What follows belongs to an exercise in optimizing a design on an open flow for small area and a short achievable clock period; a production flow would make more cautious choices.
At most, simulation tests tie the RTL to the original design; equivalence was not proved.
Some runs may be left out. An edit can pass the tests and still lose a function that they never use.
Only the layout flow was run in runs 4 and 5; the RTL was not checked for function there.

**flow/flow/run.sh**
```bash
#!/bin/bash
# Own layout flow: the standard flow (standard.sh), with one extra step
# between synthesis and floorplan: flow/polfix.py removes the needless
# inverters that Yosys's full-adder extraction leaves around full-adder cells
# (a full adder is self-dual, so each may be built in either polarity).
# Registers, ports and all other cells are kept as synthesis made them.
# Each tool's output goes to a log file of its own in the work folder.
set -euo pipefail
cd "$(dirname "$0")/.."
R=orfs/results/${FLOW_PLATFORM:-sky130hd}/Multiplier/base
# Port buffers: buf_4 instead of the delay cell buffer_ports picks by default
# (every port still gets its own buffer).
PORTBUF="BUFFER_PORTS_ARGS=-buffer_cell sky130_fd_sc_hd__buf_4"
bash standard.sh "$PORTBUF" synth > flow_synth.log 2>&1
cp "$R/1_2_yosys.v" 1_2_yosys.std.v
python3 flow/polfix.py 1_2_yosys.std.v 1_2_yosys.pol.v > flow_polfix.log 2>&1
cp 1_2_yosys.pol.v "$R/1_2_yosys.v"
rm -f "$R/1_synth.odb" "$R/1_synth.sdc"
bash standard.sh "$PORTBUF" finish > flow_finish.log 2>&1
```
**flow/flow/polfix.py**
```python
#!/usr/bin/env python3
"""Remove needless inverters around full-adder cells in a Yosys netlist.

Yosys's extract_fa leaves many inverters between sky130 full-adder cells.  A
full adder is self-dual, fa(~a, ~b, ~c) = ~fa(a, b, c) on both outputs, so each
full adder may be built in either polarity.  This script resolves every net to
a (root signal, parity) pair through chains of inverters, picks a polarity for
each full adder that needs few inverters (local search), deletes the old
inverters and adds one inverter per root signal that some load needs inverted.
Registers, ports and all other cells keep their function and names.

usage: polfix.py IN.v OUT.v
"""
import re
import sys
import random

OUT_PINS = {'X', 'Y', 'Q', 'Q_N', 'SUM', 'COUT', 'HI', 'LO'}

src = open(sys.argv[1]).read()

mod_m = re.search(r'\bmodule\s+(\S+)\s*\((.*?)\);', src, re.S)
ports = set(p.strip() for p in mod_m.group(2).split(','))
port_bases = set(ports)

inst_re = re.compile(r'^(\s*)(sky130_fd_sc_hd__\w+)\s+(\\\S+\s|\S+)\s*\((.*?)\);\n', re.S | re.M)
pin_re = re.compile(r'\.(\w+)\(\s*(.*?)\s*\)(?=\s*[,)]|\s*$)', re.S)

cells = []  # dict(type, name, pins{pin: net}, span)
for m in inst_re.finditer(src):
    typ, name, body = m.group(2), m.group(3).strip(), m.group(4)
    pins = {}
    for pm in re.finditer(r'\.(\w+)\(([^()]*)\)', body):
        pins[pm.group(1)] = pm.group(2).strip()
    cells.append({'type': typ, 'name': name, 'pins': pins, 'span': m.span()})


def is_port_net(n):
    base = n.split('[')[0].strip()
    return base in port_bases


def is_inv(c):
    return re.match(r'sky130_fd_sc_hd__(inv|clkinv)_\d+$', c['type']) is not None


def is_fa(c):
    return re.match(r'sky130_fd_sc_hd__fa_\d+$', c['type']) is not None


driver = {}
loads = {}
for i, c in enumerate(cells):
    for p, n in c['pins'].items():
        if p in OUT_PINS:
            driver[n] = (i, p)
        else:
            loads.setdefault(n, []).append((i, p))

# inverters we may remove: output net is not a port, input is a real net
free = set()
for i, c in enumerate(cells):
    if is_inv(c):
        y = c['pins']['Y']
        a = c['pins']['A']
        if not is_port_net(y) and not a.startswith("1'") and a != 'clock':
            free.add(i)


def root(n):
    par = 0
    seen = 0
    while n in driver and driver[n][0] in free:
        n = cells[driver[n][0]]['pins']['A']
        par ^= 1
        seen += 1
        if seen > 1000:
            raise SystemExit('inverter loop')
    return n, par


# requirements: (cell index, pin) -> (root net, parity); only pins of kept cells
req = {}
for i, c in enumerate(cells):
    if i in free:
        continue
    for p, n in c['pins'].items():
        if p in OUT_PINS:
            continue
        req[(i, p)] = root(n)

fa_idx = [i for i, c in enumerate(cells) if is_fa(c) and i not in free]
x = {i: 0 for i in fa_idx}
root_fa = {}
for i in fa_idx:
    for p in ('SUM', 'COUT'):
        root_fa[cells[i]['pins'][p]] = i

by_root = {}
for (i, p), (r, par) in req.items():
    by_root.setdefault(r, []).append((i, p, par))


def phys(r):
    f = root_fa.get(r)
    return x[f] if f is not None else 0


def root_cost(r):
    ph = phys(r)
    for (i, p, par) in by_root.get(r, []):
        need = par ^ x.get(i, 0)
        if need != ph:
            return 1
    return 0


def fa_roots(i):
    rs = set()
    for p in ('SUM', 'COUT'):
        rs.add(cells[i]['pins'][p])
    for p in ('A', 'B', 'CIN'):
        rs.add(req[(i, p)][0])
    return rs


def total():
    return sum(root_cost(r) for r in by_root)


before = total()
orig_inv = len(free)
best = before
random.seed(1)
for sweep in range(50):
    improved = False
    order = list(fa_idx)
    random.shuffle(order)
    for i in order:
        rs = fa_roots(i)
        c0 = sum(root_cost(r) for r in rs)
        x[i] ^= 1
        c1 = sum(root_cost(r) for r in rs)
        if c1 < c0 or (c1 == c0 and random.random() < 0.1 and sweep < 40):
            if c1 < c0:
                improved = True
        else:
            x[i] ^= 1
    if not improved and sweep >= 40:
        break
after = total()
sys.stderr.write(f'inverters: {orig_inv} removable, {before} needed as is, {after} after flipping '
                 f'{sum(x.values())} of {len(fa_idx)} full adders\n')

def esc(n):
    return n + ' ' if n.startswith('\\') else n


# build the new netlist
new_inv = {}
k = 0
for r in sorted(by_root):
    if root_cost(r):
        k += 1
        new_inv[r] = f'_polinv{k}_'

conn = {}
for (i, p), (r, par) in req.items():
    need = par ^ x.get(i, 0)
    conn[(i, p)] = r if need == phys(r) else new_inv[r]

pieces = []
pos = 0
for i, c in enumerate(cells):
    s, e = c['span']
    pieces.append(src[pos:s])
    pos = e
    if i in free:
        continue
    text = src[s:e]
    if any((i, p) in conn for p in c['pins']):
        def fix(m, i=i):
            p = m.group(1)
            if (i, p) in conn:
                return f'.{p}({esc(conn[(i, p)])})'
            return m.group(0)
        text = re.sub(r'\.(\w+)\(([^()]*)\)', fix, text)
    pieces.append(text)
rest = src[pos:]
# declare the new nets and add the inverters before endmodule
add = []
for r, y in new_inv.items():
    add.append(f'  wire {y};\n')
for r, y in new_inv.items():
    add.append(f'  sky130_fd_sc_hd__inv_1 {y}inst (\n    .A({esc(r)}),\n    .Y({y})\n  );\n')
idx = rest.rfind('endmodule')
rest = rest[:idx] + ''.join(add) + rest[idx:]
open(sys.argv[2], 'w').write(''.join(pieces) + rest)
```
**flow/standard.sh**
```bash
#!/bin/bash
# synth_recipe.tcl (not shown) runs the flow's synth.tcl, then flattens the netlist and writes it again
# the make line also repeats each setting of config.mk as NAME=value (left out here)
make -C /OpenROAD-flow-scripts/flow DESIGN_CONFIG=/design/flow/config.mk WORK_HOME=/design/flow/orfs CLKGATE_MAP_FILE= SYNTH_SCRIPT=/design/flow/synth_recipe.tcl "${@:-finish}"
```
**flow/config.mk**
```make
export PLATFORM = sky130hd
export DESIGN_NAME = Multiplier
export DESIGN_NICKNAME = Multiplier
export VERILOG_FILES = /design/flow/design.v
export SDC_FILE = /design/flow/constraint.sdc
export NUM_CORES = 4
export LEC_CHECK = 0
export ABC_AREA = 1
export CAP_MARGIN = 20
export CORE_MARGIN = 2
export CORE_UTILIZATION = 40
export SETUP_SLACK_MARGIN = 2.1
export SLEW_MARGIN = 20
```
**flow/constraint.sdc**
```tcl
create_clock -name core_clock -period 5.6 [get_ports {clock}]
set_input_delay 1.1200 -clock core_clock [delete_from_list [all_inputs] [get_ports {clock}]]
set_output_delay 1.1200 -clock core_clock [all_outputs]
set_load 0.01 [all_outputs]
```
**flow/design.v**
```verilog
module MulCore(
  input         clock,
  input  [31:0] io_a,
  input  [31:0] io_b,
  input  [1:0]  io_op,
  output [31:0] io_res
);
  wire sa = (io_op != 2'h3);
  wire sb = ~io_op[1];
  wire hi = (io_op != 2'h0);
  wire bx = sb & io_b[31];
  wire [33:0] B = {bx, bx, io_b};
  wire [32:0] A = {io_a, 1'b0};
  wire corr = io_a[31] & ~sa;
  wire one0 = A[1] ^ A[0];
  wire two0 = (A[2] & ~A[1] & ~A[0]) | (~A[2] & A[1] & A[0]);
  wire neg0 = A[2];
  wire [33:0] pp0;
  wire [33:0] y0 = ~(B ^ {34{neg0}});
  wire on0 = ~one0;
  wire tn0 = ~two0;
  wire ng0 = neg0 & (one0 | two0);
  assign pp0[0] = ~((on0 | y0[0]) & (tn0 | ~neg0));
  assign pp0[1] = ~((on0 | y0[1]) & (tn0 | y0[0]));
  assign pp0[2] = ~((on0 | y0[2]) & (tn0 | y0[1]));
  assign pp0[3] = ~((on0 | y0[3]) & (tn0 | y0[2]));
  assign pp0[4] = ~((on0 | y0[4]) & (tn0 | y0[3]));
  assign pp0[5] = ~((on0 | y0[5]) & (tn0 | y0[4]));
  assign pp0[6] = ~((on0 | y0[6]) & (tn0 | y0[5]));
  assign pp0[7] = ~((on0 | y0[7]) & (tn0 | y0[6]));
  assign pp0[8] = ~((on0 | y0[8]) & (tn0 | y0[7]));
  assign pp0[9] = ~((on0 | y0[9]) & (tn0 | y0[8]));
  assign pp0[10] = ~((on0 | y0[10]) & (tn0 | y0[9]));
  assign pp0[11] = ~((on0 | y0[11]) & (tn0 | y0[10]));
  assign pp0[12] = ~((on0 | y0[12]) & (tn0 | y0[11]));
  assign pp0[13] = ~((on0 | y0[13]) & (tn0 | y0[12]));
  assign pp0[14] = ~((on0 | y0[14]) & (tn0 | y0[13]));
  assign pp0[15] = ~((on0 | y0[15]) & (tn0 | y0[14]));
  assign pp0[16] = ~((on0 | y0[16]) & (tn0 | y0[15]));
  assign pp0[17] = ~((on0 | y0[17]) & (tn0 | y0[16]));
  assign pp0[18] = ~((on0 | y0[18]) & (tn0 | y0[17]));
  assign pp0[19] = ~((on0 | y0[19]) & (tn0 | y0[18]));
  assign pp0[20] = ~((on0 | y0[20]) & (tn0 | y0[19]));
  assign pp0[21] = ~((on0 | y0[21]) & (tn0 | y0[20]));
  assign pp0[22] = ~((on0 | y0[22]) & (tn0 | y0[21]));
  assign pp0[23] = ~((on0 | y0[23]) & (tn0 | y0[22]));
  assign pp0[24] = ~((on0 | y0[24]) & (tn0 | y0[23]));
  assign pp0[25] = ~((on0 | y0[25]) & (tn0 | y0[24]));
  assign pp0[26] = ~((on0 | y0[26]) & (tn0 | y0[25]));
  assign pp0[27] = ~((on0 | y0[27]) & (tn0 | y0[26]));
  assign pp0[28] = ~((on0 | y0[28]) & (tn0 | y0[27]));
  assign pp0[29] = ~((on0 | y0[29]) & (tn0 | y0[28]));
  assign pp0[30] = ~((on0 | y0[30]) & (tn0 | y0[29]));
  assign pp0[31] = ~((on0 | y0[31]) & (tn0 | y0[30]));
  assign pp0[32] = ~((on0 | y0[32]) & (tn0 | y0[31]));
  assign pp0[33] = ~((on0 | y0[33]) & (tn0 | y0[32]));
  wire npp0 = ~pp0[33];
  wire one1 = A[3] ^ A[2];
  wire two1 = (A[4] & ~A[3] & ~A[2]) | (~A[4] & A[3] & A[2]);
  wire neg1 = A[4];
  wire [33:0] pp1;
  wire [33:0] y1 = ~(B ^ {34{neg1}});
  wire on1 = ~one1;
  wire tn1 = ~two1;
  wire ng1 = neg1 & (one1 | two1);
  assign pp1[0] = ~((on1 | y1[0]) & (tn1 | ~neg1));
  assign pp1[1] = ~((on1 | y1[1]) & (tn1 | y1[0]));
  assign pp1[2] = ~((on1 | y1[2]) & (tn1 | y1[1]));
  assign pp1[3] = ~((on1 | y1[3]) & (tn1 | y1[2]));
  assign pp1[4] = ~((on1 | y1[4]) & (tn1 | y1[3]));
  assign pp1[5] = ~((on1 | y1[5]) & (tn1 | y1[4]));
  assign pp1[6] = ~((on1 | y1[6]) & (tn1 | y1[5]));
  assign pp1[7] = ~((on1 | y1[7]) & (tn1 | y1[6]));
  assign pp1[8] = ~((on1 | y1[8]) & (tn1 | y1[7]));
  assign pp1[9] = ~((on1 | y1[9]) & (tn1 | y1[8]));
  assign pp1[10] = ~((on1 | y1[10]) & (tn1 | y1[9]));
  assign pp1[11] = ~((on1 | y1[11]) & (tn1 | y1[10]));
  assign pp1[12] = ~((on1 | y1[12]) & (tn1 | y1[11]));
  assign pp1[13] = ~((on1 | y1[13]) & (tn1 | y1[12]));
  assign pp1[14] = ~((on1 | y1[14]) & (tn1 | y1[13]));
  assign pp1[15] = ~((on1 | y1[15]) & (tn1 | y1[14]));
  assign pp1[16] = ~((on1 | y1[16]) & (tn1 | y1[15]));
  assign pp1[17] = ~((on1 | y1[17]) & (tn1 | y1[16]));
  assign pp1[18] = ~((on1 | y1[18]) & (tn1 | y1[17]));
  assign pp1[19] = ~((on1 | y1[19]) & (tn1 | y1[18]));
  assign pp1[20] = ~((on1 | y1[20]) & (tn1 | y1[19]));
  assign pp1[21] = ~((on1 | y1[21]) & (tn1 | y1[20]));
  assign pp1[22] = ~((on1 | y1[22]) & (tn1 | y1[21]));
  assign pp1[23] = ~((on1 | y1[23]) & (tn1 | y1[22]));
  assign pp1[24] = ~((on1 | y1[24]) & (tn1 | y1[23]));
  assign pp1[25] = ~((on1 | y1[25]) & (tn1 | y1[24]));
  assign pp1[26] = ~((on1 | y1[26]) & (tn1 | y1[25]));
  assign pp1[27] = ~((on1 | y1[27]) & (tn1 | y1[26]));
  assign pp1[28] = ~((on1 | y1[28]) & (tn1 | y1[27]));
  assign pp1[29] = ~((on1 | y1[29]) & (tn1 | y1[28]));
  assign pp1[30] = ~((on1 | y1[30]) & (tn1 | y1[29]));
  assign pp1[31] = ~((on1 | y1[31]) & (tn1 | y1[30]));
  assign pp1[32] = ~((on1 | y1[32]) & (tn1 | y1[31]));
  assign pp1[33] = ~((on1 | y1[33]) & (tn1 | y1[32]));
  wire npp1 = ~pp1[33];
  wire one2 = A[5] ^ A[4];
  wire two2 = (A[6] & ~A[5] & ~A[4]) | (~A[6] & A[5] & A[4]);
  wire neg2 = A[6];
  wire [33:0] pp2;
  wire [33:0] y2 = ~(B ^ {34{neg2}});
  wire on2 = ~one2;
  wire tn2 = ~two2;
  wire ng2 = neg2 & (one2 | two2);
  assign pp2[0] = ~((on2 | y2[0]) & (tn2 | ~neg2));
  assign pp2[1] = ~((on2 | y2[1]) & (tn2 | y2[0]));
  assign pp2[2] = ~((on2 | y2[2]) & (tn2 | y2[1]));
  assign pp2[3] = ~((on2 | y2[3]) & (tn2 | y2[2]));
  assign pp2[4] = ~((on2 | y2[4]) & (tn2 | y2[3]));
  assign pp2[5] = ~((on2 | y2[5]) & (tn2 | y2[4]));
  assign pp2[6] = ~((on2 | y2[6]) & (tn2 | y2[5]));
  assign pp2[7] = ~((on2 | y2[7]) & (tn2 | y2[6]));
  assign pp2[8] = ~((on2 | y2[8]) & (tn2 | y2[7]));
  assign pp2[9] = ~((on2 | y2[9]) & (tn2 | y2[8]));
  assign pp2[10] = ~((on2 | y2[10]) & (tn2 | y2[9]));
  assign pp2[11] = ~((on2 | y2[11]) & (tn2 | y2[10]));
  assign pp2[12] = ~((on2 | y2[12]) & (tn2 | y2[11]));
  assign pp2[13] = ~((on2 | y2[13]) & (tn2 | y2[12]));
  assign pp2[14] = ~((on2 | y2[14]) & (tn2 | y2[13]));
  assign pp2[15] = ~((on2 | y2[15]) & (tn2 | y2[14]));
  assign pp2[16] = ~((on2 | y2[16]) & (tn2 | y2[15]));
  assign pp2[17] = ~((on2 | y2[17]) & (tn2 | y2[16]));
  assign pp2[18] = ~((on2 | y2[18]) & (tn2 | y2[17]));
  assign pp2[19] = ~((on2 | y2[19]) & (tn2 | y2[18]));
  assign pp2[20] = ~((on2 | y2[20]) & (tn2 | y2[19]));
  assign pp2[21] = ~((on2 | y2[21]) & (tn2 | y2[20]));
  assign pp2[22] = ~((on2 | y2[22]) & (tn2 | y2[21]));
  assign pp2[23] = ~((on2 | y2[23]) & (tn2 | y2[22]));
  assign pp2[24] = ~((on2 | y2[24]) & (tn2 | y2[23]));
  assign pp2[25] = ~((on2 | y2[25]) & (tn2 | y2[24]));
  assign pp2[26] = ~((on2 | y2[26]) & (tn2 | y2[25]));
  assign pp2[27] = ~((on2 | y2[27]) & (tn2 | y2[26]));
  assign pp2[28] = ~((on2 | y2[28]) & (tn2 | y2[27]));
  assign pp2[29] = ~((on2 | y2[29]) & (tn2 | y2[28]));
  assign pp2[30] = ~((on2 | y2[30]) & (tn2 | y2[29]));
  assign pp2[31] = ~((on2 | y2[31]) & (tn2 | y2[30]));
  assign pp2[32] = ~((on2 | y2[32]) & (tn2 | y2[31]));
  assign pp2[33] = ~((on2 | y2[33]) & (tn2 | y2[32]));
  wire npp2 = ~pp2[33];
  wire one3 = A[7] ^ A[6];
  wire two3 = (A[8] & ~A[7] & ~A[6]) | (~A[8] & A[7] & A[6]);
  wire neg3 = A[8];
  wire [33:0] pp3;
  wire [33:0] y3 = ~(B ^ {34{neg3}});
  wire on3 = ~one3;
  wire tn3 = ~two3;
  wire ng3 = neg3 & (one3 | two3);
  assign pp3[0] = ~((on3 | y3[0]) & (tn3 | ~neg3));
  assign pp3[1] = ~((on3 | y3[1]) & (tn3 | y3[0]));
  assign pp3[2] = ~((on3 | y3[2]) & (tn3 | y3[1]));
  assign pp3[3] = ~((on3 | y3[3]) & (tn3 | y3[2]));
  assign pp3[4] = ~((on3 | y3[4]) & (tn3 | y3[3]));
  assign pp3[5] = ~((on3 | y3[5]) & (tn3 | y3[4]));
  assign pp3[6] = ~((on3 | y3[6]) & (tn3 | y3[5]));
  assign pp3[7] = ~((on3 | y3[7]) & (tn3 | y3[6]));
  assign pp3[8] = ~((on3 | y3[8]) & (tn3 | y3[7]));
  assign pp3[9] = ~((on3 | y3[9]) & (tn3 | y3[8]));
  assign pp3[10] = ~((on3 | y3[10]) & (tn3 | y3[9]));
  assign pp3[11] = ~((on3 | y3[11]) & (tn3 | y3[10]));
  assign pp3[12] = ~((on3 | y3[12]) & (tn3 | y3[11]));
  assign pp3[13] = ~((on3 | y3[13]) & (tn3 | y3[12]));
  assign pp3[14] = ~((on3 | y3[14]) & (tn3 | y3[13]));
  assign pp3[15] = ~((on3 | y3[15]) & (tn3 | y3[14]));
  assign pp3[16] = ~((on3 | y3[16]) & (tn3 | y3[15]));
  assign pp3[17] = ~((on3 | y3[17]) & (tn3 | y3[16]));
  assign pp3[18] = ~((on3 | y3[18]) & (tn3 | y3[17]));
  assign pp3[19] = ~((on3 | y3[19]) & (tn3 | y3[18]));
  assign pp3[20] = ~((on3 | y3[20]) & (tn3 | y3[19]));
  assign pp3[21] = ~((on3 | y3[21]) & (tn3 | y3[20]));
  assign pp3[22] = ~((on3 | y3[22]) & (tn3 | y3[21]));
  assign pp3[23] = ~((on3 | y3[23]) & (tn3 | y3[22]));
  assign pp3[24] = ~((on3 | y3[24]) & (tn3 | y3[23]));
  assign pp3[25] = ~((on3 | y3[25]) & (tn3 | y3[24]));
  assign pp3[26] = ~((on3 | y3[26]) & (tn3 | y3[25]));
  assign pp3[27] = ~((on3 | y3[27]) & (tn3 | y3[26]));
  assign pp3[28] = ~((on3 | y3[28]) & (tn3 | y3[27]));
  assign pp3[29] = ~((on3 | y3[29]) & (tn3 | y3[28]));
  assign pp3[30] = ~((on3 | y3[30]) & (tn3 | y3[29]));
  assign pp3[31] = ~((on3 | y3[31]) & (tn3 | y3[30]));
  assign pp3[32] = ~((on3 | y3[32]) & (tn3 | y3[31]));
  assign pp3[33] = ~((on3 | y3[33]) & (tn3 | y3[32]));
  wire npp3 = ~pp3[33];
  wire one4 = A[9] ^ A[8];
  wire two4 = (A[10] & ~A[9] & ~A[8]) | (~A[10] & A[9] & A[8]);
  wire neg4 = A[10];
  wire [33:0] pp4;
  wire [33:0] y4 = ~(B ^ {34{neg4}});
  wire on4 = ~one4;
  wire tn4 = ~two4;
  wire ng4 = neg4 & (one4 | two4);
  assign pp4[0] = ~((on4 | y4[0]) & (tn4 | ~neg4));
  assign pp4[1] = ~((on4 | y4[1]) & (tn4 | y4[0]));
  assign pp4[2] = ~((on4 | y4[2]) & (tn4 | y4[1]));
  assign pp4[3] = ~((on4 | y4[3]) & (tn4 | y4[2]));
  assign pp4[4] = ~((on4 | y4[4]) & (tn4 | y4[3]));
  assign pp4[5] = ~((on4 | y4[5]) & (tn4 | y4[4]));
  assign pp4[6] = ~((on4 | y4[6]) & (tn4 | y4[5]));
  assign pp4[7] = ~((on4 | y4[7]) & (tn4 | y4[6]));
  assign pp4[8] = ~((on4 | y4[8]) & (tn4 | y4[7]));
  assign pp4[9] = ~((on4 | y4[9]) & (tn4 | y4[8]));
  assign pp4[10] = ~((on4 | y4[10]) & (tn4 | y4[9]));
  assign pp4[11] = ~((on4 | y4[11]) & (tn4 | y4[10]));
  assign pp4[12] = ~((on4 | y4[12]) & (tn4 | y4[11]));
  assign pp4[13] = ~((on4 | y4[13]) & (tn4 | y4[12]));
  assign pp4[14] = ~((on4 | y4[14]) & (tn4 | y4[13]));
  assign pp4[15] = ~((on4 | y4[15]) & (tn4 | y4[14]));
  assign pp4[16] = ~((on4 | y4[16]) & (tn4 | y4[15]));
  assign pp4[17] = ~((on4 | y4[17]) & (tn4 | y4[16]));
  assign pp4[18] = ~((on4 | y4[18]) & (tn4 | y4[17]));
  assign pp4[19] = ~((on4 | y4[19]) & (tn4 | y4[18]));
  assign pp4[20] = ~((on4 | y4[20]) & (tn4 | y4[19]));
  assign pp4[21] = ~((on4 | y4[21]) & (tn4 | y4[20]));
  assign pp4[22] = ~((on4 | y4[22]) & (tn4 | y4[21]));
  assign pp4[23] = ~((on4 | y4[23]) & (tn4 | y4[22]));
  assign pp4[24] = ~((on4 | y4[24]) & (tn4 | y4[23]));
  assign pp4[25] = ~((on4 | y4[25]) & (tn4 | y4[24]));
  assign pp4[26] = ~((on4 | y4[26]) & (tn4 | y4[25]));
  assign pp4[27] = ~((on4 | y4[27]) & (tn4 | y4[26]));
  assign pp4[28] = ~((on4 | y4[28]) & (tn4 | y4[27]));
  assign pp4[29] = ~((on4 | y4[29]) & (tn4 | y4[28]));
  assign pp4[30] = ~((on4 | y4[30]) & (tn4 | y4[29]));
  assign pp4[31] = ~((on4 | y4[31]) & (tn4 | y4[30]));
  assign pp4[32] = ~((on4 | y4[32]) & (tn4 | y4[31]));
  assign pp4[33] = ~((on4 | y4[33]) & (tn4 | y4[32]));
  wire npp4 = ~pp4[33];
  wire one5 = A[11] ^ A[10];
  wire two5 = (A[12] & ~A[11] & ~A[10]) | (~A[12] & A[11] & A[10]);
  wire neg5 = A[12];
  wire [33:0] pp5;
  wire [33:0] y5 = ~(B ^ {34{neg5}});
  wire on5 = ~one5;
  wire tn5 = ~two5;
  wire ng5 = neg5 & (one5 | two5);
  assign pp5[0] = ~((on5 | y5[0]) & (tn5 | ~neg5));
  assign pp5[1] = ~((on5 | y5[1]) & (tn5 | y5[0]));
  assign pp5[2] = ~((on5 | y5[2]) & (tn5 | y5[1]));
  assign pp5[3] = ~((on5 | y5[3]) & (tn5 | y5[2]));
  assign pp5[4] = ~((on5 | y5[4]) & (tn5 | y5[3]));
  assign pp5[5] = ~((on5 | y5[5]) & (tn5 | y5[4]));
  assign pp5[6] = ~((on5 | y5[6]) & (tn5 | y5[5]));
  assign pp5[7] = ~((on5 | y5[7]) & (tn5 | y5[6]));
  assign pp5[8] = ~((on5 | y5[8]) & (tn5 | y5[7]));
  assign pp5[9] = ~((on5 | y5[9]) & (tn5 | y5[8]));
  assign pp5[10] = ~((on5 | y5[10]) & (tn5 | y5[9]));
  assign pp5[11] = ~((on5 | y5[11]) & (tn5 | y5[10]));
  assign pp5[12] = ~((on5 | y5[12]) & (tn5 | y5[11]));
  assign pp5[13] = ~((on5 | y5[13]) & (tn5 | y5[12]));
  assign pp5[14] = ~((on5 | y5[14]) & (tn5 | y5[13]));
  assign pp5[15] = ~((on5 | y5[15]) & (tn5 | y5[14]));
  assign pp5[16] = ~((on5 | y5[16]) & (tn5 | y5[15]));
  assign pp5[17] = ~((on5 | y5[17]) & (tn5 | y5[16]));
  assign pp5[18] = ~((on5 | y5[18]) & (tn5 | y5[17]));
  assign pp5[19] = ~((on5 | y5[19]) & (tn5 | y5[18]));
  assign pp5[20] = ~((on5 | y5[20]) & (tn5 | y5[19]));
  assign pp5[21] = ~((on5 | y5[21]) & (tn5 | y5[20]));
  assign pp5[22] = ~((on5 | y5[22]) & (tn5 | y5[21]));
  assign pp5[23] = ~((on5 | y5[23]) & (tn5 | y5[22]));
  assign pp5[24] = ~((on5 | y5[24]) & (tn5 | y5[23]));
  assign pp5[25] = ~((on5 | y5[25]) & (tn5 | y5[24]));
  assign pp5[26] = ~((on5 | y5[26]) & (tn5 | y5[25]));
  assign pp5[27] = ~((on5 | y5[27]) & (tn5 | y5[26]));
  assign pp5[28] = ~((on5 | y5[28]) & (tn5 | y5[27]));
  assign pp5[29] = ~((on5 | y5[29]) & (tn5 | y5[28]));
  assign pp5[30] = ~((on5 | y5[30]) & (tn5 | y5[29]));
  assign pp5[31] = ~((on5 | y5[31]) & (tn5 | y5[30]));
  assign pp5[32] = ~((on5 | y5[32]) & (tn5 | y5[31]));
  assign pp5[33] = ~((on5 | y5[33]) & (tn5 | y5[32]));
  wire npp5 = ~pp5[33];
  wire one6 = A[13] ^ A[12];
  wire two6 = (A[14] & ~A[13] & ~A[12]) | (~A[14] & A[13] & A[12]);
  wire neg6 = A[14];
  wire [33:0] pp6;
  wire [33:0] y6 = ~(B ^ {34{neg6}});
  wire on6 = ~one6;
  wire tn6 = ~two6;
  wire ng6 = neg6 & (one6 | two6);
  assign pp6[0] = ~((on6 | y6[0]) & (tn6 | ~neg6));
  assign pp6[1] = ~((on6 | y6[1]) & (tn6 | y6[0]));
  assign pp6[2] = ~((on6 | y6[2]) & (tn6 | y6[1]));
  assign pp6[3] = ~((on6 | y6[3]) & (tn6 | y6[2]));
  assign pp6[4] = ~((on6 | y6[4]) & (tn6 | y6[3]));
  assign pp6[5] = ~((on6 | y6[5]) & (tn6 | y6[4]));
  assign pp6[6] = ~((on6 | y6[6]) & (tn6 | y6[5]));
  assign pp6[7] = ~((on6 | y6[7]) & (tn6 | y6[6]));
  assign pp6[8] = ~((on6 | y6[8]) & (tn6 | y6[7]));
  assign pp6[9] = ~((on6 | y6[9]) & (tn6 | y6[8]));
  assign pp6[10] = ~((on6 | y6[10]) & (tn6 | y6[9]));
  assign pp6[11] = ~((on6 | y6[11]) & (tn6 | y6[10]));
  assign pp6[12] = ~((on6 | y6[12]) & (tn6 | y6[11]));
  assign pp6[13] = ~((on6 | y6[13]) & (tn6 | y6[12]));
  assign pp6[14] = ~((on6 | y6[14]) & (tn6 | y6[13]));
  assign pp6[15] = ~((on6 | y6[15]) & (tn6 | y6[14]));
  assign pp6[16] = ~((on6 | y6[16]) & (tn6 | y6[15]));
  assign pp6[17] = ~((on6 | y6[17]) & (tn6 | y6[16]));
  assign pp6[18] = ~((on6 | y6[18]) & (tn6 | y6[17]));
  assign pp6[19] = ~((on6 | y6[19]) & (tn6 | y6[18]));
  assign pp6[20] = ~((on6 | y6[20]) & (tn6 | y6[19]));
  assign pp6[21] = ~((on6 | y6[21]) & (tn6 | y6[20]));
  assign pp6[22] = ~((on6 | y6[22]) & (tn6 | y6[21]));
  assign pp6[23] = ~((on6 | y6[23]) & (tn6 | y6[22]));
  assign pp6[24] = ~((on6 | y6[24]) & (tn6 | y6[23]));
  assign pp6[25] = ~((on6 | y6[25]) & (tn6 | y6[24]));
  assign pp6[26] = ~((on6 | y6[26]) & (tn6 | y6[25]));
  assign pp6[27] = ~((on6 | y6[27]) & (tn6 | y6[26]));
  assign pp6[28] = ~((on6 | y6[28]) & (tn6 | y6[27]));
  assign pp6[29] = ~((on6 | y6[29]) & (tn6 | y6[28]));
  assign pp6[30] = ~((on6 | y6[30]) & (tn6 | y6[29]));
  assign pp6[31] = ~((on6 | y6[31]) & (tn6 | y6[30]));
  assign pp6[32] = ~((on6 | y6[32]) & (tn6 | y6[31]));
  assign pp6[33] = ~((on6 | y6[33]) & (tn6 | y6[32]));
  wire npp6 = ~pp6[33];
  wire one7 = A[15] ^ A[14];
  wire two7 = (A[16] & ~A[15] & ~A[14]) | (~A[16] & A[15] & A[14]);
  wire neg7 = A[16];
  wire [33:0] pp7;
  wire [33:0] y7 = ~(B ^ {34{neg7}});
  wire on7 = ~one7;
  wire tn7 = ~two7;
  wire ng7 = neg7 & (one7 | two7);
  assign pp7[0] = ~((on7 | y7[0]) & (tn7 | ~neg7));
  assign pp7[1] = ~((on7 | y7[1]) & (tn7 | y7[0]));
  assign pp7[2] = ~((on7 | y7[2]) & (tn7 | y7[1]));
  assign pp7[3] = ~((on7 | y7[3]) & (tn7 | y7[2]));
  assign pp7[4] = ~((on7 | y7[4]) & (tn7 | y7[3]));
  assign pp7[5] = ~((on7 | y7[5]) & (tn7 | y7[4]));
  assign pp7[6] = ~((on7 | y7[6]) & (tn7 | y7[5]));
  assign pp7[7] = ~((on7 | y7[7]) & (tn7 | y7[6]));
  assign pp7[8] = ~((on7 | y7[8]) & (tn7 | y7[7]));
  assign pp7[9] = ~((on7 | y7[9]) & (tn7 | y7[8]));
  assign pp7[10] = ~((on7 | y7[10]) & (tn7 | y7[9]));
  assign pp7[11] = ~((on7 | y7[11]) & (tn7 | y7[10]));
  assign pp7[12] = ~((on7 | y7[12]) & (tn7 | y7[11]));
  assign pp7[13] = ~((on7 | y7[13]) & (tn7 | y7[12]));
  assign pp7[14] = ~((on7 | y7[14]) & (tn7 | y7[13]));
  assign pp7[15] = ~((on7 | y7[15]) & (tn7 | y7[14]));
  assign pp7[16] = ~((on7 | y7[16]) & (tn7 | y7[15]));
  assign pp7[17] = ~((on7 | y7[17]) & (tn7 | y7[16]));
  assign pp7[18] = ~((on7 | y7[18]) & (tn7 | y7[17]));
  assign pp7[19] = ~((on7 | y7[19]) & (tn7 | y7[18]));
  assign pp7[20] = ~((on7 | y7[20]) & (tn7 | y7[19]));
  assign pp7[21] = ~((on7 | y7[21]) & (tn7 | y7[20]));
  assign pp7[22] = ~((on7 | y7[22]) & (tn7 | y7[21]));
  assign pp7[23] = ~((on7 | y7[23]) & (tn7 | y7[22]));
  assign pp7[24] = ~((on7 | y7[24]) & (tn7 | y7[23]));
  assign pp7[25] = ~((on7 | y7[25]) & (tn7 | y7[24]));
  assign pp7[26] = ~((on7 | y7[26]) & (tn7 | y7[25]));
  assign pp7[27] = ~((on7 | y7[27]) & (tn7 | y7[26]));
  assign pp7[28] = ~((on7 | y7[28]) & (tn7 | y7[27]));
  assign pp7[29] = ~((on7 | y7[29]) & (tn7 | y7[28]));
  assign pp7[30] = ~((on7 | y7[30]) & (tn7 | y7[29]));
  assign pp7[31] = ~((on7 | y7[31]) & (tn7 | y7[30]));
  assign pp7[32] = ~((on7 | y7[32]) & (tn7 | y7[31]));
  assign pp7[33] = ~((on7 | y7[33]) & (tn7 | y7[32]));
  wire npp7 = ~pp7[33];
  wire one8 = A[17] ^ A[16];
  wire two8 = (A[18] & ~A[17] & ~A[16]) | (~A[18] & A[17] & A[16]);
  wire neg8 = A[18];
  wire [33:0] pp8;
  wire [33:0] y8 = ~(B ^ {34{neg8}});
  wire on8 = ~one8;
  wire tn8 = ~two8;
  wire ng8 = neg8 & (one8 | two8);
  assign pp8[0] = ~((on8 | y8[0]) & (tn8 | ~neg8));
  assign pp8[1] = ~((on8 | y8[1]) & (tn8 | y8[0]));
  assign pp8[2] = ~((on8 | y8[2]) & (tn8 | y8[1]));
  assign pp8[3] = ~((on8 | y8[3]) & (tn8 | y8[2]));
  assign pp8[4] = ~((on8 | y8[4]) & (tn8 | y8[3]));
  assign pp8[5] = ~((on8 | y8[5]) & (tn8 | y8[4]));
  assign pp8[6] = ~((on8 | y8[6]) & (tn8 | y8[5]));
  assign pp8[7] = ~((on8 | y8[7]) & (tn8 | y8[6]));
  assign pp8[8] = ~((on8 | y8[8]) & (tn8 | y8[7]));
  assign pp8[9] = ~((on8 | y8[9]) & (tn8 | y8[8]));
  assign pp8[10] = ~((on8 | y8[10]) & (tn8 | y8[9]));
  assign pp8[11] = ~((on8 | y8[11]) & (tn8 | y8[10]));
  assign pp8[12] = ~((on8 | y8[12]) & (tn8 | y8[11]));
  assign pp8[13] = ~((on8 | y8[13]) & (tn8 | y8[12]));
  assign pp8[14] = ~((on8 | y8[14]) & (tn8 | y8[13]));
  assign pp8[15] = ~((on8 | y8[15]) & (tn8 | y8[14]));
  assign pp8[16] = ~((on8 | y8[16]) & (tn8 | y8[15]));
  assign pp8[17] = ~((on8 | y8[17]) & (tn8 | y8[16]));
  assign pp8[18] = ~((on8 | y8[18]) & (tn8 | y8[17]));
  assign pp8[19] = ~((on8 | y8[19]) & (tn8 | y8[18]));
  assign pp8[20] = ~((on8 | y8[20]) & (tn8 | y8[19]));
  assign pp8[21] = ~((on8 | y8[21]) & (tn8 | y8[20]));
  assign pp8[22] = ~((on8 | y8[22]) & (tn8 | y8[21]));
  assign pp8[23] = ~((on8 | y8[23]) & (tn8 | y8[22]));
  assign pp8[24] = ~((on8 | y8[24]) & (tn8 | y8[23]));
  assign pp8[25] = ~((on8 | y8[25]) & (tn8 | y8[24]));
  assign pp8[26] = ~((on8 | y8[26]) & (tn8 | y8[25]));
  assign pp8[27] = ~((on8 | y8[27]) & (tn8 | y8[26]));
  assign pp8[28] = ~((on8 | y8[28]) & (tn8 | y8[27]));
  assign pp8[29] = ~((on8 | y8[29]) & (tn8 | y8[28]));
  assign pp8[30] = ~((on8 | y8[30]) & (tn8 | y8[29]));
  assign pp8[31] = ~((on8 | y8[31]) & (tn8 | y8[30]));
  assign pp8[32] = ~((on8 | y8[32]) & (tn8 | y8[31]));
  assign pp8[33] = ~((on8 | y8[33]) & (tn8 | y8[32]));
  wire npp8 = ~pp8[33];
  wire one9 = A[19] ^ A[18];
  wire two9 = (A[20] & ~A[19] & ~A[18]) | (~A[20] & A[19] & A[18]);
  wire neg9 = A[20];
  wire [33:0] pp9;
  wire [33:0] y9 = ~(B ^ {34{neg9}});
  wire on9 = ~one9;
  wire tn9 = ~two9;
  wire ng9 = neg9 & (one9 | two9);
  assign pp9[0] = ~((on9 | y9[0]) & (tn9 | ~neg9));
  assign pp9[1] = ~((on9 | y9[1]) & (tn9 | y9[0]));
  assign pp9[2] = ~((on9 | y9[2]) & (tn9 | y9[1]));
  assign pp9[3] = ~((on9 | y9[3]) & (tn9 | y9[2]));
  assign pp9[4] = ~((on9 | y9[4]) & (tn9 | y9[3]));
  assign pp9[5] = ~((on9 | y9[5]) & (tn9 | y9[4]));
  assign pp9[6] = ~((on9 | y9[6]) & (tn9 | y9[5]));
  assign pp9[7] = ~((on9 | y9[7]) & (tn9 | y9[6]));
  assign pp9[8] = ~((on9 | y9[8]) & (tn9 | y9[7]));
  assign pp9[9] = ~((on9 | y9[9]) & (tn9 | y9[8]));
  assign pp9[10] = ~((on9 | y9[10]) & (tn9 | y9[9]));
  assign pp9[11] = ~((on9 | y9[11]) & (tn9 | y9[10]));
  assign pp9[12] = ~((on9 | y9[12]) & (tn9 | y9[11]));
  assign pp9[13] = ~((on9 | y9[13]) & (tn9 | y9[12]));
  assign pp9[14] = ~((on9 | y9[14]) & (tn9 | y9[13]));
  assign pp9[15] = ~((on9 | y9[15]) & (tn9 | y9[14]));
  assign pp9[16] = ~((on9 | y9[16]) & (tn9 | y9[15]));
  assign pp9[17] = ~((on9 | y9[17]) & (tn9 | y9[16]));
  assign pp9[18] = ~((on9 | y9[18]) & (tn9 | y9[17]));
  assign pp9[19] = ~((on9 | y9[19]) & (tn9 | y9[18]));
  assign pp9[20] = ~((on9 | y9[20]) & (tn9 | y9[19]));
  assign pp9[21] = ~((on9 | y9[21]) & (tn9 | y9[20]));
  assign pp9[22] = ~((on9 | y9[22]) & (tn9 | y9[21]));
  assign pp9[23] = ~((on9 | y9[23]) & (tn9 | y9[22]));
  assign pp9[24] = ~((on9 | y9[24]) & (tn9 | y9[23]));
  assign pp9[25] = ~((on9 | y9[25]) & (tn9 | y9[24]));
  assign pp9[26] = ~((on9 | y9[26]) & (tn9 | y9[25]));
  assign pp9[27] = ~((on9 | y9[27]) & (tn9 | y9[26]));
  assign pp9[28] = ~((on9 | y9[28]) & (tn9 | y9[27]));
  assign pp9[29] = ~((on9 | y9[29]) & (tn9 | y9[28]));
  assign pp9[30] = ~((on9 | y9[30]) & (tn9 | y9[29]));
  assign pp9[31] = ~((on9 | y9[31]) & (tn9 | y9[30]));
  assign pp9[32] = ~((on9 | y9[32]) & (tn9 | y9[31]));
  assign pp9[33] = ~((on9 | y9[33]) & (tn9 | y9[32]));
  wire npp9 = ~pp9[33];
  wire one10 = A[21] ^ A[20];
  wire two10 = (A[22] & ~A[21] & ~A[20]) | (~A[22] & A[21] & A[20]);
  wire neg10 = A[22];
  wire [33:0] pp10;
  wire [33:0] y10 = ~(B ^ {34{neg10}});
  wire on10 = ~one10;
  wire tn10 = ~two10;
  wire ng10 = neg10 & (one10 | two10);
  assign pp10[0] = ~((on10 | y10[0]) & (tn10 | ~neg10));
  assign pp10[1] = ~((on10 | y10[1]) & (tn10 | y10[0]));
  assign pp10[2] = ~((on10 | y10[2]) & (tn10 | y10[1]));
  assign pp10[3] = ~((on10 | y10[3]) & (tn10 | y10[2]));
  assign pp10[4] = ~((on10 | y10[4]) & (tn10 | y10[3]));
  assign pp10[5] = ~((on10 | y10[5]) & (tn10 | y10[4]));
  assign pp10[6] = ~((on10 | y10[6]) & (tn10 | y10[5]));
  assign pp10[7] = ~((on10 | y10[7]) & (tn10 | y10[6]));
  assign pp10[8] = ~((on10 | y10[8]) & (tn10 | y10[7]));
  assign pp10[9] = ~((on10 | y10[9]) & (tn10 | y10[8]));
  assign pp10[10] = ~((on10 | y10[10]) & (tn10 | y10[9]));
  assign pp10[11] = ~((on10 | y10[11]) & (tn10 | y10[10]));
  assign pp10[12] = ~((on10 | y10[12]) & (tn10 | y10[11]));
  assign pp10[13] = ~((on10 | y10[13]) & (tn10 | y10[12]));
  assign pp10[14] = ~((on10 | y10[14]) & (tn10 | y10[13]));
  assign pp10[15] = ~((on10 | y10[15]) & (tn10 | y10[14]));
  assign pp10[16] = ~((on10 | y10[16]) & (tn10 | y10[15]));
  assign pp10[17] = ~((on10 | y10[17]) & (tn10 | y10[16]));
  assign pp10[18] = ~((on10 | y10[18]) & (tn10 | y10[17]));
  assign pp10[19] = ~((on10 | y10[19]) & (tn10 | y10[18]));
  assign pp10[20] = ~((on10 | y10[20]) & (tn10 | y10[19]));
  assign pp10[21] = ~((on10 | y10[21]) & (tn10 | y10[20]));
  assign pp10[22] = ~((on10 | y10[22]) & (tn10 | y10[21]));
  assign pp10[23] = ~((on10 | y10[23]) & (tn10 | y10[22]));
  assign pp10[24] = ~((on10 | y10[24]) & (tn10 | y10[23]));
  assign pp10[25] = ~((on10 | y10[25]) & (tn10 | y10[24]));
  assign pp10[26] = ~((on10 | y10[26]) & (tn10 | y10[25]));
  assign pp10[27] = ~((on10 | y10[27]) & (tn10 | y10[26]));
  assign pp10[28] = ~((on10 | y10[28]) & (tn10 | y10[27]));
  assign pp10[29] = ~((on10 | y10[29]) & (tn10 | y10[28]));
  assign pp10[30] = ~((on10 | y10[30]) & (tn10 | y10[29]));
  assign pp10[31] = ~((on10 | y10[31]) & (tn10 | y10[30]));
  assign pp10[32] = ~((on10 | y10[32]) & (tn10 | y10[31]));
  assign pp10[33] = ~((on10 | y10[33]) & (tn10 | y10[32]));
  wire npp10 = ~pp10[33];
  wire one11 = A[23] ^ A[22];
  wire two11 = (A[24] & ~A[23] & ~A[22]) | (~A[24] & A[23] & A[22]);
  wire neg11 = A[24];
  wire [33:0] pp11;
  wire [33:0] y11 = ~(B ^ {34{neg11}});
  wire on11 = ~one11;
  wire tn11 = ~two11;
  wire ng11 = neg11 & (one11 | two11);
  assign pp11[0] = ~((on11 | y11[0]) & (tn11 | ~neg11));
  assign pp11[1] = ~((on11 | y11[1]) & (tn11 | y11[0]));
  assign pp11[2] = ~((on11 | y11[2]) & (tn11 | y11[1]));
  assign pp11[3] = ~((on11 | y11[3]) & (tn11 | y11[2]));
  assign pp11[4] = ~((on11 | y11[4]) & (tn11 | y11[3]));
  assign pp11[5] = ~((on11 | y11[5]) & (tn11 | y11[4]));
  assign pp11[6] = ~((on11 | y11[6]) & (tn11 | y11[5]));
  assign pp11[7] = ~((on11 | y11[7]) & (tn11 | y11[6]));
  assign pp11[8] = ~((on11 | y11[8]) & (tn11 | y11[7]));
  assign pp11[9] = ~((on11 | y11[9]) & (tn11 | y11[8]));
  assign pp11[10] = ~((on11 | y11[10]) & (tn11 | y11[9]));
  assign pp11[11] = ~((on11 | y11[11]) & (tn11 | y11[10]));
  assign pp11[12] = ~((on11 | y11[12]) & (tn11 | y11[11]));
  assign pp11[13] = ~((on11 | y11[13]) & (tn11 | y11[12]));
  assign pp11[14] = ~((on11 | y11[14]) & (tn11 | y11[13]));
  assign pp11[15] = ~((on11 | y11[15]) & (tn11 | y11[14]));
  assign pp11[16] = ~((on11 | y11[16]) & (tn11 | y11[15]));
  assign pp11[17] = ~((on11 | y11[17]) & (tn11 | y11[16]));
  assign pp11[18] = ~((on11 | y11[18]) & (tn11 | y11[17]));
  assign pp11[19] = ~((on11 | y11[19]) & (tn11 | y11[18]));
  assign pp11[20] = ~((on11 | y11[20]) & (tn11 | y11[19]));
  assign pp11[21] = ~((on11 | y11[21]) & (tn11 | y11[20]));
  assign pp11[22] = ~((on11 | y11[22]) & (tn11 | y11[21]));
  assign pp11[23] = ~((on11 | y11[23]) & (tn11 | y11[22]));
  assign pp11[24] = ~((on11 | y11[24]) & (tn11 | y11[23]));
  assign pp11[25] = ~((on11 | y11[25]) & (tn11 | y11[24]));
  assign pp11[26] = ~((on11 | y11[26]) & (tn11 | y11[25]));
  assign pp11[27] = ~((on11 | y11[27]) & (tn11 | y11[26]));
  assign pp11[28] = ~((on11 | y11[28]) & (tn11 | y11[27]));
  assign pp11[29] = ~((on11 | y11[29]) & (tn11 | y11[28]));
  assign pp11[30] = ~((on11 | y11[30]) & (tn11 | y11[29]));
  assign pp11[31] = ~((on11 | y11[31]) & (tn11 | y11[30]));
  assign pp11[32] = ~((on11 | y11[32]) & (tn11 | y11[31]));
  assign pp11[33] = ~((on11 | y11[33]) & (tn11 | y11[32]));
  wire npp11 = ~pp11[33];
  wire one12 = A[25] ^ A[24];
  wire two12 = (A[26] & ~A[25] & ~A[24]) | (~A[26] & A[25] & A[24]);
  wire neg12 = A[26];
  wire [33:0] pp12;
  wire [33:0] y12 = ~(B ^ {34{neg12}});
  wire on12 = ~one12;
  wire tn12 = ~two12;
  wire ng12 = neg12 & (one12 | two12);
  assign pp12[0] = ~((on12 | y12[0]) & (tn12 | ~neg12));
  assign pp12[1] = ~((on12 | y12[1]) & (tn12 | y12[0]));
  assign pp12[2] = ~((on12 | y12[2]) & (tn12 | y12[1]));
  assign pp12[3] = ~((on12 | y12[3]) & (tn12 | y12[2]));
  assign pp12[4] = ~((on12 | y12[4]) & (tn12 | y12[3]));
  assign pp12[5] = ~((on12 | y12[5]) & (tn12 | y12[4]));
  assign pp12[6] = ~((on12 | y12[6]) & (tn12 | y12[5]));
  assign pp12[7] = ~((on12 | y12[7]) & (tn12 | y12[6]));
  assign pp12[8] = ~((on12 | y12[8]) & (tn12 | y12[7]));
  assign pp12[9] = ~((on12 | y12[9]) & (tn12 | y12[8]));
  assign pp12[10] = ~((on12 | y12[10]) & (tn12 | y12[9]));
  assign pp12[11] = ~((on12 | y12[11]) & (tn12 | y12[10]));
  assign pp12[12] = ~((on12 | y12[12]) & (tn12 | y12[11]));
  assign pp12[13] = ~((on12 | y12[13]) & (tn12 | y12[12]));
  assign pp12[14] = ~((on12 | y12[14]) & (tn12 | y12[13]));
  assign pp12[15] = ~((on12 | y12[15]) & (tn12 | y12[14]));
  assign pp12[16] = ~((on12 | y12[16]) & (tn12 | y12[15]));
  assign pp12[17] = ~((on12 | y12[17]) & (tn12 | y12[16]));
  assign pp12[18] = ~((on12 | y12[18]) & (tn12 | y12[17]));
  assign pp12[19] = ~((on12 | y12[19]) & (tn12 | y12[18]));
  assign pp12[20] = ~((on12 | y12[20]) & (tn12 | y12[19]));
  assign pp12[21] = ~((on12 | y12[21]) & (tn12 | y12[20]));
  assign pp12[22] = ~((on12 | y12[22]) & (tn12 | y12[21]));
  assign pp12[23] = ~((on12 | y12[23]) & (tn12 | y12[22]));
  assign pp12[24] = ~((on12 | y12[24]) & (tn12 | y12[23]));
  assign pp12[25] = ~((on12 | y12[25]) & (tn12 | y12[24]));
  assign pp12[26] = ~((on12 | y12[26]) & (tn12 | y12[25]));
  assign pp12[27] = ~((on12 | y12[27]) & (tn12 | y12[26]));
  assign pp12[28] = ~((on12 | y12[28]) & (tn12 | y12[27]));
  assign pp12[29] = ~((on12 | y12[29]) & (tn12 | y12[28]));
  assign pp12[30] = ~((on12 | y12[30]) & (tn12 | y12[29]));
  assign pp12[31] = ~((on12 | y12[31]) & (tn12 | y12[30]));
  assign pp12[32] = ~((on12 | y12[32]) & (tn12 | y12[31]));
  assign pp12[33] = ~((on12 | y12[33]) & (tn12 | y12[32]));
  wire npp12 = ~pp12[33];
  wire one13 = A[27] ^ A[26];
  wire two13 = (A[28] & ~A[27] & ~A[26]) | (~A[28] & A[27] & A[26]);
  wire neg13 = A[28];
  wire [33:0] pp13;
  wire [33:0] y13 = ~(B ^ {34{neg13}});
  wire on13 = ~one13;
  wire tn13 = ~two13;
  wire ng13 = neg13 & (one13 | two13);
  assign pp13[0] = ~((on13 | y13[0]) & (tn13 | ~neg13));
  assign pp13[1] = ~((on13 | y13[1]) & (tn13 | y13[0]));
  assign pp13[2] = ~((on13 | y13[2]) & (tn13 | y13[1]));
  assign pp13[3] = ~((on13 | y13[3]) & (tn13 | y13[2]));
  assign pp13[4] = ~((on13 | y13[4]) & (tn13 | y13[3]));
  assign pp13[5] = ~((on13 | y13[5]) & (tn13 | y13[4]));
  assign pp13[6] = ~((on13 | y13[6]) & (tn13 | y13[5]));
  assign pp13[7] = ~((on13 | y13[7]) & (tn13 | y13[6]));
  assign pp13[8] = ~((on13 | y13[8]) & (tn13 | y13[7]));
  assign pp13[9] = ~((on13 | y13[9]) & (tn13 | y13[8]));
  assign pp13[10] = ~((on13 | y13[10]) & (tn13 | y13[9]));
  assign pp13[11] = ~((on13 | y13[11]) & (tn13 | y13[10]));
  assign pp13[12] = ~((on13 | y13[12]) & (tn13 | y13[11]));
  assign pp13[13] = ~((on13 | y13[13]) & (tn13 | y13[12]));
  assign pp13[14] = ~((on13 | y13[14]) & (tn13 | y13[13]));
  assign pp13[15] = ~((on13 | y13[15]) & (tn13 | y13[14]));
  assign pp13[16] = ~((on13 | y13[16]) & (tn13 | y13[15]));
  assign pp13[17] = ~((on13 | y13[17]) & (tn13 | y13[16]));
  assign pp13[18] = ~((on13 | y13[18]) & (tn13 | y13[17]));
  assign pp13[19] = ~((on13 | y13[19]) & (tn13 | y13[18]));
  assign pp13[20] = ~((on13 | y13[20]) & (tn13 | y13[19]));
  assign pp13[21] = ~((on13 | y13[21]) & (tn13 | y13[20]));
  assign pp13[22] = ~((on13 | y13[22]) & (tn13 | y13[21]));
  assign pp13[23] = ~((on13 | y13[23]) & (tn13 | y13[22]));
  assign pp13[24] = ~((on13 | y13[24]) & (tn13 | y13[23]));
  assign pp13[25] = ~((on13 | y13[25]) & (tn13 | y13[24]));
  assign pp13[26] = ~((on13 | y13[26]) & (tn13 | y13[25]));
  assign pp13[27] = ~((on13 | y13[27]) & (tn13 | y13[26]));
  assign pp13[28] = ~((on13 | y13[28]) & (tn13 | y13[27]));
  assign pp13[29] = ~((on13 | y13[29]) & (tn13 | y13[28]));
  assign pp13[30] = ~((on13 | y13[30]) & (tn13 | y13[29]));
  assign pp13[31] = ~((on13 | y13[31]) & (tn13 | y13[30]));
  assign pp13[32] = ~((on13 | y13[32]) & (tn13 | y13[31]));
  assign pp13[33] = ~((on13 | y13[33]) & (tn13 | y13[32]));
  wire npp13 = ~pp13[33];
  wire one14 = A[29] ^ A[28];
  wire two14 = (A[30] & ~A[29] & ~A[28]) | (~A[30] & A[29] & A[28]);
  wire neg14 = A[30];
  wire [33:0] pp14;
  wire [33:0] y14 = ~(B ^ {34{neg14}});
  wire on14 = ~one14;
  wire tn14 = ~two14;
  wire ng14 = neg14 & (one14 | two14);
  assign pp14[0] = ~((on14 | y14[0]) & (tn14 | ~neg14));
  assign pp14[1] = ~((on14 | y14[1]) & (tn14 | y14[0]));
  assign pp14[2] = ~((on14 | y14[2]) & (tn14 | y14[1]));
  assign pp14[3] = ~((on14 | y14[3]) & (tn14 | y14[2]));
  assign pp14[4] = ~((on14 | y14[4]) & (tn14 | y14[3]));
  assign pp14[5] = ~((on14 | y14[5]) & (tn14 | y14[4]));
  assign pp14[6] = ~((on14 | y14[6]) & (tn14 | y14[5]));
  assign pp14[7] = ~((on14 | y14[7]) & (tn14 | y14[6]));
  assign pp14[8] = ~((on14 | y14[8]) & (tn14 | y14[7]));
  assign pp14[9] = ~((on14 | y14[9]) & (tn14 | y14[8]));
  assign pp14[10] = ~((on14 | y14[10]) & (tn14 | y14[9]));
  assign pp14[11] = ~((on14 | y14[11]) & (tn14 | y14[10]));
  assign pp14[12] = ~((on14 | y14[12]) & (tn14 | y14[11]));
  assign pp14[13] = ~((on14 | y14[13]) & (tn14 | y14[12]));
  assign pp14[14] = ~((on14 | y14[14]) & (tn14 | y14[13]));
  assign pp14[15] = ~((on14 | y14[15]) & (tn14 | y14[14]));
  assign pp14[16] = ~((on14 | y14[16]) & (tn14 | y14[15]));
  assign pp14[17] = ~((on14 | y14[17]) & (tn14 | y14[16]));
  assign pp14[18] = ~((on14 | y14[18]) & (tn14 | y14[17]));
  assign pp14[19] = ~((on14 | y14[19]) & (tn14 | y14[18]));
  assign pp14[20] = ~((on14 | y14[20]) & (tn14 | y14[19]));
  assign pp14[21] = ~((on14 | y14[21]) & (tn14 | y14[20]));
  assign pp14[22] = ~((on14 | y14[22]) & (tn14 | y14[21]));
  assign pp14[23] = ~((on14 | y14[23]) & (tn14 | y14[22]));
  assign pp14[24] = ~((on14 | y14[24]) & (tn14 | y14[23]));
  assign pp14[25] = ~((on14 | y14[25]) & (tn14 | y14[24]));
  assign pp14[26] = ~((on14 | y14[26]) & (tn14 | y14[25]));
  assign pp14[27] = ~((on14 | y14[27]) & (tn14 | y14[26]));
  assign pp14[28] = ~((on14 | y14[28]) & (tn14 | y14[27]));
  assign pp14[29] = ~((on14 | y14[29]) & (tn14 | y14[28]));
  assign pp14[30] = ~((on14 | y14[30]) & (tn14 | y14[29]));
  assign pp14[31] = ~((on14 | y14[31]) & (tn14 | y14[30]));
  assign pp14[32] = ~((on14 | y14[32]) & (tn14 | y14[31]));
  assign pp14[33] = ~((on14 | y14[33]) & (tn14 | y14[32]));
  wire npp14 = ~pp14[33];
  wire one15 = A[31] ^ A[30];
  wire two15 = (A[32] & ~A[31] & ~A[30]) | (~A[32] & A[31] & A[30]);
  wire neg15 = A[32];
  wire [33:0] pp15;
  wire [33:0] y15 = ~(B ^ {34{neg15}});
  wire on15 = ~one15;
  wire tn15 = ~two15;
  wire ng15 = neg15 & (one15 | two15);
  assign pp15[0] = ~((on15 | y15[0]) & (tn15 | ~neg15));
  assign pp15[1] = ~((on15 | y15[1]) & (tn15 | y15[0]));
  assign pp15[2] = ~((on15 | y15[2]) & (tn15 | y15[1]));
  assign pp15[3] = ~((on15 | y15[3]) & (tn15 | y15[2]));
  assign pp15[4] = ~((on15 | y15[4]) & (tn15 | y15[3]));
  assign pp15[5] = ~((on15 | y15[5]) & (tn15 | y15[4]));
  assign pp15[6] = ~((on15 | y15[6]) & (tn15 | y15[5]));
  assign pp15[7] = ~((on15 | y15[7]) & (tn15 | y15[6]));
  assign pp15[8] = ~((on15 | y15[8]) & (tn15 | y15[7]));
  assign pp15[9] = ~((on15 | y15[9]) & (tn15 | y15[8]));
  assign pp15[10] = ~((on15 | y15[10]) & (tn15 | y15[9]));
  assign pp15[11] = ~((on15 | y15[11]) & (tn15 | y15[10]));
  assign pp15[12] = ~((on15 | y15[12]) & (tn15 | y15[11]));
  assign pp15[13] = ~((on15 | y15[13]) & (tn15 | y15[12]));
  assign pp15[14] = ~((on15 | y15[14]) & (tn15 | y15[13]));
  assign pp15[15] = ~((on15 | y15[15]) & (tn15 | y15[14]));
  assign pp15[16] = ~((on15 | y15[16]) & (tn15 | y15[15]));
  assign pp15[17] = ~((on15 | y15[17]) & (tn15 | y15[16]));
  assign pp15[18] = ~((on15 | y15[18]) & (tn15 | y15[17]));
  assign pp15[19] = ~((on15 | y15[19]) & (tn15 | y15[18]));
  assign pp15[20] = ~((on15 | y15[20]) & (tn15 | y15[19]));
  assign pp15[21] = ~((on15 | y15[21]) & (tn15 | y15[20]));
  assign pp15[22] = ~((on15 | y15[22]) & (tn15 | y15[21]));
  assign pp15[23] = ~((on15 | y15[23]) & (tn15 | y15[22]));
  assign pp15[24] = ~((on15 | y15[24]) & (tn15 | y15[23]));
  assign pp15[25] = ~((on15 | y15[25]) & (tn15 | y15[24]));
  assign pp15[26] = ~((on15 | y15[26]) & (tn15 | y15[25]));
  assign pp15[27] = ~((on15 | y15[27]) & (tn15 | y15[26]));
  assign pp15[28] = ~((on15 | y15[28]) & (tn15 | y15[27]));
  assign pp15[29] = ~((on15 | y15[29]) & (tn15 | y15[28]));
  assign pp15[30] = ~((on15 | y15[30]) & (tn15 | y15[29]));
  assign pp15[31] = ~((on15 | y15[31]) & (tn15 | y15[30]));
  assign pp15[32] = ~((on15 | y15[32]) & (tn15 | y15[31]));
  assign pp15[33] = ~((on15 | y15[33]) & (tn15 | y15[32]));
  wire npp15 = ~pp15[33];
  wire cr0 = corr & B[0];
  wire cr1 = corr & B[1];
  wire cr2 = corr & B[2];
  wire cr3 = corr & B[3];
  wire cr4 = corr & B[4];
  wire cr5 = corr & B[5];
  wire cr6 = corr & B[6];
  wire cr7 = corr & B[7];
  wire cr8 = corr & B[8];
  wire cr9 = corr & B[9];
  wire cr10 = corr & B[10];
  wire cr11 = corr & B[11];
  wire cr12 = corr & B[12];
  wire cr13 = corr & B[13];
  wire cr14 = corr & B[14];
  wire cr15 = corr & B[15];
  wire cr16 = corr & B[16];
  wire cr17 = corr & B[17];
  wire cr18 = corr & B[18];
  wire cr19 = corr & B[19];
  wire cr20 = corr & B[20];
  wire cr21 = corr & B[21];
  wire cr22 = corr & B[22];
  wire cr23 = corr & B[23];
  wire cr24 = corr & B[24];
  wire cr25 = corr & B[25];
  wire cr26 = corr & B[26];
  wire cr27 = corr & B[27];
  wire cr28 = corr & B[28];
  wire cr29 = corr & B[29];
  wire cr30 = corr & B[30];
  wire cr31 = corr & B[31];
  wire s1, k2;
  assign {k2, s1} = ng12 + pp0[24];
  wire s3, k4;
  assign {k4, s3} = pp0[25] + pp1[23];
  wire s5, k6;
  assign {k6, s5} = ng13 + pp0[26] + pp1[24];
  wire s7, k8;
  assign {k8, s7} = pp2[22] + pp3[20];
  wire s9, k10;
  assign {k10, s9} = pp0[27] + pp1[25] + pp2[23];
  wire s11, k12;
  assign {k12, s11} = pp3[21] + pp4[19];
  wire s13, k14;
  assign {k14, s13} = ng14 + pp0[28] + pp1[26];
  wire s15, k16;
  assign {k16, s15} = pp2[24] + pp3[22] + pp4[20];
  wire s17, k18;
  assign {k18, s17} = pp5[18] + pp6[16];
  wire s19, k20;
  assign {k20, s19} = pp0[29] + pp1[27] + pp2[25];
  wire s21, k22;
  assign {k22, s21} = pp3[23] + pp4[21] + pp5[19];
  wire s23, k24;
  assign {k24, s23} = pp6[17] + pp7[15];
  wire s25, k26;
  assign {k26, s25} = ng15 + pp0[30] + pp1[28];
  wire s27, k28;
  assign {k28, s27} = pp2[26] + pp3[24] + pp4[22];
  wire s29, k30;
  assign {k30, s29} = pp5[20] + pp6[18] + pp7[16];
  wire s31, k32;
  assign {k32, s31} = pp8[14] + pp9[12];
  wire s33, k34;
  assign {k34, s33} = pp0[31] + pp1[29] + pp2[27];
  wire s35, k36;
  assign {k36, s35} = pp3[25] + pp4[23] + pp5[21];
  wire s37, k38;
  assign {k38, s37} = pp6[19] + pp7[17] + pp8[15];
  wire s39, k40;
  assign {k40, s39} = pp9[13] + pp10[11];
  wire s41, k42;
  assign {k42, s41} = cr0 + pp0[32] + pp1[30];
  wire s43, k44;
  assign {k44, s43} = pp2[28] + pp3[26] + pp4[24];
  wire s45, k46;
  assign {k46, s45} = pp5[22] + pp6[20] + pp7[18];
  wire s47, k48;
  assign {k48, s47} = pp8[16] + pp9[14] + pp10[12];
  wire s49, k50;
  assign {k50, s49} = 1'b1 + cr1 + npp0;
  wire s51, k52;
  assign {k52, s51} = pp1[31] + pp2[29] + pp3[27];
  wire s53, k54;
  assign {k54, s53} = pp4[25] + pp5[23] + pp6[21];
  wire s55, k56;
  assign {k56, s55} = pp7[19] + pp8[17] + pp9[15];
  wire s57, k58;
  assign {k58, s57} = pp10[13] + pp11[11];
  wire s59, k60;
  assign {k60, s59} = 1'b1 + cr2 + pp1[32];
  wire s61, k62;
  assign {k62, s61} = pp2[30] + pp3[28] + pp4[26];
  wire s63, k64;
  assign {k64, s63} = pp5[24] + pp6[22] + pp7[20];
  wire s65, k66;
  assign {k66, s65} = pp8[18] + pp9[16] + pp10[14];
  wire s67, k68;
  assign {k68, s67} = pp11[12] + pp12[10];
  wire s69, k70;
  assign {k70, s69} = cr3 + npp1 + pp2[31];
  wire s71, k72;
  assign {k72, s71} = pp3[29] + pp4[27] + pp5[25];
  wire s73, k74;
  assign {k74, s73} = pp6[23] + pp7[21] + pp8[19];
  wire s75, k76;
  assign {k76, s75} = pp9[17] + pp10[15] + pp11[13];
  wire s77, k78;
  assign {k78, s77} = 1'b1 + cr4 + pp2[32];
  wire s79, k80;
  assign {k80, s79} = pp3[30] + pp4[28] + pp5[26];
  wire s81, k82;
  assign {k82, s81} = pp6[24] + pp7[22] + pp8[20];
  wire s83, k84;
  assign {k84, s83} = pp9[18] + pp10[16];
  wire s85, k86;
  assign {k86, s85} = cr5 + npp2 + pp3[31];
  wire s87, k88;
  assign {k88, s87} = pp4[29] + pp5[27] + pp6[25];
  wire s89, k90;
  assign {k90, s89} = pp7[23] + pp8[21] + pp9[19];
  wire s91, k92;
  assign {k92, s91} = 1'b1 + cr6 + pp3[32];
  wire s93, k94;
  assign {k94, s93} = pp4[30] + pp5[28] + pp6[26];
  wire s95, k96;
  assign {k96, s95} = pp7[24] + pp8[22];
  wire s97, k98;
  assign {k98, s97} = cr7 + npp3 + pp4[31];
  wire s99, k100;
  assign {k100, s99} = pp5[29] + pp6[27] + pp7[25];
  wire s101, k102;
  assign {k102, s101} = 1'b1 + cr8 + pp4[32];
  wire s103, k104;
  assign {k104, s103} = pp5[30] + pp6[28];
  wire s105, k106;
  assign {k106, s105} = cr9 + npp4 + pp5[31];
  wire s107, k108;
  assign {k108, s107} = 1'b1 + cr10;
  wire s109, k110;
  assign {k110, s109} = ng8 + pp0[16];
  wire s111, k112;
  assign {k112, s111} = pp0[17] + pp1[15];
  wire s113, k114;
  assign {k114, s113} = ng9 + pp0[18] + pp1[16];
  wire s115, k116;
  assign {k116, s115} = pp2[14] + pp3[12];
  wire s117, k118;
  assign {k118, s117} = pp0[19] + pp1[17] + pp2[15];
  wire s119, k120;
  assign {k120, s119} = pp3[13] + pp4[11];
  wire s121, k122;
  assign {k122, s121} = ng10 + pp0[20] + pp1[18];
  wire s123, k124;
  assign {k124, s123} = pp2[16] + pp3[14] + pp4[12];
  wire s125, k126;
  assign {k126, s125} = pp5[10] + pp6[8];
  wire s127, k128;
  assign {k128, s127} = pp0[21] + pp1[19] + pp2[17];
  wire s129, k130;
  assign {k130, s129} = pp3[15] + pp4[13] + pp5[11];
  wire s131, k132;
  assign {k132, s131} = pp6[9] + pp7[7];
  wire s133, k134;
  assign {k134, s133} = ng11 + pp0[22] + pp1[20];
  wire s135, k136;
  assign {k136, s135} = pp2[18] + pp3[16] + pp4[14];
  wire s137, k138;
  assign {k138, s137} = pp5[12] + pp6[10] + pp7[8];
  wire s139, k140;
  assign {k140, s139} = pp8[6] + pp9[4];
  wire s141, k142;
  assign {k142, s141} = pp0[23] + pp1[21] + pp2[19];
  wire s143, k144;
  assign {k144, s143} = pp3[17] + pp4[15] + pp5[13];
  wire s145, k146;
  assign {k146, s145} = pp6[11] + pp7[9] + pp8[7];
  wire s147, k148;
  assign {k148, s147} = pp9[5] + pp10[3];
  wire s149, k150;
  assign {k150, s149} = pp1[22] + pp2[20] + pp3[18];
  wire s151, k152;
  assign {k152, s151} = pp4[16] + pp5[14] + pp6[12];
  wire s153, k154;
  assign {k154, s153} = pp7[10] + pp8[8] + pp9[6];
  wire s155, k156;
  assign {k156, s155} = pp10[4] + pp11[2] + pp12[0];
  wire s157, k158;
  assign {k158, s157} = pp2[21] + pp3[19] + pp4[17];
  wire s159, k160;
  assign {k160, s159} = pp5[15] + pp6[13] + pp7[11];
  wire s161, k162;
  assign {k162, s161} = pp8[9] + pp9[7] + pp10[5];
  wire s163, k164;
  assign {k164, s163} = pp11[3] + pp12[1] + k2;
  wire s165, k166;
  assign {k166, s165} = pp4[18] + pp5[16] + pp6[14];
  wire s167, k168;
  assign {k168, s167} = pp7[12] + pp8[10] + pp9[8];
  wire s169, k170;
  assign {k170, s169} = pp10[6] + pp11[4] + pp12[2];
  wire s171, k172;
  assign {k172, s171} = pp13[0] + k4 + s7;
  wire s173, k174;
  assign {k174, s173} = pp5[17] + pp6[15] + pp7[13];
  wire s175, k176;
  assign {k176, s175} = pp8[11] + pp9[9] + pp10[7];
  wire s177, k178;
  assign {k178, s177} = pp11[5] + pp12[3] + pp13[1];
  wire s179, k180;
  assign {k180, s179} = k8 + s11 + k6;
  wire s181, k182;
  assign {k182, s181} = pp7[14] + pp8[12] + pp9[10];
  wire s183, k184;
  assign {k184, s183} = pp10[8] + pp11[6] + pp12[4];
  wire s185, k186;
  assign {k186, s185} = pp13[2] + pp14[0] + k12;
  wire s187, k188;
  assign {k188, s187} = s17 + k10 + s13;
  wire s189, k190;
  assign {k190, s189} = pp8[13] + pp9[11] + pp10[9];
  wire s191, k192;
  assign {k192, s191} = pp11[7] + pp12[5] + pp13[3];
  wire s193, k194;
  assign {k194, s193} = pp14[1] + k18 + s23;
  wire s195, k196;
  assign {k196, s195} = k14 + k16 + s19;
  wire s197, k198;
  assign {k198, s197} = pp10[10] + pp11[8] + pp12[6];
  wire s199, k200;
  assign {k200, s199} = pp13[4] + pp14[2] + pp15[0];
  wire s201, k202;
  assign {k202, s201} = k24 + s31 + k20;
  wire s203, k204;
  assign {k204, s203} = k22 + s25 + s27;
  wire s205, k206;
  assign {k206, s205} = pp11[9] + pp12[7] + pp13[5];
  wire s207, k208;
  assign {k208, s207} = pp14[3] + pp15[1] + k32;
  wire s209, k210;
  assign {k210, s209} = s39 + k26 + k28;
  wire s211, k212;
  assign {k212, s211} = k30 + s33 + s35;
  wire s213, k214;
  assign {k214, s213} = pp11[10] + pp12[8] + pp13[6];
  wire s215, k216;
  assign {k216, s215} = pp14[4] + pp15[2] + k40;
  wire s217, k218;
  assign {k218, s217} = k34 + k36 + k38;
  wire s219, k220;
  assign {k220, s219} = s41 + s43 + s45;
  wire s221, k222;
  assign {k222, s221} = pp12[9] + pp13[7] + pp14[5];
  wire s223, k224;
  assign {k224, s223} = pp15[3] + s57 + k42;
  wire s225, k226;
  assign {k226, s225} = k44 + k46 + k48;
  wire s227, k228;
  assign {k228, s227} = s49 + s51 + s53;
  wire s229, k230;
  assign {k230, s229} = pp13[8] + pp14[6] + pp15[4];
  wire s231, k232;
  assign {k232, s231} = k58 + s67 + k50;
  wire s233, k234;
  assign {k234, s233} = k52 + k54 + k56;
  wire s235, k236;
  assign {k236, s235} = s59 + s61 + s63;
  wire s237, k238;
  assign {k238, s237} = pp12[11] + pp13[9] + pp14[7];
  wire s239, k240;
  assign {k240, s239} = pp15[5] + k68 + k60;
  wire s241, k242;
  assign {k242, s241} = k62 + k64 + k66;
  wire s243, k244;
  assign {k244, s243} = s69 + s71 + s73;
  wire s245, k246;
  assign {k246, s245} = pp11[14] + pp12[12] + pp13[10];
  wire s247, k248;
  assign {k248, s247} = pp14[8] + pp15[6] + s83;
  wire s249, k250;
  assign {k250, s249} = k70 + k72 + k74;
  wire s251, k252;
  assign {k252, s251} = k76 + s77 + s79;
  wire s253, k254;
  assign {k254, s253} = pp10[17] + pp11[15] + pp12[13];
  wire s255, k256;
  assign {k256, s255} = pp13[11] + pp14[9] + pp15[7];
  wire s257, k258;
  assign {k258, s257} = k84 + k78 + k80;
  wire s259, k260;
  assign {k260, s259} = k82 + s85 + s87;
  wire s261, k262;
  assign {k262, s261} = pp9[20] + pp10[18] + pp11[16];
  wire s263, k264;
  assign {k264, s263} = pp12[14] + pp13[12] + pp14[10];
  wire s265, k266;
  assign {k266, s265} = pp15[8] + s95 + k86;
  wire s267, k268;
  assign {k268, s267} = k88 + k90 + s91;
  wire s269, k270;
  assign {k270, s269} = pp8[23] + pp9[21] + pp10[19];
  wire s271, k272;
  assign {k272, s271} = pp11[17] + pp12[15] + pp13[13];
  wire s273, k274;
  assign {k274, s273} = pp14[11] + pp15[9] + k96;
  wire s275, k276;
  assign {k276, s275} = k92 + k94 + s97;
  wire s277, k278;
  assign {k278, s277} = pp7[26] + pp8[24] + pp9[22];
  wire s279, k280;
  assign {k280, s279} = pp10[20] + pp11[18] + pp12[16];
  wire s281, k282;
  assign {k282, s281} = pp13[14] + pp14[12] + pp15[10];
  wire s283, k284;
  assign {k284, s283} = s103 + k98 + k100;
  wire s285, k286;
  assign {k286, s285} = pp6[29] + pp7[27] + pp8[25];
  wire s287, k288;
  assign {k288, s287} = pp9[23] + pp10[21] + pp11[19];
  wire s289, k290;
  assign {k290, s289} = pp12[17] + pp13[15] + pp14[13];
  wire s291, k292;
  assign {k292, s291} = pp15[11] + k104 + k102;
  wire s293, k294;
  assign {k294, s293} = s107 + pp5[32] + pp6[30];
  wire s295, k296;
  assign {k296, s295} = pp7[28] + pp8[26] + pp9[24];
  wire s297, k298;
  assign {k298, s297} = pp10[22] + pp11[20] + pp12[18];
  wire s299, k300;
  assign {k300, s299} = pp13[16] + pp14[14] + pp15[12];
  wire s301, k302;
  assign {k302, s301} = cr11 + k108 + npp5;
  wire s303, k304;
  assign {k304, s303} = pp6[31] + pp7[29] + pp8[27];
  wire s305, k306;
  assign {k306, s305} = pp9[25] + pp10[23] + pp11[21];
  wire s307, k308;
  assign {k308, s307} = pp12[19] + pp13[17] + pp14[15];
  wire s309, k310;
  assign {k310, s309} = 1'b1 + cr12 + pp6[32];
  wire s311, k312;
  assign {k312, s311} = pp7[30] + pp8[28] + pp9[26];
  wire s313, k314;
  assign {k314, s313} = pp10[24] + pp11[22] + pp12[20];
  wire s315, k316;
  assign {k316, s315} = pp13[18] + pp14[16];
  wire s317, k318;
  assign {k318, s317} = cr13 + npp6 + pp7[31];
  wire s319, k320;
  assign {k320, s319} = pp8[29] + pp9[27] + pp10[25];
  wire s321, k322;
  assign {k322, s321} = pp11[23] + pp12[21] + pp13[19];
  wire s323, k324;
  assign {k324, s323} = 1'b1 + cr14 + pp7[32];
  wire s325, k326;
  assign {k326, s325} = pp8[30] + pp9[28] + pp10[26];
  wire s327, k328;
  assign {k328, s327} = pp11[24] + pp12[22];
  wire s329, k330;
  assign {k330, s329} = cr15 + npp7 + pp8[31];
  wire s331, k332;
  assign {k332, s331} = pp9[29] + pp10[27] + pp11[25];
  wire s333, k334;
  assign {k334, s333} = 1'b1 + cr16 + pp8[32];
  wire s335, k336;
  assign {k336, s335} = pp9[30] + pp10[28];
  wire s337, k338;
  assign {k338, s337} = cr17 + npp8 + pp9[31];
  wire s339, k340;
  assign {k340, s339} = 1'b1 + cr18;
  wire s341, k342;
  assign {k342, s341} = ng5 + pp0[10];
  wire s343, k344;
  assign {k344, s343} = pp0[11] + pp1[9];
  wire s345, k346;
  assign {k346, s345} = ng6 + pp0[12] + pp1[10];
  wire s347, k348;
  assign {k348, s347} = pp2[8] + pp3[6];
  wire s349, k350;
  assign {k350, s349} = pp0[13] + pp1[11] + pp2[9];
  wire s351, k352;
  assign {k352, s351} = pp3[7] + pp4[5];
  wire s353, k354;
  assign {k354, s353} = ng7 + pp0[14] + pp1[12];
  wire s355, k356;
  assign {k356, s355} = pp2[10] + pp3[8] + pp4[6];
  wire s357, k358;
  assign {k358, s357} = pp5[4] + pp6[2];
  wire s359, k360;
  assign {k360, s359} = pp0[15] + pp1[13] + pp2[11];
  wire s361, k362;
  assign {k362, s361} = pp3[9] + pp4[7] + pp5[5];
  wire s363, k364;
  assign {k364, s363} = pp6[3] + pp7[1];
  wire s365, k366;
  assign {k366, s365} = pp1[14] + pp2[12] + pp3[10];
  wire s367, k368;
  assign {k368, s367} = pp4[8] + pp5[6] + pp6[4];
  wire s369, k370;
  assign {k370, s369} = pp7[2] + pp8[0] + s109;
  wire s371, k372;
  assign {k372, s371} = pp2[13] + pp3[11] + pp4[9];
  wire s373, k374;
  assign {k374, s373} = pp5[7] + pp6[5] + pp7[3];
  wire s375, k376;
  assign {k376, s375} = pp8[1] + k110 + s111;
  wire s377, k378;
  assign {k378, s377} = pp4[10] + pp5[8] + pp6[6];
  wire s379, k380;
  assign {k380, s379} = pp7[4] + pp8[2] + pp9[0];
  wire s381, k382;
  assign {k382, s381} = k112 + s115 + s113;
  wire s383, k384;
  assign {k384, s383} = pp5[9] + pp6[7] + pp7[5];
  wire s385, k386;
  assign {k386, s385} = pp8[3] + pp9[1] + k116;
  wire s387, k388;
  assign {k388, s387} = s119 + k114 + s117;
  wire s389, k390;
  assign {k390, s389} = pp7[6] + pp8[4] + pp9[2];
  wire s391, k392;
  assign {k392, s391} = pp10[0] + k120 + s125;
  wire s393, k394;
  assign {k394, s393} = k118 + s121 + s123;
  wire s395, k396;
  assign {k396, s395} = pp8[5] + pp9[3] + pp10[1];
  wire s397, k398;
  assign {k398, s397} = k126 + s131 + k122;
  wire s399, k400;
  assign {k400, s399} = k124 + s127 + s129;
  wire s401, k402;
  assign {k402, s401} = pp10[2] + pp11[0] + k132;
  wire s403, k404;
  assign {k404, s403} = s139 + k128 + k130;
  wire s405, k406;
  assign {k406, s405} = s133 + s135 + s137;
  wire s407, k408;
  assign {k408, s407} = pp11[1] + k140 + s147;
  wire s409, k410;
  assign {k410, s409} = k134 + k136 + k138;
  wire s411, k412;
  assign {k412, s411} = s141 + s143 + s145;
  wire s413, k414;
  assign {k414, s413} = k148 + s1 + k142;
  wire s415, k416;
  assign {k416, s415} = k144 + k146 + s149;
  wire s417, k418;
  assign {k418, s417} = s151 + s153 + s155;
  wire s419, k420;
  assign {k420, s419} = s3 + k150 + k152;
  wire s421, k422;
  assign {k422, s421} = k154 + k156 + s157;
  wire s423, k424;
  assign {k424, s423} = s159 + s161 + s163;
  wire s425, k426;
  assign {k426, s425} = k158 + k160 + k162;
  wire s427, k428;
  assign {k428, s427} = s165 + s167 + s169;
  wire s429, k430;
  assign {k430, s429} = s5 + k164 + s171;
  wire s431, k432;
  assign {k432, s431} = k166 + k168 + k170;
  wire s433, k434;
  assign {k434, s433} = s173 + s175 + s177;
  wire s435, k436;
  assign {k436, s435} = s9 + k172 + s179;
  wire s437, k438;
  assign {k438, s437} = k174 + k176 + k178;
  wire s439, k440;
  assign {k440, s439} = s181 + s183 + s15;
  wire s441, k442;
  assign {k442, s441} = s185 + k180 + s187;
  wire s443, k444;
  assign {k444, s443} = k182 + k184 + s189;
  wire s445, k446;
  assign {k446, s445} = s191 + s21 + k186;
  wire s447, k448;
  assign {k448, s447} = s193 + k188 + s195;
  wire s449, k450;
  assign {k450, s449} = k190 + k192 + s197;
  wire s451, k452;
  assign {k452, s451} = s199 + s29 + k194;
  wire s453, k454;
  assign {k454, s453} = k196 + s201 + s203;
  wire s455, k456;
  assign {k456, s455} = k198 + k200 + s205;
  wire s457, k458;
  assign {k458, s457} = s37 + s207 + k202;
  wire s459, k460;
  assign {k460, s459} = k204 + s209 + s211;
  wire s461, k462;
  assign {k462, s461} = k206 + s213 + s47;
  wire s463, k464;
  assign {k464, s463} = k208 + s215 + k210;
  wire s465, k466;
  assign {k466, s465} = k212 + s217 + s219;
  wire s467, k468;
  assign {k468, s467} = k214 + s221 + s55;
  wire s469, k470;
  assign {k470, s469} = k216 + k218 + k220;
  wire s471, k472;
  assign {k472, s471} = s223 + s225 + s227;
  wire s473, k474;
  assign {k474, s473} = k222 + s229 + s65;
  wire s475, k476;
  assign {k476, s475} = k224 + k226 + k228;
  wire s477, k478;
  assign {k478, s477} = s231 + s233 + s235;
  wire s479, k480;
  assign {k480, s479} = k230 + s237 + s75;
  wire s481, k482;
  assign {k482, s481} = k232 + k234 + k236;
  wire s483, k484;
  assign {k484, s483} = s239 + s241 + s243;
  wire s485, k486;
  assign {k486, s485} = k238 + s245 + s81;
  wire s487, k488;
  assign {k488, s487} = s247 + k240 + k242;
  wire s489, k490;
  assign {k490, s489} = k244 + s249 + s251;
  wire s491, k492;
  assign {k492, s491} = k246 + s253 + s255;
  wire s493, k494;
  assign {k494, s493} = s89 + k248 + k250;
  wire s495, k496;
  assign {k496, s495} = k252 + s257 + s259;
  wire s497, k498;
  assign {k498, s497} = k254 + k256 + s261;
  wire s499, k500;
  assign {k500, s499} = s263 + s93 + k258;
  wire s501, k502;
  assign {k502, s501} = k260 + s265 + s267;
  wire s503, k504;
  assign {k504, s503} = k262 + k264 + s269;
  wire s505, k506;
  assign {k506, s505} = s271 + s99 + s273;
  wire s507, k508;
  assign {k508, s507} = k266 + k268 + s275;
  wire s509, k510;
  assign {k510, s509} = k270 + k272 + s277;
  wire s511, k512;
  assign {k512, s511} = s279 + s281 + s101;
  wire s513, k514;
  assign {k514, s513} = k274 + k276 + s283;
  wire s515, k516;
  assign {k516, s515} = k278 + k280 + k282;
  wire s517, k518;
  assign {k518, s517} = s285 + s287 + s289;
  wire s519, k520;
  assign {k520, s519} = s105 + k284 + s291;
  wire s521, k522;
  assign {k522, s521} = k286 + k288 + k290;
  wire s523, k524;
  assign {k524, s523} = k106 + s293 + s295;
  wire s525, k526;
  assign {k526, s525} = s297 + s299 + k292;
  wire s527, k528;
  assign {k528, s527} = pp15[13] + k294 + k296;
  wire s529, k530;
  assign {k530, s529} = k298 + k300 + s301;
  wire s531, k532;
  assign {k532, s531} = s303 + s305 + s307;
  wire s533, k534;
  assign {k534, s533} = pp15[14] + s315 + k302;
  wire s535, k536;
  assign {k536, s535} = k304 + k306 + k308;
  wire s537, k538;
  assign {k538, s537} = s309 + s311 + s313;
  wire s539, k540;
  assign {k540, s539} = pp14[17] + pp15[15] + k316;
  wire s541, k542;
  assign {k542, s541} = k310 + k312 + k314;
  wire s543, k544;
  assign {k544, s543} = s317 + s319 + s321;
  wire s545, k546;
  assign {k546, s545} = pp13[20] + pp14[18] + pp15[16];
  wire s547, k548;
  assign {k548, s547} = s327 + k318 + k320;
  wire s549, k550;
  assign {k550, s549} = k322 + s323 + s325;
  wire s551, k552;
  assign {k552, s551} = pp12[23] + pp13[21] + pp14[19];
  wire s553, k554;
  assign {k554, s553} = pp15[17] + k328 + k324;
  wire s555, k556;
  assign {k556, s555} = k326 + s329 + s331;
  wire s557, k558;
  assign {k558, s557} = pp11[26] + pp12[24] + pp13[22];
  wire s559, k560;
  assign {k560, s559} = pp14[20] + pp15[18] + s335;
  wire s561, k562;
  assign {k562, s561} = k330 + k332 + s333;
  wire s563, k564;
  assign {k564, s563} = pp10[29] + pp11[27] + pp12[25];
  wire s565, k566;
  assign {k566, s565} = pp13[23] + pp14[21] + pp15[19];
  wire s567, k568;
  assign {k568, s567} = k336 + k334 + s337;
  wire s569, k570;
  assign {k570, s569} = s339 + pp9[32] + pp10[30];
  wire s571, k572;
  assign {k572, s571} = pp11[28] + pp12[26] + pp13[24];
  wire s573, k574;
  assign {k574, s573} = pp14[22] + pp15[20] + k338;
  wire s575, k576;
  assign {k576, s575} = cr19 + k340 + npp9;
  wire s577, k578;
  assign {k578, s577} = pp10[31] + pp11[29] + pp12[27];
  wire s579, k580;
  assign {k580, s579} = pp13[25] + pp14[23] + pp15[21];
  wire s581, k582;
  assign {k582, s581} = 1'b1 + cr20 + pp10[32];
  wire s583, k584;
  assign {k584, s583} = pp11[30] + pp12[28] + pp13[26];
  wire s585, k586;
  assign {k586, s585} = pp14[24] + pp15[22];
  wire s587, k588;
  assign {k588, s587} = cr21 + npp10 + pp11[31];
  wire s589, k590;
  assign {k590, s589} = pp12[29] + pp13[27] + pp14[25];
  wire s591, k592;
  assign {k592, s591} = 1'b1 + cr22 + pp11[32];
  wire s593, k594;
  assign {k594, s593} = pp12[30] + pp13[28];
  wire s595, k596;
  assign {k596, s595} = cr23 + npp11 + pp12[31];
  wire s597, k598;
  assign {k598, s597} = 1'b1 + cr24;
  wire s599, k600;
  assign {k600, s599} = ng1 + pp0[2] + pp1[0];
  wire s601, k602;
  assign {k602, s601} = pp0[3] + pp1[1] + k600;
  wire s603, k604;
  assign {k604, s603} = ng2 + pp0[4] + pp1[2];
  wire s605, k606;
  assign {k606, s605} = pp2[0] + s603 + k602;
  wire s607, k608;
  assign {k608, s607} = pp0[5] + pp1[3] + pp2[1];
  wire s609, k610;
  assign {k610, s609} = ng3 + pp0[6] + pp1[4];
  wire s611, k612;
  assign {k612, s611} = pp2[2] + pp3[0] + k608;
  wire s613, k614;
  assign {k614, s613} = ng4 + pp0[8] + pp1[6];
  wire s615, k616;
  assign {k616, s615} = cr25 + k598 + npp12;
  wire s617, k618;
  assign {k618, s617} = 1'b1 + cr26 + pp13[32];
  wire s619, k620;
  assign {k620, s619} = pp14[30] + pp15[28] + k616;
  wire s621, k622;
  assign {k622, s621} = cr27 + npp13 + pp14[31];
  wire s623, k624;
  assign {k624, s623} = pp15[29] + k618 + s621;
  wire s625, k626;
  assign {k626, s625} = 1'b1 + cr28 + pp14[32];
  wire s627, k628;
  assign {k628, s627} = pp15[30] + k622 + s625;
  wire s629, k630;
  assign {k630, s629} = cr29 + npp14 + pp15[31];
  wire s631, k632;
  assign {k632, s631} = k626 + s629 + k628;
  wire s633, k634;
  assign {k634, s633} = 1'b1 + cr30 + pp15[32];
  wire s635, k636;
  assign {k636, s635} = cr31 + npp15 + k634;
  wire s637, k638;
  assign {k638, s637} = pp0[7] + pp1[5] + pp2[3];
  wire s639, k640;
  assign {k640, s639} = pp3[1] + k610 + s637;
  wire s641, k642;
  assign {k642, s641} = s597 + pp12[32] + pp13[30];
  wire s643, k644;
  assign {k644, s643} = pp14[28] + pp15[26] + k596;
  wire s645, k646;
  assign {k646, s645} = pp13[31] + pp14[29] + pp15[27];
  wire s647, k648;
  assign {k648, s647} = k642 + s615 + s645;
  wire s649, k650;
  assign {k650, s649} = k646 + s617 + s619;
  wire s651, k652;
  assign {k652, s651} = pp13[29] + pp14[27] + pp15[25];
  wire s653, k654;
  assign {k654, s653} = k594 + k592 + s595;
  wire s655, k656;
  assign {k656, s655} = k652 + s641 + s643;
  wire s657, k658;
  assign {k658, s657} = pp14[26] + pp15[24] + s593;
  wire s659, k660;
  assign {k660, s659} = k588 + k590 + s591;
  wire s661, k662;
  assign {k662, s661} = s651 + k658 + k660;
  wire s663, k664;
  assign {k664, s663} = pp15[23] + k586 + k582;
  wire s665, k666;
  assign {k666, s665} = k584 + s587 + s589;
  wire s667, k668;
  assign {k668, s667} = s657 + k664 + k666;
  wire s669, k670;
  assign {k670, s669} = s585 + k576 + k578;
  wire s671, k672;
  assign {k672, s671} = k580 + s581 + s583;
  wire s673, k674;
  assign {k674, s673} = k670 + s663 + k672;
  wire s675, k676;
  assign {k676, s675} = k570 + k572 + s575;
  wire s677, k678;
  assign {k678, s677} = s577 + s579 + k574;
  wire s679, k680;
  assign {k680, s679} = s669 + k676 + s671;
  wire s681, k682;
  assign {k682, s681} = k564 + k566 + s569;
  wire s683, k684;
  assign {k684, s683} = s571 + k568 + s573;
  wire s685, k686;
  assign {k686, s685} = k558 + s563 + s565;
  wire s687, k688;
  assign {k688, s687} = k560 + k562 + s567;
  wire s689, k690;
  assign {k690, s689} = k552 + s557 + s559;
  wire s691, k692;
  assign {k692, s691} = k554 + k556 + s561;
  wire s693, k694;
  assign {k694, s693} = k546 + s551 + k548;
  wire s695, k696;
  assign {k696, s695} = k550 + s553 + s555;
  wire s697, k698;
  assign {k698, s697} = s545 + k540 + k542;
  wire s699, k700;
  assign {k700, s699} = k544 + s547 + s549;
  wire s701, k702;
  assign {k702, s701} = s539 + k534 + k536;
  wire s703, k704;
  assign {k704, s703} = k538 + s541 + s543;
  wire s705, k706;
  assign {k706, s705} = k528 + k530 + k532;
  wire s707, k708;
  assign {k708, s707} = s533 + s535 + s537;
  wire s709, k710;
  assign {k710, s709} = k522 + k524 + s527;
  wire s711, k712;
  assign {k712, s711} = k516 + k518 + s521;
  wire s713, k714;
  assign {k714, s713} = k510 + k512 + s515;
  wire s715, k716;
  assign {k716, s715} = k504 + s509 + s511;
  reg hi1;
  reg q717;
  reg q718;
  reg q719;
  reg q720;
  reg q721;
  reg q722;
  reg q723;
  reg q724;
  reg q725;
  reg q726;
  reg q727;
  reg q728;
  reg q729;
  reg q730;
  reg q731;
  reg q732;
  reg q733;
  reg q734;
  reg q735;
  reg q736;
  reg q737;
  reg q738;
  reg q739;
  reg q740;
  reg q741;
  reg q742;
  reg q743;
  reg q744;
  reg q745;
  reg q746;
  reg q747;
  reg q748;
  reg q749;
  reg q750;
  reg q751;
  reg q752;
  reg q753;
  reg q754;
  reg q755;
  reg q756;
  reg q757;
  reg q758;
  reg q759;
  reg q760;
  reg q761;
  reg q762;
  reg q763;
  reg q764;
  reg q765;
  reg q766;
  reg q767;
  reg q768;
  reg q769;
  reg q770;
  reg q771;
  reg q772;
  reg q773;
  reg q774;
  reg q775;
  reg q776;
  reg q777;
  reg q778;
  reg q779;
  reg q780;
  reg q781;
  reg q782;
  reg q783;
  reg q784;
  reg q785;
  reg q786;
  reg q787;
  reg q788;
  reg q789;
  reg q790;
  reg q791;
  reg q792;
  reg q793;
  reg q794;
  reg q795;
  reg q796;
  reg q797;
  reg q798;
  reg q799;
  reg q800;
  reg q801;
  reg q802;
  reg q803;
  reg q804;
  reg q805;
  reg q806;
  reg q807;
  reg q808;
  reg q809;
  reg q810;
  reg q811;
  reg q812;
  reg q813;
  reg q814;
  reg q815;
  reg q816;
  reg q817;
  reg q818;
  reg q819;
  reg q820;
  reg q821;
  reg q822;
  reg q823;
  reg q824;
  reg q825;
  reg q826;
  reg q827;
  reg q828;
  reg q829;
  reg q830;
  reg q831;
  reg q832;
  reg q833;
  reg q834;
  reg q835;
  reg q836;
  reg q837;
  reg q838;
  reg q839;
  reg q840;
  reg q841;
  reg q842;
  reg q843;
  reg q844;
  reg q845;
  reg q846;
  reg q847;
  reg q848;
  reg q849;
  reg q850;
  reg q851;
  reg q852;
  reg q853;
  reg q854;
  reg q855;
  reg q856;
  reg q857;
  reg q858;
  reg q859;
  reg q860;
  reg q861;
  reg q862;
  reg q863;
  reg q864;
  reg q865;
  reg q866;
  reg q867;
  reg q868;
  reg q869;
  reg q870;
  reg q871;
  reg q872;
  reg q873;
  reg q874;
  reg q875;
  reg q876;
  reg q877;
  reg q878;
  reg q879;
  reg q880;
  reg q881;
  reg q882;
  reg q883;
  reg q884;
  reg q885;
  reg q886;
  reg q887;
  reg q888;
  reg q889;
  reg q890;
  reg q891;
  reg q892;
  reg q893;
  reg q894;
  reg q895;
  reg q896;
  reg q897;
  reg q898;
  reg q899;
  reg q900;
  reg q901;
  reg q902;
  reg q903;
  reg q904;
  reg q905;
  reg q906;
  reg q907;
  reg q908;
  reg q909;
  reg q910;
  reg q911;
  reg q912;
  reg q913;
  reg q914;
  reg q915;
  reg q916;
  reg q917;
  reg q918;
  reg q919;
  reg q920;
  reg q921;
  reg q922;
  reg q923;
  reg q924;
  reg q925;
  reg q926;
  reg q927;
  reg q928;
  reg q929;
  reg q930;
  reg q931;
  reg q932;
  reg q933;
  reg q934;
  reg q935;
  reg q936;
  reg q937;
  reg q938;
  reg q939;
  reg q940;
  reg q941;
  reg q942;
  reg q943;
  reg q944;
  reg q945;
  reg q946;
  reg q947;
  reg q948;
  reg q949;
  reg q950;
  reg q951;
  reg q952;
  reg q953;
  reg q954;
  reg q955;
  reg q956;
  reg q957;
  reg q958;
  reg q959;
  reg q960;
  reg q961;
  reg q962;
  reg q963;
  reg q964;
  reg q965;
  reg q966;
  reg q967;
  reg q968;
  reg q969;
  reg q970;
  reg q971;
  reg q972;
  reg q973;
  reg q974;
  reg q975;
  reg q976;
  reg q977;
  reg q978;
  reg q979;
  reg q980;
  reg q981;
  reg q982;
  reg q983;
  reg q984;
  reg q985;
  reg q986;
  reg q987;
  reg q988;
  reg q989;
  reg q990;
  reg q991;
  reg q992;
  reg q993;
  reg q994;
  reg q995;
  reg q996;
  reg q997;
  reg q998;
  reg q999;
  reg q1000;
  always @(posedge clock) begin
    hi1 <= hi;
    q717 <= ng0;
    q718 <= pp0[0];
    q719 <= pp0[1];
    q720 <= s599;
    q721 <= s601;
    q722 <= s605;
    q723 <= k604;
    q724 <= s607;
    q725 <= k606;
    q726 <= s609;
    q727 <= s611;
    q728 <= k612;
    q729 <= s639;
    q730 <= pp2[4];
    q731 <= pp3[2];
    q732 <= pp4[0];
    q733 <= k638;
    q734 <= s613;
    q735 <= k640;
    q736 <= pp0[9];
    q737 <= pp1[7];
    q738 <= pp2[5];
    q739 <= pp3[3];
    q740 <= pp4[1];
    q741 <= k614;
    q742 <= pp1[8];
    q743 <= pp2[6];
    q744 <= pp3[4];
    q745 <= pp4[2];
    q746 <= pp5[0];
    q747 <= s341;
    q748 <= pp2[7];
    q749 <= pp3[5];
    q750 <= pp4[3];
    q751 <= pp5[1];
    q752 <= k342;
    q753 <= s343;
    q754 <= pp4[4];
    q755 <= pp5[2];
    q756 <= pp6[0];
    q757 <= k344;
    q758 <= s347;
    q759 <= s345;
    q760 <= pp5[3];
    q761 <= pp6[1];
    q762 <= k348;
    q763 <= s351;
    q764 <= k346;
    q765 <= s349;
    q766 <= pp7[0];
    q767 <= k352;
    q768 <= s357;
    q769 <= k350;
    q770 <= s353;
    q771 <= s355;
    q772 <= k358;
    q773 <= s363;
    q774 <= k354;
    q775 <= k356;
    q776 <= s359;
    q777 <= s361;
    q778 <= k364;
    q779 <= k360;
    q780 <= k362;
    q781 <= s365;
    q782 <= s367;
    q783 <= s369;
    q784 <= k366;
    q785 <= k368;
    q786 <= s371;
    q787 <= s373;
    q788 <= k370;
    q789 <= s375;
    q790 <= k372;
    q791 <= k374;
    q792 <= s377;
    q793 <= s379;
    q794 <= k376;
    q795 <= s381;
    q796 <= k378;
    q797 <= k380;
    q798 <= s383;
    q799 <= s385;
    q800 <= k382;
    q801 <= s387;
    q802 <= k384;
    q803 <= s389;
    q804 <= k386;
    q805 <= s391;
    q806 <= k388;
    q807 <= s393;
    q808 <= k390;
    q809 <= s395;
    q810 <= k392;
    q811 <= k394;
    q812 <= s397;
    q813 <= s399;
    q814 <= k396;
    q815 <= s401;
    q816 <= k398;
    q817 <= k400;
    q818 <= s403;
    q819 <= s405;
    q820 <= k402;
    q821 <= s407;
    q822 <= k404;
    q823 <= k406;
    q824 <= s409;
    q825 <= s411;
    q826 <= k408;
    q827 <= k410;
    q828 <= k412;
    q829 <= s413;
    q830 <= s415;
    q831 <= s417;
    q832 <= k414;
    q833 <= k416;
    q834 <= k418;
    q835 <= s419;
    q836 <= s421;
    q837 <= s423;
    q838 <= k420;
    q839 <= k422;
    q840 <= s425;
    q841 <= s427;
    q842 <= k424;
    q843 <= s429;
    q844 <= k426;
    q845 <= k428;
    q846 <= s431;
    q847 <= s433;
    q848 <= k430;
    q849 <= s435;
    q850 <= k432;
    q851 <= k434;
    q852 <= s437;
    q853 <= s439;
    q854 <= k436;
    q855 <= s441;
    q856 <= k438;
    q857 <= k440;
    q858 <= s443;
    q859 <= s445;
    q860 <= k442;
    q861 <= s447;
    q862 <= k444;
    q863 <= s449;
    q864 <= k446;
    q865 <= s451;
    q866 <= k448;
    q867 <= s453;
    q868 <= k450;
    q869 <= s455;
    q870 <= k452;
    q871 <= s457;
    q872 <= k454;
    q873 <= s459;
    q874 <= k456;
    q875 <= s461;
    q876 <= k458;
    q877 <= s463;
    q878 <= k460;
    q879 <= s465;
    q880 <= k462;
    q881 <= s467;
    q882 <= k464;
    q883 <= k466;
    q884 <= s469;
    q885 <= s471;
    q886 <= k468;
    q887 <= s473;
    q888 <= k470;
    q889 <= k472;
    q890 <= s475;
    q891 <= s477;
    q892 <= k474;
    q893 <= s479;
    q894 <= k476;
    q895 <= k478;
    q896 <= s481;
    q897 <= s483;
    q898 <= k480;
    q899 <= s485;
    q900 <= k482;
    q901 <= s487;
    q902 <= k484;
    q903 <= s489;
    q904 <= k486;
    q905 <= s491;
    q906 <= k488;
    q907 <= s493;
    q908 <= k490;
    q909 <= s495;
    q910 <= k492;
    q911 <= s497;
    q912 <= k494;
    q913 <= s499;
    q914 <= k496;
    q915 <= s501;
    q916 <= k498;
    q917 <= s503;
    q918 <= s505;
    q919 <= k500;
    q920 <= k502;
    q921 <= s507;
    q922 <= k506;
    q923 <= k508;
    q924 <= s513;
    q925 <= s715;
    q926 <= s517;
    q927 <= k514;
    q928 <= s519;
    q929 <= s713;
    q930 <= k716;
    q931 <= s523;
    q932 <= k520;
    q933 <= s525;
    q934 <= k714;
    q935 <= s711;
    q936 <= s529;
    q937 <= s531;
    q938 <= k526;
    q939 <= k712;
    q940 <= s709;
    q941 <= k710;
    q942 <= s705;
    q943 <= s707;
    q944 <= s701;
    q945 <= k706;
    q946 <= k708;
    q947 <= s703;
    q948 <= k702;
    q949 <= s697;
    q950 <= k704;
    q951 <= s699;
    q952 <= k698;
    q953 <= s693;
    q954 <= k700;
    q955 <= s695;
    q956 <= s689;
    q957 <= k694;
    q958 <= k696;
    q959 <= s691;
    q960 <= s685;
    q961 <= k690;
    q962 <= k692;
    q963 <= s687;
    q964 <= k686;
    q965 <= s681;
    q966 <= s683;
    q967 <= k688;
    q968 <= k682;
    q969 <= s675;
    q970 <= s677;
    q971 <= k684;
    q972 <= k678;
    q973 <= s679;
    q974 <= s665;
    q975 <= s673;
    q976 <= k680;
    q977 <= s659;
    q978 <= k674;
    q979 <= s667;
    q980 <= s653;
    q981 <= k668;
    q982 <= s661;
    q983 <= k654;
    q984 <= k662;
    q985 <= s655;
    q986 <= k644;
    q987 <= s647;
    q988 <= k656;
    q989 <= k648;
    q990 <= s649;
    q991 <= k620;
    q992 <= s623;
    q993 <= k650;
    q994 <= k624;
    q995 <= s627;
    q996 <= s631;
    q997 <= k630;
    q998 <= s633;
    q999 <= k632;
    q1000 <= s635;
  end
  wire s1001, k1002;
  assign {k1002, s1001} = q730 + q731 + q732;
  wire s1003, k1004;
  assign {k1004, s1003} = q736 + q737 + q738;
  wire s1005, k1006;
  assign {k1006, s1005} = q739 + q740;
  wire s1007, k1008;
  assign {k1008, s1007} = q742 + q743 + q744;
  wire s1009, k1010;
  assign {k1010, s1009} = q745 + q746 + q747;
  wire s1011, k1012;
  assign {k1012, s1011} = q748 + q749 + q750;
  wire s1013, k1014;
  assign {k1014, s1013} = q751 + q752 + q753;
  wire s1015, k1016;
  assign {k1016, s1015} = q754 + q755 + q756;
  wire s1017, k1018;
  assign {k1018, s1017} = q757 + q758 + q759;
  wire s1019, k1020;
  assign {k1020, s1019} = q760 + q761 + q762;
  wire s1021, k1022;
  assign {k1022, s1021} = q763 + q764 + q765;
  wire s1023, k1024;
  assign {k1024, s1023} = q766 + q767 + q768;
  wire s1025, k1026;
  assign {k1026, s1025} = q769 + q770 + q771;
  wire s1027, k1028;
  assign {k1028, s1027} = q772 + q773 + q774;
  wire s1029, k1030;
  assign {k1030, s1029} = q775 + q776 + q777;
  wire s1031, k1032;
  assign {k1032, s1031} = q778 + q779 + q780;
  wire s1033, k1034;
  assign {k1034, s1033} = q781 + q782 + q783;
  wire s1035, k1036;
  assign {k1036, s1035} = q784 + q785 + q786;
  wire s1037, k1038;
  assign {k1038, s1037} = q787 + q788 + q789;
  wire s1039, k1040;
  assign {k1040, s1039} = q790 + q791 + q792;
  wire s1041, k1042;
  assign {k1042, s1041} = q793 + q794 + q795;
  wire s1043, k1044;
  assign {k1044, s1043} = q796 + q797 + q798;
  wire s1045, k1046;
  assign {k1046, s1045} = q799 + q800 + q801;
  wire s1047, k1048;
  assign {k1048, s1047} = q802 + q803 + q804;
  wire s1049, k1050;
  assign {k1050, s1049} = q805 + q806 + q807;
  wire s1051, k1052;
  assign {k1052, s1051} = q808 + q809 + q810;
  wire s1053, k1054;
  assign {k1054, s1053} = q811 + q812 + q813;
  wire s1055, k1056;
  assign {k1056, s1055} = q814 + q815 + q816;
  wire s1057, k1058;
  assign {k1058, s1057} = q817 + q818 + q819;
  wire s1059, k1060;
  assign {k1060, s1059} = q820 + q821 + q822;
  wire s1061, k1062;
  assign {k1062, s1061} = q823 + q824 + q825;
  wire s1063, k1064;
  assign {k1064, s1063} = q826 + q827 + q828;
  wire s1065, k1066;
  assign {k1066, s1065} = q829 + q830 + q831;
  wire s1067, k1068;
  assign {k1068, s1067} = q832 + q833 + q834;
  wire s1069, k1070;
  assign {k1070, s1069} = q835 + q836 + q837;
  wire s1071, k1072;
  assign {k1072, s1071} = q838 + q839 + q840;
  wire s1073, k1074;
  assign {k1074, s1073} = q841 + q842 + q843;
  wire s1075, k1076;
  assign {k1076, s1075} = q844 + q845 + q846;
  wire s1077, k1078;
  assign {k1078, s1077} = q847 + q848 + q849;
  wire s1079, k1080;
  assign {k1080, s1079} = q850 + q851 + q852;
  wire s1081, k1082;
  assign {k1082, s1081} = q853 + q854 + q855;
  wire s1083, k1084;
  assign {k1084, s1083} = q856 + q857 + q858;
  wire s1085, k1086;
  assign {k1086, s1085} = q859 + q860 + q861;
  wire s1087, k1088;
  assign {k1088, s1087} = q862 + q863 + q864;
  wire s1089, k1090;
  assign {k1090, s1089} = q865 + q866 + q867;
  wire s1091, k1092;
  assign {k1092, s1091} = q868 + q869 + q870;
  wire s1093, k1094;
  assign {k1094, s1093} = q871 + q872 + q873;
  wire s1095, k1096;
  assign {k1096, s1095} = q874 + q875 + q876;
  wire s1097, k1098;
  assign {k1098, s1097} = q877 + q878 + q879;
  wire s1099, k1100;
  assign {k1100, s1099} = q880 + q881 + q882;
  wire s1101, k1102;
  assign {k1102, s1101} = q883 + q884 + q885;
  wire s1103, k1104;
  assign {k1104, s1103} = q886 + q887 + q888;
  wire s1105, k1106;
  assign {k1106, s1105} = q889 + q890 + q891;
  wire s1107, k1108;
  assign {k1108, s1107} = q892 + q893 + q894;
  wire s1109, k1110;
  assign {k1110, s1109} = q895 + q896 + q897;
  wire s1111, k1112;
  assign {k1112, s1111} = q898 + q899 + q900;
  wire s1113, k1114;
  assign {k1114, s1113} = q901 + q902 + q903;
  wire s1115, k1116;
  assign {k1116, s1115} = q904 + q905 + q906;
  wire s1117, k1118;
  assign {k1118, s1117} = q907 + q908 + q909;
  wire s1119, k1120;
  assign {k1120, s1119} = q910 + q911 + q912;
  wire s1121, k1122;
  assign {k1122, s1121} = q913 + q914 + q915;
  wire s1123, k1124;
  assign {k1124, s1123} = q916 + q917 + q918;
  wire s1125, k1126;
  assign {k1126, s1125} = q919 + q920 + q921;
  wire s1127, k1128;
  assign {k1128, s1127} = q922 + q923 + q924;
  wire s1129, k1130;
  assign {k1130, s1129} = q926 + q927 + q928;
  wire s1131, k1132;
  assign {k1132, s1131} = q931 + q932 + q933;
  wire s1133, k1134;
  assign {k1134, s1133} = q936 + q937 + q938;
  wire s1135, k1136;
  assign {k1136, s1135} = q733 + q734;
  wire s1137, k1138;
  assign {k1138, s1137} = q741 + s1005 + k1002;
  wire s1139, k1140;
  assign {k1140, s1139} = k1006 + k1004 + s1007;
  wire s1141, k1142;
  assign {k1142, s1141} = k1008 + k1010 + s1011;
  wire s1143, k1144;
  assign {k1144, s1143} = k1012 + k1014 + s1015;
  wire s1145, k1146;
  assign {k1146, s1145} = k1016 + k1018 + s1019;
  wire s1147, k1148;
  assign {k1148, s1147} = k1020 + k1022 + s1023;
  wire s1149, k1150;
  assign {k1150, s1149} = k1024 + k1026 + s1027;
  wire s1151, k1152;
  assign {k1152, s1151} = k1028 + k1030 + s1031;
  wire s1153, k1154;
  assign {k1154, s1153} = k1032 + k1034 + s1035;
  wire s1155, k1156;
  assign {k1156, s1155} = k1036 + k1038 + s1039;
  wire s1157, k1158;
  assign {k1158, s1157} = k1040 + k1042 + s1043;
  wire s1159, k1160;
  assign {k1160, s1159} = k1044 + k1046 + s1047;
  wire s1161, k1162;
  assign {k1162, s1161} = k1048 + k1050 + s1051;
  wire s1163, k1164;
  assign {k1164, s1163} = k1052 + k1054 + s1055;
  wire s1165, k1166;
  assign {k1166, s1165} = k1056 + k1058 + s1059;
  wire s1167, k1168;
  assign {k1168, s1167} = k1060 + k1062 + s1063;
  wire s1169, k1170;
  assign {k1170, s1169} = k1064 + k1066 + s1067;
  wire s1171, k1172;
  assign {k1172, s1171} = k1068 + k1070 + s1071;
  wire s1173, k1174;
  assign {k1174, s1173} = k1072 + k1074 + s1075;
  wire s1175, k1176;
  assign {k1176, s1175} = k1076 + k1078 + s1079;
  wire s1177, k1178;
  assign {k1178, s1177} = k1080 + k1082 + s1083;
  wire s1179, k1180;
  assign {k1180, s1179} = k1084 + k1086 + s1087;
  wire s1181, k1182;
  assign {k1182, s1181} = k1088 + k1090 + s1091;
  wire s1183, k1184;
  assign {k1184, s1183} = k1092 + k1094 + s1095;
  wire s1185, k1186;
  assign {k1186, s1185} = k1096 + k1098 + s1099;
  wire s1187, k1188;
  assign {k1188, s1187} = k1100 + k1102 + s1103;
  wire s1189, k1190;
  assign {k1190, s1189} = k1104 + k1106 + s1107;
  wire s1191, k1192;
  assign {k1192, s1191} = k1108 + k1110 + s1111;
  wire s1193, k1194;
  assign {k1194, s1193} = k1112 + k1114 + s1115;
  wire s1195, k1196;
  assign {k1196, s1195} = k1116 + k1118 + s1119;
  wire s1197, k1198;
  assign {k1198, s1197} = k1120 + k1122 + s1123;
  wire s1199, k1200;
  assign {k1200, s1199} = q925 + k1124 + k1126;
  wire s1201, k1202;
  assign {k1202, s1201} = q929 + q930 + k1128;
  wire s1203, k1204;
  assign {k1204, s1203} = q934 + q935 + k1130;
  wire s1205, k1206;
  assign {k1206, s1205} = q939 + q940 + k1132;
  wire s1207, k1208;
  assign {k1208, s1207} = q941 + q942 + q943;
  wire s1209, k1210;
  assign {k1210, s1209} = q944 + q945 + q946;
  wire s1211, k1212;
  assign {k1212, s1211} = q948 + q949 + q950;
  wire s1213, k1214;
  assign {k1214, s1213} = q952 + q953 + q954;
  wire s1215, k1216;
  assign {k1216, s1215} = q956 + q957 + q958;
  wire s1217, k1218;
  assign {k1218, s1217} = q960 + q961 + q962;
  wire s1219, k1220;
  assign {k1220, s1219} = q964 + q965 + q966;
  wire s1221, k1222;
  assign {k1222, s1221} = q968 + q969 + q970;
  wire s1223, k1224;
  assign {k1224, s1223} = q723 + q724;
  wire s1225, k1226;
  assign {k1226, s1225} = q726 + q727;
  wire s1227, k1228;
  assign {k1228, s1227} = q728 + q729;
  wire s1229, k1230;
  assign {k1230, s1229} = q735 + s1135 + s1001;
  wire s1231, k1232;
  assign {k1232, s1231} = k1136 + s1003 + s1137;
  wire s1233, k1234;
  assign {k1234, s1233} = s1009 + k1138 + s1139;
  wire s1235, k1236;
  assign {k1236, s1235} = s1013 + k1140 + s1141;
  wire s1237, k1238;
  assign {k1238, s1237} = s1017 + k1142 + s1143;
  wire s1239, k1240;
  assign {k1240, s1239} = s1021 + k1144 + s1145;
  wire s1241, k1242;
  assign {k1242, s1241} = s1025 + k1146 + s1147;
  wire s1243, k1244;
  assign {k1244, s1243} = s1029 + k1148 + s1149;
  wire s1245, k1246;
  assign {k1246, s1245} = s1033 + k1150 + s1151;
  wire s1247, k1248;
  assign {k1248, s1247} = s1037 + k1152 + s1153;
  wire s1249, k1250;
  assign {k1250, s1249} = s1041 + k1154 + s1155;
  wire s1251, k1252;
  assign {k1252, s1251} = s1045 + k1156 + s1157;
  wire s1253, k1254;
  assign {k1254, s1253} = s1049 + k1158 + s1159;
  wire s1255, k1256;
  assign {k1256, s1255} = s1053 + k1160 + s1161;
  wire s1257, k1258;
  assign {k1258, s1257} = s1057 + k1162 + s1163;
  wire s1259, k1260;
  assign {k1260, s1259} = s1061 + k1164 + s1165;
  wire s1261, k1262;
  assign {k1262, s1261} = s1065 + k1166 + s1167;
  wire s1263, k1264;
  assign {k1264, s1263} = s1069 + k1168 + s1169;
  wire s1265, k1266;
  assign {k1266, s1265} = s1073 + k1170 + s1171;
  wire s1267, k1268;
  assign {k1268, s1267} = s1077 + k1172 + s1173;
  wire s1269, k1270;
  assign {k1270, s1269} = s1081 + k1174 + s1175;
  wire s1271, k1272;
  assign {k1272, s1271} = s1085 + k1176 + s1177;
  wire s1273, k1274;
  assign {k1274, s1273} = s1089 + k1178 + s1179;
  wire s1275, k1276;
  assign {k1276, s1275} = s1093 + k1180 + s1181;
  wire s1277, k1278;
  assign {k1278, s1277} = s1097 + k1182 + s1183;
  wire s1279, k1280;
  assign {k1280, s1279} = s1101 + k1184 + s1185;
  wire s1281, k1282;
  assign {k1282, s1281} = s1105 + k1186 + s1187;
  wire s1283, k1284;
  assign {k1284, s1283} = s1109 + k1188 + s1189;
  wire s1285, k1286;
  assign {k1286, s1285} = s1113 + k1190 + s1191;
  wire s1287, k1288;
  assign {k1288, s1287} = s1117 + k1192 + s1193;
  wire s1289, k1290;
  assign {k1290, s1289} = s1121 + k1194 + s1195;
  wire s1291, k1292;
  assign {k1292, s1291} = s1125 + k1196 + s1197;
  wire s1293, k1294;
  assign {k1294, s1293} = s1127 + k1198 + s1199;
  wire s1295, k1296;
  assign {k1296, s1295} = s1129 + k1200 + s1201;
  wire s1297, k1298;
  assign {k1298, s1297} = s1131 + k1202 + s1203;
  wire s1299, k1300;
  assign {k1300, s1299} = s1133 + k1204 + s1205;
  wire s1301, k1302;
  assign {k1302, s1301} = k1134 + s1207 + k1206;
  wire s1303, k1304;
  assign {k1304, s1303} = q947 + k1208 + s1209;
  wire s1305, k1306;
  assign {k1306, s1305} = q951 + k1210 + s1211;
  wire s1307, k1308;
  assign {k1308, s1307} = q955 + k1212 + s1213;
  wire s1309, k1310;
  assign {k1310, s1309} = q959 + k1214 + s1215;
  wire s1311, k1312;
  assign {k1312, s1311} = q963 + k1216 + s1217;
  wire s1313, k1314;
  assign {k1314, s1313} = q967 + k1218 + s1219;
  wire s1315, k1316;
  assign {k1316, s1315} = q971 + k1220 + s1221;
  wire s1317, k1318;
  assign {k1318, s1317} = q972 + q973 + k1222;
  wire s1319, k1320;
  assign {k1320, s1319} = q974 + q975 + q976;
  wire s1321, k1322;
  assign {k1322, s1321} = q977 + q978 + q979;
  wire s1323, k1324;
  assign {k1324, s1323} = q980 + q981 + q982;
  wire s1325, k1326;
  assign {k1326, s1325} = q983 + q984 + q985;
  wire s1327, k1328;
  assign {k1328, s1327} = q986 + q987 + q988;
  wire s1329, k1330;
  assign {k1330, s1329} = q989 + q990;
  wire s1331, k1332;
  assign {k1332, s1331} = q991 + q992 + q993;
  wire s1333, k1334;
  assign {k1334, s1333} = q994 + q995;
  wire s1335, k1336;
  assign {k1336, s1335} = q997 + q998;
  wire [31:0] L_x = {k1274, k1272, k1270, k1268, k1266, k1264, k1262, k1260, k1258, k1256, k1254, k1252, k1250, k1248, k1246, k1244, k1242, k1240, k1238, k1236, k1234, k1232, k1230, k1228, k1226, k1224, q725, q722, q721, q720, q719, q717};
  wire [31:0] L_y = {s1275, s1273, s1271, s1269, s1267, s1265, s1263, s1261, s1259, s1257, s1255, s1253, s1251, s1249, s1247, s1245, s1243, s1241, s1239, s1237, s1235, s1233, s1231, s1229, s1227, s1225, s1223, 1'b0, 1'b0, 1'b0, 1'b0, q718};
  wire [31:0] L_p = L_x ^ L_y;
  wire [31:0] L_g0 = L_x & L_y;
  wire L_G1337 = L_g0[1] | (L_p[1] & L_g0[0]);
  wire L_G1338 = L_g0[3] | (L_p[3] & L_g0[2]);
  wire L_P1339 = L_p[3] & L_p[2];
  wire L_G1340 = L_g0[5] | (L_p[5] & L_g0[4]);
  wire L_P1341 = L_p[5] & L_p[4];
  wire L_G1342 = L_g0[7] | (L_p[7] & L_g0[6]);
  wire L_P1343 = L_p[7] & L_p[6];
  wire L_G1344 = L_g0[9] | (L_p[9] & L_g0[8]);
  wire L_P1345 = L_p[9] & L_p[8];
  wire L_G1346 = L_g0[11] | (L_p[11] & L_g0[10]);
  wire L_P1347 = L_p[11] & L_p[10];
  wire L_G1348 = L_g0[13] | (L_p[13] & L_g0[12]);
  wire L_P1349 = L_p[13] & L_p[12];
  wire L_G1350 = L_g0[15] | (L_p[15] & L_g0[14]);
  wire L_P1351 = L_p[15] & L_p[14];
  wire L_G1352 = L_g0[17] | (L_p[17] & L_g0[16]);
  wire L_P1353 = L_p[17] & L_p[16];
  wire L_G1354 = L_g0[19] | (L_p[19] & L_g0[18]);
  wire L_P1355 = L_p[19] & L_p[18];
  wire L_G1356 = L_g0[21] | (L_p[21] & L_g0[20]);
  wire L_P1357 = L_p[21] & L_p[20];
  wire L_G1358 = L_g0[23] | (L_p[23] & L_g0[22]);
  wire L_P1359 = L_p[23] & L_p[22];
  wire L_G1360 = L_g0[25] | (L_p[25] & L_g0[24]);
  wire L_P1361 = L_p[25] & L_p[24];
  wire L_G1362 = L_g0[27] | (L_p[27] & L_g0[26]);
  wire L_P1363 = L_p[27] & L_p[26];
  wire L_G1364 = L_g0[29] | (L_p[29] & L_g0[28]);
  wire L_P1365 = L_p[29] & L_p[28];
  wire L_G1366 = L_g0[31] | (L_p[31] & L_g0[30]);
  wire L_P1367 = L_p[31] & L_p[30];
  wire L_G1368 = L_g0[2] | (L_p[2] & L_G1337);
  wire L_G1369 = L_G1338 | (L_P1339 & L_G1337);
  wire L_G1370 = L_g0[6] | (L_p[6] & L_G1340);
  wire L_P1371 = L_p[6] & L_P1341;
  wire L_G1372 = L_G1342 | (L_P1343 & L_G1340);
  wire L_P1373 = L_P1343 & L_P1341;
  wire L_G1374 = L_g0[10] | (L_p[10] & L_G1344);
  wire L_P1375 = L_p[10] & L_P1345;
  wire L_G1376 = L_G1346 | (L_P1347 & L_G1344);
  wire L_P1377 = L_P1347 & L_P1345;
  wire L_G1378 = L_g0[14] | (L_p[14] & L_G1348);
  wire L_P1379 = L_p[14] & L_P1349;
  wire L_G1380 = L_G1350 | (L_P1351 & L_G1348);
  wire L_P1381 = L_P1351 & L_P1349;
  wire L_G1382 = L_g0[18] | (L_p[18] & L_G1352);
  wire L_P1383 = L_p[18] & L_P1353;
  wire L_G1384 = L_G1354 | (L_P1355 & L_G1352);
  wire L_P1385 = L_P1355 & L_P1353;
  wire L_G1386 = L_g0[22] | (L_p[22] & L_G1356);
  wire L_P1387 = L_p[22] & L_P1357;
  wire L_G1388 = L_G1358 | (L_P1359 & L_G1356);
  wire L_P1389 = L_P1359 & L_P1357;
  wire L_G1390 = L_g0[26] | (L_p[26] & L_G1360);
  wire L_P1391 = L_p[26] & L_P1361;
  wire L_G1392 = L_G1362 | (L_P1363 & L_G1360);
  wire L_P1393 = L_P1363 & L_P1361;
  wire L_G1394 = L_g0[30] | (L_p[30] & L_G1364);
  wire L_P1395 = L_p[30] & L_P1365;
  wire L_G1396 = L_G1366 | (L_P1367 & L_G1364);
  wire L_P1397 = L_P1367 & L_P1365;
  wire L_G1398 = L_g0[4] | (L_p[4] & L_G1369);
  wire L_G1399 = L_G1340 | (L_P1341 & L_G1369);
  wire L_G1400 = L_G1370 | (L_P1371 & L_G1369);
  wire L_G1401 = L_G1372 | (L_P1373 & L_G1369);
  wire L_G1402 = L_g0[12] | (L_p[12] & L_G1376);
  wire L_P1403 = L_p[12] & L_P1377;
  wire L_G1404 = L_G1348 | (L_P1349 & L_G1376);
  wire L_P1405 = L_P1349 & L_P1377;
  wire L_G1406 = L_G1378 | (L_P1379 & L_G1376);
  wire L_P1407 = L_P1379 & L_P1377;
  wire L_G1408 = L_G1380 | (L_P1381 & L_G1376);
  wire L_P1409 = L_P1381 & L_P1377;
  wire L_G1410 = L_g0[20] | (L_p[20] & L_G1384);
  wire L_P1411 = L_p[20] & L_P1385;
  wire L_G1412 = L_G1356 | (L_P1357 & L_G1384);
  wire L_P1413 = L_P1357 & L_P1385;
  wire L_G1414 = L_G1386 | (L_P1387 & L_G1384);
  wire L_P1415 = L_P1387 & L_P1385;
  wire L_G1416 = L_G1388 | (L_P1389 & L_G1384);
  wire L_P1417 = L_P1389 & L_P1385;
  wire L_G1418 = L_g0[28] | (L_p[28] & L_G1392);
  wire L_P1419 = L_p[28] & L_P1393;
  wire L_G1420 = L_G1364 | (L_P1365 & L_G1392);
  wire L_P1421 = L_P1365 & L_P1393;
  wire L_G1422 = L_G1394 | (L_P1395 & L_G1392);
  wire L_P1423 = L_P1395 & L_P1393;
  wire L_G1424 = L_G1396 | (L_P1397 & L_G1392);
  wire L_P1425 = L_P1397 & L_P1393;
  wire L_G1426 = L_g0[8] | (L_p[8] & L_G1401);
  wire L_G1427 = L_G1344 | (L_P1345 & L_G1401);
  wire L_G1428 = L_G1374 | (L_P1375 & L_G1401);
  wire L_G1429 = L_G1376 | (L_P1377 & L_G1401);
  wire L_G1430 = L_G1402 | (L_P1403 & L_G1401);
  wire L_G1431 = L_G1404 | (L_P1405 & L_G1401);
  wire L_G1432 = L_G1406 | (L_P1407 & L_G1401);
  wire L_G1433 = L_G1408 | (L_P1409 & L_G1401);
  wire L_G1434 = L_g0[24] | (L_p[24] & L_G1416);
  wire L_P1435 = L_p[24] & L_P1417;
  wire L_G1436 = L_G1360 | (L_P1361 & L_G1416);
  wire L_P1437 = L_P1361 & L_P1417;
  wire L_G1438 = L_G1390 | (L_P1391 & L_G1416);
  wire L_P1439 = L_P1391 & L_P1417;
  wire L_G1440 = L_G1392 | (L_P1393 & L_G1416);
  wire L_P1441 = L_P1393 & L_P1417;
  wire L_G1442 = L_G1418 | (L_P1419 & L_G1416);
  wire L_P1443 = L_P1419 & L_P1417;
  wire L_G1444 = L_G1420 | (L_P1421 & L_G1416);
  wire L_P1445 = L_P1421 & L_P1417;
  wire L_G1446 = L_G1422 | (L_P1423 & L_G1416);
  wire L_P1447 = L_P1423 & L_P1417;
  wire L_G1448 = L_G1424 | (L_P1425 & L_G1416);
  wire L_P1449 = L_P1425 & L_P1417;
  wire L_G1450 = L_g0[16] | (L_p[16] & L_G1433);
  wire L_G1451 = L_G1352 | (L_P1353 & L_G1433);
  wire L_G1452 = L_G1382 | (L_P1383 & L_G1433);
  wire L_G1453 = L_G1384 | (L_P1385 & L_G1433);
  wire L_G1454 = L_G1410 | (L_P1411 & L_G1433);
  wire L_G1455 = L_G1412 | (L_P1413 & L_G1433);
  wire L_G1456 = L_G1414 | (L_P1415 & L_G1433);
  wire L_G1457 = L_G1416 | (L_P1417 & L_G1433);
  wire L_G1458 = L_G1434 | (L_P1435 & L_G1433);
  wire L_G1459 = L_G1436 | (L_P1437 & L_G1433);
  wire L_G1460 = L_G1438 | (L_P1439 & L_G1433);
  wire L_G1461 = L_G1440 | (L_P1441 & L_G1433);
  wire L_G1462 = L_G1442 | (L_P1443 & L_G1433);
  wire L_G1463 = L_G1444 | (L_P1445 & L_G1433);
  wire L_G1464 = L_G1446 | (L_P1447 & L_G1433);
  wire L_G1465 = L_G1448 | (L_P1449 & L_G1433);
  wire [31:0] L;
  assign L[0] = L_p[0] ^ 1'b0;
  assign L[1] = L_p[1] ^ L_g0[0];
  assign L[2] = L_p[2] ^ L_G1337;
  assign L[3] = L_p[3] ^ L_G1368;
  assign L[4] = L_p[4] ^ L_G1369;
  assign L[5] = L_p[5] ^ L_G1398;
  assign L[6] = L_p[6] ^ L_G1399;
  assign L[7] = L_p[7] ^ L_G1400;
  assign L[8] = L_p[8] ^ L_G1401;
  assign L[9] = L_p[9] ^ L_G1426;
  assign L[10] = L_p[10] ^ L_G1427;
  assign L[11] = L_p[11] ^ L_G1428;
  assign L[12] = L_p[12] ^ L_G1429;
  assign L[13] = L_p[13] ^ L_G1430;
  assign L[14] = L_p[14] ^ L_G1431;
  assign L[15] = L_p[15] ^ L_G1432;
  assign L[16] = L_p[16] ^ L_G1433;
  assign L[17] = L_p[17] ^ L_G1450;
  assign L[18] = L_p[18] ^ L_G1451;
  assign L[19] = L_p[19] ^ L_G1452;
  assign L[20] = L_p[20] ^ L_G1453;
  assign L[21] = L_p[21] ^ L_G1454;
  assign L[22] = L_p[22] ^ L_G1455;
  assign L[23] = L_p[23] ^ L_G1456;
  assign L[24] = L_p[24] ^ L_G1457;
  assign L[25] = L_p[25] ^ L_G1458;
  assign L[26] = L_p[26] ^ L_G1459;
  assign L[27] = L_p[27] ^ L_G1460;
  assign L[28] = L_p[28] ^ L_G1461;
  assign L[29] = L_p[29] ^ L_G1462;
  assign L[30] = L_p[30] ^ L_G1463;
  assign L[31] = L_p[31] ^ L_G1464;
  wire L_co = L_G1465;
  wire [31:0] H_x = {q1000, q999, q996, s1333, k1330, s1329, k1326, k1324, k1322, k1320, s1319, k1316, k1314, k1312, k1310, k1308, k1306, k1304, s1303, k1300, k1298, k1296, k1294, k1292, k1290, k1288, k1286, k1284, k1282, k1280, k1278, k1276};
  wire [31:0] H_y = {k1336, s1335, k1334, k1332, s1331, k1328, s1327, s1325, s1323, s1321, k1318, s1317, s1315, s1313, s1311, s1309, s1307, s1305, k1302, s1301, s1299, s1297, s1295, s1293, s1291, s1289, s1287, s1285, s1283, s1281, s1279, s1277};
  wire [31:0] H_p = H_x ^ H_y;
  wire [31:0] H_g0 = H_x & H_y;
  wire H_G1466 = H_g0[1] | (H_p[1] & H_g0[0]);
  wire H_P1467 = H_p[1] & H_p[0];
  wire H_G1468 = H_g0[3] | (H_p[3] & H_g0[2]);
  wire H_P1469 = H_p[3] & H_p[2];
  wire H_G1470 = H_g0[5] | (H_p[5] & H_g0[4]);
  wire H_P1471 = H_p[5] & H_p[4];
  wire H_G1472 = H_g0[7] | (H_p[7] & H_g0[6]);
  wire H_P1473 = H_p[7] & H_p[6];
  wire H_G1474 = H_g0[9] | (H_p[9] & H_g0[8]);
  wire H_P1475 = H_p[9] & H_p[8];
  wire H_G1476 = H_g0[11] | (H_p[11] & H_g0[10]);
  wire H_P1477 = H_p[11] & H_p[10];
  wire H_G1478 = H_g0[13] | (H_p[13] & H_g0[12]);
  wire H_P1479 = H_p[13] & H_p[12];
  wire H_G1480 = H_g0[15] | (H_p[15] & H_g0[14]);
  wire H_P1481 = H_p[15] & H_p[14];
  wire H_G1482 = H_g0[17] | (H_p[17] & H_g0[16]);
  wire H_P1483 = H_p[17] & H_p[16];
  wire H_G1484 = H_g0[19] | (H_p[19] & H_g0[18]);
  wire H_P1485 = H_p[19] & H_p[18];
  wire H_G1486 = H_g0[21] | (H_p[21] & H_g0[20]);
  wire H_P1487 = H_p[21] & H_p[20];
  wire H_G1488 = H_g0[23] | (H_p[23] & H_g0[22]);
  wire H_P1489 = H_p[23] & H_p[22];
  wire H_G1490 = H_g0[25] | (H_p[25] & H_g0[24]);
  wire H_P1491 = H_p[25] & H_p[24];
  wire H_G1492 = H_g0[27] | (H_p[27] & H_g0[26]);
  wire H_P1493 = H_p[27] & H_p[26];
  wire H_G1494 = H_g0[29] | (H_p[29] & H_g0[28]);
  wire H_P1495 = H_p[29] & H_p[28];
  wire H_G1496 = H_g0[31] | (H_p[31] & H_g0[30]);
  wire H_P1497 = H_p[31] & H_p[30];
  wire H_G1498 = H_g0[2] | (H_p[2] & H_G1466);
  wire H_P1499 = H_p[2] & H_P1467;
  wire H_G1500 = H_G1468 | (H_P1469 & H_G1466);
  wire H_P1501 = H_P1469 & H_P1467;
  wire H_G1502 = H_g0[6] | (H_p[6] & H_G1470);
  wire H_P1503 = H_p[6] & H_P1471;
  wire H_G1504 = H_G1472 | (H_P1473 & H_G1470);
  wire H_P1505 = H_P1473 & H_P1471;
  wire H_G1506 = H_g0[10] | (H_p[10] & H_G1474);
  wire H_P1507 = H_p[10] & H_P1475;
  wire H_G1508 = H_G1476 | (H_P1477 & H_G1474);
  wire H_P1509 = H_P1477 & H_P1475;
  wire H_G1510 = H_g0[14] | (H_p[14] & H_G1478);
  wire H_P1511 = H_p[14] & H_P1479;
  wire H_G1512 = H_G1480 | (H_P1481 & H_G1478);
  wire H_P1513 = H_P1481 & H_P1479;
  wire H_G1514 = H_g0[18] | (H_p[18] & H_G1482);
  wire H_P1515 = H_p[18] & H_P1483;
  wire H_G1516 = H_G1484 | (H_P1485 & H_G1482);
  wire H_P1517 = H_P1485 & H_P1483;
  wire H_G1518 = H_g0[22] | (H_p[22] & H_G1486);
  wire H_P1519 = H_p[22] & H_P1487;
  wire H_G1520 = H_G1488 | (H_P1489 & H_G1486);
  wire H_P1521 = H_P1489 & H_P1487;
  wire H_G1522 = H_g0[26] | (H_p[26] & H_G1490);
  wire H_P1523 = H_p[26] & H_P1491;
  wire H_G1524 = H_G1492 | (H_P1493 & H_G1490);
  wire H_P1525 = H_P1493 & H_P1491;
  wire H_G1526 = H_g0[30] | (H_p[30] & H_G1494);
  wire H_P1527 = H_p[30] & H_P1495;
  wire H_G1528 = H_G1496 | (H_P1497 & H_G1494);
  wire H_P1529 = H_P1497 & H_P1495;
  wire H_G1530 = H_g0[4] | (H_p[4] & H_G1500);
  wire H_P1531 = H_p[4] & H_P1501;
  wire H_G1532 = H_G1470 | (H_P1471 & H_G1500);
  wire H_P1533 = H_P1471 & H_P1501;
  wire H_G1534 = H_G1502 | (H_P1503 & H_G1500);
  wire H_P1535 = H_P1503 & H_P1501;
  wire H_G1536 = H_G1504 | (H_P1505 & H_G1500);
  wire H_P1537 = H_P1505 & H_P1501;
  wire H_G1538 = H_g0[12] | (H_p[12] & H_G1508);
  wire H_P1539 = H_p[12] & H_P1509;
  wire H_G1540 = H_G1478 | (H_P1479 & H_G1508);
  wire H_P1541 = H_P1479 & H_P1509;
  wire H_G1542 = H_G1510 | (H_P1511 & H_G1508);
  wire H_P1543 = H_P1511 & H_P1509;
  wire H_G1544 = H_G1512 | (H_P1513 & H_G1508);
  wire H_P1545 = H_P1513 & H_P1509;
  wire H_G1546 = H_g0[20] | (H_p[20] & H_G1516);
  wire H_P1547 = H_p[20] & H_P1517;
  wire H_G1548 = H_G1486 | (H_P1487 & H_G1516);
  wire H_P1549 = H_P1487 & H_P1517;
  wire H_G1550 = H_G1518 | (H_P1519 & H_G1516);
  wire H_P1551 = H_P1519 & H_P1517;
  wire H_G1552 = H_G1520 | (H_P1521 & H_G1516);
  wire H_P1553 = H_P1521 & H_P1517;
  wire H_G1554 = H_g0[28] | (H_p[28] & H_G1524);
  wire H_P1555 = H_p[28] & H_P1525;
  wire H_G1556 = H_G1494 | (H_P1495 & H_G1524);
  wire H_P1557 = H_P1495 & H_P1525;
  wire H_G1558 = H_G1526 | (H_P1527 & H_G1524);
  wire H_P1559 = H_P1527 & H_P1525;
  wire H_G1560 = H_G1528 | (H_P1529 & H_G1524);
  wire H_P1561 = H_P1529 & H_P1525;
  wire H_G1562 = H_g0[8] | (H_p[8] & H_G1536);
  wire H_P1563 = H_p[8] & H_P1537;
  wire H_G1564 = H_G1474 | (H_P1475 & H_G1536);
  wire H_P1565 = H_P1475 & H_P1537;
  wire H_G1566 = H_G1506 | (H_P1507 & H_G1536);
  wire H_P1567 = H_P1507 & H_P1537;
  wire H_G1568 = H_G1508 | (H_P1509 & H_G1536);
  wire H_P1569 = H_P1509 & H_P1537;
  wire H_G1570 = H_G1538 | (H_P1539 & H_G1536);
  wire H_P1571 = H_P1539 & H_P1537;
  wire H_G1572 = H_G1540 | (H_P1541 & H_G1536);
  wire H_P1573 = H_P1541 & H_P1537;
  wire H_G1574 = H_G1542 | (H_P1543 & H_G1536);
  wire H_P1575 = H_P1543 & H_P1537;
  wire H_G1576 = H_G1544 | (H_P1545 & H_G1536);
  wire H_P1577 = H_P1545 & H_P1537;
  wire H_G1578 = H_g0[24] | (H_p[24] & H_G1552);
  wire H_P1579 = H_p[24] & H_P1553;
  wire H_G1580 = H_G1490 | (H_P1491 & H_G1552);
  wire H_P1581 = H_P1491 & H_P1553;
  wire H_G1582 = H_G1522 | (H_P1523 & H_G1552);
  wire H_P1583 = H_P1523 & H_P1553;
  wire H_G1584 = H_G1524 | (H_P1525 & H_G1552);
  wire H_P1585 = H_P1525 & H_P1553;
  wire H_G1586 = H_G1554 | (H_P1555 & H_G1552);
  wire H_P1587 = H_P1555 & H_P1553;
  wire H_G1588 = H_G1556 | (H_P1557 & H_G1552);
  wire H_P1589 = H_P1557 & H_P1553;
  wire H_G1590 = H_G1558 | (H_P1559 & H_G1552);
  wire H_P1591 = H_P1559 & H_P1553;
  wire H_G1592 = H_G1560 | (H_P1561 & H_G1552);
  wire H_P1593 = H_P1561 & H_P1553;
  wire H_G1594 = H_g0[16] | (H_p[16] & H_G1576);
  wire H_P1595 = H_p[16] & H_P1577;
  wire H_G1596 = H_G1482 | (H_P1483 & H_G1576);
  wire H_P1597 = H_P1483 & H_P1577;
  wire H_G1598 = H_G1514 | (H_P1515 & H_G1576);
  wire H_P1599 = H_P1515 & H_P1577;
  wire H_G1600 = H_G1516 | (H_P1517 & H_G1576);
  wire H_P1601 = H_P1517 & H_P1577;
  wire H_G1602 = H_G1546 | (H_P1547 & H_G1576);
  wire H_P1603 = H_P1547 & H_P1577;
  wire H_G1604 = H_G1548 | (H_P1549 & H_G1576);
  wire H_P1605 = H_P1549 & H_P1577;
  wire H_G1606 = H_G1550 | (H_P1551 & H_G1576);
  wire H_P1607 = H_P1551 & H_P1577;
  wire H_G1608 = H_G1552 | (H_P1553 & H_G1576);
  wire H_P1609 = H_P1553 & H_P1577;
  wire H_G1610 = H_G1578 | (H_P1579 & H_G1576);
  wire H_P1611 = H_P1579 & H_P1577;
  wire H_G1612 = H_G1580 | (H_P1581 & H_G1576);
  wire H_P1613 = H_P1581 & H_P1577;
  wire H_G1614 = H_G1582 | (H_P1583 & H_G1576);
  wire H_P1615 = H_P1583 & H_P1577;
  wire H_G1616 = H_G1584 | (H_P1585 & H_G1576);
  wire H_P1617 = H_P1585 & H_P1577;
  wire H_G1618 = H_G1586 | (H_P1587 & H_G1576);
  wire H_P1619 = H_P1587 & H_P1577;
  wire H_G1620 = H_G1588 | (H_P1589 & H_G1576);
  wire H_P1621 = H_P1589 & H_P1577;
  wire H_G1622 = H_G1590 | (H_P1591 & H_G1576);
  wire H_P1623 = H_P1591 & H_P1577;
  wire H_G1624 = H_G1592 | (H_P1593 & H_G1576);
  wire H_P1625 = H_P1593 & H_P1577;
  wire [31:0] hs0, hs1;
  assign hs0[0] = H_p[0];
  assign hs1[0] = ~H_p[0];
  assign hs0[1] = H_p[1] ^ H_g0[0];
  assign hs1[1] = H_p[1] ^ (H_g0[0] | H_p[0]);
  assign hs0[2] = H_p[2] ^ H_G1466;
  assign hs1[2] = H_p[2] ^ (H_G1466 | H_P1467);
  assign hs0[3] = H_p[3] ^ H_G1498;
  assign hs1[3] = H_p[3] ^ (H_G1498 | H_P1499);
  assign hs0[4] = H_p[4] ^ H_G1500;
  assign hs1[4] = H_p[4] ^ (H_G1500 | H_P1501);
  assign hs0[5] = H_p[5] ^ H_G1530;
  assign hs1[5] = H_p[5] ^ (H_G1530 | H_P1531);
  assign hs0[6] = H_p[6] ^ H_G1532;
  assign hs1[6] = H_p[6] ^ (H_G1532 | H_P1533);
  assign hs0[7] = H_p[7] ^ H_G1534;
  assign hs1[7] = H_p[7] ^ (H_G1534 | H_P1535);
  assign hs0[8] = H_p[8] ^ H_G1536;
  assign hs1[8] = H_p[8] ^ (H_G1536 | H_P1537);
  assign hs0[9] = H_p[9] ^ H_G1562;
  assign hs1[9] = H_p[9] ^ (H_G1562 | H_P1563);
  assign hs0[10] = H_p[10] ^ H_G1564;
  assign hs1[10] = H_p[10] ^ (H_G1564 | H_P1565);
  assign hs0[11] = H_p[11] ^ H_G1566;
  assign hs1[11] = H_p[11] ^ (H_G1566 | H_P1567);
  assign hs0[12] = H_p[12] ^ H_G1568;
  assign hs1[12] = H_p[12] ^ (H_G1568 | H_P1569);
  assign hs0[13] = H_p[13] ^ H_G1570;
  assign hs1[13] = H_p[13] ^ (H_G1570 | H_P1571);
  assign hs0[14] = H_p[14] ^ H_G1572;
  assign hs1[14] = H_p[14] ^ (H_G1572 | H_P1573);
  assign hs0[15] = H_p[15] ^ H_G1574;
  assign hs1[15] = H_p[15] ^ (H_G1574 | H_P1575);
  assign hs0[16] = H_p[16] ^ H_G1576;
  assign hs1[16] = H_p[16] ^ (H_G1576 | H_P1577);
  assign hs0[17] = H_p[17] ^ H_G1594;
  assign hs1[17] = H_p[17] ^ (H_G1594 | H_P1595);
  assign hs0[18] = H_p[18] ^ H_G1596;
  assign hs1[18] = H_p[18] ^ (H_G1596 | H_P1597);
  assign hs0[19] = H_p[19] ^ H_G1598;
  assign hs1[19] = H_p[19] ^ (H_G1598 | H_P1599);
  assign hs0[20] = H_p[20] ^ H_G1600;
  assign hs1[20] = H_p[20] ^ (H_G1600 | H_P1601);
  assign hs0[21] = H_p[21] ^ H_G1602;
  assign hs1[21] = H_p[21] ^ (H_G1602 | H_P1603);
  assign hs0[22] = H_p[22] ^ H_G1604;
  assign hs1[22] = H_p[22] ^ (H_G1604 | H_P1605);
  assign hs0[23] = H_p[23] ^ H_G1606;
  assign hs1[23] = H_p[23] ^ (H_G1606 | H_P1607);
  assign hs0[24] = H_p[24] ^ H_G1608;
  assign hs1[24] = H_p[24] ^ (H_G1608 | H_P1609);
  assign hs0[25] = H_p[25] ^ H_G1610;
  assign hs1[25] = H_p[25] ^ (H_G1610 | H_P1611);
  assign hs0[26] = H_p[26] ^ H_G1612;
  assign hs1[26] = H_p[26] ^ (H_G1612 | H_P1613);
  assign hs0[27] = H_p[27] ^ H_G1614;
  assign hs1[27] = H_p[27] ^ (H_G1614 | H_P1615);
  assign hs0[28] = H_p[28] ^ H_G1616;
  assign hs1[28] = H_p[28] ^ (H_G1616 | H_P1617);
  assign hs0[29] = H_p[29] ^ H_G1618;
  assign hs1[29] = H_p[29] ^ (H_G1618 | H_P1619);
  assign hs0[30] = H_p[30] ^ H_G1620;
  assign hs1[30] = H_p[30] ^ (H_G1620 | H_P1621);
  assign hs0[31] = H_p[31] ^ H_G1622;
  assign hs1[31] = H_p[31] ^ (H_G1622 | H_P1623);
  reg [31:0] rlo;
  reg [31:0] rh0;
  reg [31:0] rh1;
  reg rs1;
  reg rs0;
  reg rsl;
  always @(posedge clock) begin
    rlo <= L;
    rh0 <= hs0;
    rh1 <= hs1;
    rs1 <= hi1 & L_co;
    rs0 <= hi1 & ~L_co;
    rsl <= ~hi1;
  end
  assign io_res = ({32{rs1}} & rh1) | ({32{rs0}} & rh0) | ({32{rsl}} & rlo);
endmodule
module Multiplier(
  input         clock,
                reset,
                io_in_valid,
  input  [31:0] io_a,
                io_b,
  input  [1:0]  io_op,
  output [31:0] io_res,
  output        io_res_valid
);
  reg valid_1;
  reg valid_2;
  always @(posedge clock) begin
    if (reset) begin
      valid_1 <= 1'h0;
      valid_2 <= 1'h0;
    end
    else begin
      valid_1 <= io_in_valid;
      valid_2 <= valid_1;
    end
  end
  MulCore mulcore_inst (
    .clock  (clock),
    .io_a   (io_a),
    .io_b   (io_b),
    .io_op  (io_op),
    .io_res (io_res)
  );
  assign io_res_valid = valid_2;
endmodule
```
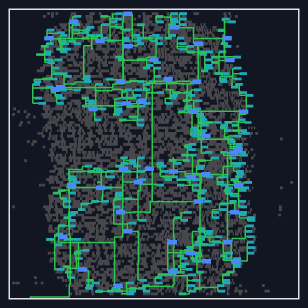
Figure 1: run 1, clock distribution.
Scale: 1 px per micron.
Key: green = clock wires [length 5650 microns]; blue = cells driving clock nets [count 45]; cyan = flip-flops [count 386]
There are 46 routed clock nets.

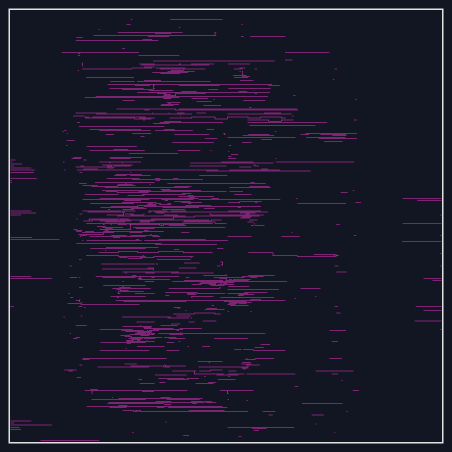
Figure 2: run 1, metal 3.
Scale: 1.5 px per micron.
The layer holds 9.3% of the routed length. 347 nets have wire on it.

==> summary.txt, run 1 <==
CTS Buffer Depth=3; Final HPWL DP=a little over 80 mm; Syn Nets=3987; clock-pin slew on the worst setup and hold paths=about 0.060 ns; number of global-route vias before repair=between 20k and 25k; Hold Path Class=register to register; RSZ-0062 raised after global routing=yes; headroom to the max-slew limit=30.3%; status=complete, no violations; final slew viol count=0; Worst-Skew Late Latency=~0.6 ns; Sink Count=~390; Routed WL per cell=~24 microns; Initial DRC Count=~2.3k; crit path max fanout=3; Yosys Warn Count=2; final core utilization=45.8%; router iterations before antenna repair=6; vias after detailed routing=between 20k and 25k; CP Data Arrival Time=between 4 and 5 ns; Setup crit start kind=register; Critical Path RT=just over 6 ns; Initial Util=40.2%; Max-cap violations=0; Hold-fix buffers, CTS=0; drc violations=0; share of cells above drive strength 1=14.5%; Final Cycle Share=roughly two thirds; die height=between 200 and 300 microns; skew final=0.0180 ns; CTS tree=done; Placed Cells=4307; IO Count=102; fillers=between 7k and 8k; CTS Root Buffer Type=clkbuf_16; die area=0.0829 sq mm; Worst Slack Setup Final=~1.9 ns; Non-Filler Instances=roughly 4.5k; final antenna-violating net count=0; area of the multi-input gates=around 0.023 sq mm; GPL Wtd Cong=slightly below 0.9; design area=0.0367 sq mm; fin nets=4015; Slew @ Worst Pin=1.04 ns; FMAX=around 0.27 GHz; total global routing overflow=0; port buffer count=slightly above 100; chip width=between 200 and 300 microns; routed wire length=107 mm; Final setup viols=0; setup TNS=0 ns; CTS H-tree depth=2; Num CTS Buffers=45; post-DR vias/cell=5.53; Cells after Synth=around 3.3k; Final Hold Vio Count=0; initial antenna violation count=1; WS Path Type=register to register; Worst setup EP type=register; largest net degree at the start of global routing=39; Period minus WS final=about 3.7 ns; row cnt=approximately 100; pre-CTS setup slack=approximately 1.2 ns; Top Registers=mulcore_inst.rh0 x32, mulcore_inst.rh1 x32, mulcore_inst.rlo x32; placed cell area=0.0340 sq mm; Syn Area/Cell=between 9 and 10 sq um; P&R area growth vs syn=13.7%; area of the core=about 0.080 sq mm; first-pass GRT wire length=158 mm; Synth Cell Area=0.0323 sq mm
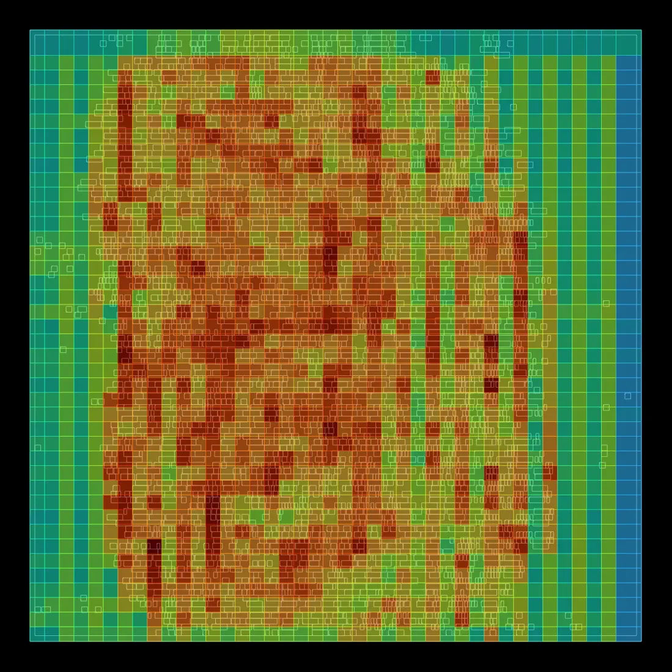
Figure 3: run 1, routing congestion.
GRT Util Overall: 25.8%
met3 GRT Util: 6.25%
gr busiest metal: met2

-- run 1: layout make-up --
type                    instances  area share, %
clock buffers                  60           3.47
diodes                          1        0.00682
inverters                     252           2.71
multi-input cells            2449           63.5
flip-flops and latches        386           21.1
repair buffers                213           4.71
well taps                    1060           3.62
clock inverters                22          0.836
repair inverters                7          0.123
-- run 1: per-stage QoR --
step,hold WS [ns]
finish,0.402
detailed placement,0.399
global route,0.429
CTS,0.406
floorplan,0.375
global placement,0.390
-- run 1: final timing paths --
| path | from | endpoint | slack, ns | cells after the start |
|---|---|---|---|---|
| hold reg to reg | valid_1 | valid_2 | 0.40 | 2 |
| setup / recovery | mulcore_inst.q905 | mulcore_inst.rh1[17] | 1.91 | 15 |
| hold / removal | valid_1 | valid_2 | 0.40 | 2 |
| setup reg to reg | mulcore_inst.q905 | mulcore_inst.rh1[17] | 1.91 | 15 |
-- run 1: placed cells by master (no fill, tap or decap), types with 5 or more instances in the layout --
cell and n:
clkbuf_16 46, nand3_1 82, fa_2 26, o21a_1 6, ha_4 15, nor2_2 13, o22ai_2 39, o21ai_0 30
ha_1 98, a21oi_2 12, clkinvlp_4 18, nand2_1 416, a21oi_1 64, fa_1 450, clkbuf_1 7, clkinv_2 8
dfxtp_1 381, inv_2 18, xnor2_1 509, buf_6 8, nor2_4 6, nor2_1 94, nand2_2 21, nand2_4 6
buf_12 6, inv_1 221, bufinv_16 6, xor2_1 47, buf_4 196, clkbuf_8 7, dfxtp_2 5, o21bai_1 9
o22ai_1 461
-- run 1: critical path: stages (launching register included) --
cell and delay (ns):
dfxtp_1 0.38, fa_1 0.48, fa_1 0.52, fa_1 0.63, ha_4 0.24, nand2_1 0.07
nand2_1 0.11, a21oi_2 0.21, nand2_4 0.11, nand2_8 0.11, nand2_8 0.07, fa_2 0.36
inv_2 0.07, xnor2_2 0.07, a21oi_2 0.12, a21oi_2 0.04
-- run 1: repair_timing --
| action | in CTS | in global routing |
|---|---|---|
| resized for setup | 63 | 98 |
| endpoints found under the setup margin | 142 | 131 |
| pin swaps | 17 | 33 |
| buffers inserted | 23 | 29 |
| cloned | 5 | 3 |
-- run 1: metal layers --
| metal | GRT usage (%) | vias up | routed length [microns] |
|---|---|---|---|
| met3 | 6.25 | 223 | 10000 |
| li1 | - | 11074 | - |
| met4 | 9.38 | 0 | 4490 |
| met5 | 0 | - | 0 |
| met1 | 35.3 | 12121 | 45500 |
| met2 | 39.7 | 1173 | 47300 |
Figure 4. Metal layers overlaid (run 1).
Scale: 2 px per micron. Only two layers are drawn.
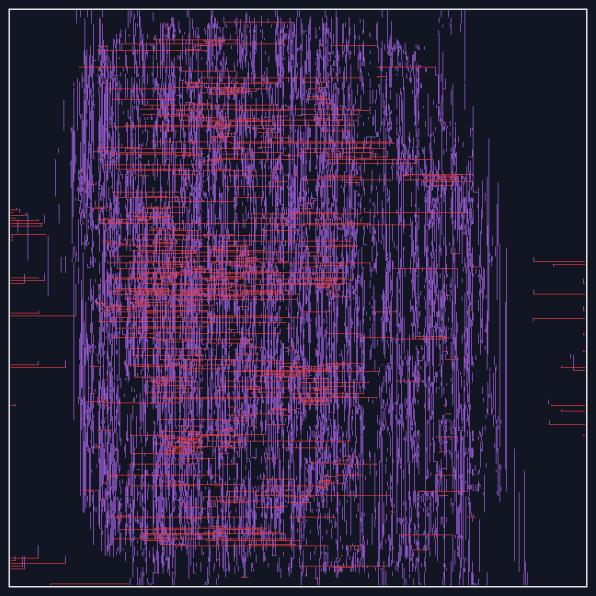

==> run 1 -> run 2 <==
--- a/flow/config.mk
+++ b/flow/config.mk
@@ -10,4 +10,4 @@
 export CORE_MARGIN = 2
 export CORE_UTILIZATION = 40
-export SETUP_SLACK_MARGIN = 2.1
+export SETUP_SLACK_MARGIN = 1.9
 export SLEW_MARGIN = 20
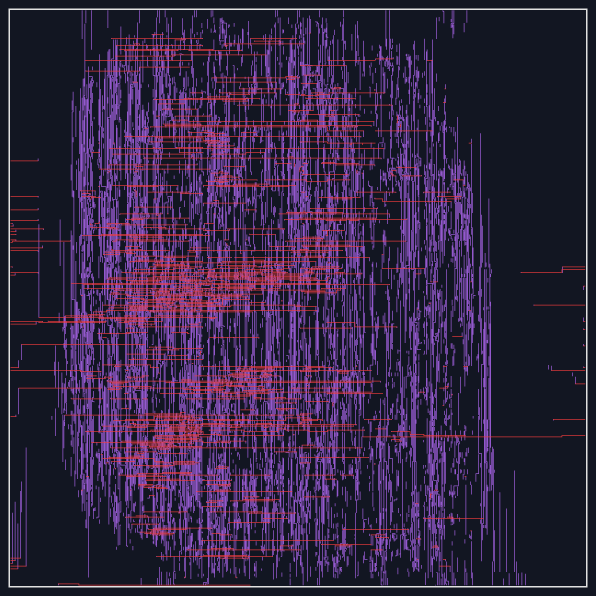
Figure 5: run 2, metal layers overlaid.
Scale: 2 px per micron. Only two layers are drawn.
Key: red = met3 [wire length 11300 microns]; purple = met2 [wire length 45.9 mm]
routed wire length: 106 mm
Routed WL per cell: 24.1 microns

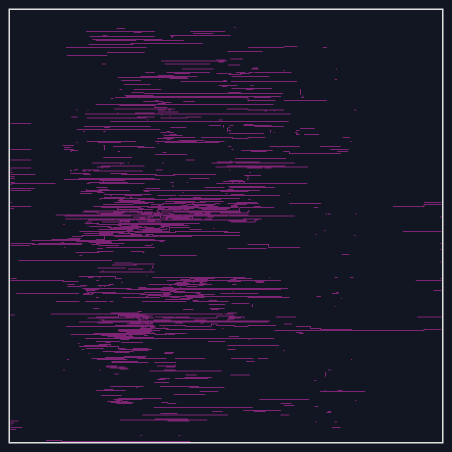
Figure 6: run 2, metal 3.
Scale: 1.5 px per micron.
The longest straight run is 137 microns. The layer carries 11300 microns of wire. 368 nets have wire on it.
met3 GRT Util: 7.13%
vias after detailed routing: 24.3k

==> run 2 against run 1 <==
  * Global-route usage decreased by 0.36 points
  * Area after synthesis stayed put
  * Critical path type unchanged
  * Still clean on timing, DRC and antenna
  * Critical path depth is 1 higher
  * Sequential share of layout area increased by 0.57 points
  * Critical endpoint unchanged
  * Hold slack improved by 0.0015 ns
  * Non-clock buffer count down 31
==> summary.txt, run 2 <==
clock-pin slew on the worst setup and hold paths=approximately 0.06 ns; Hold-fix buffers, CTS=0; Initial DRC Count=roughly 2.5k; Syn Nets=3987; Final Cycle Share=between 60% and 70%; total global routing overflow=0; GRT Util Overall=25.4%; Worst setup EP type=register; skew final=approximately 0.023 ns; reg2reg setup slack=1.86 ns; final antenna-violating net count=0; Final Hold Vio Count=0; P&R area growth vs syn=10.6%; IO Count=102; Period minus WS final=about 3.7 ns; fillers=7701; Hold Path Class=register to register; status=complete, no violations; FMAX=~0.27 GHz; chip width=about 290 microns; headroom to the max-slew limit=just under 30%; final core utilization=between 40% and 50%; Critical Path RT=between 6 and 7 ns; Worst-Skew Late Latency=0.59 ns; Worst Slack Setup Final=1.86 ns; Synth Cell Area=~0.032 sq mm; pre-CTS setup slack=between 1 and 1.5 ns; CTS Buffer Depth=3; GPL Wtd Cong=approximately 0.89; router iterations before antenna repair=6; first-pass GRT wire length=about 160 mm; Setup crit start kind=register; crit path max fanout=7; commonest non-fill, non-tap cell in the layout=xnor2_1; family with the most delay on the worst path=adder cells; Num CTS Buffers=45; CP Data Arrival Time=roughly 4.3 ns; Yosys Warn Count=2; CP dominant cell by count=fa_1; share of cells above drive strength 1=10.3%; initial antenna violation count=2; Cells after Synth=approximately 3.3k; number of global-route vias before repair=~24k; WS Path Type=register to register; Final setup viols=0; Max-cap violations=0; drc violations=0; final slew viol count=0
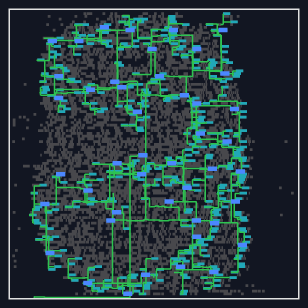
Figure 7: run 2, clock distribution.
Scale: 1 px per micron.
Key: blue = cells driving clock nets [count 45]; green = clock wires [length 5390 microns]; cyan = flip-flops [count 386]
There are 46 routed clock nets.

run 2: layout make-up:
cell class / instances / area share (%)
Antenna cell: 2 / 0.0140
Clock buffer: 65 / 3.63
Clock inverter: 15 / 0.554
Inverter: 252 / 2.75
Multi-Input combinational cell: 2449 / 63.6
Sequential cell: 386 / 21.7
Tap cell: 1060 / 3.72
Timing Repair Buffer: 182 / 3.94
Timing Repair inverter: 7 / 0.140
run 2: final timing paths:
check / startpoint / to / cells after the start
worst max-delay path: mulcore_inst.q875 / mulcore_inst.rh1[17] / 16
worst min-delay path: valid_1 / valid_2 / 2
worst max register to register: mulcore_inst.q875 / mulcore_inst.rh1[17] / 16
worst min register to register: valid_1 / valid_2 / 2
run 2: worst min-delay path: stages (launching register included):
cell     delay [ns]
dfxtp_1        0.29
inv_1          0.04
nor2_1         0.03
run 2: through the flow:
stage	area (sq um)	hold WS, ns	std cells
floorplan	32300	0.375	3326
global placement	33600	0.389	4295
detailed placement	33600	0.398	4295
CTS	35300	0.406	4391
global route	35700	0.438	4416
finish	35700	0.404	4418
run 2: what timing repair did:
item / in CTS / in global routing
gates cloned: 4 / 4
setup buffers: 12 / 21
pin swaps: 6 / 11
setup endpoints to repair: 73 / 130
gates resized for setup: 29 / 66
run 2: metal layers:
layer	vias to the layer above	global-route usage (%)	part of all wire, %
li1	11014	-	-
met1	11810	34.5	42
met2	1266	38.1	43
met3	235	7.13	11
met4	0	10.5	4.8
met5	-	0	0
Figure 8. Routing congestion (run 2).
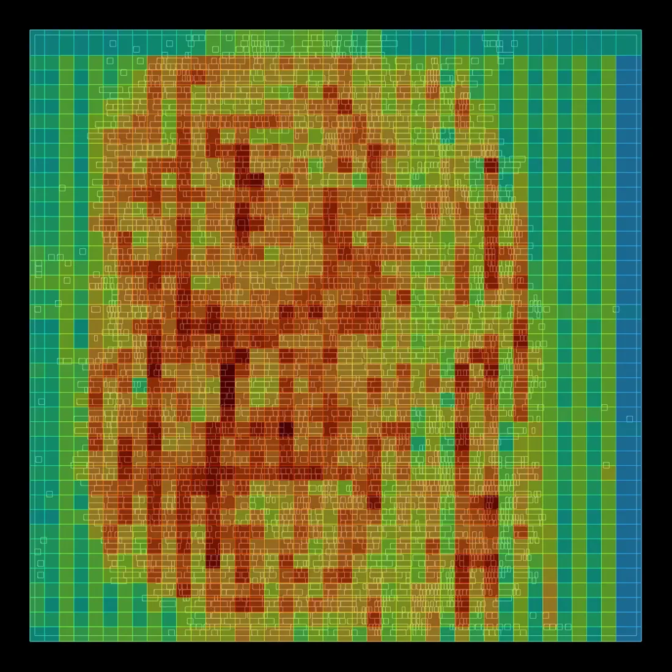

==> run 2 -> run 3 <==
--- a/flow/config.mk
+++ b/flow/config.mk
@@ -10,4 +10,5 @@
 export CORE_MARGIN = 2
 export CORE_UTILIZATION = 40
-export SETUP_SLACK_MARGIN = 1.9
+export CTS_BUF_LIST = sky130_fd_sc_hd__clkbuf_4 sky130_fd_sc_hd__clkbuf_8
+export SETUP_SLACK_MARGIN = 2.0
 export SLEW_MARGIN = 20
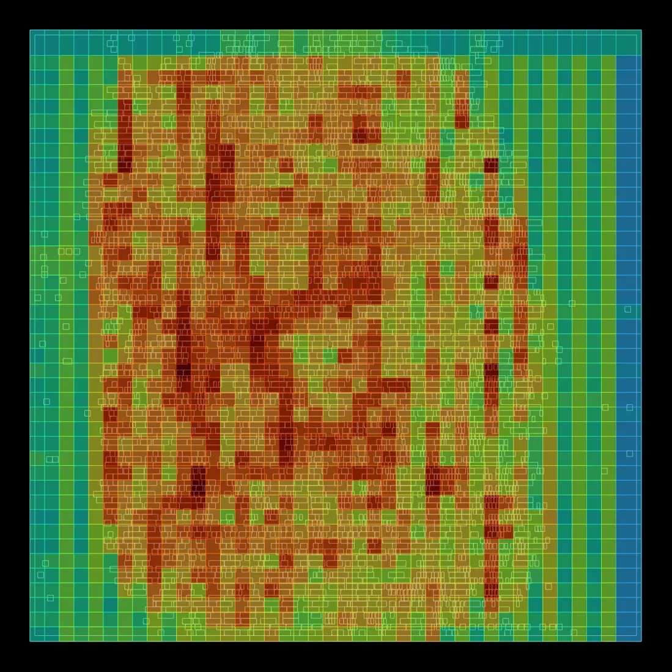
Figure 9: run 3, routing congestion.
GR Util met2: 38.4%
met3 GRT Util: 5.70%

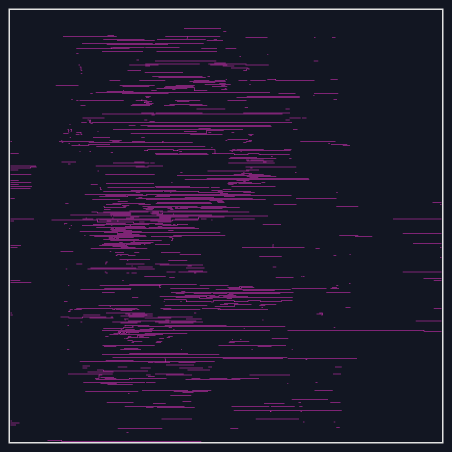
Figure 10: run 3, metal 3.
Scale: 1.5 px per micron.
The layer holds 9.8% of the routed length. The wires run mostly horizontal. The longest straight run is 133 microns. 351 nets have wire on it.
routed wire length: 106 mm
vias after detailed routing: 24.6k

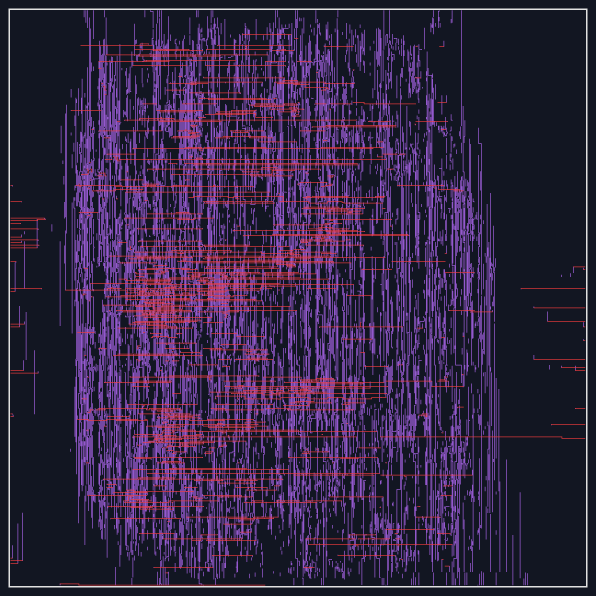
Figure 11: run 3, metal layers overlaid.
Scale: 2 px per micron. Only two layers are drawn.
Key: red = met3 [wire length 10400 microns]; purple = met2 [wire length 46.4 mm]

==> run 3 against run 2 <==
  * Still clean on timing, DRC and antenna
  * Hold slack improved by 0.00078 ns
  * Final area increased by 1.0%
  * Flip-flop and latch count unchanged
  * Clock skew increased by 0.019 ns
  * Setup slack improved by 0.16 ns
  * Via count increased by 1.1%
  * First-iteration DRC count increased by 3.0%
==> summary.txt, run 3 <==
die height=between 200 and 300 microns; clock-pin slew on the worst setup and hold paths=around 0.06 ns; fin nets=4022; chip width=288 microns; CP Data Arrival Time=between 4 and 5 ns; Routed WL per cell=roughly 24 microns; Period minus WS final=~3.6 ns; Worst-Skew Late Latency=~0.66 ns; CTS Buffer Depth=3; GPL Wtd Cong=slightly above 0.9; Final Hold Vio Count=0; Final HPWL DP=slightly above 80 mm; Final Cycle Share=between 60% and 70%; CTS Root Buffer Type=clkbuf_8; Syn Area/Cell=a little under 10 sq um; port buffer count=between 100 and 150; total global routing overflow=0; final antenna-violating net count=0; Initial DRC Count=between 2k and 3k; Critical Path RT=~6.2 ns; Placed Cells=4297; Cells after Synth=3326; Synth Cell Area=around 0.032 sq mm; area of the multi-input gates=about 0.023 sq mm; skew final=approximately 0.041 ns; headroom to the max-slew limit=38.7%; final slew viol count=0; number of global-route vias before repair=about 24k; GRT Util Overall=between 20% and 30%; share of cells above drive strength 1=13.4%; first-pass GRT wire length=around 160 mm; row cnt=roughly 100; commonest non-fill, non-tap cell in the layout=xnor2_1; setup TNS=0 ns; Non-Filler Instances=around 4.5k; crit path max fanout=3; Hold Path Class=register to register; Initial Util=about two fifths; Top Registers=mulcore_inst.rh0 x32, mulcore_inst.rh1 x32, mulcore_inst.rlo x32; Max-cap violations=0; RSZ-0062 raised after global routing=yes; area of the core=around 0.08 sq mm; drc violations=0; FMAX=0.279 GHz; Yosys Warn Count=2; initial antenna violation count=2; Worst setup EP type=register; P&R area growth vs syn=11.8%; router iterations before antenna repair=6; status=complete, no violations; CTS tree=done; Slew @ Worst Pin=around 0.9 ns; fillers=7704; Syn Nets=~4.0k; WS Path Type=register to register; Sink Count=between 300 and 400
-- run 3: layer usage --
| metal | vias to the layer above | GRT usage (%) | share of wire [%] |
|---|---|---|---|
| li1 | 11096 | - | - |
| met1 | 12098 | 35.0 | 42 |
| met2 | 1176 | 38.4 | 44 |
| met3 | 224 | 5.70 | 9.8 |
| met4 | 0 | 10.5 | 4.4 |
| met5 | - | 0 | 0 |
-- run 3: cell type report --
cell class                 instances  area share, %
multi-input combinational       2449           63.6
sequential                       386           21.4
timing repair buffer             191           4.16
tap                             1060           3.68
clock buffer                      95           3.45
inverter                         252           2.75
clock inverter                    22          0.642
timing repair inverter            12          0.208
antenna                            2         0.0139
-- run 3: what timing repair did --
| action | in CTS | in global routing |
|---|---|---|
| pin swaps | 11 | 34 |
| endpoints found under the setup margin | 85 | 158 |
| gates resized for setup | 35 | 108 |
| gates cloned | 4 | 9 |
| hold buffers | 0 | 0 |
| setup buffers | 17 | 23 |
-- run 3: path summary, 6_finish.rpt --
| path | from | to | slack, ns | cells after the start |
|---|---|---|---|---|
| hold reg to reg | valid_1 | valid_2 | 0.40 | 2 |
| setup / recovery | mulcore_inst.q900 | mulcore_inst.rh1[17] | 2.02 | 15 |
| setup reg to reg | mulcore_inst.q900 | mulcore_inst.rh1[17] | 2.02 | 15 |
| hold / removal | valid_1 | valid_2 | 0.40 | 2 |
-- run 3: per-stage QoR --
stage                     setup slack (ns)  util (%)  hold slack, ns  cell area, sq um
after floorplan                       1.97         -           0.375             32300
final                                 2.02      45.0           0.404             36100
after CTS                             1.89      44.2           0.406             35400
after global placement                1.13      41.9           0.390             33600
after global routing                  1.89      45.0           0.442             36000
after detailed placement              1.12      42.0           0.397             33600
-- run 3: critical path, stage by stage, from the launching register on --
cell and delay [ns]:
dfxtp_1 0.32, fa_1 0.50, fa_1 0.52, fa_1 0.64, ha_1 0.30, nand2_1 0.14, nor2_4 0.06, nand2_2 0.08
nand2_4 0.07, nand2_4 0.10, nand2_8 0.07, fa_2 0.34, inv_2 0.07, xnor2_2 0.12, a21oi_1 0.06, a21oi_1 0.13
Figure 12. Sizing map (run 3).
Scale: 2 px per micron.
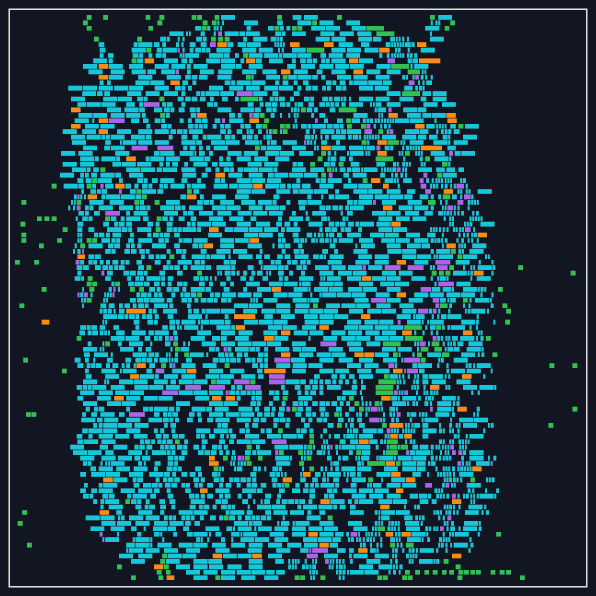

## Run 4: large edit since run 3, in outline
flow/design.v: 2801 -> 2832 lines; modules unchanged: 1
  MulCore: edited, 2770 -> 2801 lines
--- a/flow/config.mk
+++ b/flow/config.mk
@@ -10,5 +10,4 @@
 export CORE_MARGIN = 2
 export CORE_UTILIZATION = 40
-export CTS_BUF_LIST = sky130_fd_sc_hd__clkbuf_4 sky130_fd_sc_hd__clkbuf_8
-export SETUP_SLACK_MARGIN = 2.0
+export SETUP_SLACK_MARGIN = 2.2
 export SLEW_MARGIN = 20
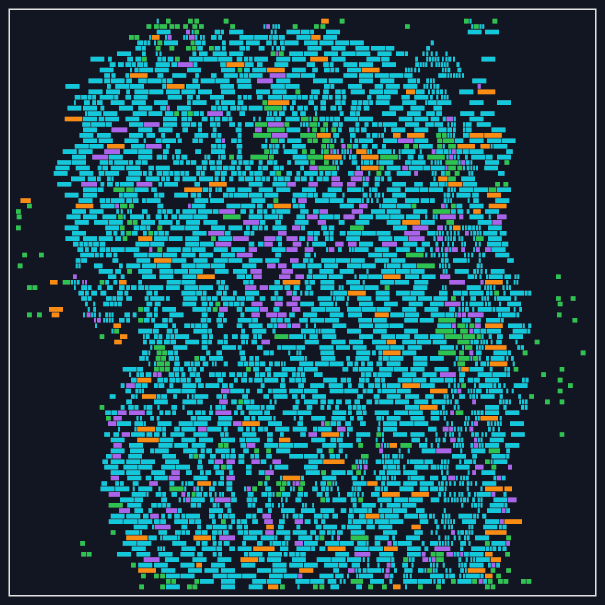
Figure 13: run 4, sizing map.
Scale: 2 px per micron.
Key: orange = drive 6 and up [cells 98, share 2.9%, most used clkbuf_16]; purple = drive 2 [cells 224, share 6.6%, most used o22ai_2]; cyan = drive 1 or less [cells 2783, share 82%, most used xnor2_1]; green = drive 3 to 4 [cells 273, share 8.1%, most used buf_4]

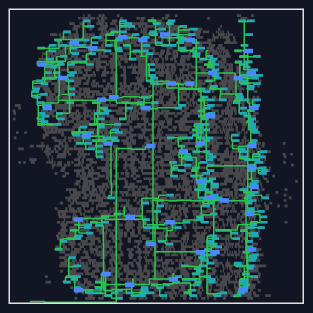
Figure 14: run 4, clock distribution.
Scale: 1 px per micron.
Key: blue = cells driving clock nets [count 44]; green = clock wires [length 5650 microns]; cyan = flip-flops [count 405]
There are 45 routed clock nets. Position of the flops: widely spread.
Worst-Skew Late Latency: 0.60 ns
skew final: 0.0221 ns

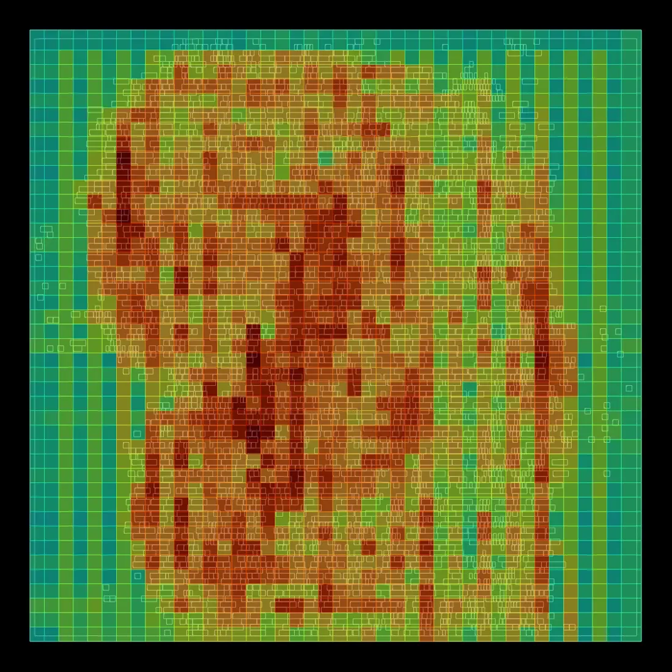
Figure 15: run 4, routing congestion.
final core utilization: 46.2%
GR Util met2: 38.9%
GR Util met1: 35.6%
met3 GRT Util: 5.94%
GRT Util Overall: 25.7%

==> run 4 against run 3 <==
  * Synthesized cell count shrank 0.63%
  * Flip-flop and latch count grew 19
  * Area after synthesis grew 3.2%
  * Die area grew 3.2%
  * Wire length grew 3.5%
  * Setup slack gained 0.017 ns
  * Hold slack lost 0.078 ns
  * First-iteration DRC count shrank 11%
  * Critical path type unchanged
  * Largest cell class unchanged
==> summary.txt, run 4 <==
Final setup viols=0; CTS Root Buffer Type=clkbuf_16; Final Hold Vio Count=0; drc violations=0; fin nets=roughly 4k; share of cells above drive strength 1=around 18%; largest net degree at the start of global routing=39; Routed WL per cell=24.8 microns; Syn Area/Cell=just over 10 sq um; Cells after Synth=~3.3k; Syn Nets=between 3k and 4k; commonest non-fill, non-tap cell in the layout=xnor2_1; Final HPWL DP=~84 mm; Hold Path Class=register to register; port buffer count=roughly 100; first-pass GRT wire length=163 mm; Num CTS Buffers=44; IO Count=a little over 100; die height=approximately 290 microns; R2R depth=11; area of the core=0.0822 sq mm; Initial Util=between 40 and 50%; CTS H-tree depth=2; clock-pin slew on the worst setup and hold paths=around 0.060 ns; placed cell area=approximately 0.035 sq mm; CTS Buffer Depth=3; setup TNS=0 ns; initial antenna violation count=3; Max-cap violations=0; WS Path Type=register to register; crit path max fanout=3; Final Cycle Share=around 64%; die area=between 0.08 and 0.09 sq mm; vias after detailed routing=between 20k and 25k; reg2reg setup slack=roughly 2.0 ns; Worst Hold Path Cells=0; Yosys Warn Count=2; Setup crit start kind=register; Critical Path RT=6.07 ns; most frequent cells in the layout=xnor2_1, o22ai_1, fa_1, dfxtp_1, nand2_1; router iterations before antenna repair=5; P&R area growth vs syn=14.2%; GPL Wtd Cong=0.920; CP Data Arrival Time=4.03 ns; Sink Count=roughly 400; final antenna-violating net count=0; headroom to the max-slew limit=30.4%; chip width=293 microns; Initial DRC Count=roughly 2.3k; number of global-route vias before repair=between 20k and 25k; Worst setup EP type=register; FMAX=roughly 0.28 GHz; Synth Cell Area=about 0.033 sq mm; routed wire length=about 110 mm; Slew @ Worst Pin=1.03 ns; total global routing overflow=0; final slew viol count=0; post-DR vias/cell=5.51; row cnt=around 110; design area=approximately 0.038 sq mm; status=complete, no violations; CTS tree=done; Period minus WS final=~3.6 ns; RSZ-0062 raised after global routing=yes; fillers=around 7.7k
==> run 4: layout make-up <==
type,instances,area [sq um],share of cell area (%)
multi-input combinational,2404,24000,63.1
clock buffer,60,1260,3.32
tap,1070,1340,3.52
antenna,1,2.50,0.00658
clock inverter,19,293,0.770
timing repair buffer,226,1940,5.11
inverter,255,1010,2.67
sequential,405,8110,21.3
timing repair inverter,9,62.6,0.165
==> run 4: routing by layer <==
metal	up-vias	global-route usage (%)	share of wire [%]
met2	1159	38.9	43
met5	-	0	0.025
li1	11085	-	-
met3	208	5.94	9.8
met4	4	10.1	4.4
met1	12072	35.6	42
==> run 4: repair_timing <==
item,in CTS,in global routing
resized for setup,111,106
hold buffers,0,0
buffers inserted,43,24
cloned,10,1
setup endpoints to repair,162,124
pin swaps,19,31
==> run 4: final timing paths <==
| kind | end | from |
|---|---|---|
| worst min-delay path | mulcore_inst.rhi | mulcore_inst.hi1 |
| worst min register to register | mulcore_inst.rhi | mulcore_inst.hi1 |
| worst max register to register | mulcore_inst.rb1s1[9] | mulcore_inst.q820 |
| worst max-delay path | mulcore_inst.rb1s1[9] | mulcore_inst.q820 |
==> run 4: per-stage QoR <==
step / setup slack (ns) / std cells / hold slack (ns)
after global routing: 1.93 / 4448 / 0.340
final: 2.04 / 4449 / 0.326
after global placement: 1.13 / 4290 / 0.313
after detailed placement: 1.09 / 4291 / 0.312
after floorplan: 2.16 / 3305 / 0.310
after CTS: 2.02 / 4423 / 0.326
==> run 4: critical path, stage by stage (launching register included) <==
cell	delay, ns
dfxtp_1	0.31
fa_1	0.50
fa_1	0.55
fa_2	0.69
ha_4	0.25
nand2_2	0.10
inv_2	0.07
a21oi_4	0.23
nand2_8	0.06
fa_2	0.36
a21o_1	0.17
xor2_1	0.14
Figure 16. Metal 3 (run 4).
Scale: 1.5 px per micron.
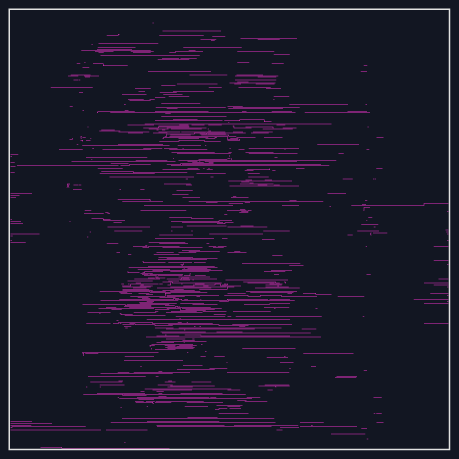

--- run 5: outline of the changes from run 4 ---
flow/design.v: 2832 -> 2828 lines; modules unchanged: 1
  MulCore: edited, 2801 -> 2797 lines
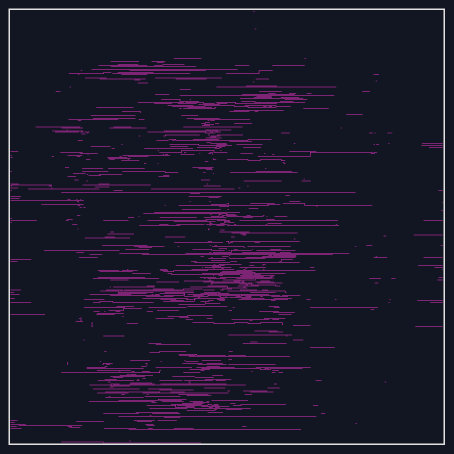
Figure 17: run 5, metal 3.
Scale: 1.5 px per micron.
The longest straight run is 196 microns. The layer carries 10400 microns of wire.
vias after detailed routing: 24.0k
routed wire length: 110 mm

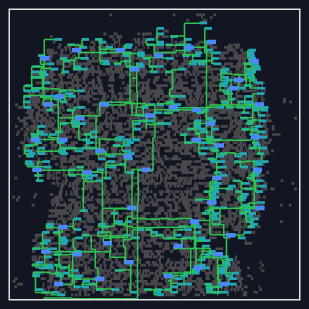
Figure 18: run 5, clock distribution.
Scale: 1 px per micron.
Key: cyan = flip-flops [count 421]; green = clock wires [length 6220 microns]; blue = cells driving clock nets [count 48]
Position of the flops: widely spread. There are 49 routed clock nets.
Worst-Skew Late Latency: 0.62 ns
skew final: 0.0296 ns

==> run 5 against run 4 <==
  * Clock-buffer cell count is the same
  * Final cell count shrank 4.7%
  * Final area shrank 0.96%
  * Still clean on timing, DRC and antenna
  * Critical path type is now register to output pin
  * Clock skew grew 0.0075 ns
  * Register-to-register slack is essentially flat
==> summary.txt, run 5 <==
Final Hold Vio Count=0; Final HPWL DP=just over 80 mm; router iterations before antenna repair=6; Sink Count=421; placed cell area=0.0347 sq mm; reg2reg setup slack=2.03 ns; clock-pin slew on the worst setup and hold paths=~0.060 ns; Syn Nets=about 3.8k; largest net degree at the start of global routing=39; post-DR vias/cell=~5.6; Initial DRC Count=roughly 2.2k; CTS Buffer Depth=3; Final Cycle Share=about 65%; row cnt=roughly 100; design area=between 0.03 and 0.04 sq mm; Syn Area/Cell=around 10 sq um; CP Cell Sequence=nand2_4 -> nand2_8 -> nand2_8 -> nand2_8 -> nand2_4 -> nand2_8 -> nand2_4 -> nand2_8 -> buf_4 -> clkinvlp_4 -> buf_4 -> o21ai_2 -> o22ai_1 -> buf_4; port buffer count=101; die height=~290 microns; P&R area growth vs syn=15.8%; Num CTS Buffers=48; Initial Util=around two fifths; Slew @ Worst Pin=roughly 0.78 ns; RSZ-0062 raised after global routing=yes; Period minus WS final=approximately 3.6 ns; sequential cell area=0.00844 sq mm; area of the core=0.0805 sq mm; Hold Path Class=register to register; Crit. Startpoint=mulcore_inst.rg0; hold slack=about 0.33 ns; CTS tree=done; most frequent cells in the layout=xnor2_1, fa_1, o22ai_1, dfxtp_1, inv_1; Critical Path End=io_res[10]; setup TNS=0 ns; Worst setup EP type=output pin; CTS H-tree depth=2; Placed Cells=between 4k and 5k; final slew viol count=0; Routed WL per cell=26.0 microns; r2r startpoint=mulcore_inst.q828; worst path buffer plus inverter count=4; Setup crit start kind=register; total global routing overflow=0; CP max-delay cell=dfxtp_4; CTS Root Buffer Type=clkbuf_16; Reg2Reg Capture Point=mulcore_inst.rb3s0[7]; Yosys Warn Count=2; commonest non-fill, non-tap cell in the layout=xnor2_1; R2R depth=13; first-pass GRT wire length=between 150 and 200 mm; fin nets=between 3k and 4k; family with the most delay on the worst path=buffers and inverters; drc violations=0; status=complete, no violations; final antenna-violating net count=0; share of cells above drive strength 1=between 10% and 20%; CP dominant cell by count=nand2_8; Non-Filler Instances=~4.2k; initial antenna violation count=4; Synth Cell Area=around 0.033 sq mm; WS Path Type=register to output pin; headroom to the max-slew limit=48.0%; area of the multi-input gates=0.0236 sq mm; IO Count=between 100 and 150; Critical Path RT=4.48 ns; number of global-route vias before repair=roughly 25k; Max stage delay on crit path=around 0.36 ns; die area=around 0.084 sq mm; chip width=roughly 290 microns; GPL Wtd Cong=0.934; crit path max fanout=8; Final setup viols=0; Cells after Synth=3113; FMAX=between 0.2 and 0.3 GHz; Critical Path Stages=14; final core utilization=46.7%; CP Data Arrival Time=2.50 ns; Max-cap violations=0; fillers=7375
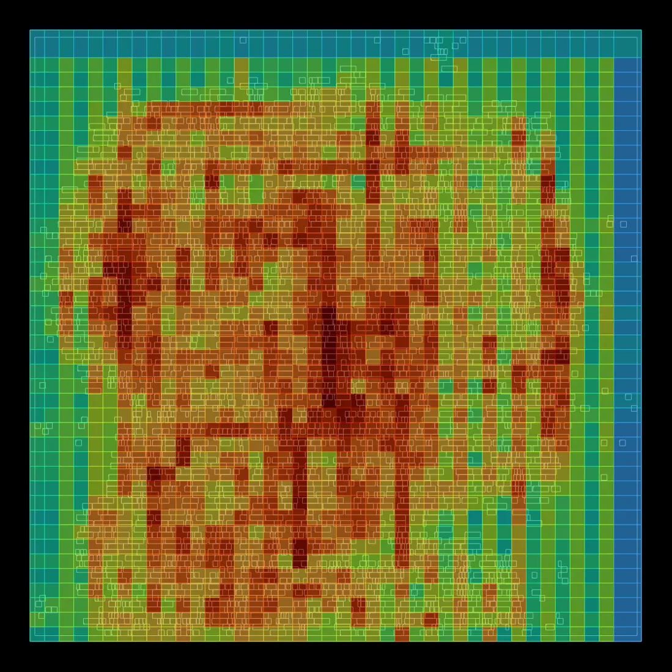
Figure 19: run 5, routing congestion.
GRT Util Overall: 26.4%
GR Util met1: 35.3%
met3 GRT Util: 6.65%

==> run 5: layout make-up <==
class	count	area share (%)
tap	1060	3.52
antenna	1	0.00665
timing repair buffer	208	4.60
sequential	421	22.4
timing repair inverter	5	0.0931
clock inverter	27	0.721
multi-input combinational	2224	62.6
inverter	235	2.51
clock buffer	60	3.52
==> run 5: metal layers <==
metal	share of wire, %	vias to the layer above	routed length [microns]	GRT usage (%)
met5	0.042	-	46	0
met4	5.4	6	5950	12.5
met3	9.5	298	10400	6.65
met2	44	1251	48500	40.3
met1	41	11928	45300	35.3
li1	-	10474	-	-
==> run 5: worst register-to-register path: cells and delay by family (launching register included) <==
| kind | cells | cell delay (ns) |
|---|---|---|
| adders and majority gates | 5 | 2.20 |
| and+or+nand+nor | 4 | 0.36 |
| DFF | 1 | 0.32 |
| buffers and inverters | 2 | 0.27 |
| AOI/OAI and AO/OA | 1 | 0.18 |
| xor gates and xnor gates | 1 | 0.13 |
==> run 5: stage by stage <==
stage	setup WS, ns
after global placement	1.05
after detailed placement	1.02
final	1.98
after global routing	1.86
after floorplan	2.17
after CTS	1.91
==> run 5: timing repair <==
action | 4_1_cts | 5_1_grt
hold buffers | 0 | 0
buffers inserted | 36 | 20
gates cloned | 4 | 2
resized for setup | 125 | 136
endpoints found under the hold margin | 0 | 0
endpoints found under the setup margin | 205 | 113
pin swaps | 27 | 63
==> run 5: worst min path at each step <==
| stage | cells past startpoint | end | startpoint |
|---|---|---|---|
| 2_1_floorplan | 0 | mulcore_inst.rhi | mulcore_inst.hi1 |
| 3_3_place_gp | 0 | mulcore_inst.rhi | mulcore_inst.hi1 |
| 3_5_place_dp | 0 | mulcore_inst.rhi | mulcore_inst.hi1 |
| 4_1_cts | 0 | mulcore_inst.rhi | mulcore_inst.hi1 |
| 5_1_grt | 0 | mulcore_inst.rhi | mulcore_inst.hi1 |
| 6_report | 0 | mulcore_inst.rhi | mulcore_inst.hi1 |

==> what the ideal ports hide <==
Ports are ideal in the flow. The routed layouts listed here were re-timed in OpenROAD.
Step 1 (the two cells are an assumption about what drives the block):
set clk [get_ports {clock}]
set_driving_cell -lib_cell sky130_fd_sc_hd__clkbuf_16 $clk
set_driving_cell -lib_cell sky130_fd_sc_hd__buf_2 [delete_from_list [all_inputs] $clk]
Step 2 moves the port delays by t, midway between the first and last clock arrival at a register: inputs arrive t later, outputs are due t later. That takes back most of the time a late clock gives input paths.
Three values: no drivers, after step 1, after step 2; two values: the first two.
run | t (ns) | setup slack, ns | hold WS [ns] | slew at the worst register clock pin (ns) | cell pins on the clock port's net
run 1 | 0.652 | 1.905 / 1.905 / 1.580 | 0.402 / 0.402 / 0.402 | 0.06 / 0.06 | 1
run 2 | 0.637 | 1.859 / 1.859 / 1.279 | 0.404 / 0.404 / 0.404 | 0.07 / 0.07 | 1
run 3 | 0.694 | 2.021 / 2.021 / 1.381 | 0.404 / 0.404 / 0.404 | 0.07 / 0.07 | 1
run 4 | 0.654 | 2.038 / 2.038 / 1.606 | 0.326 / 0.326 / 0.326 | 0.07 / 0.07 | 1
run 5 | 0.669 | 1.984 / 1.924 / 1.613 | 0.331 / 0.331 / 0.331 | 0.07 / 0.07 | 1
After both steps setup and hold are still met in every run listed. For run 3, which loses most, drivers alone change the setup slack by 0.000 ns; drivers and shift together by -0.640 ns.
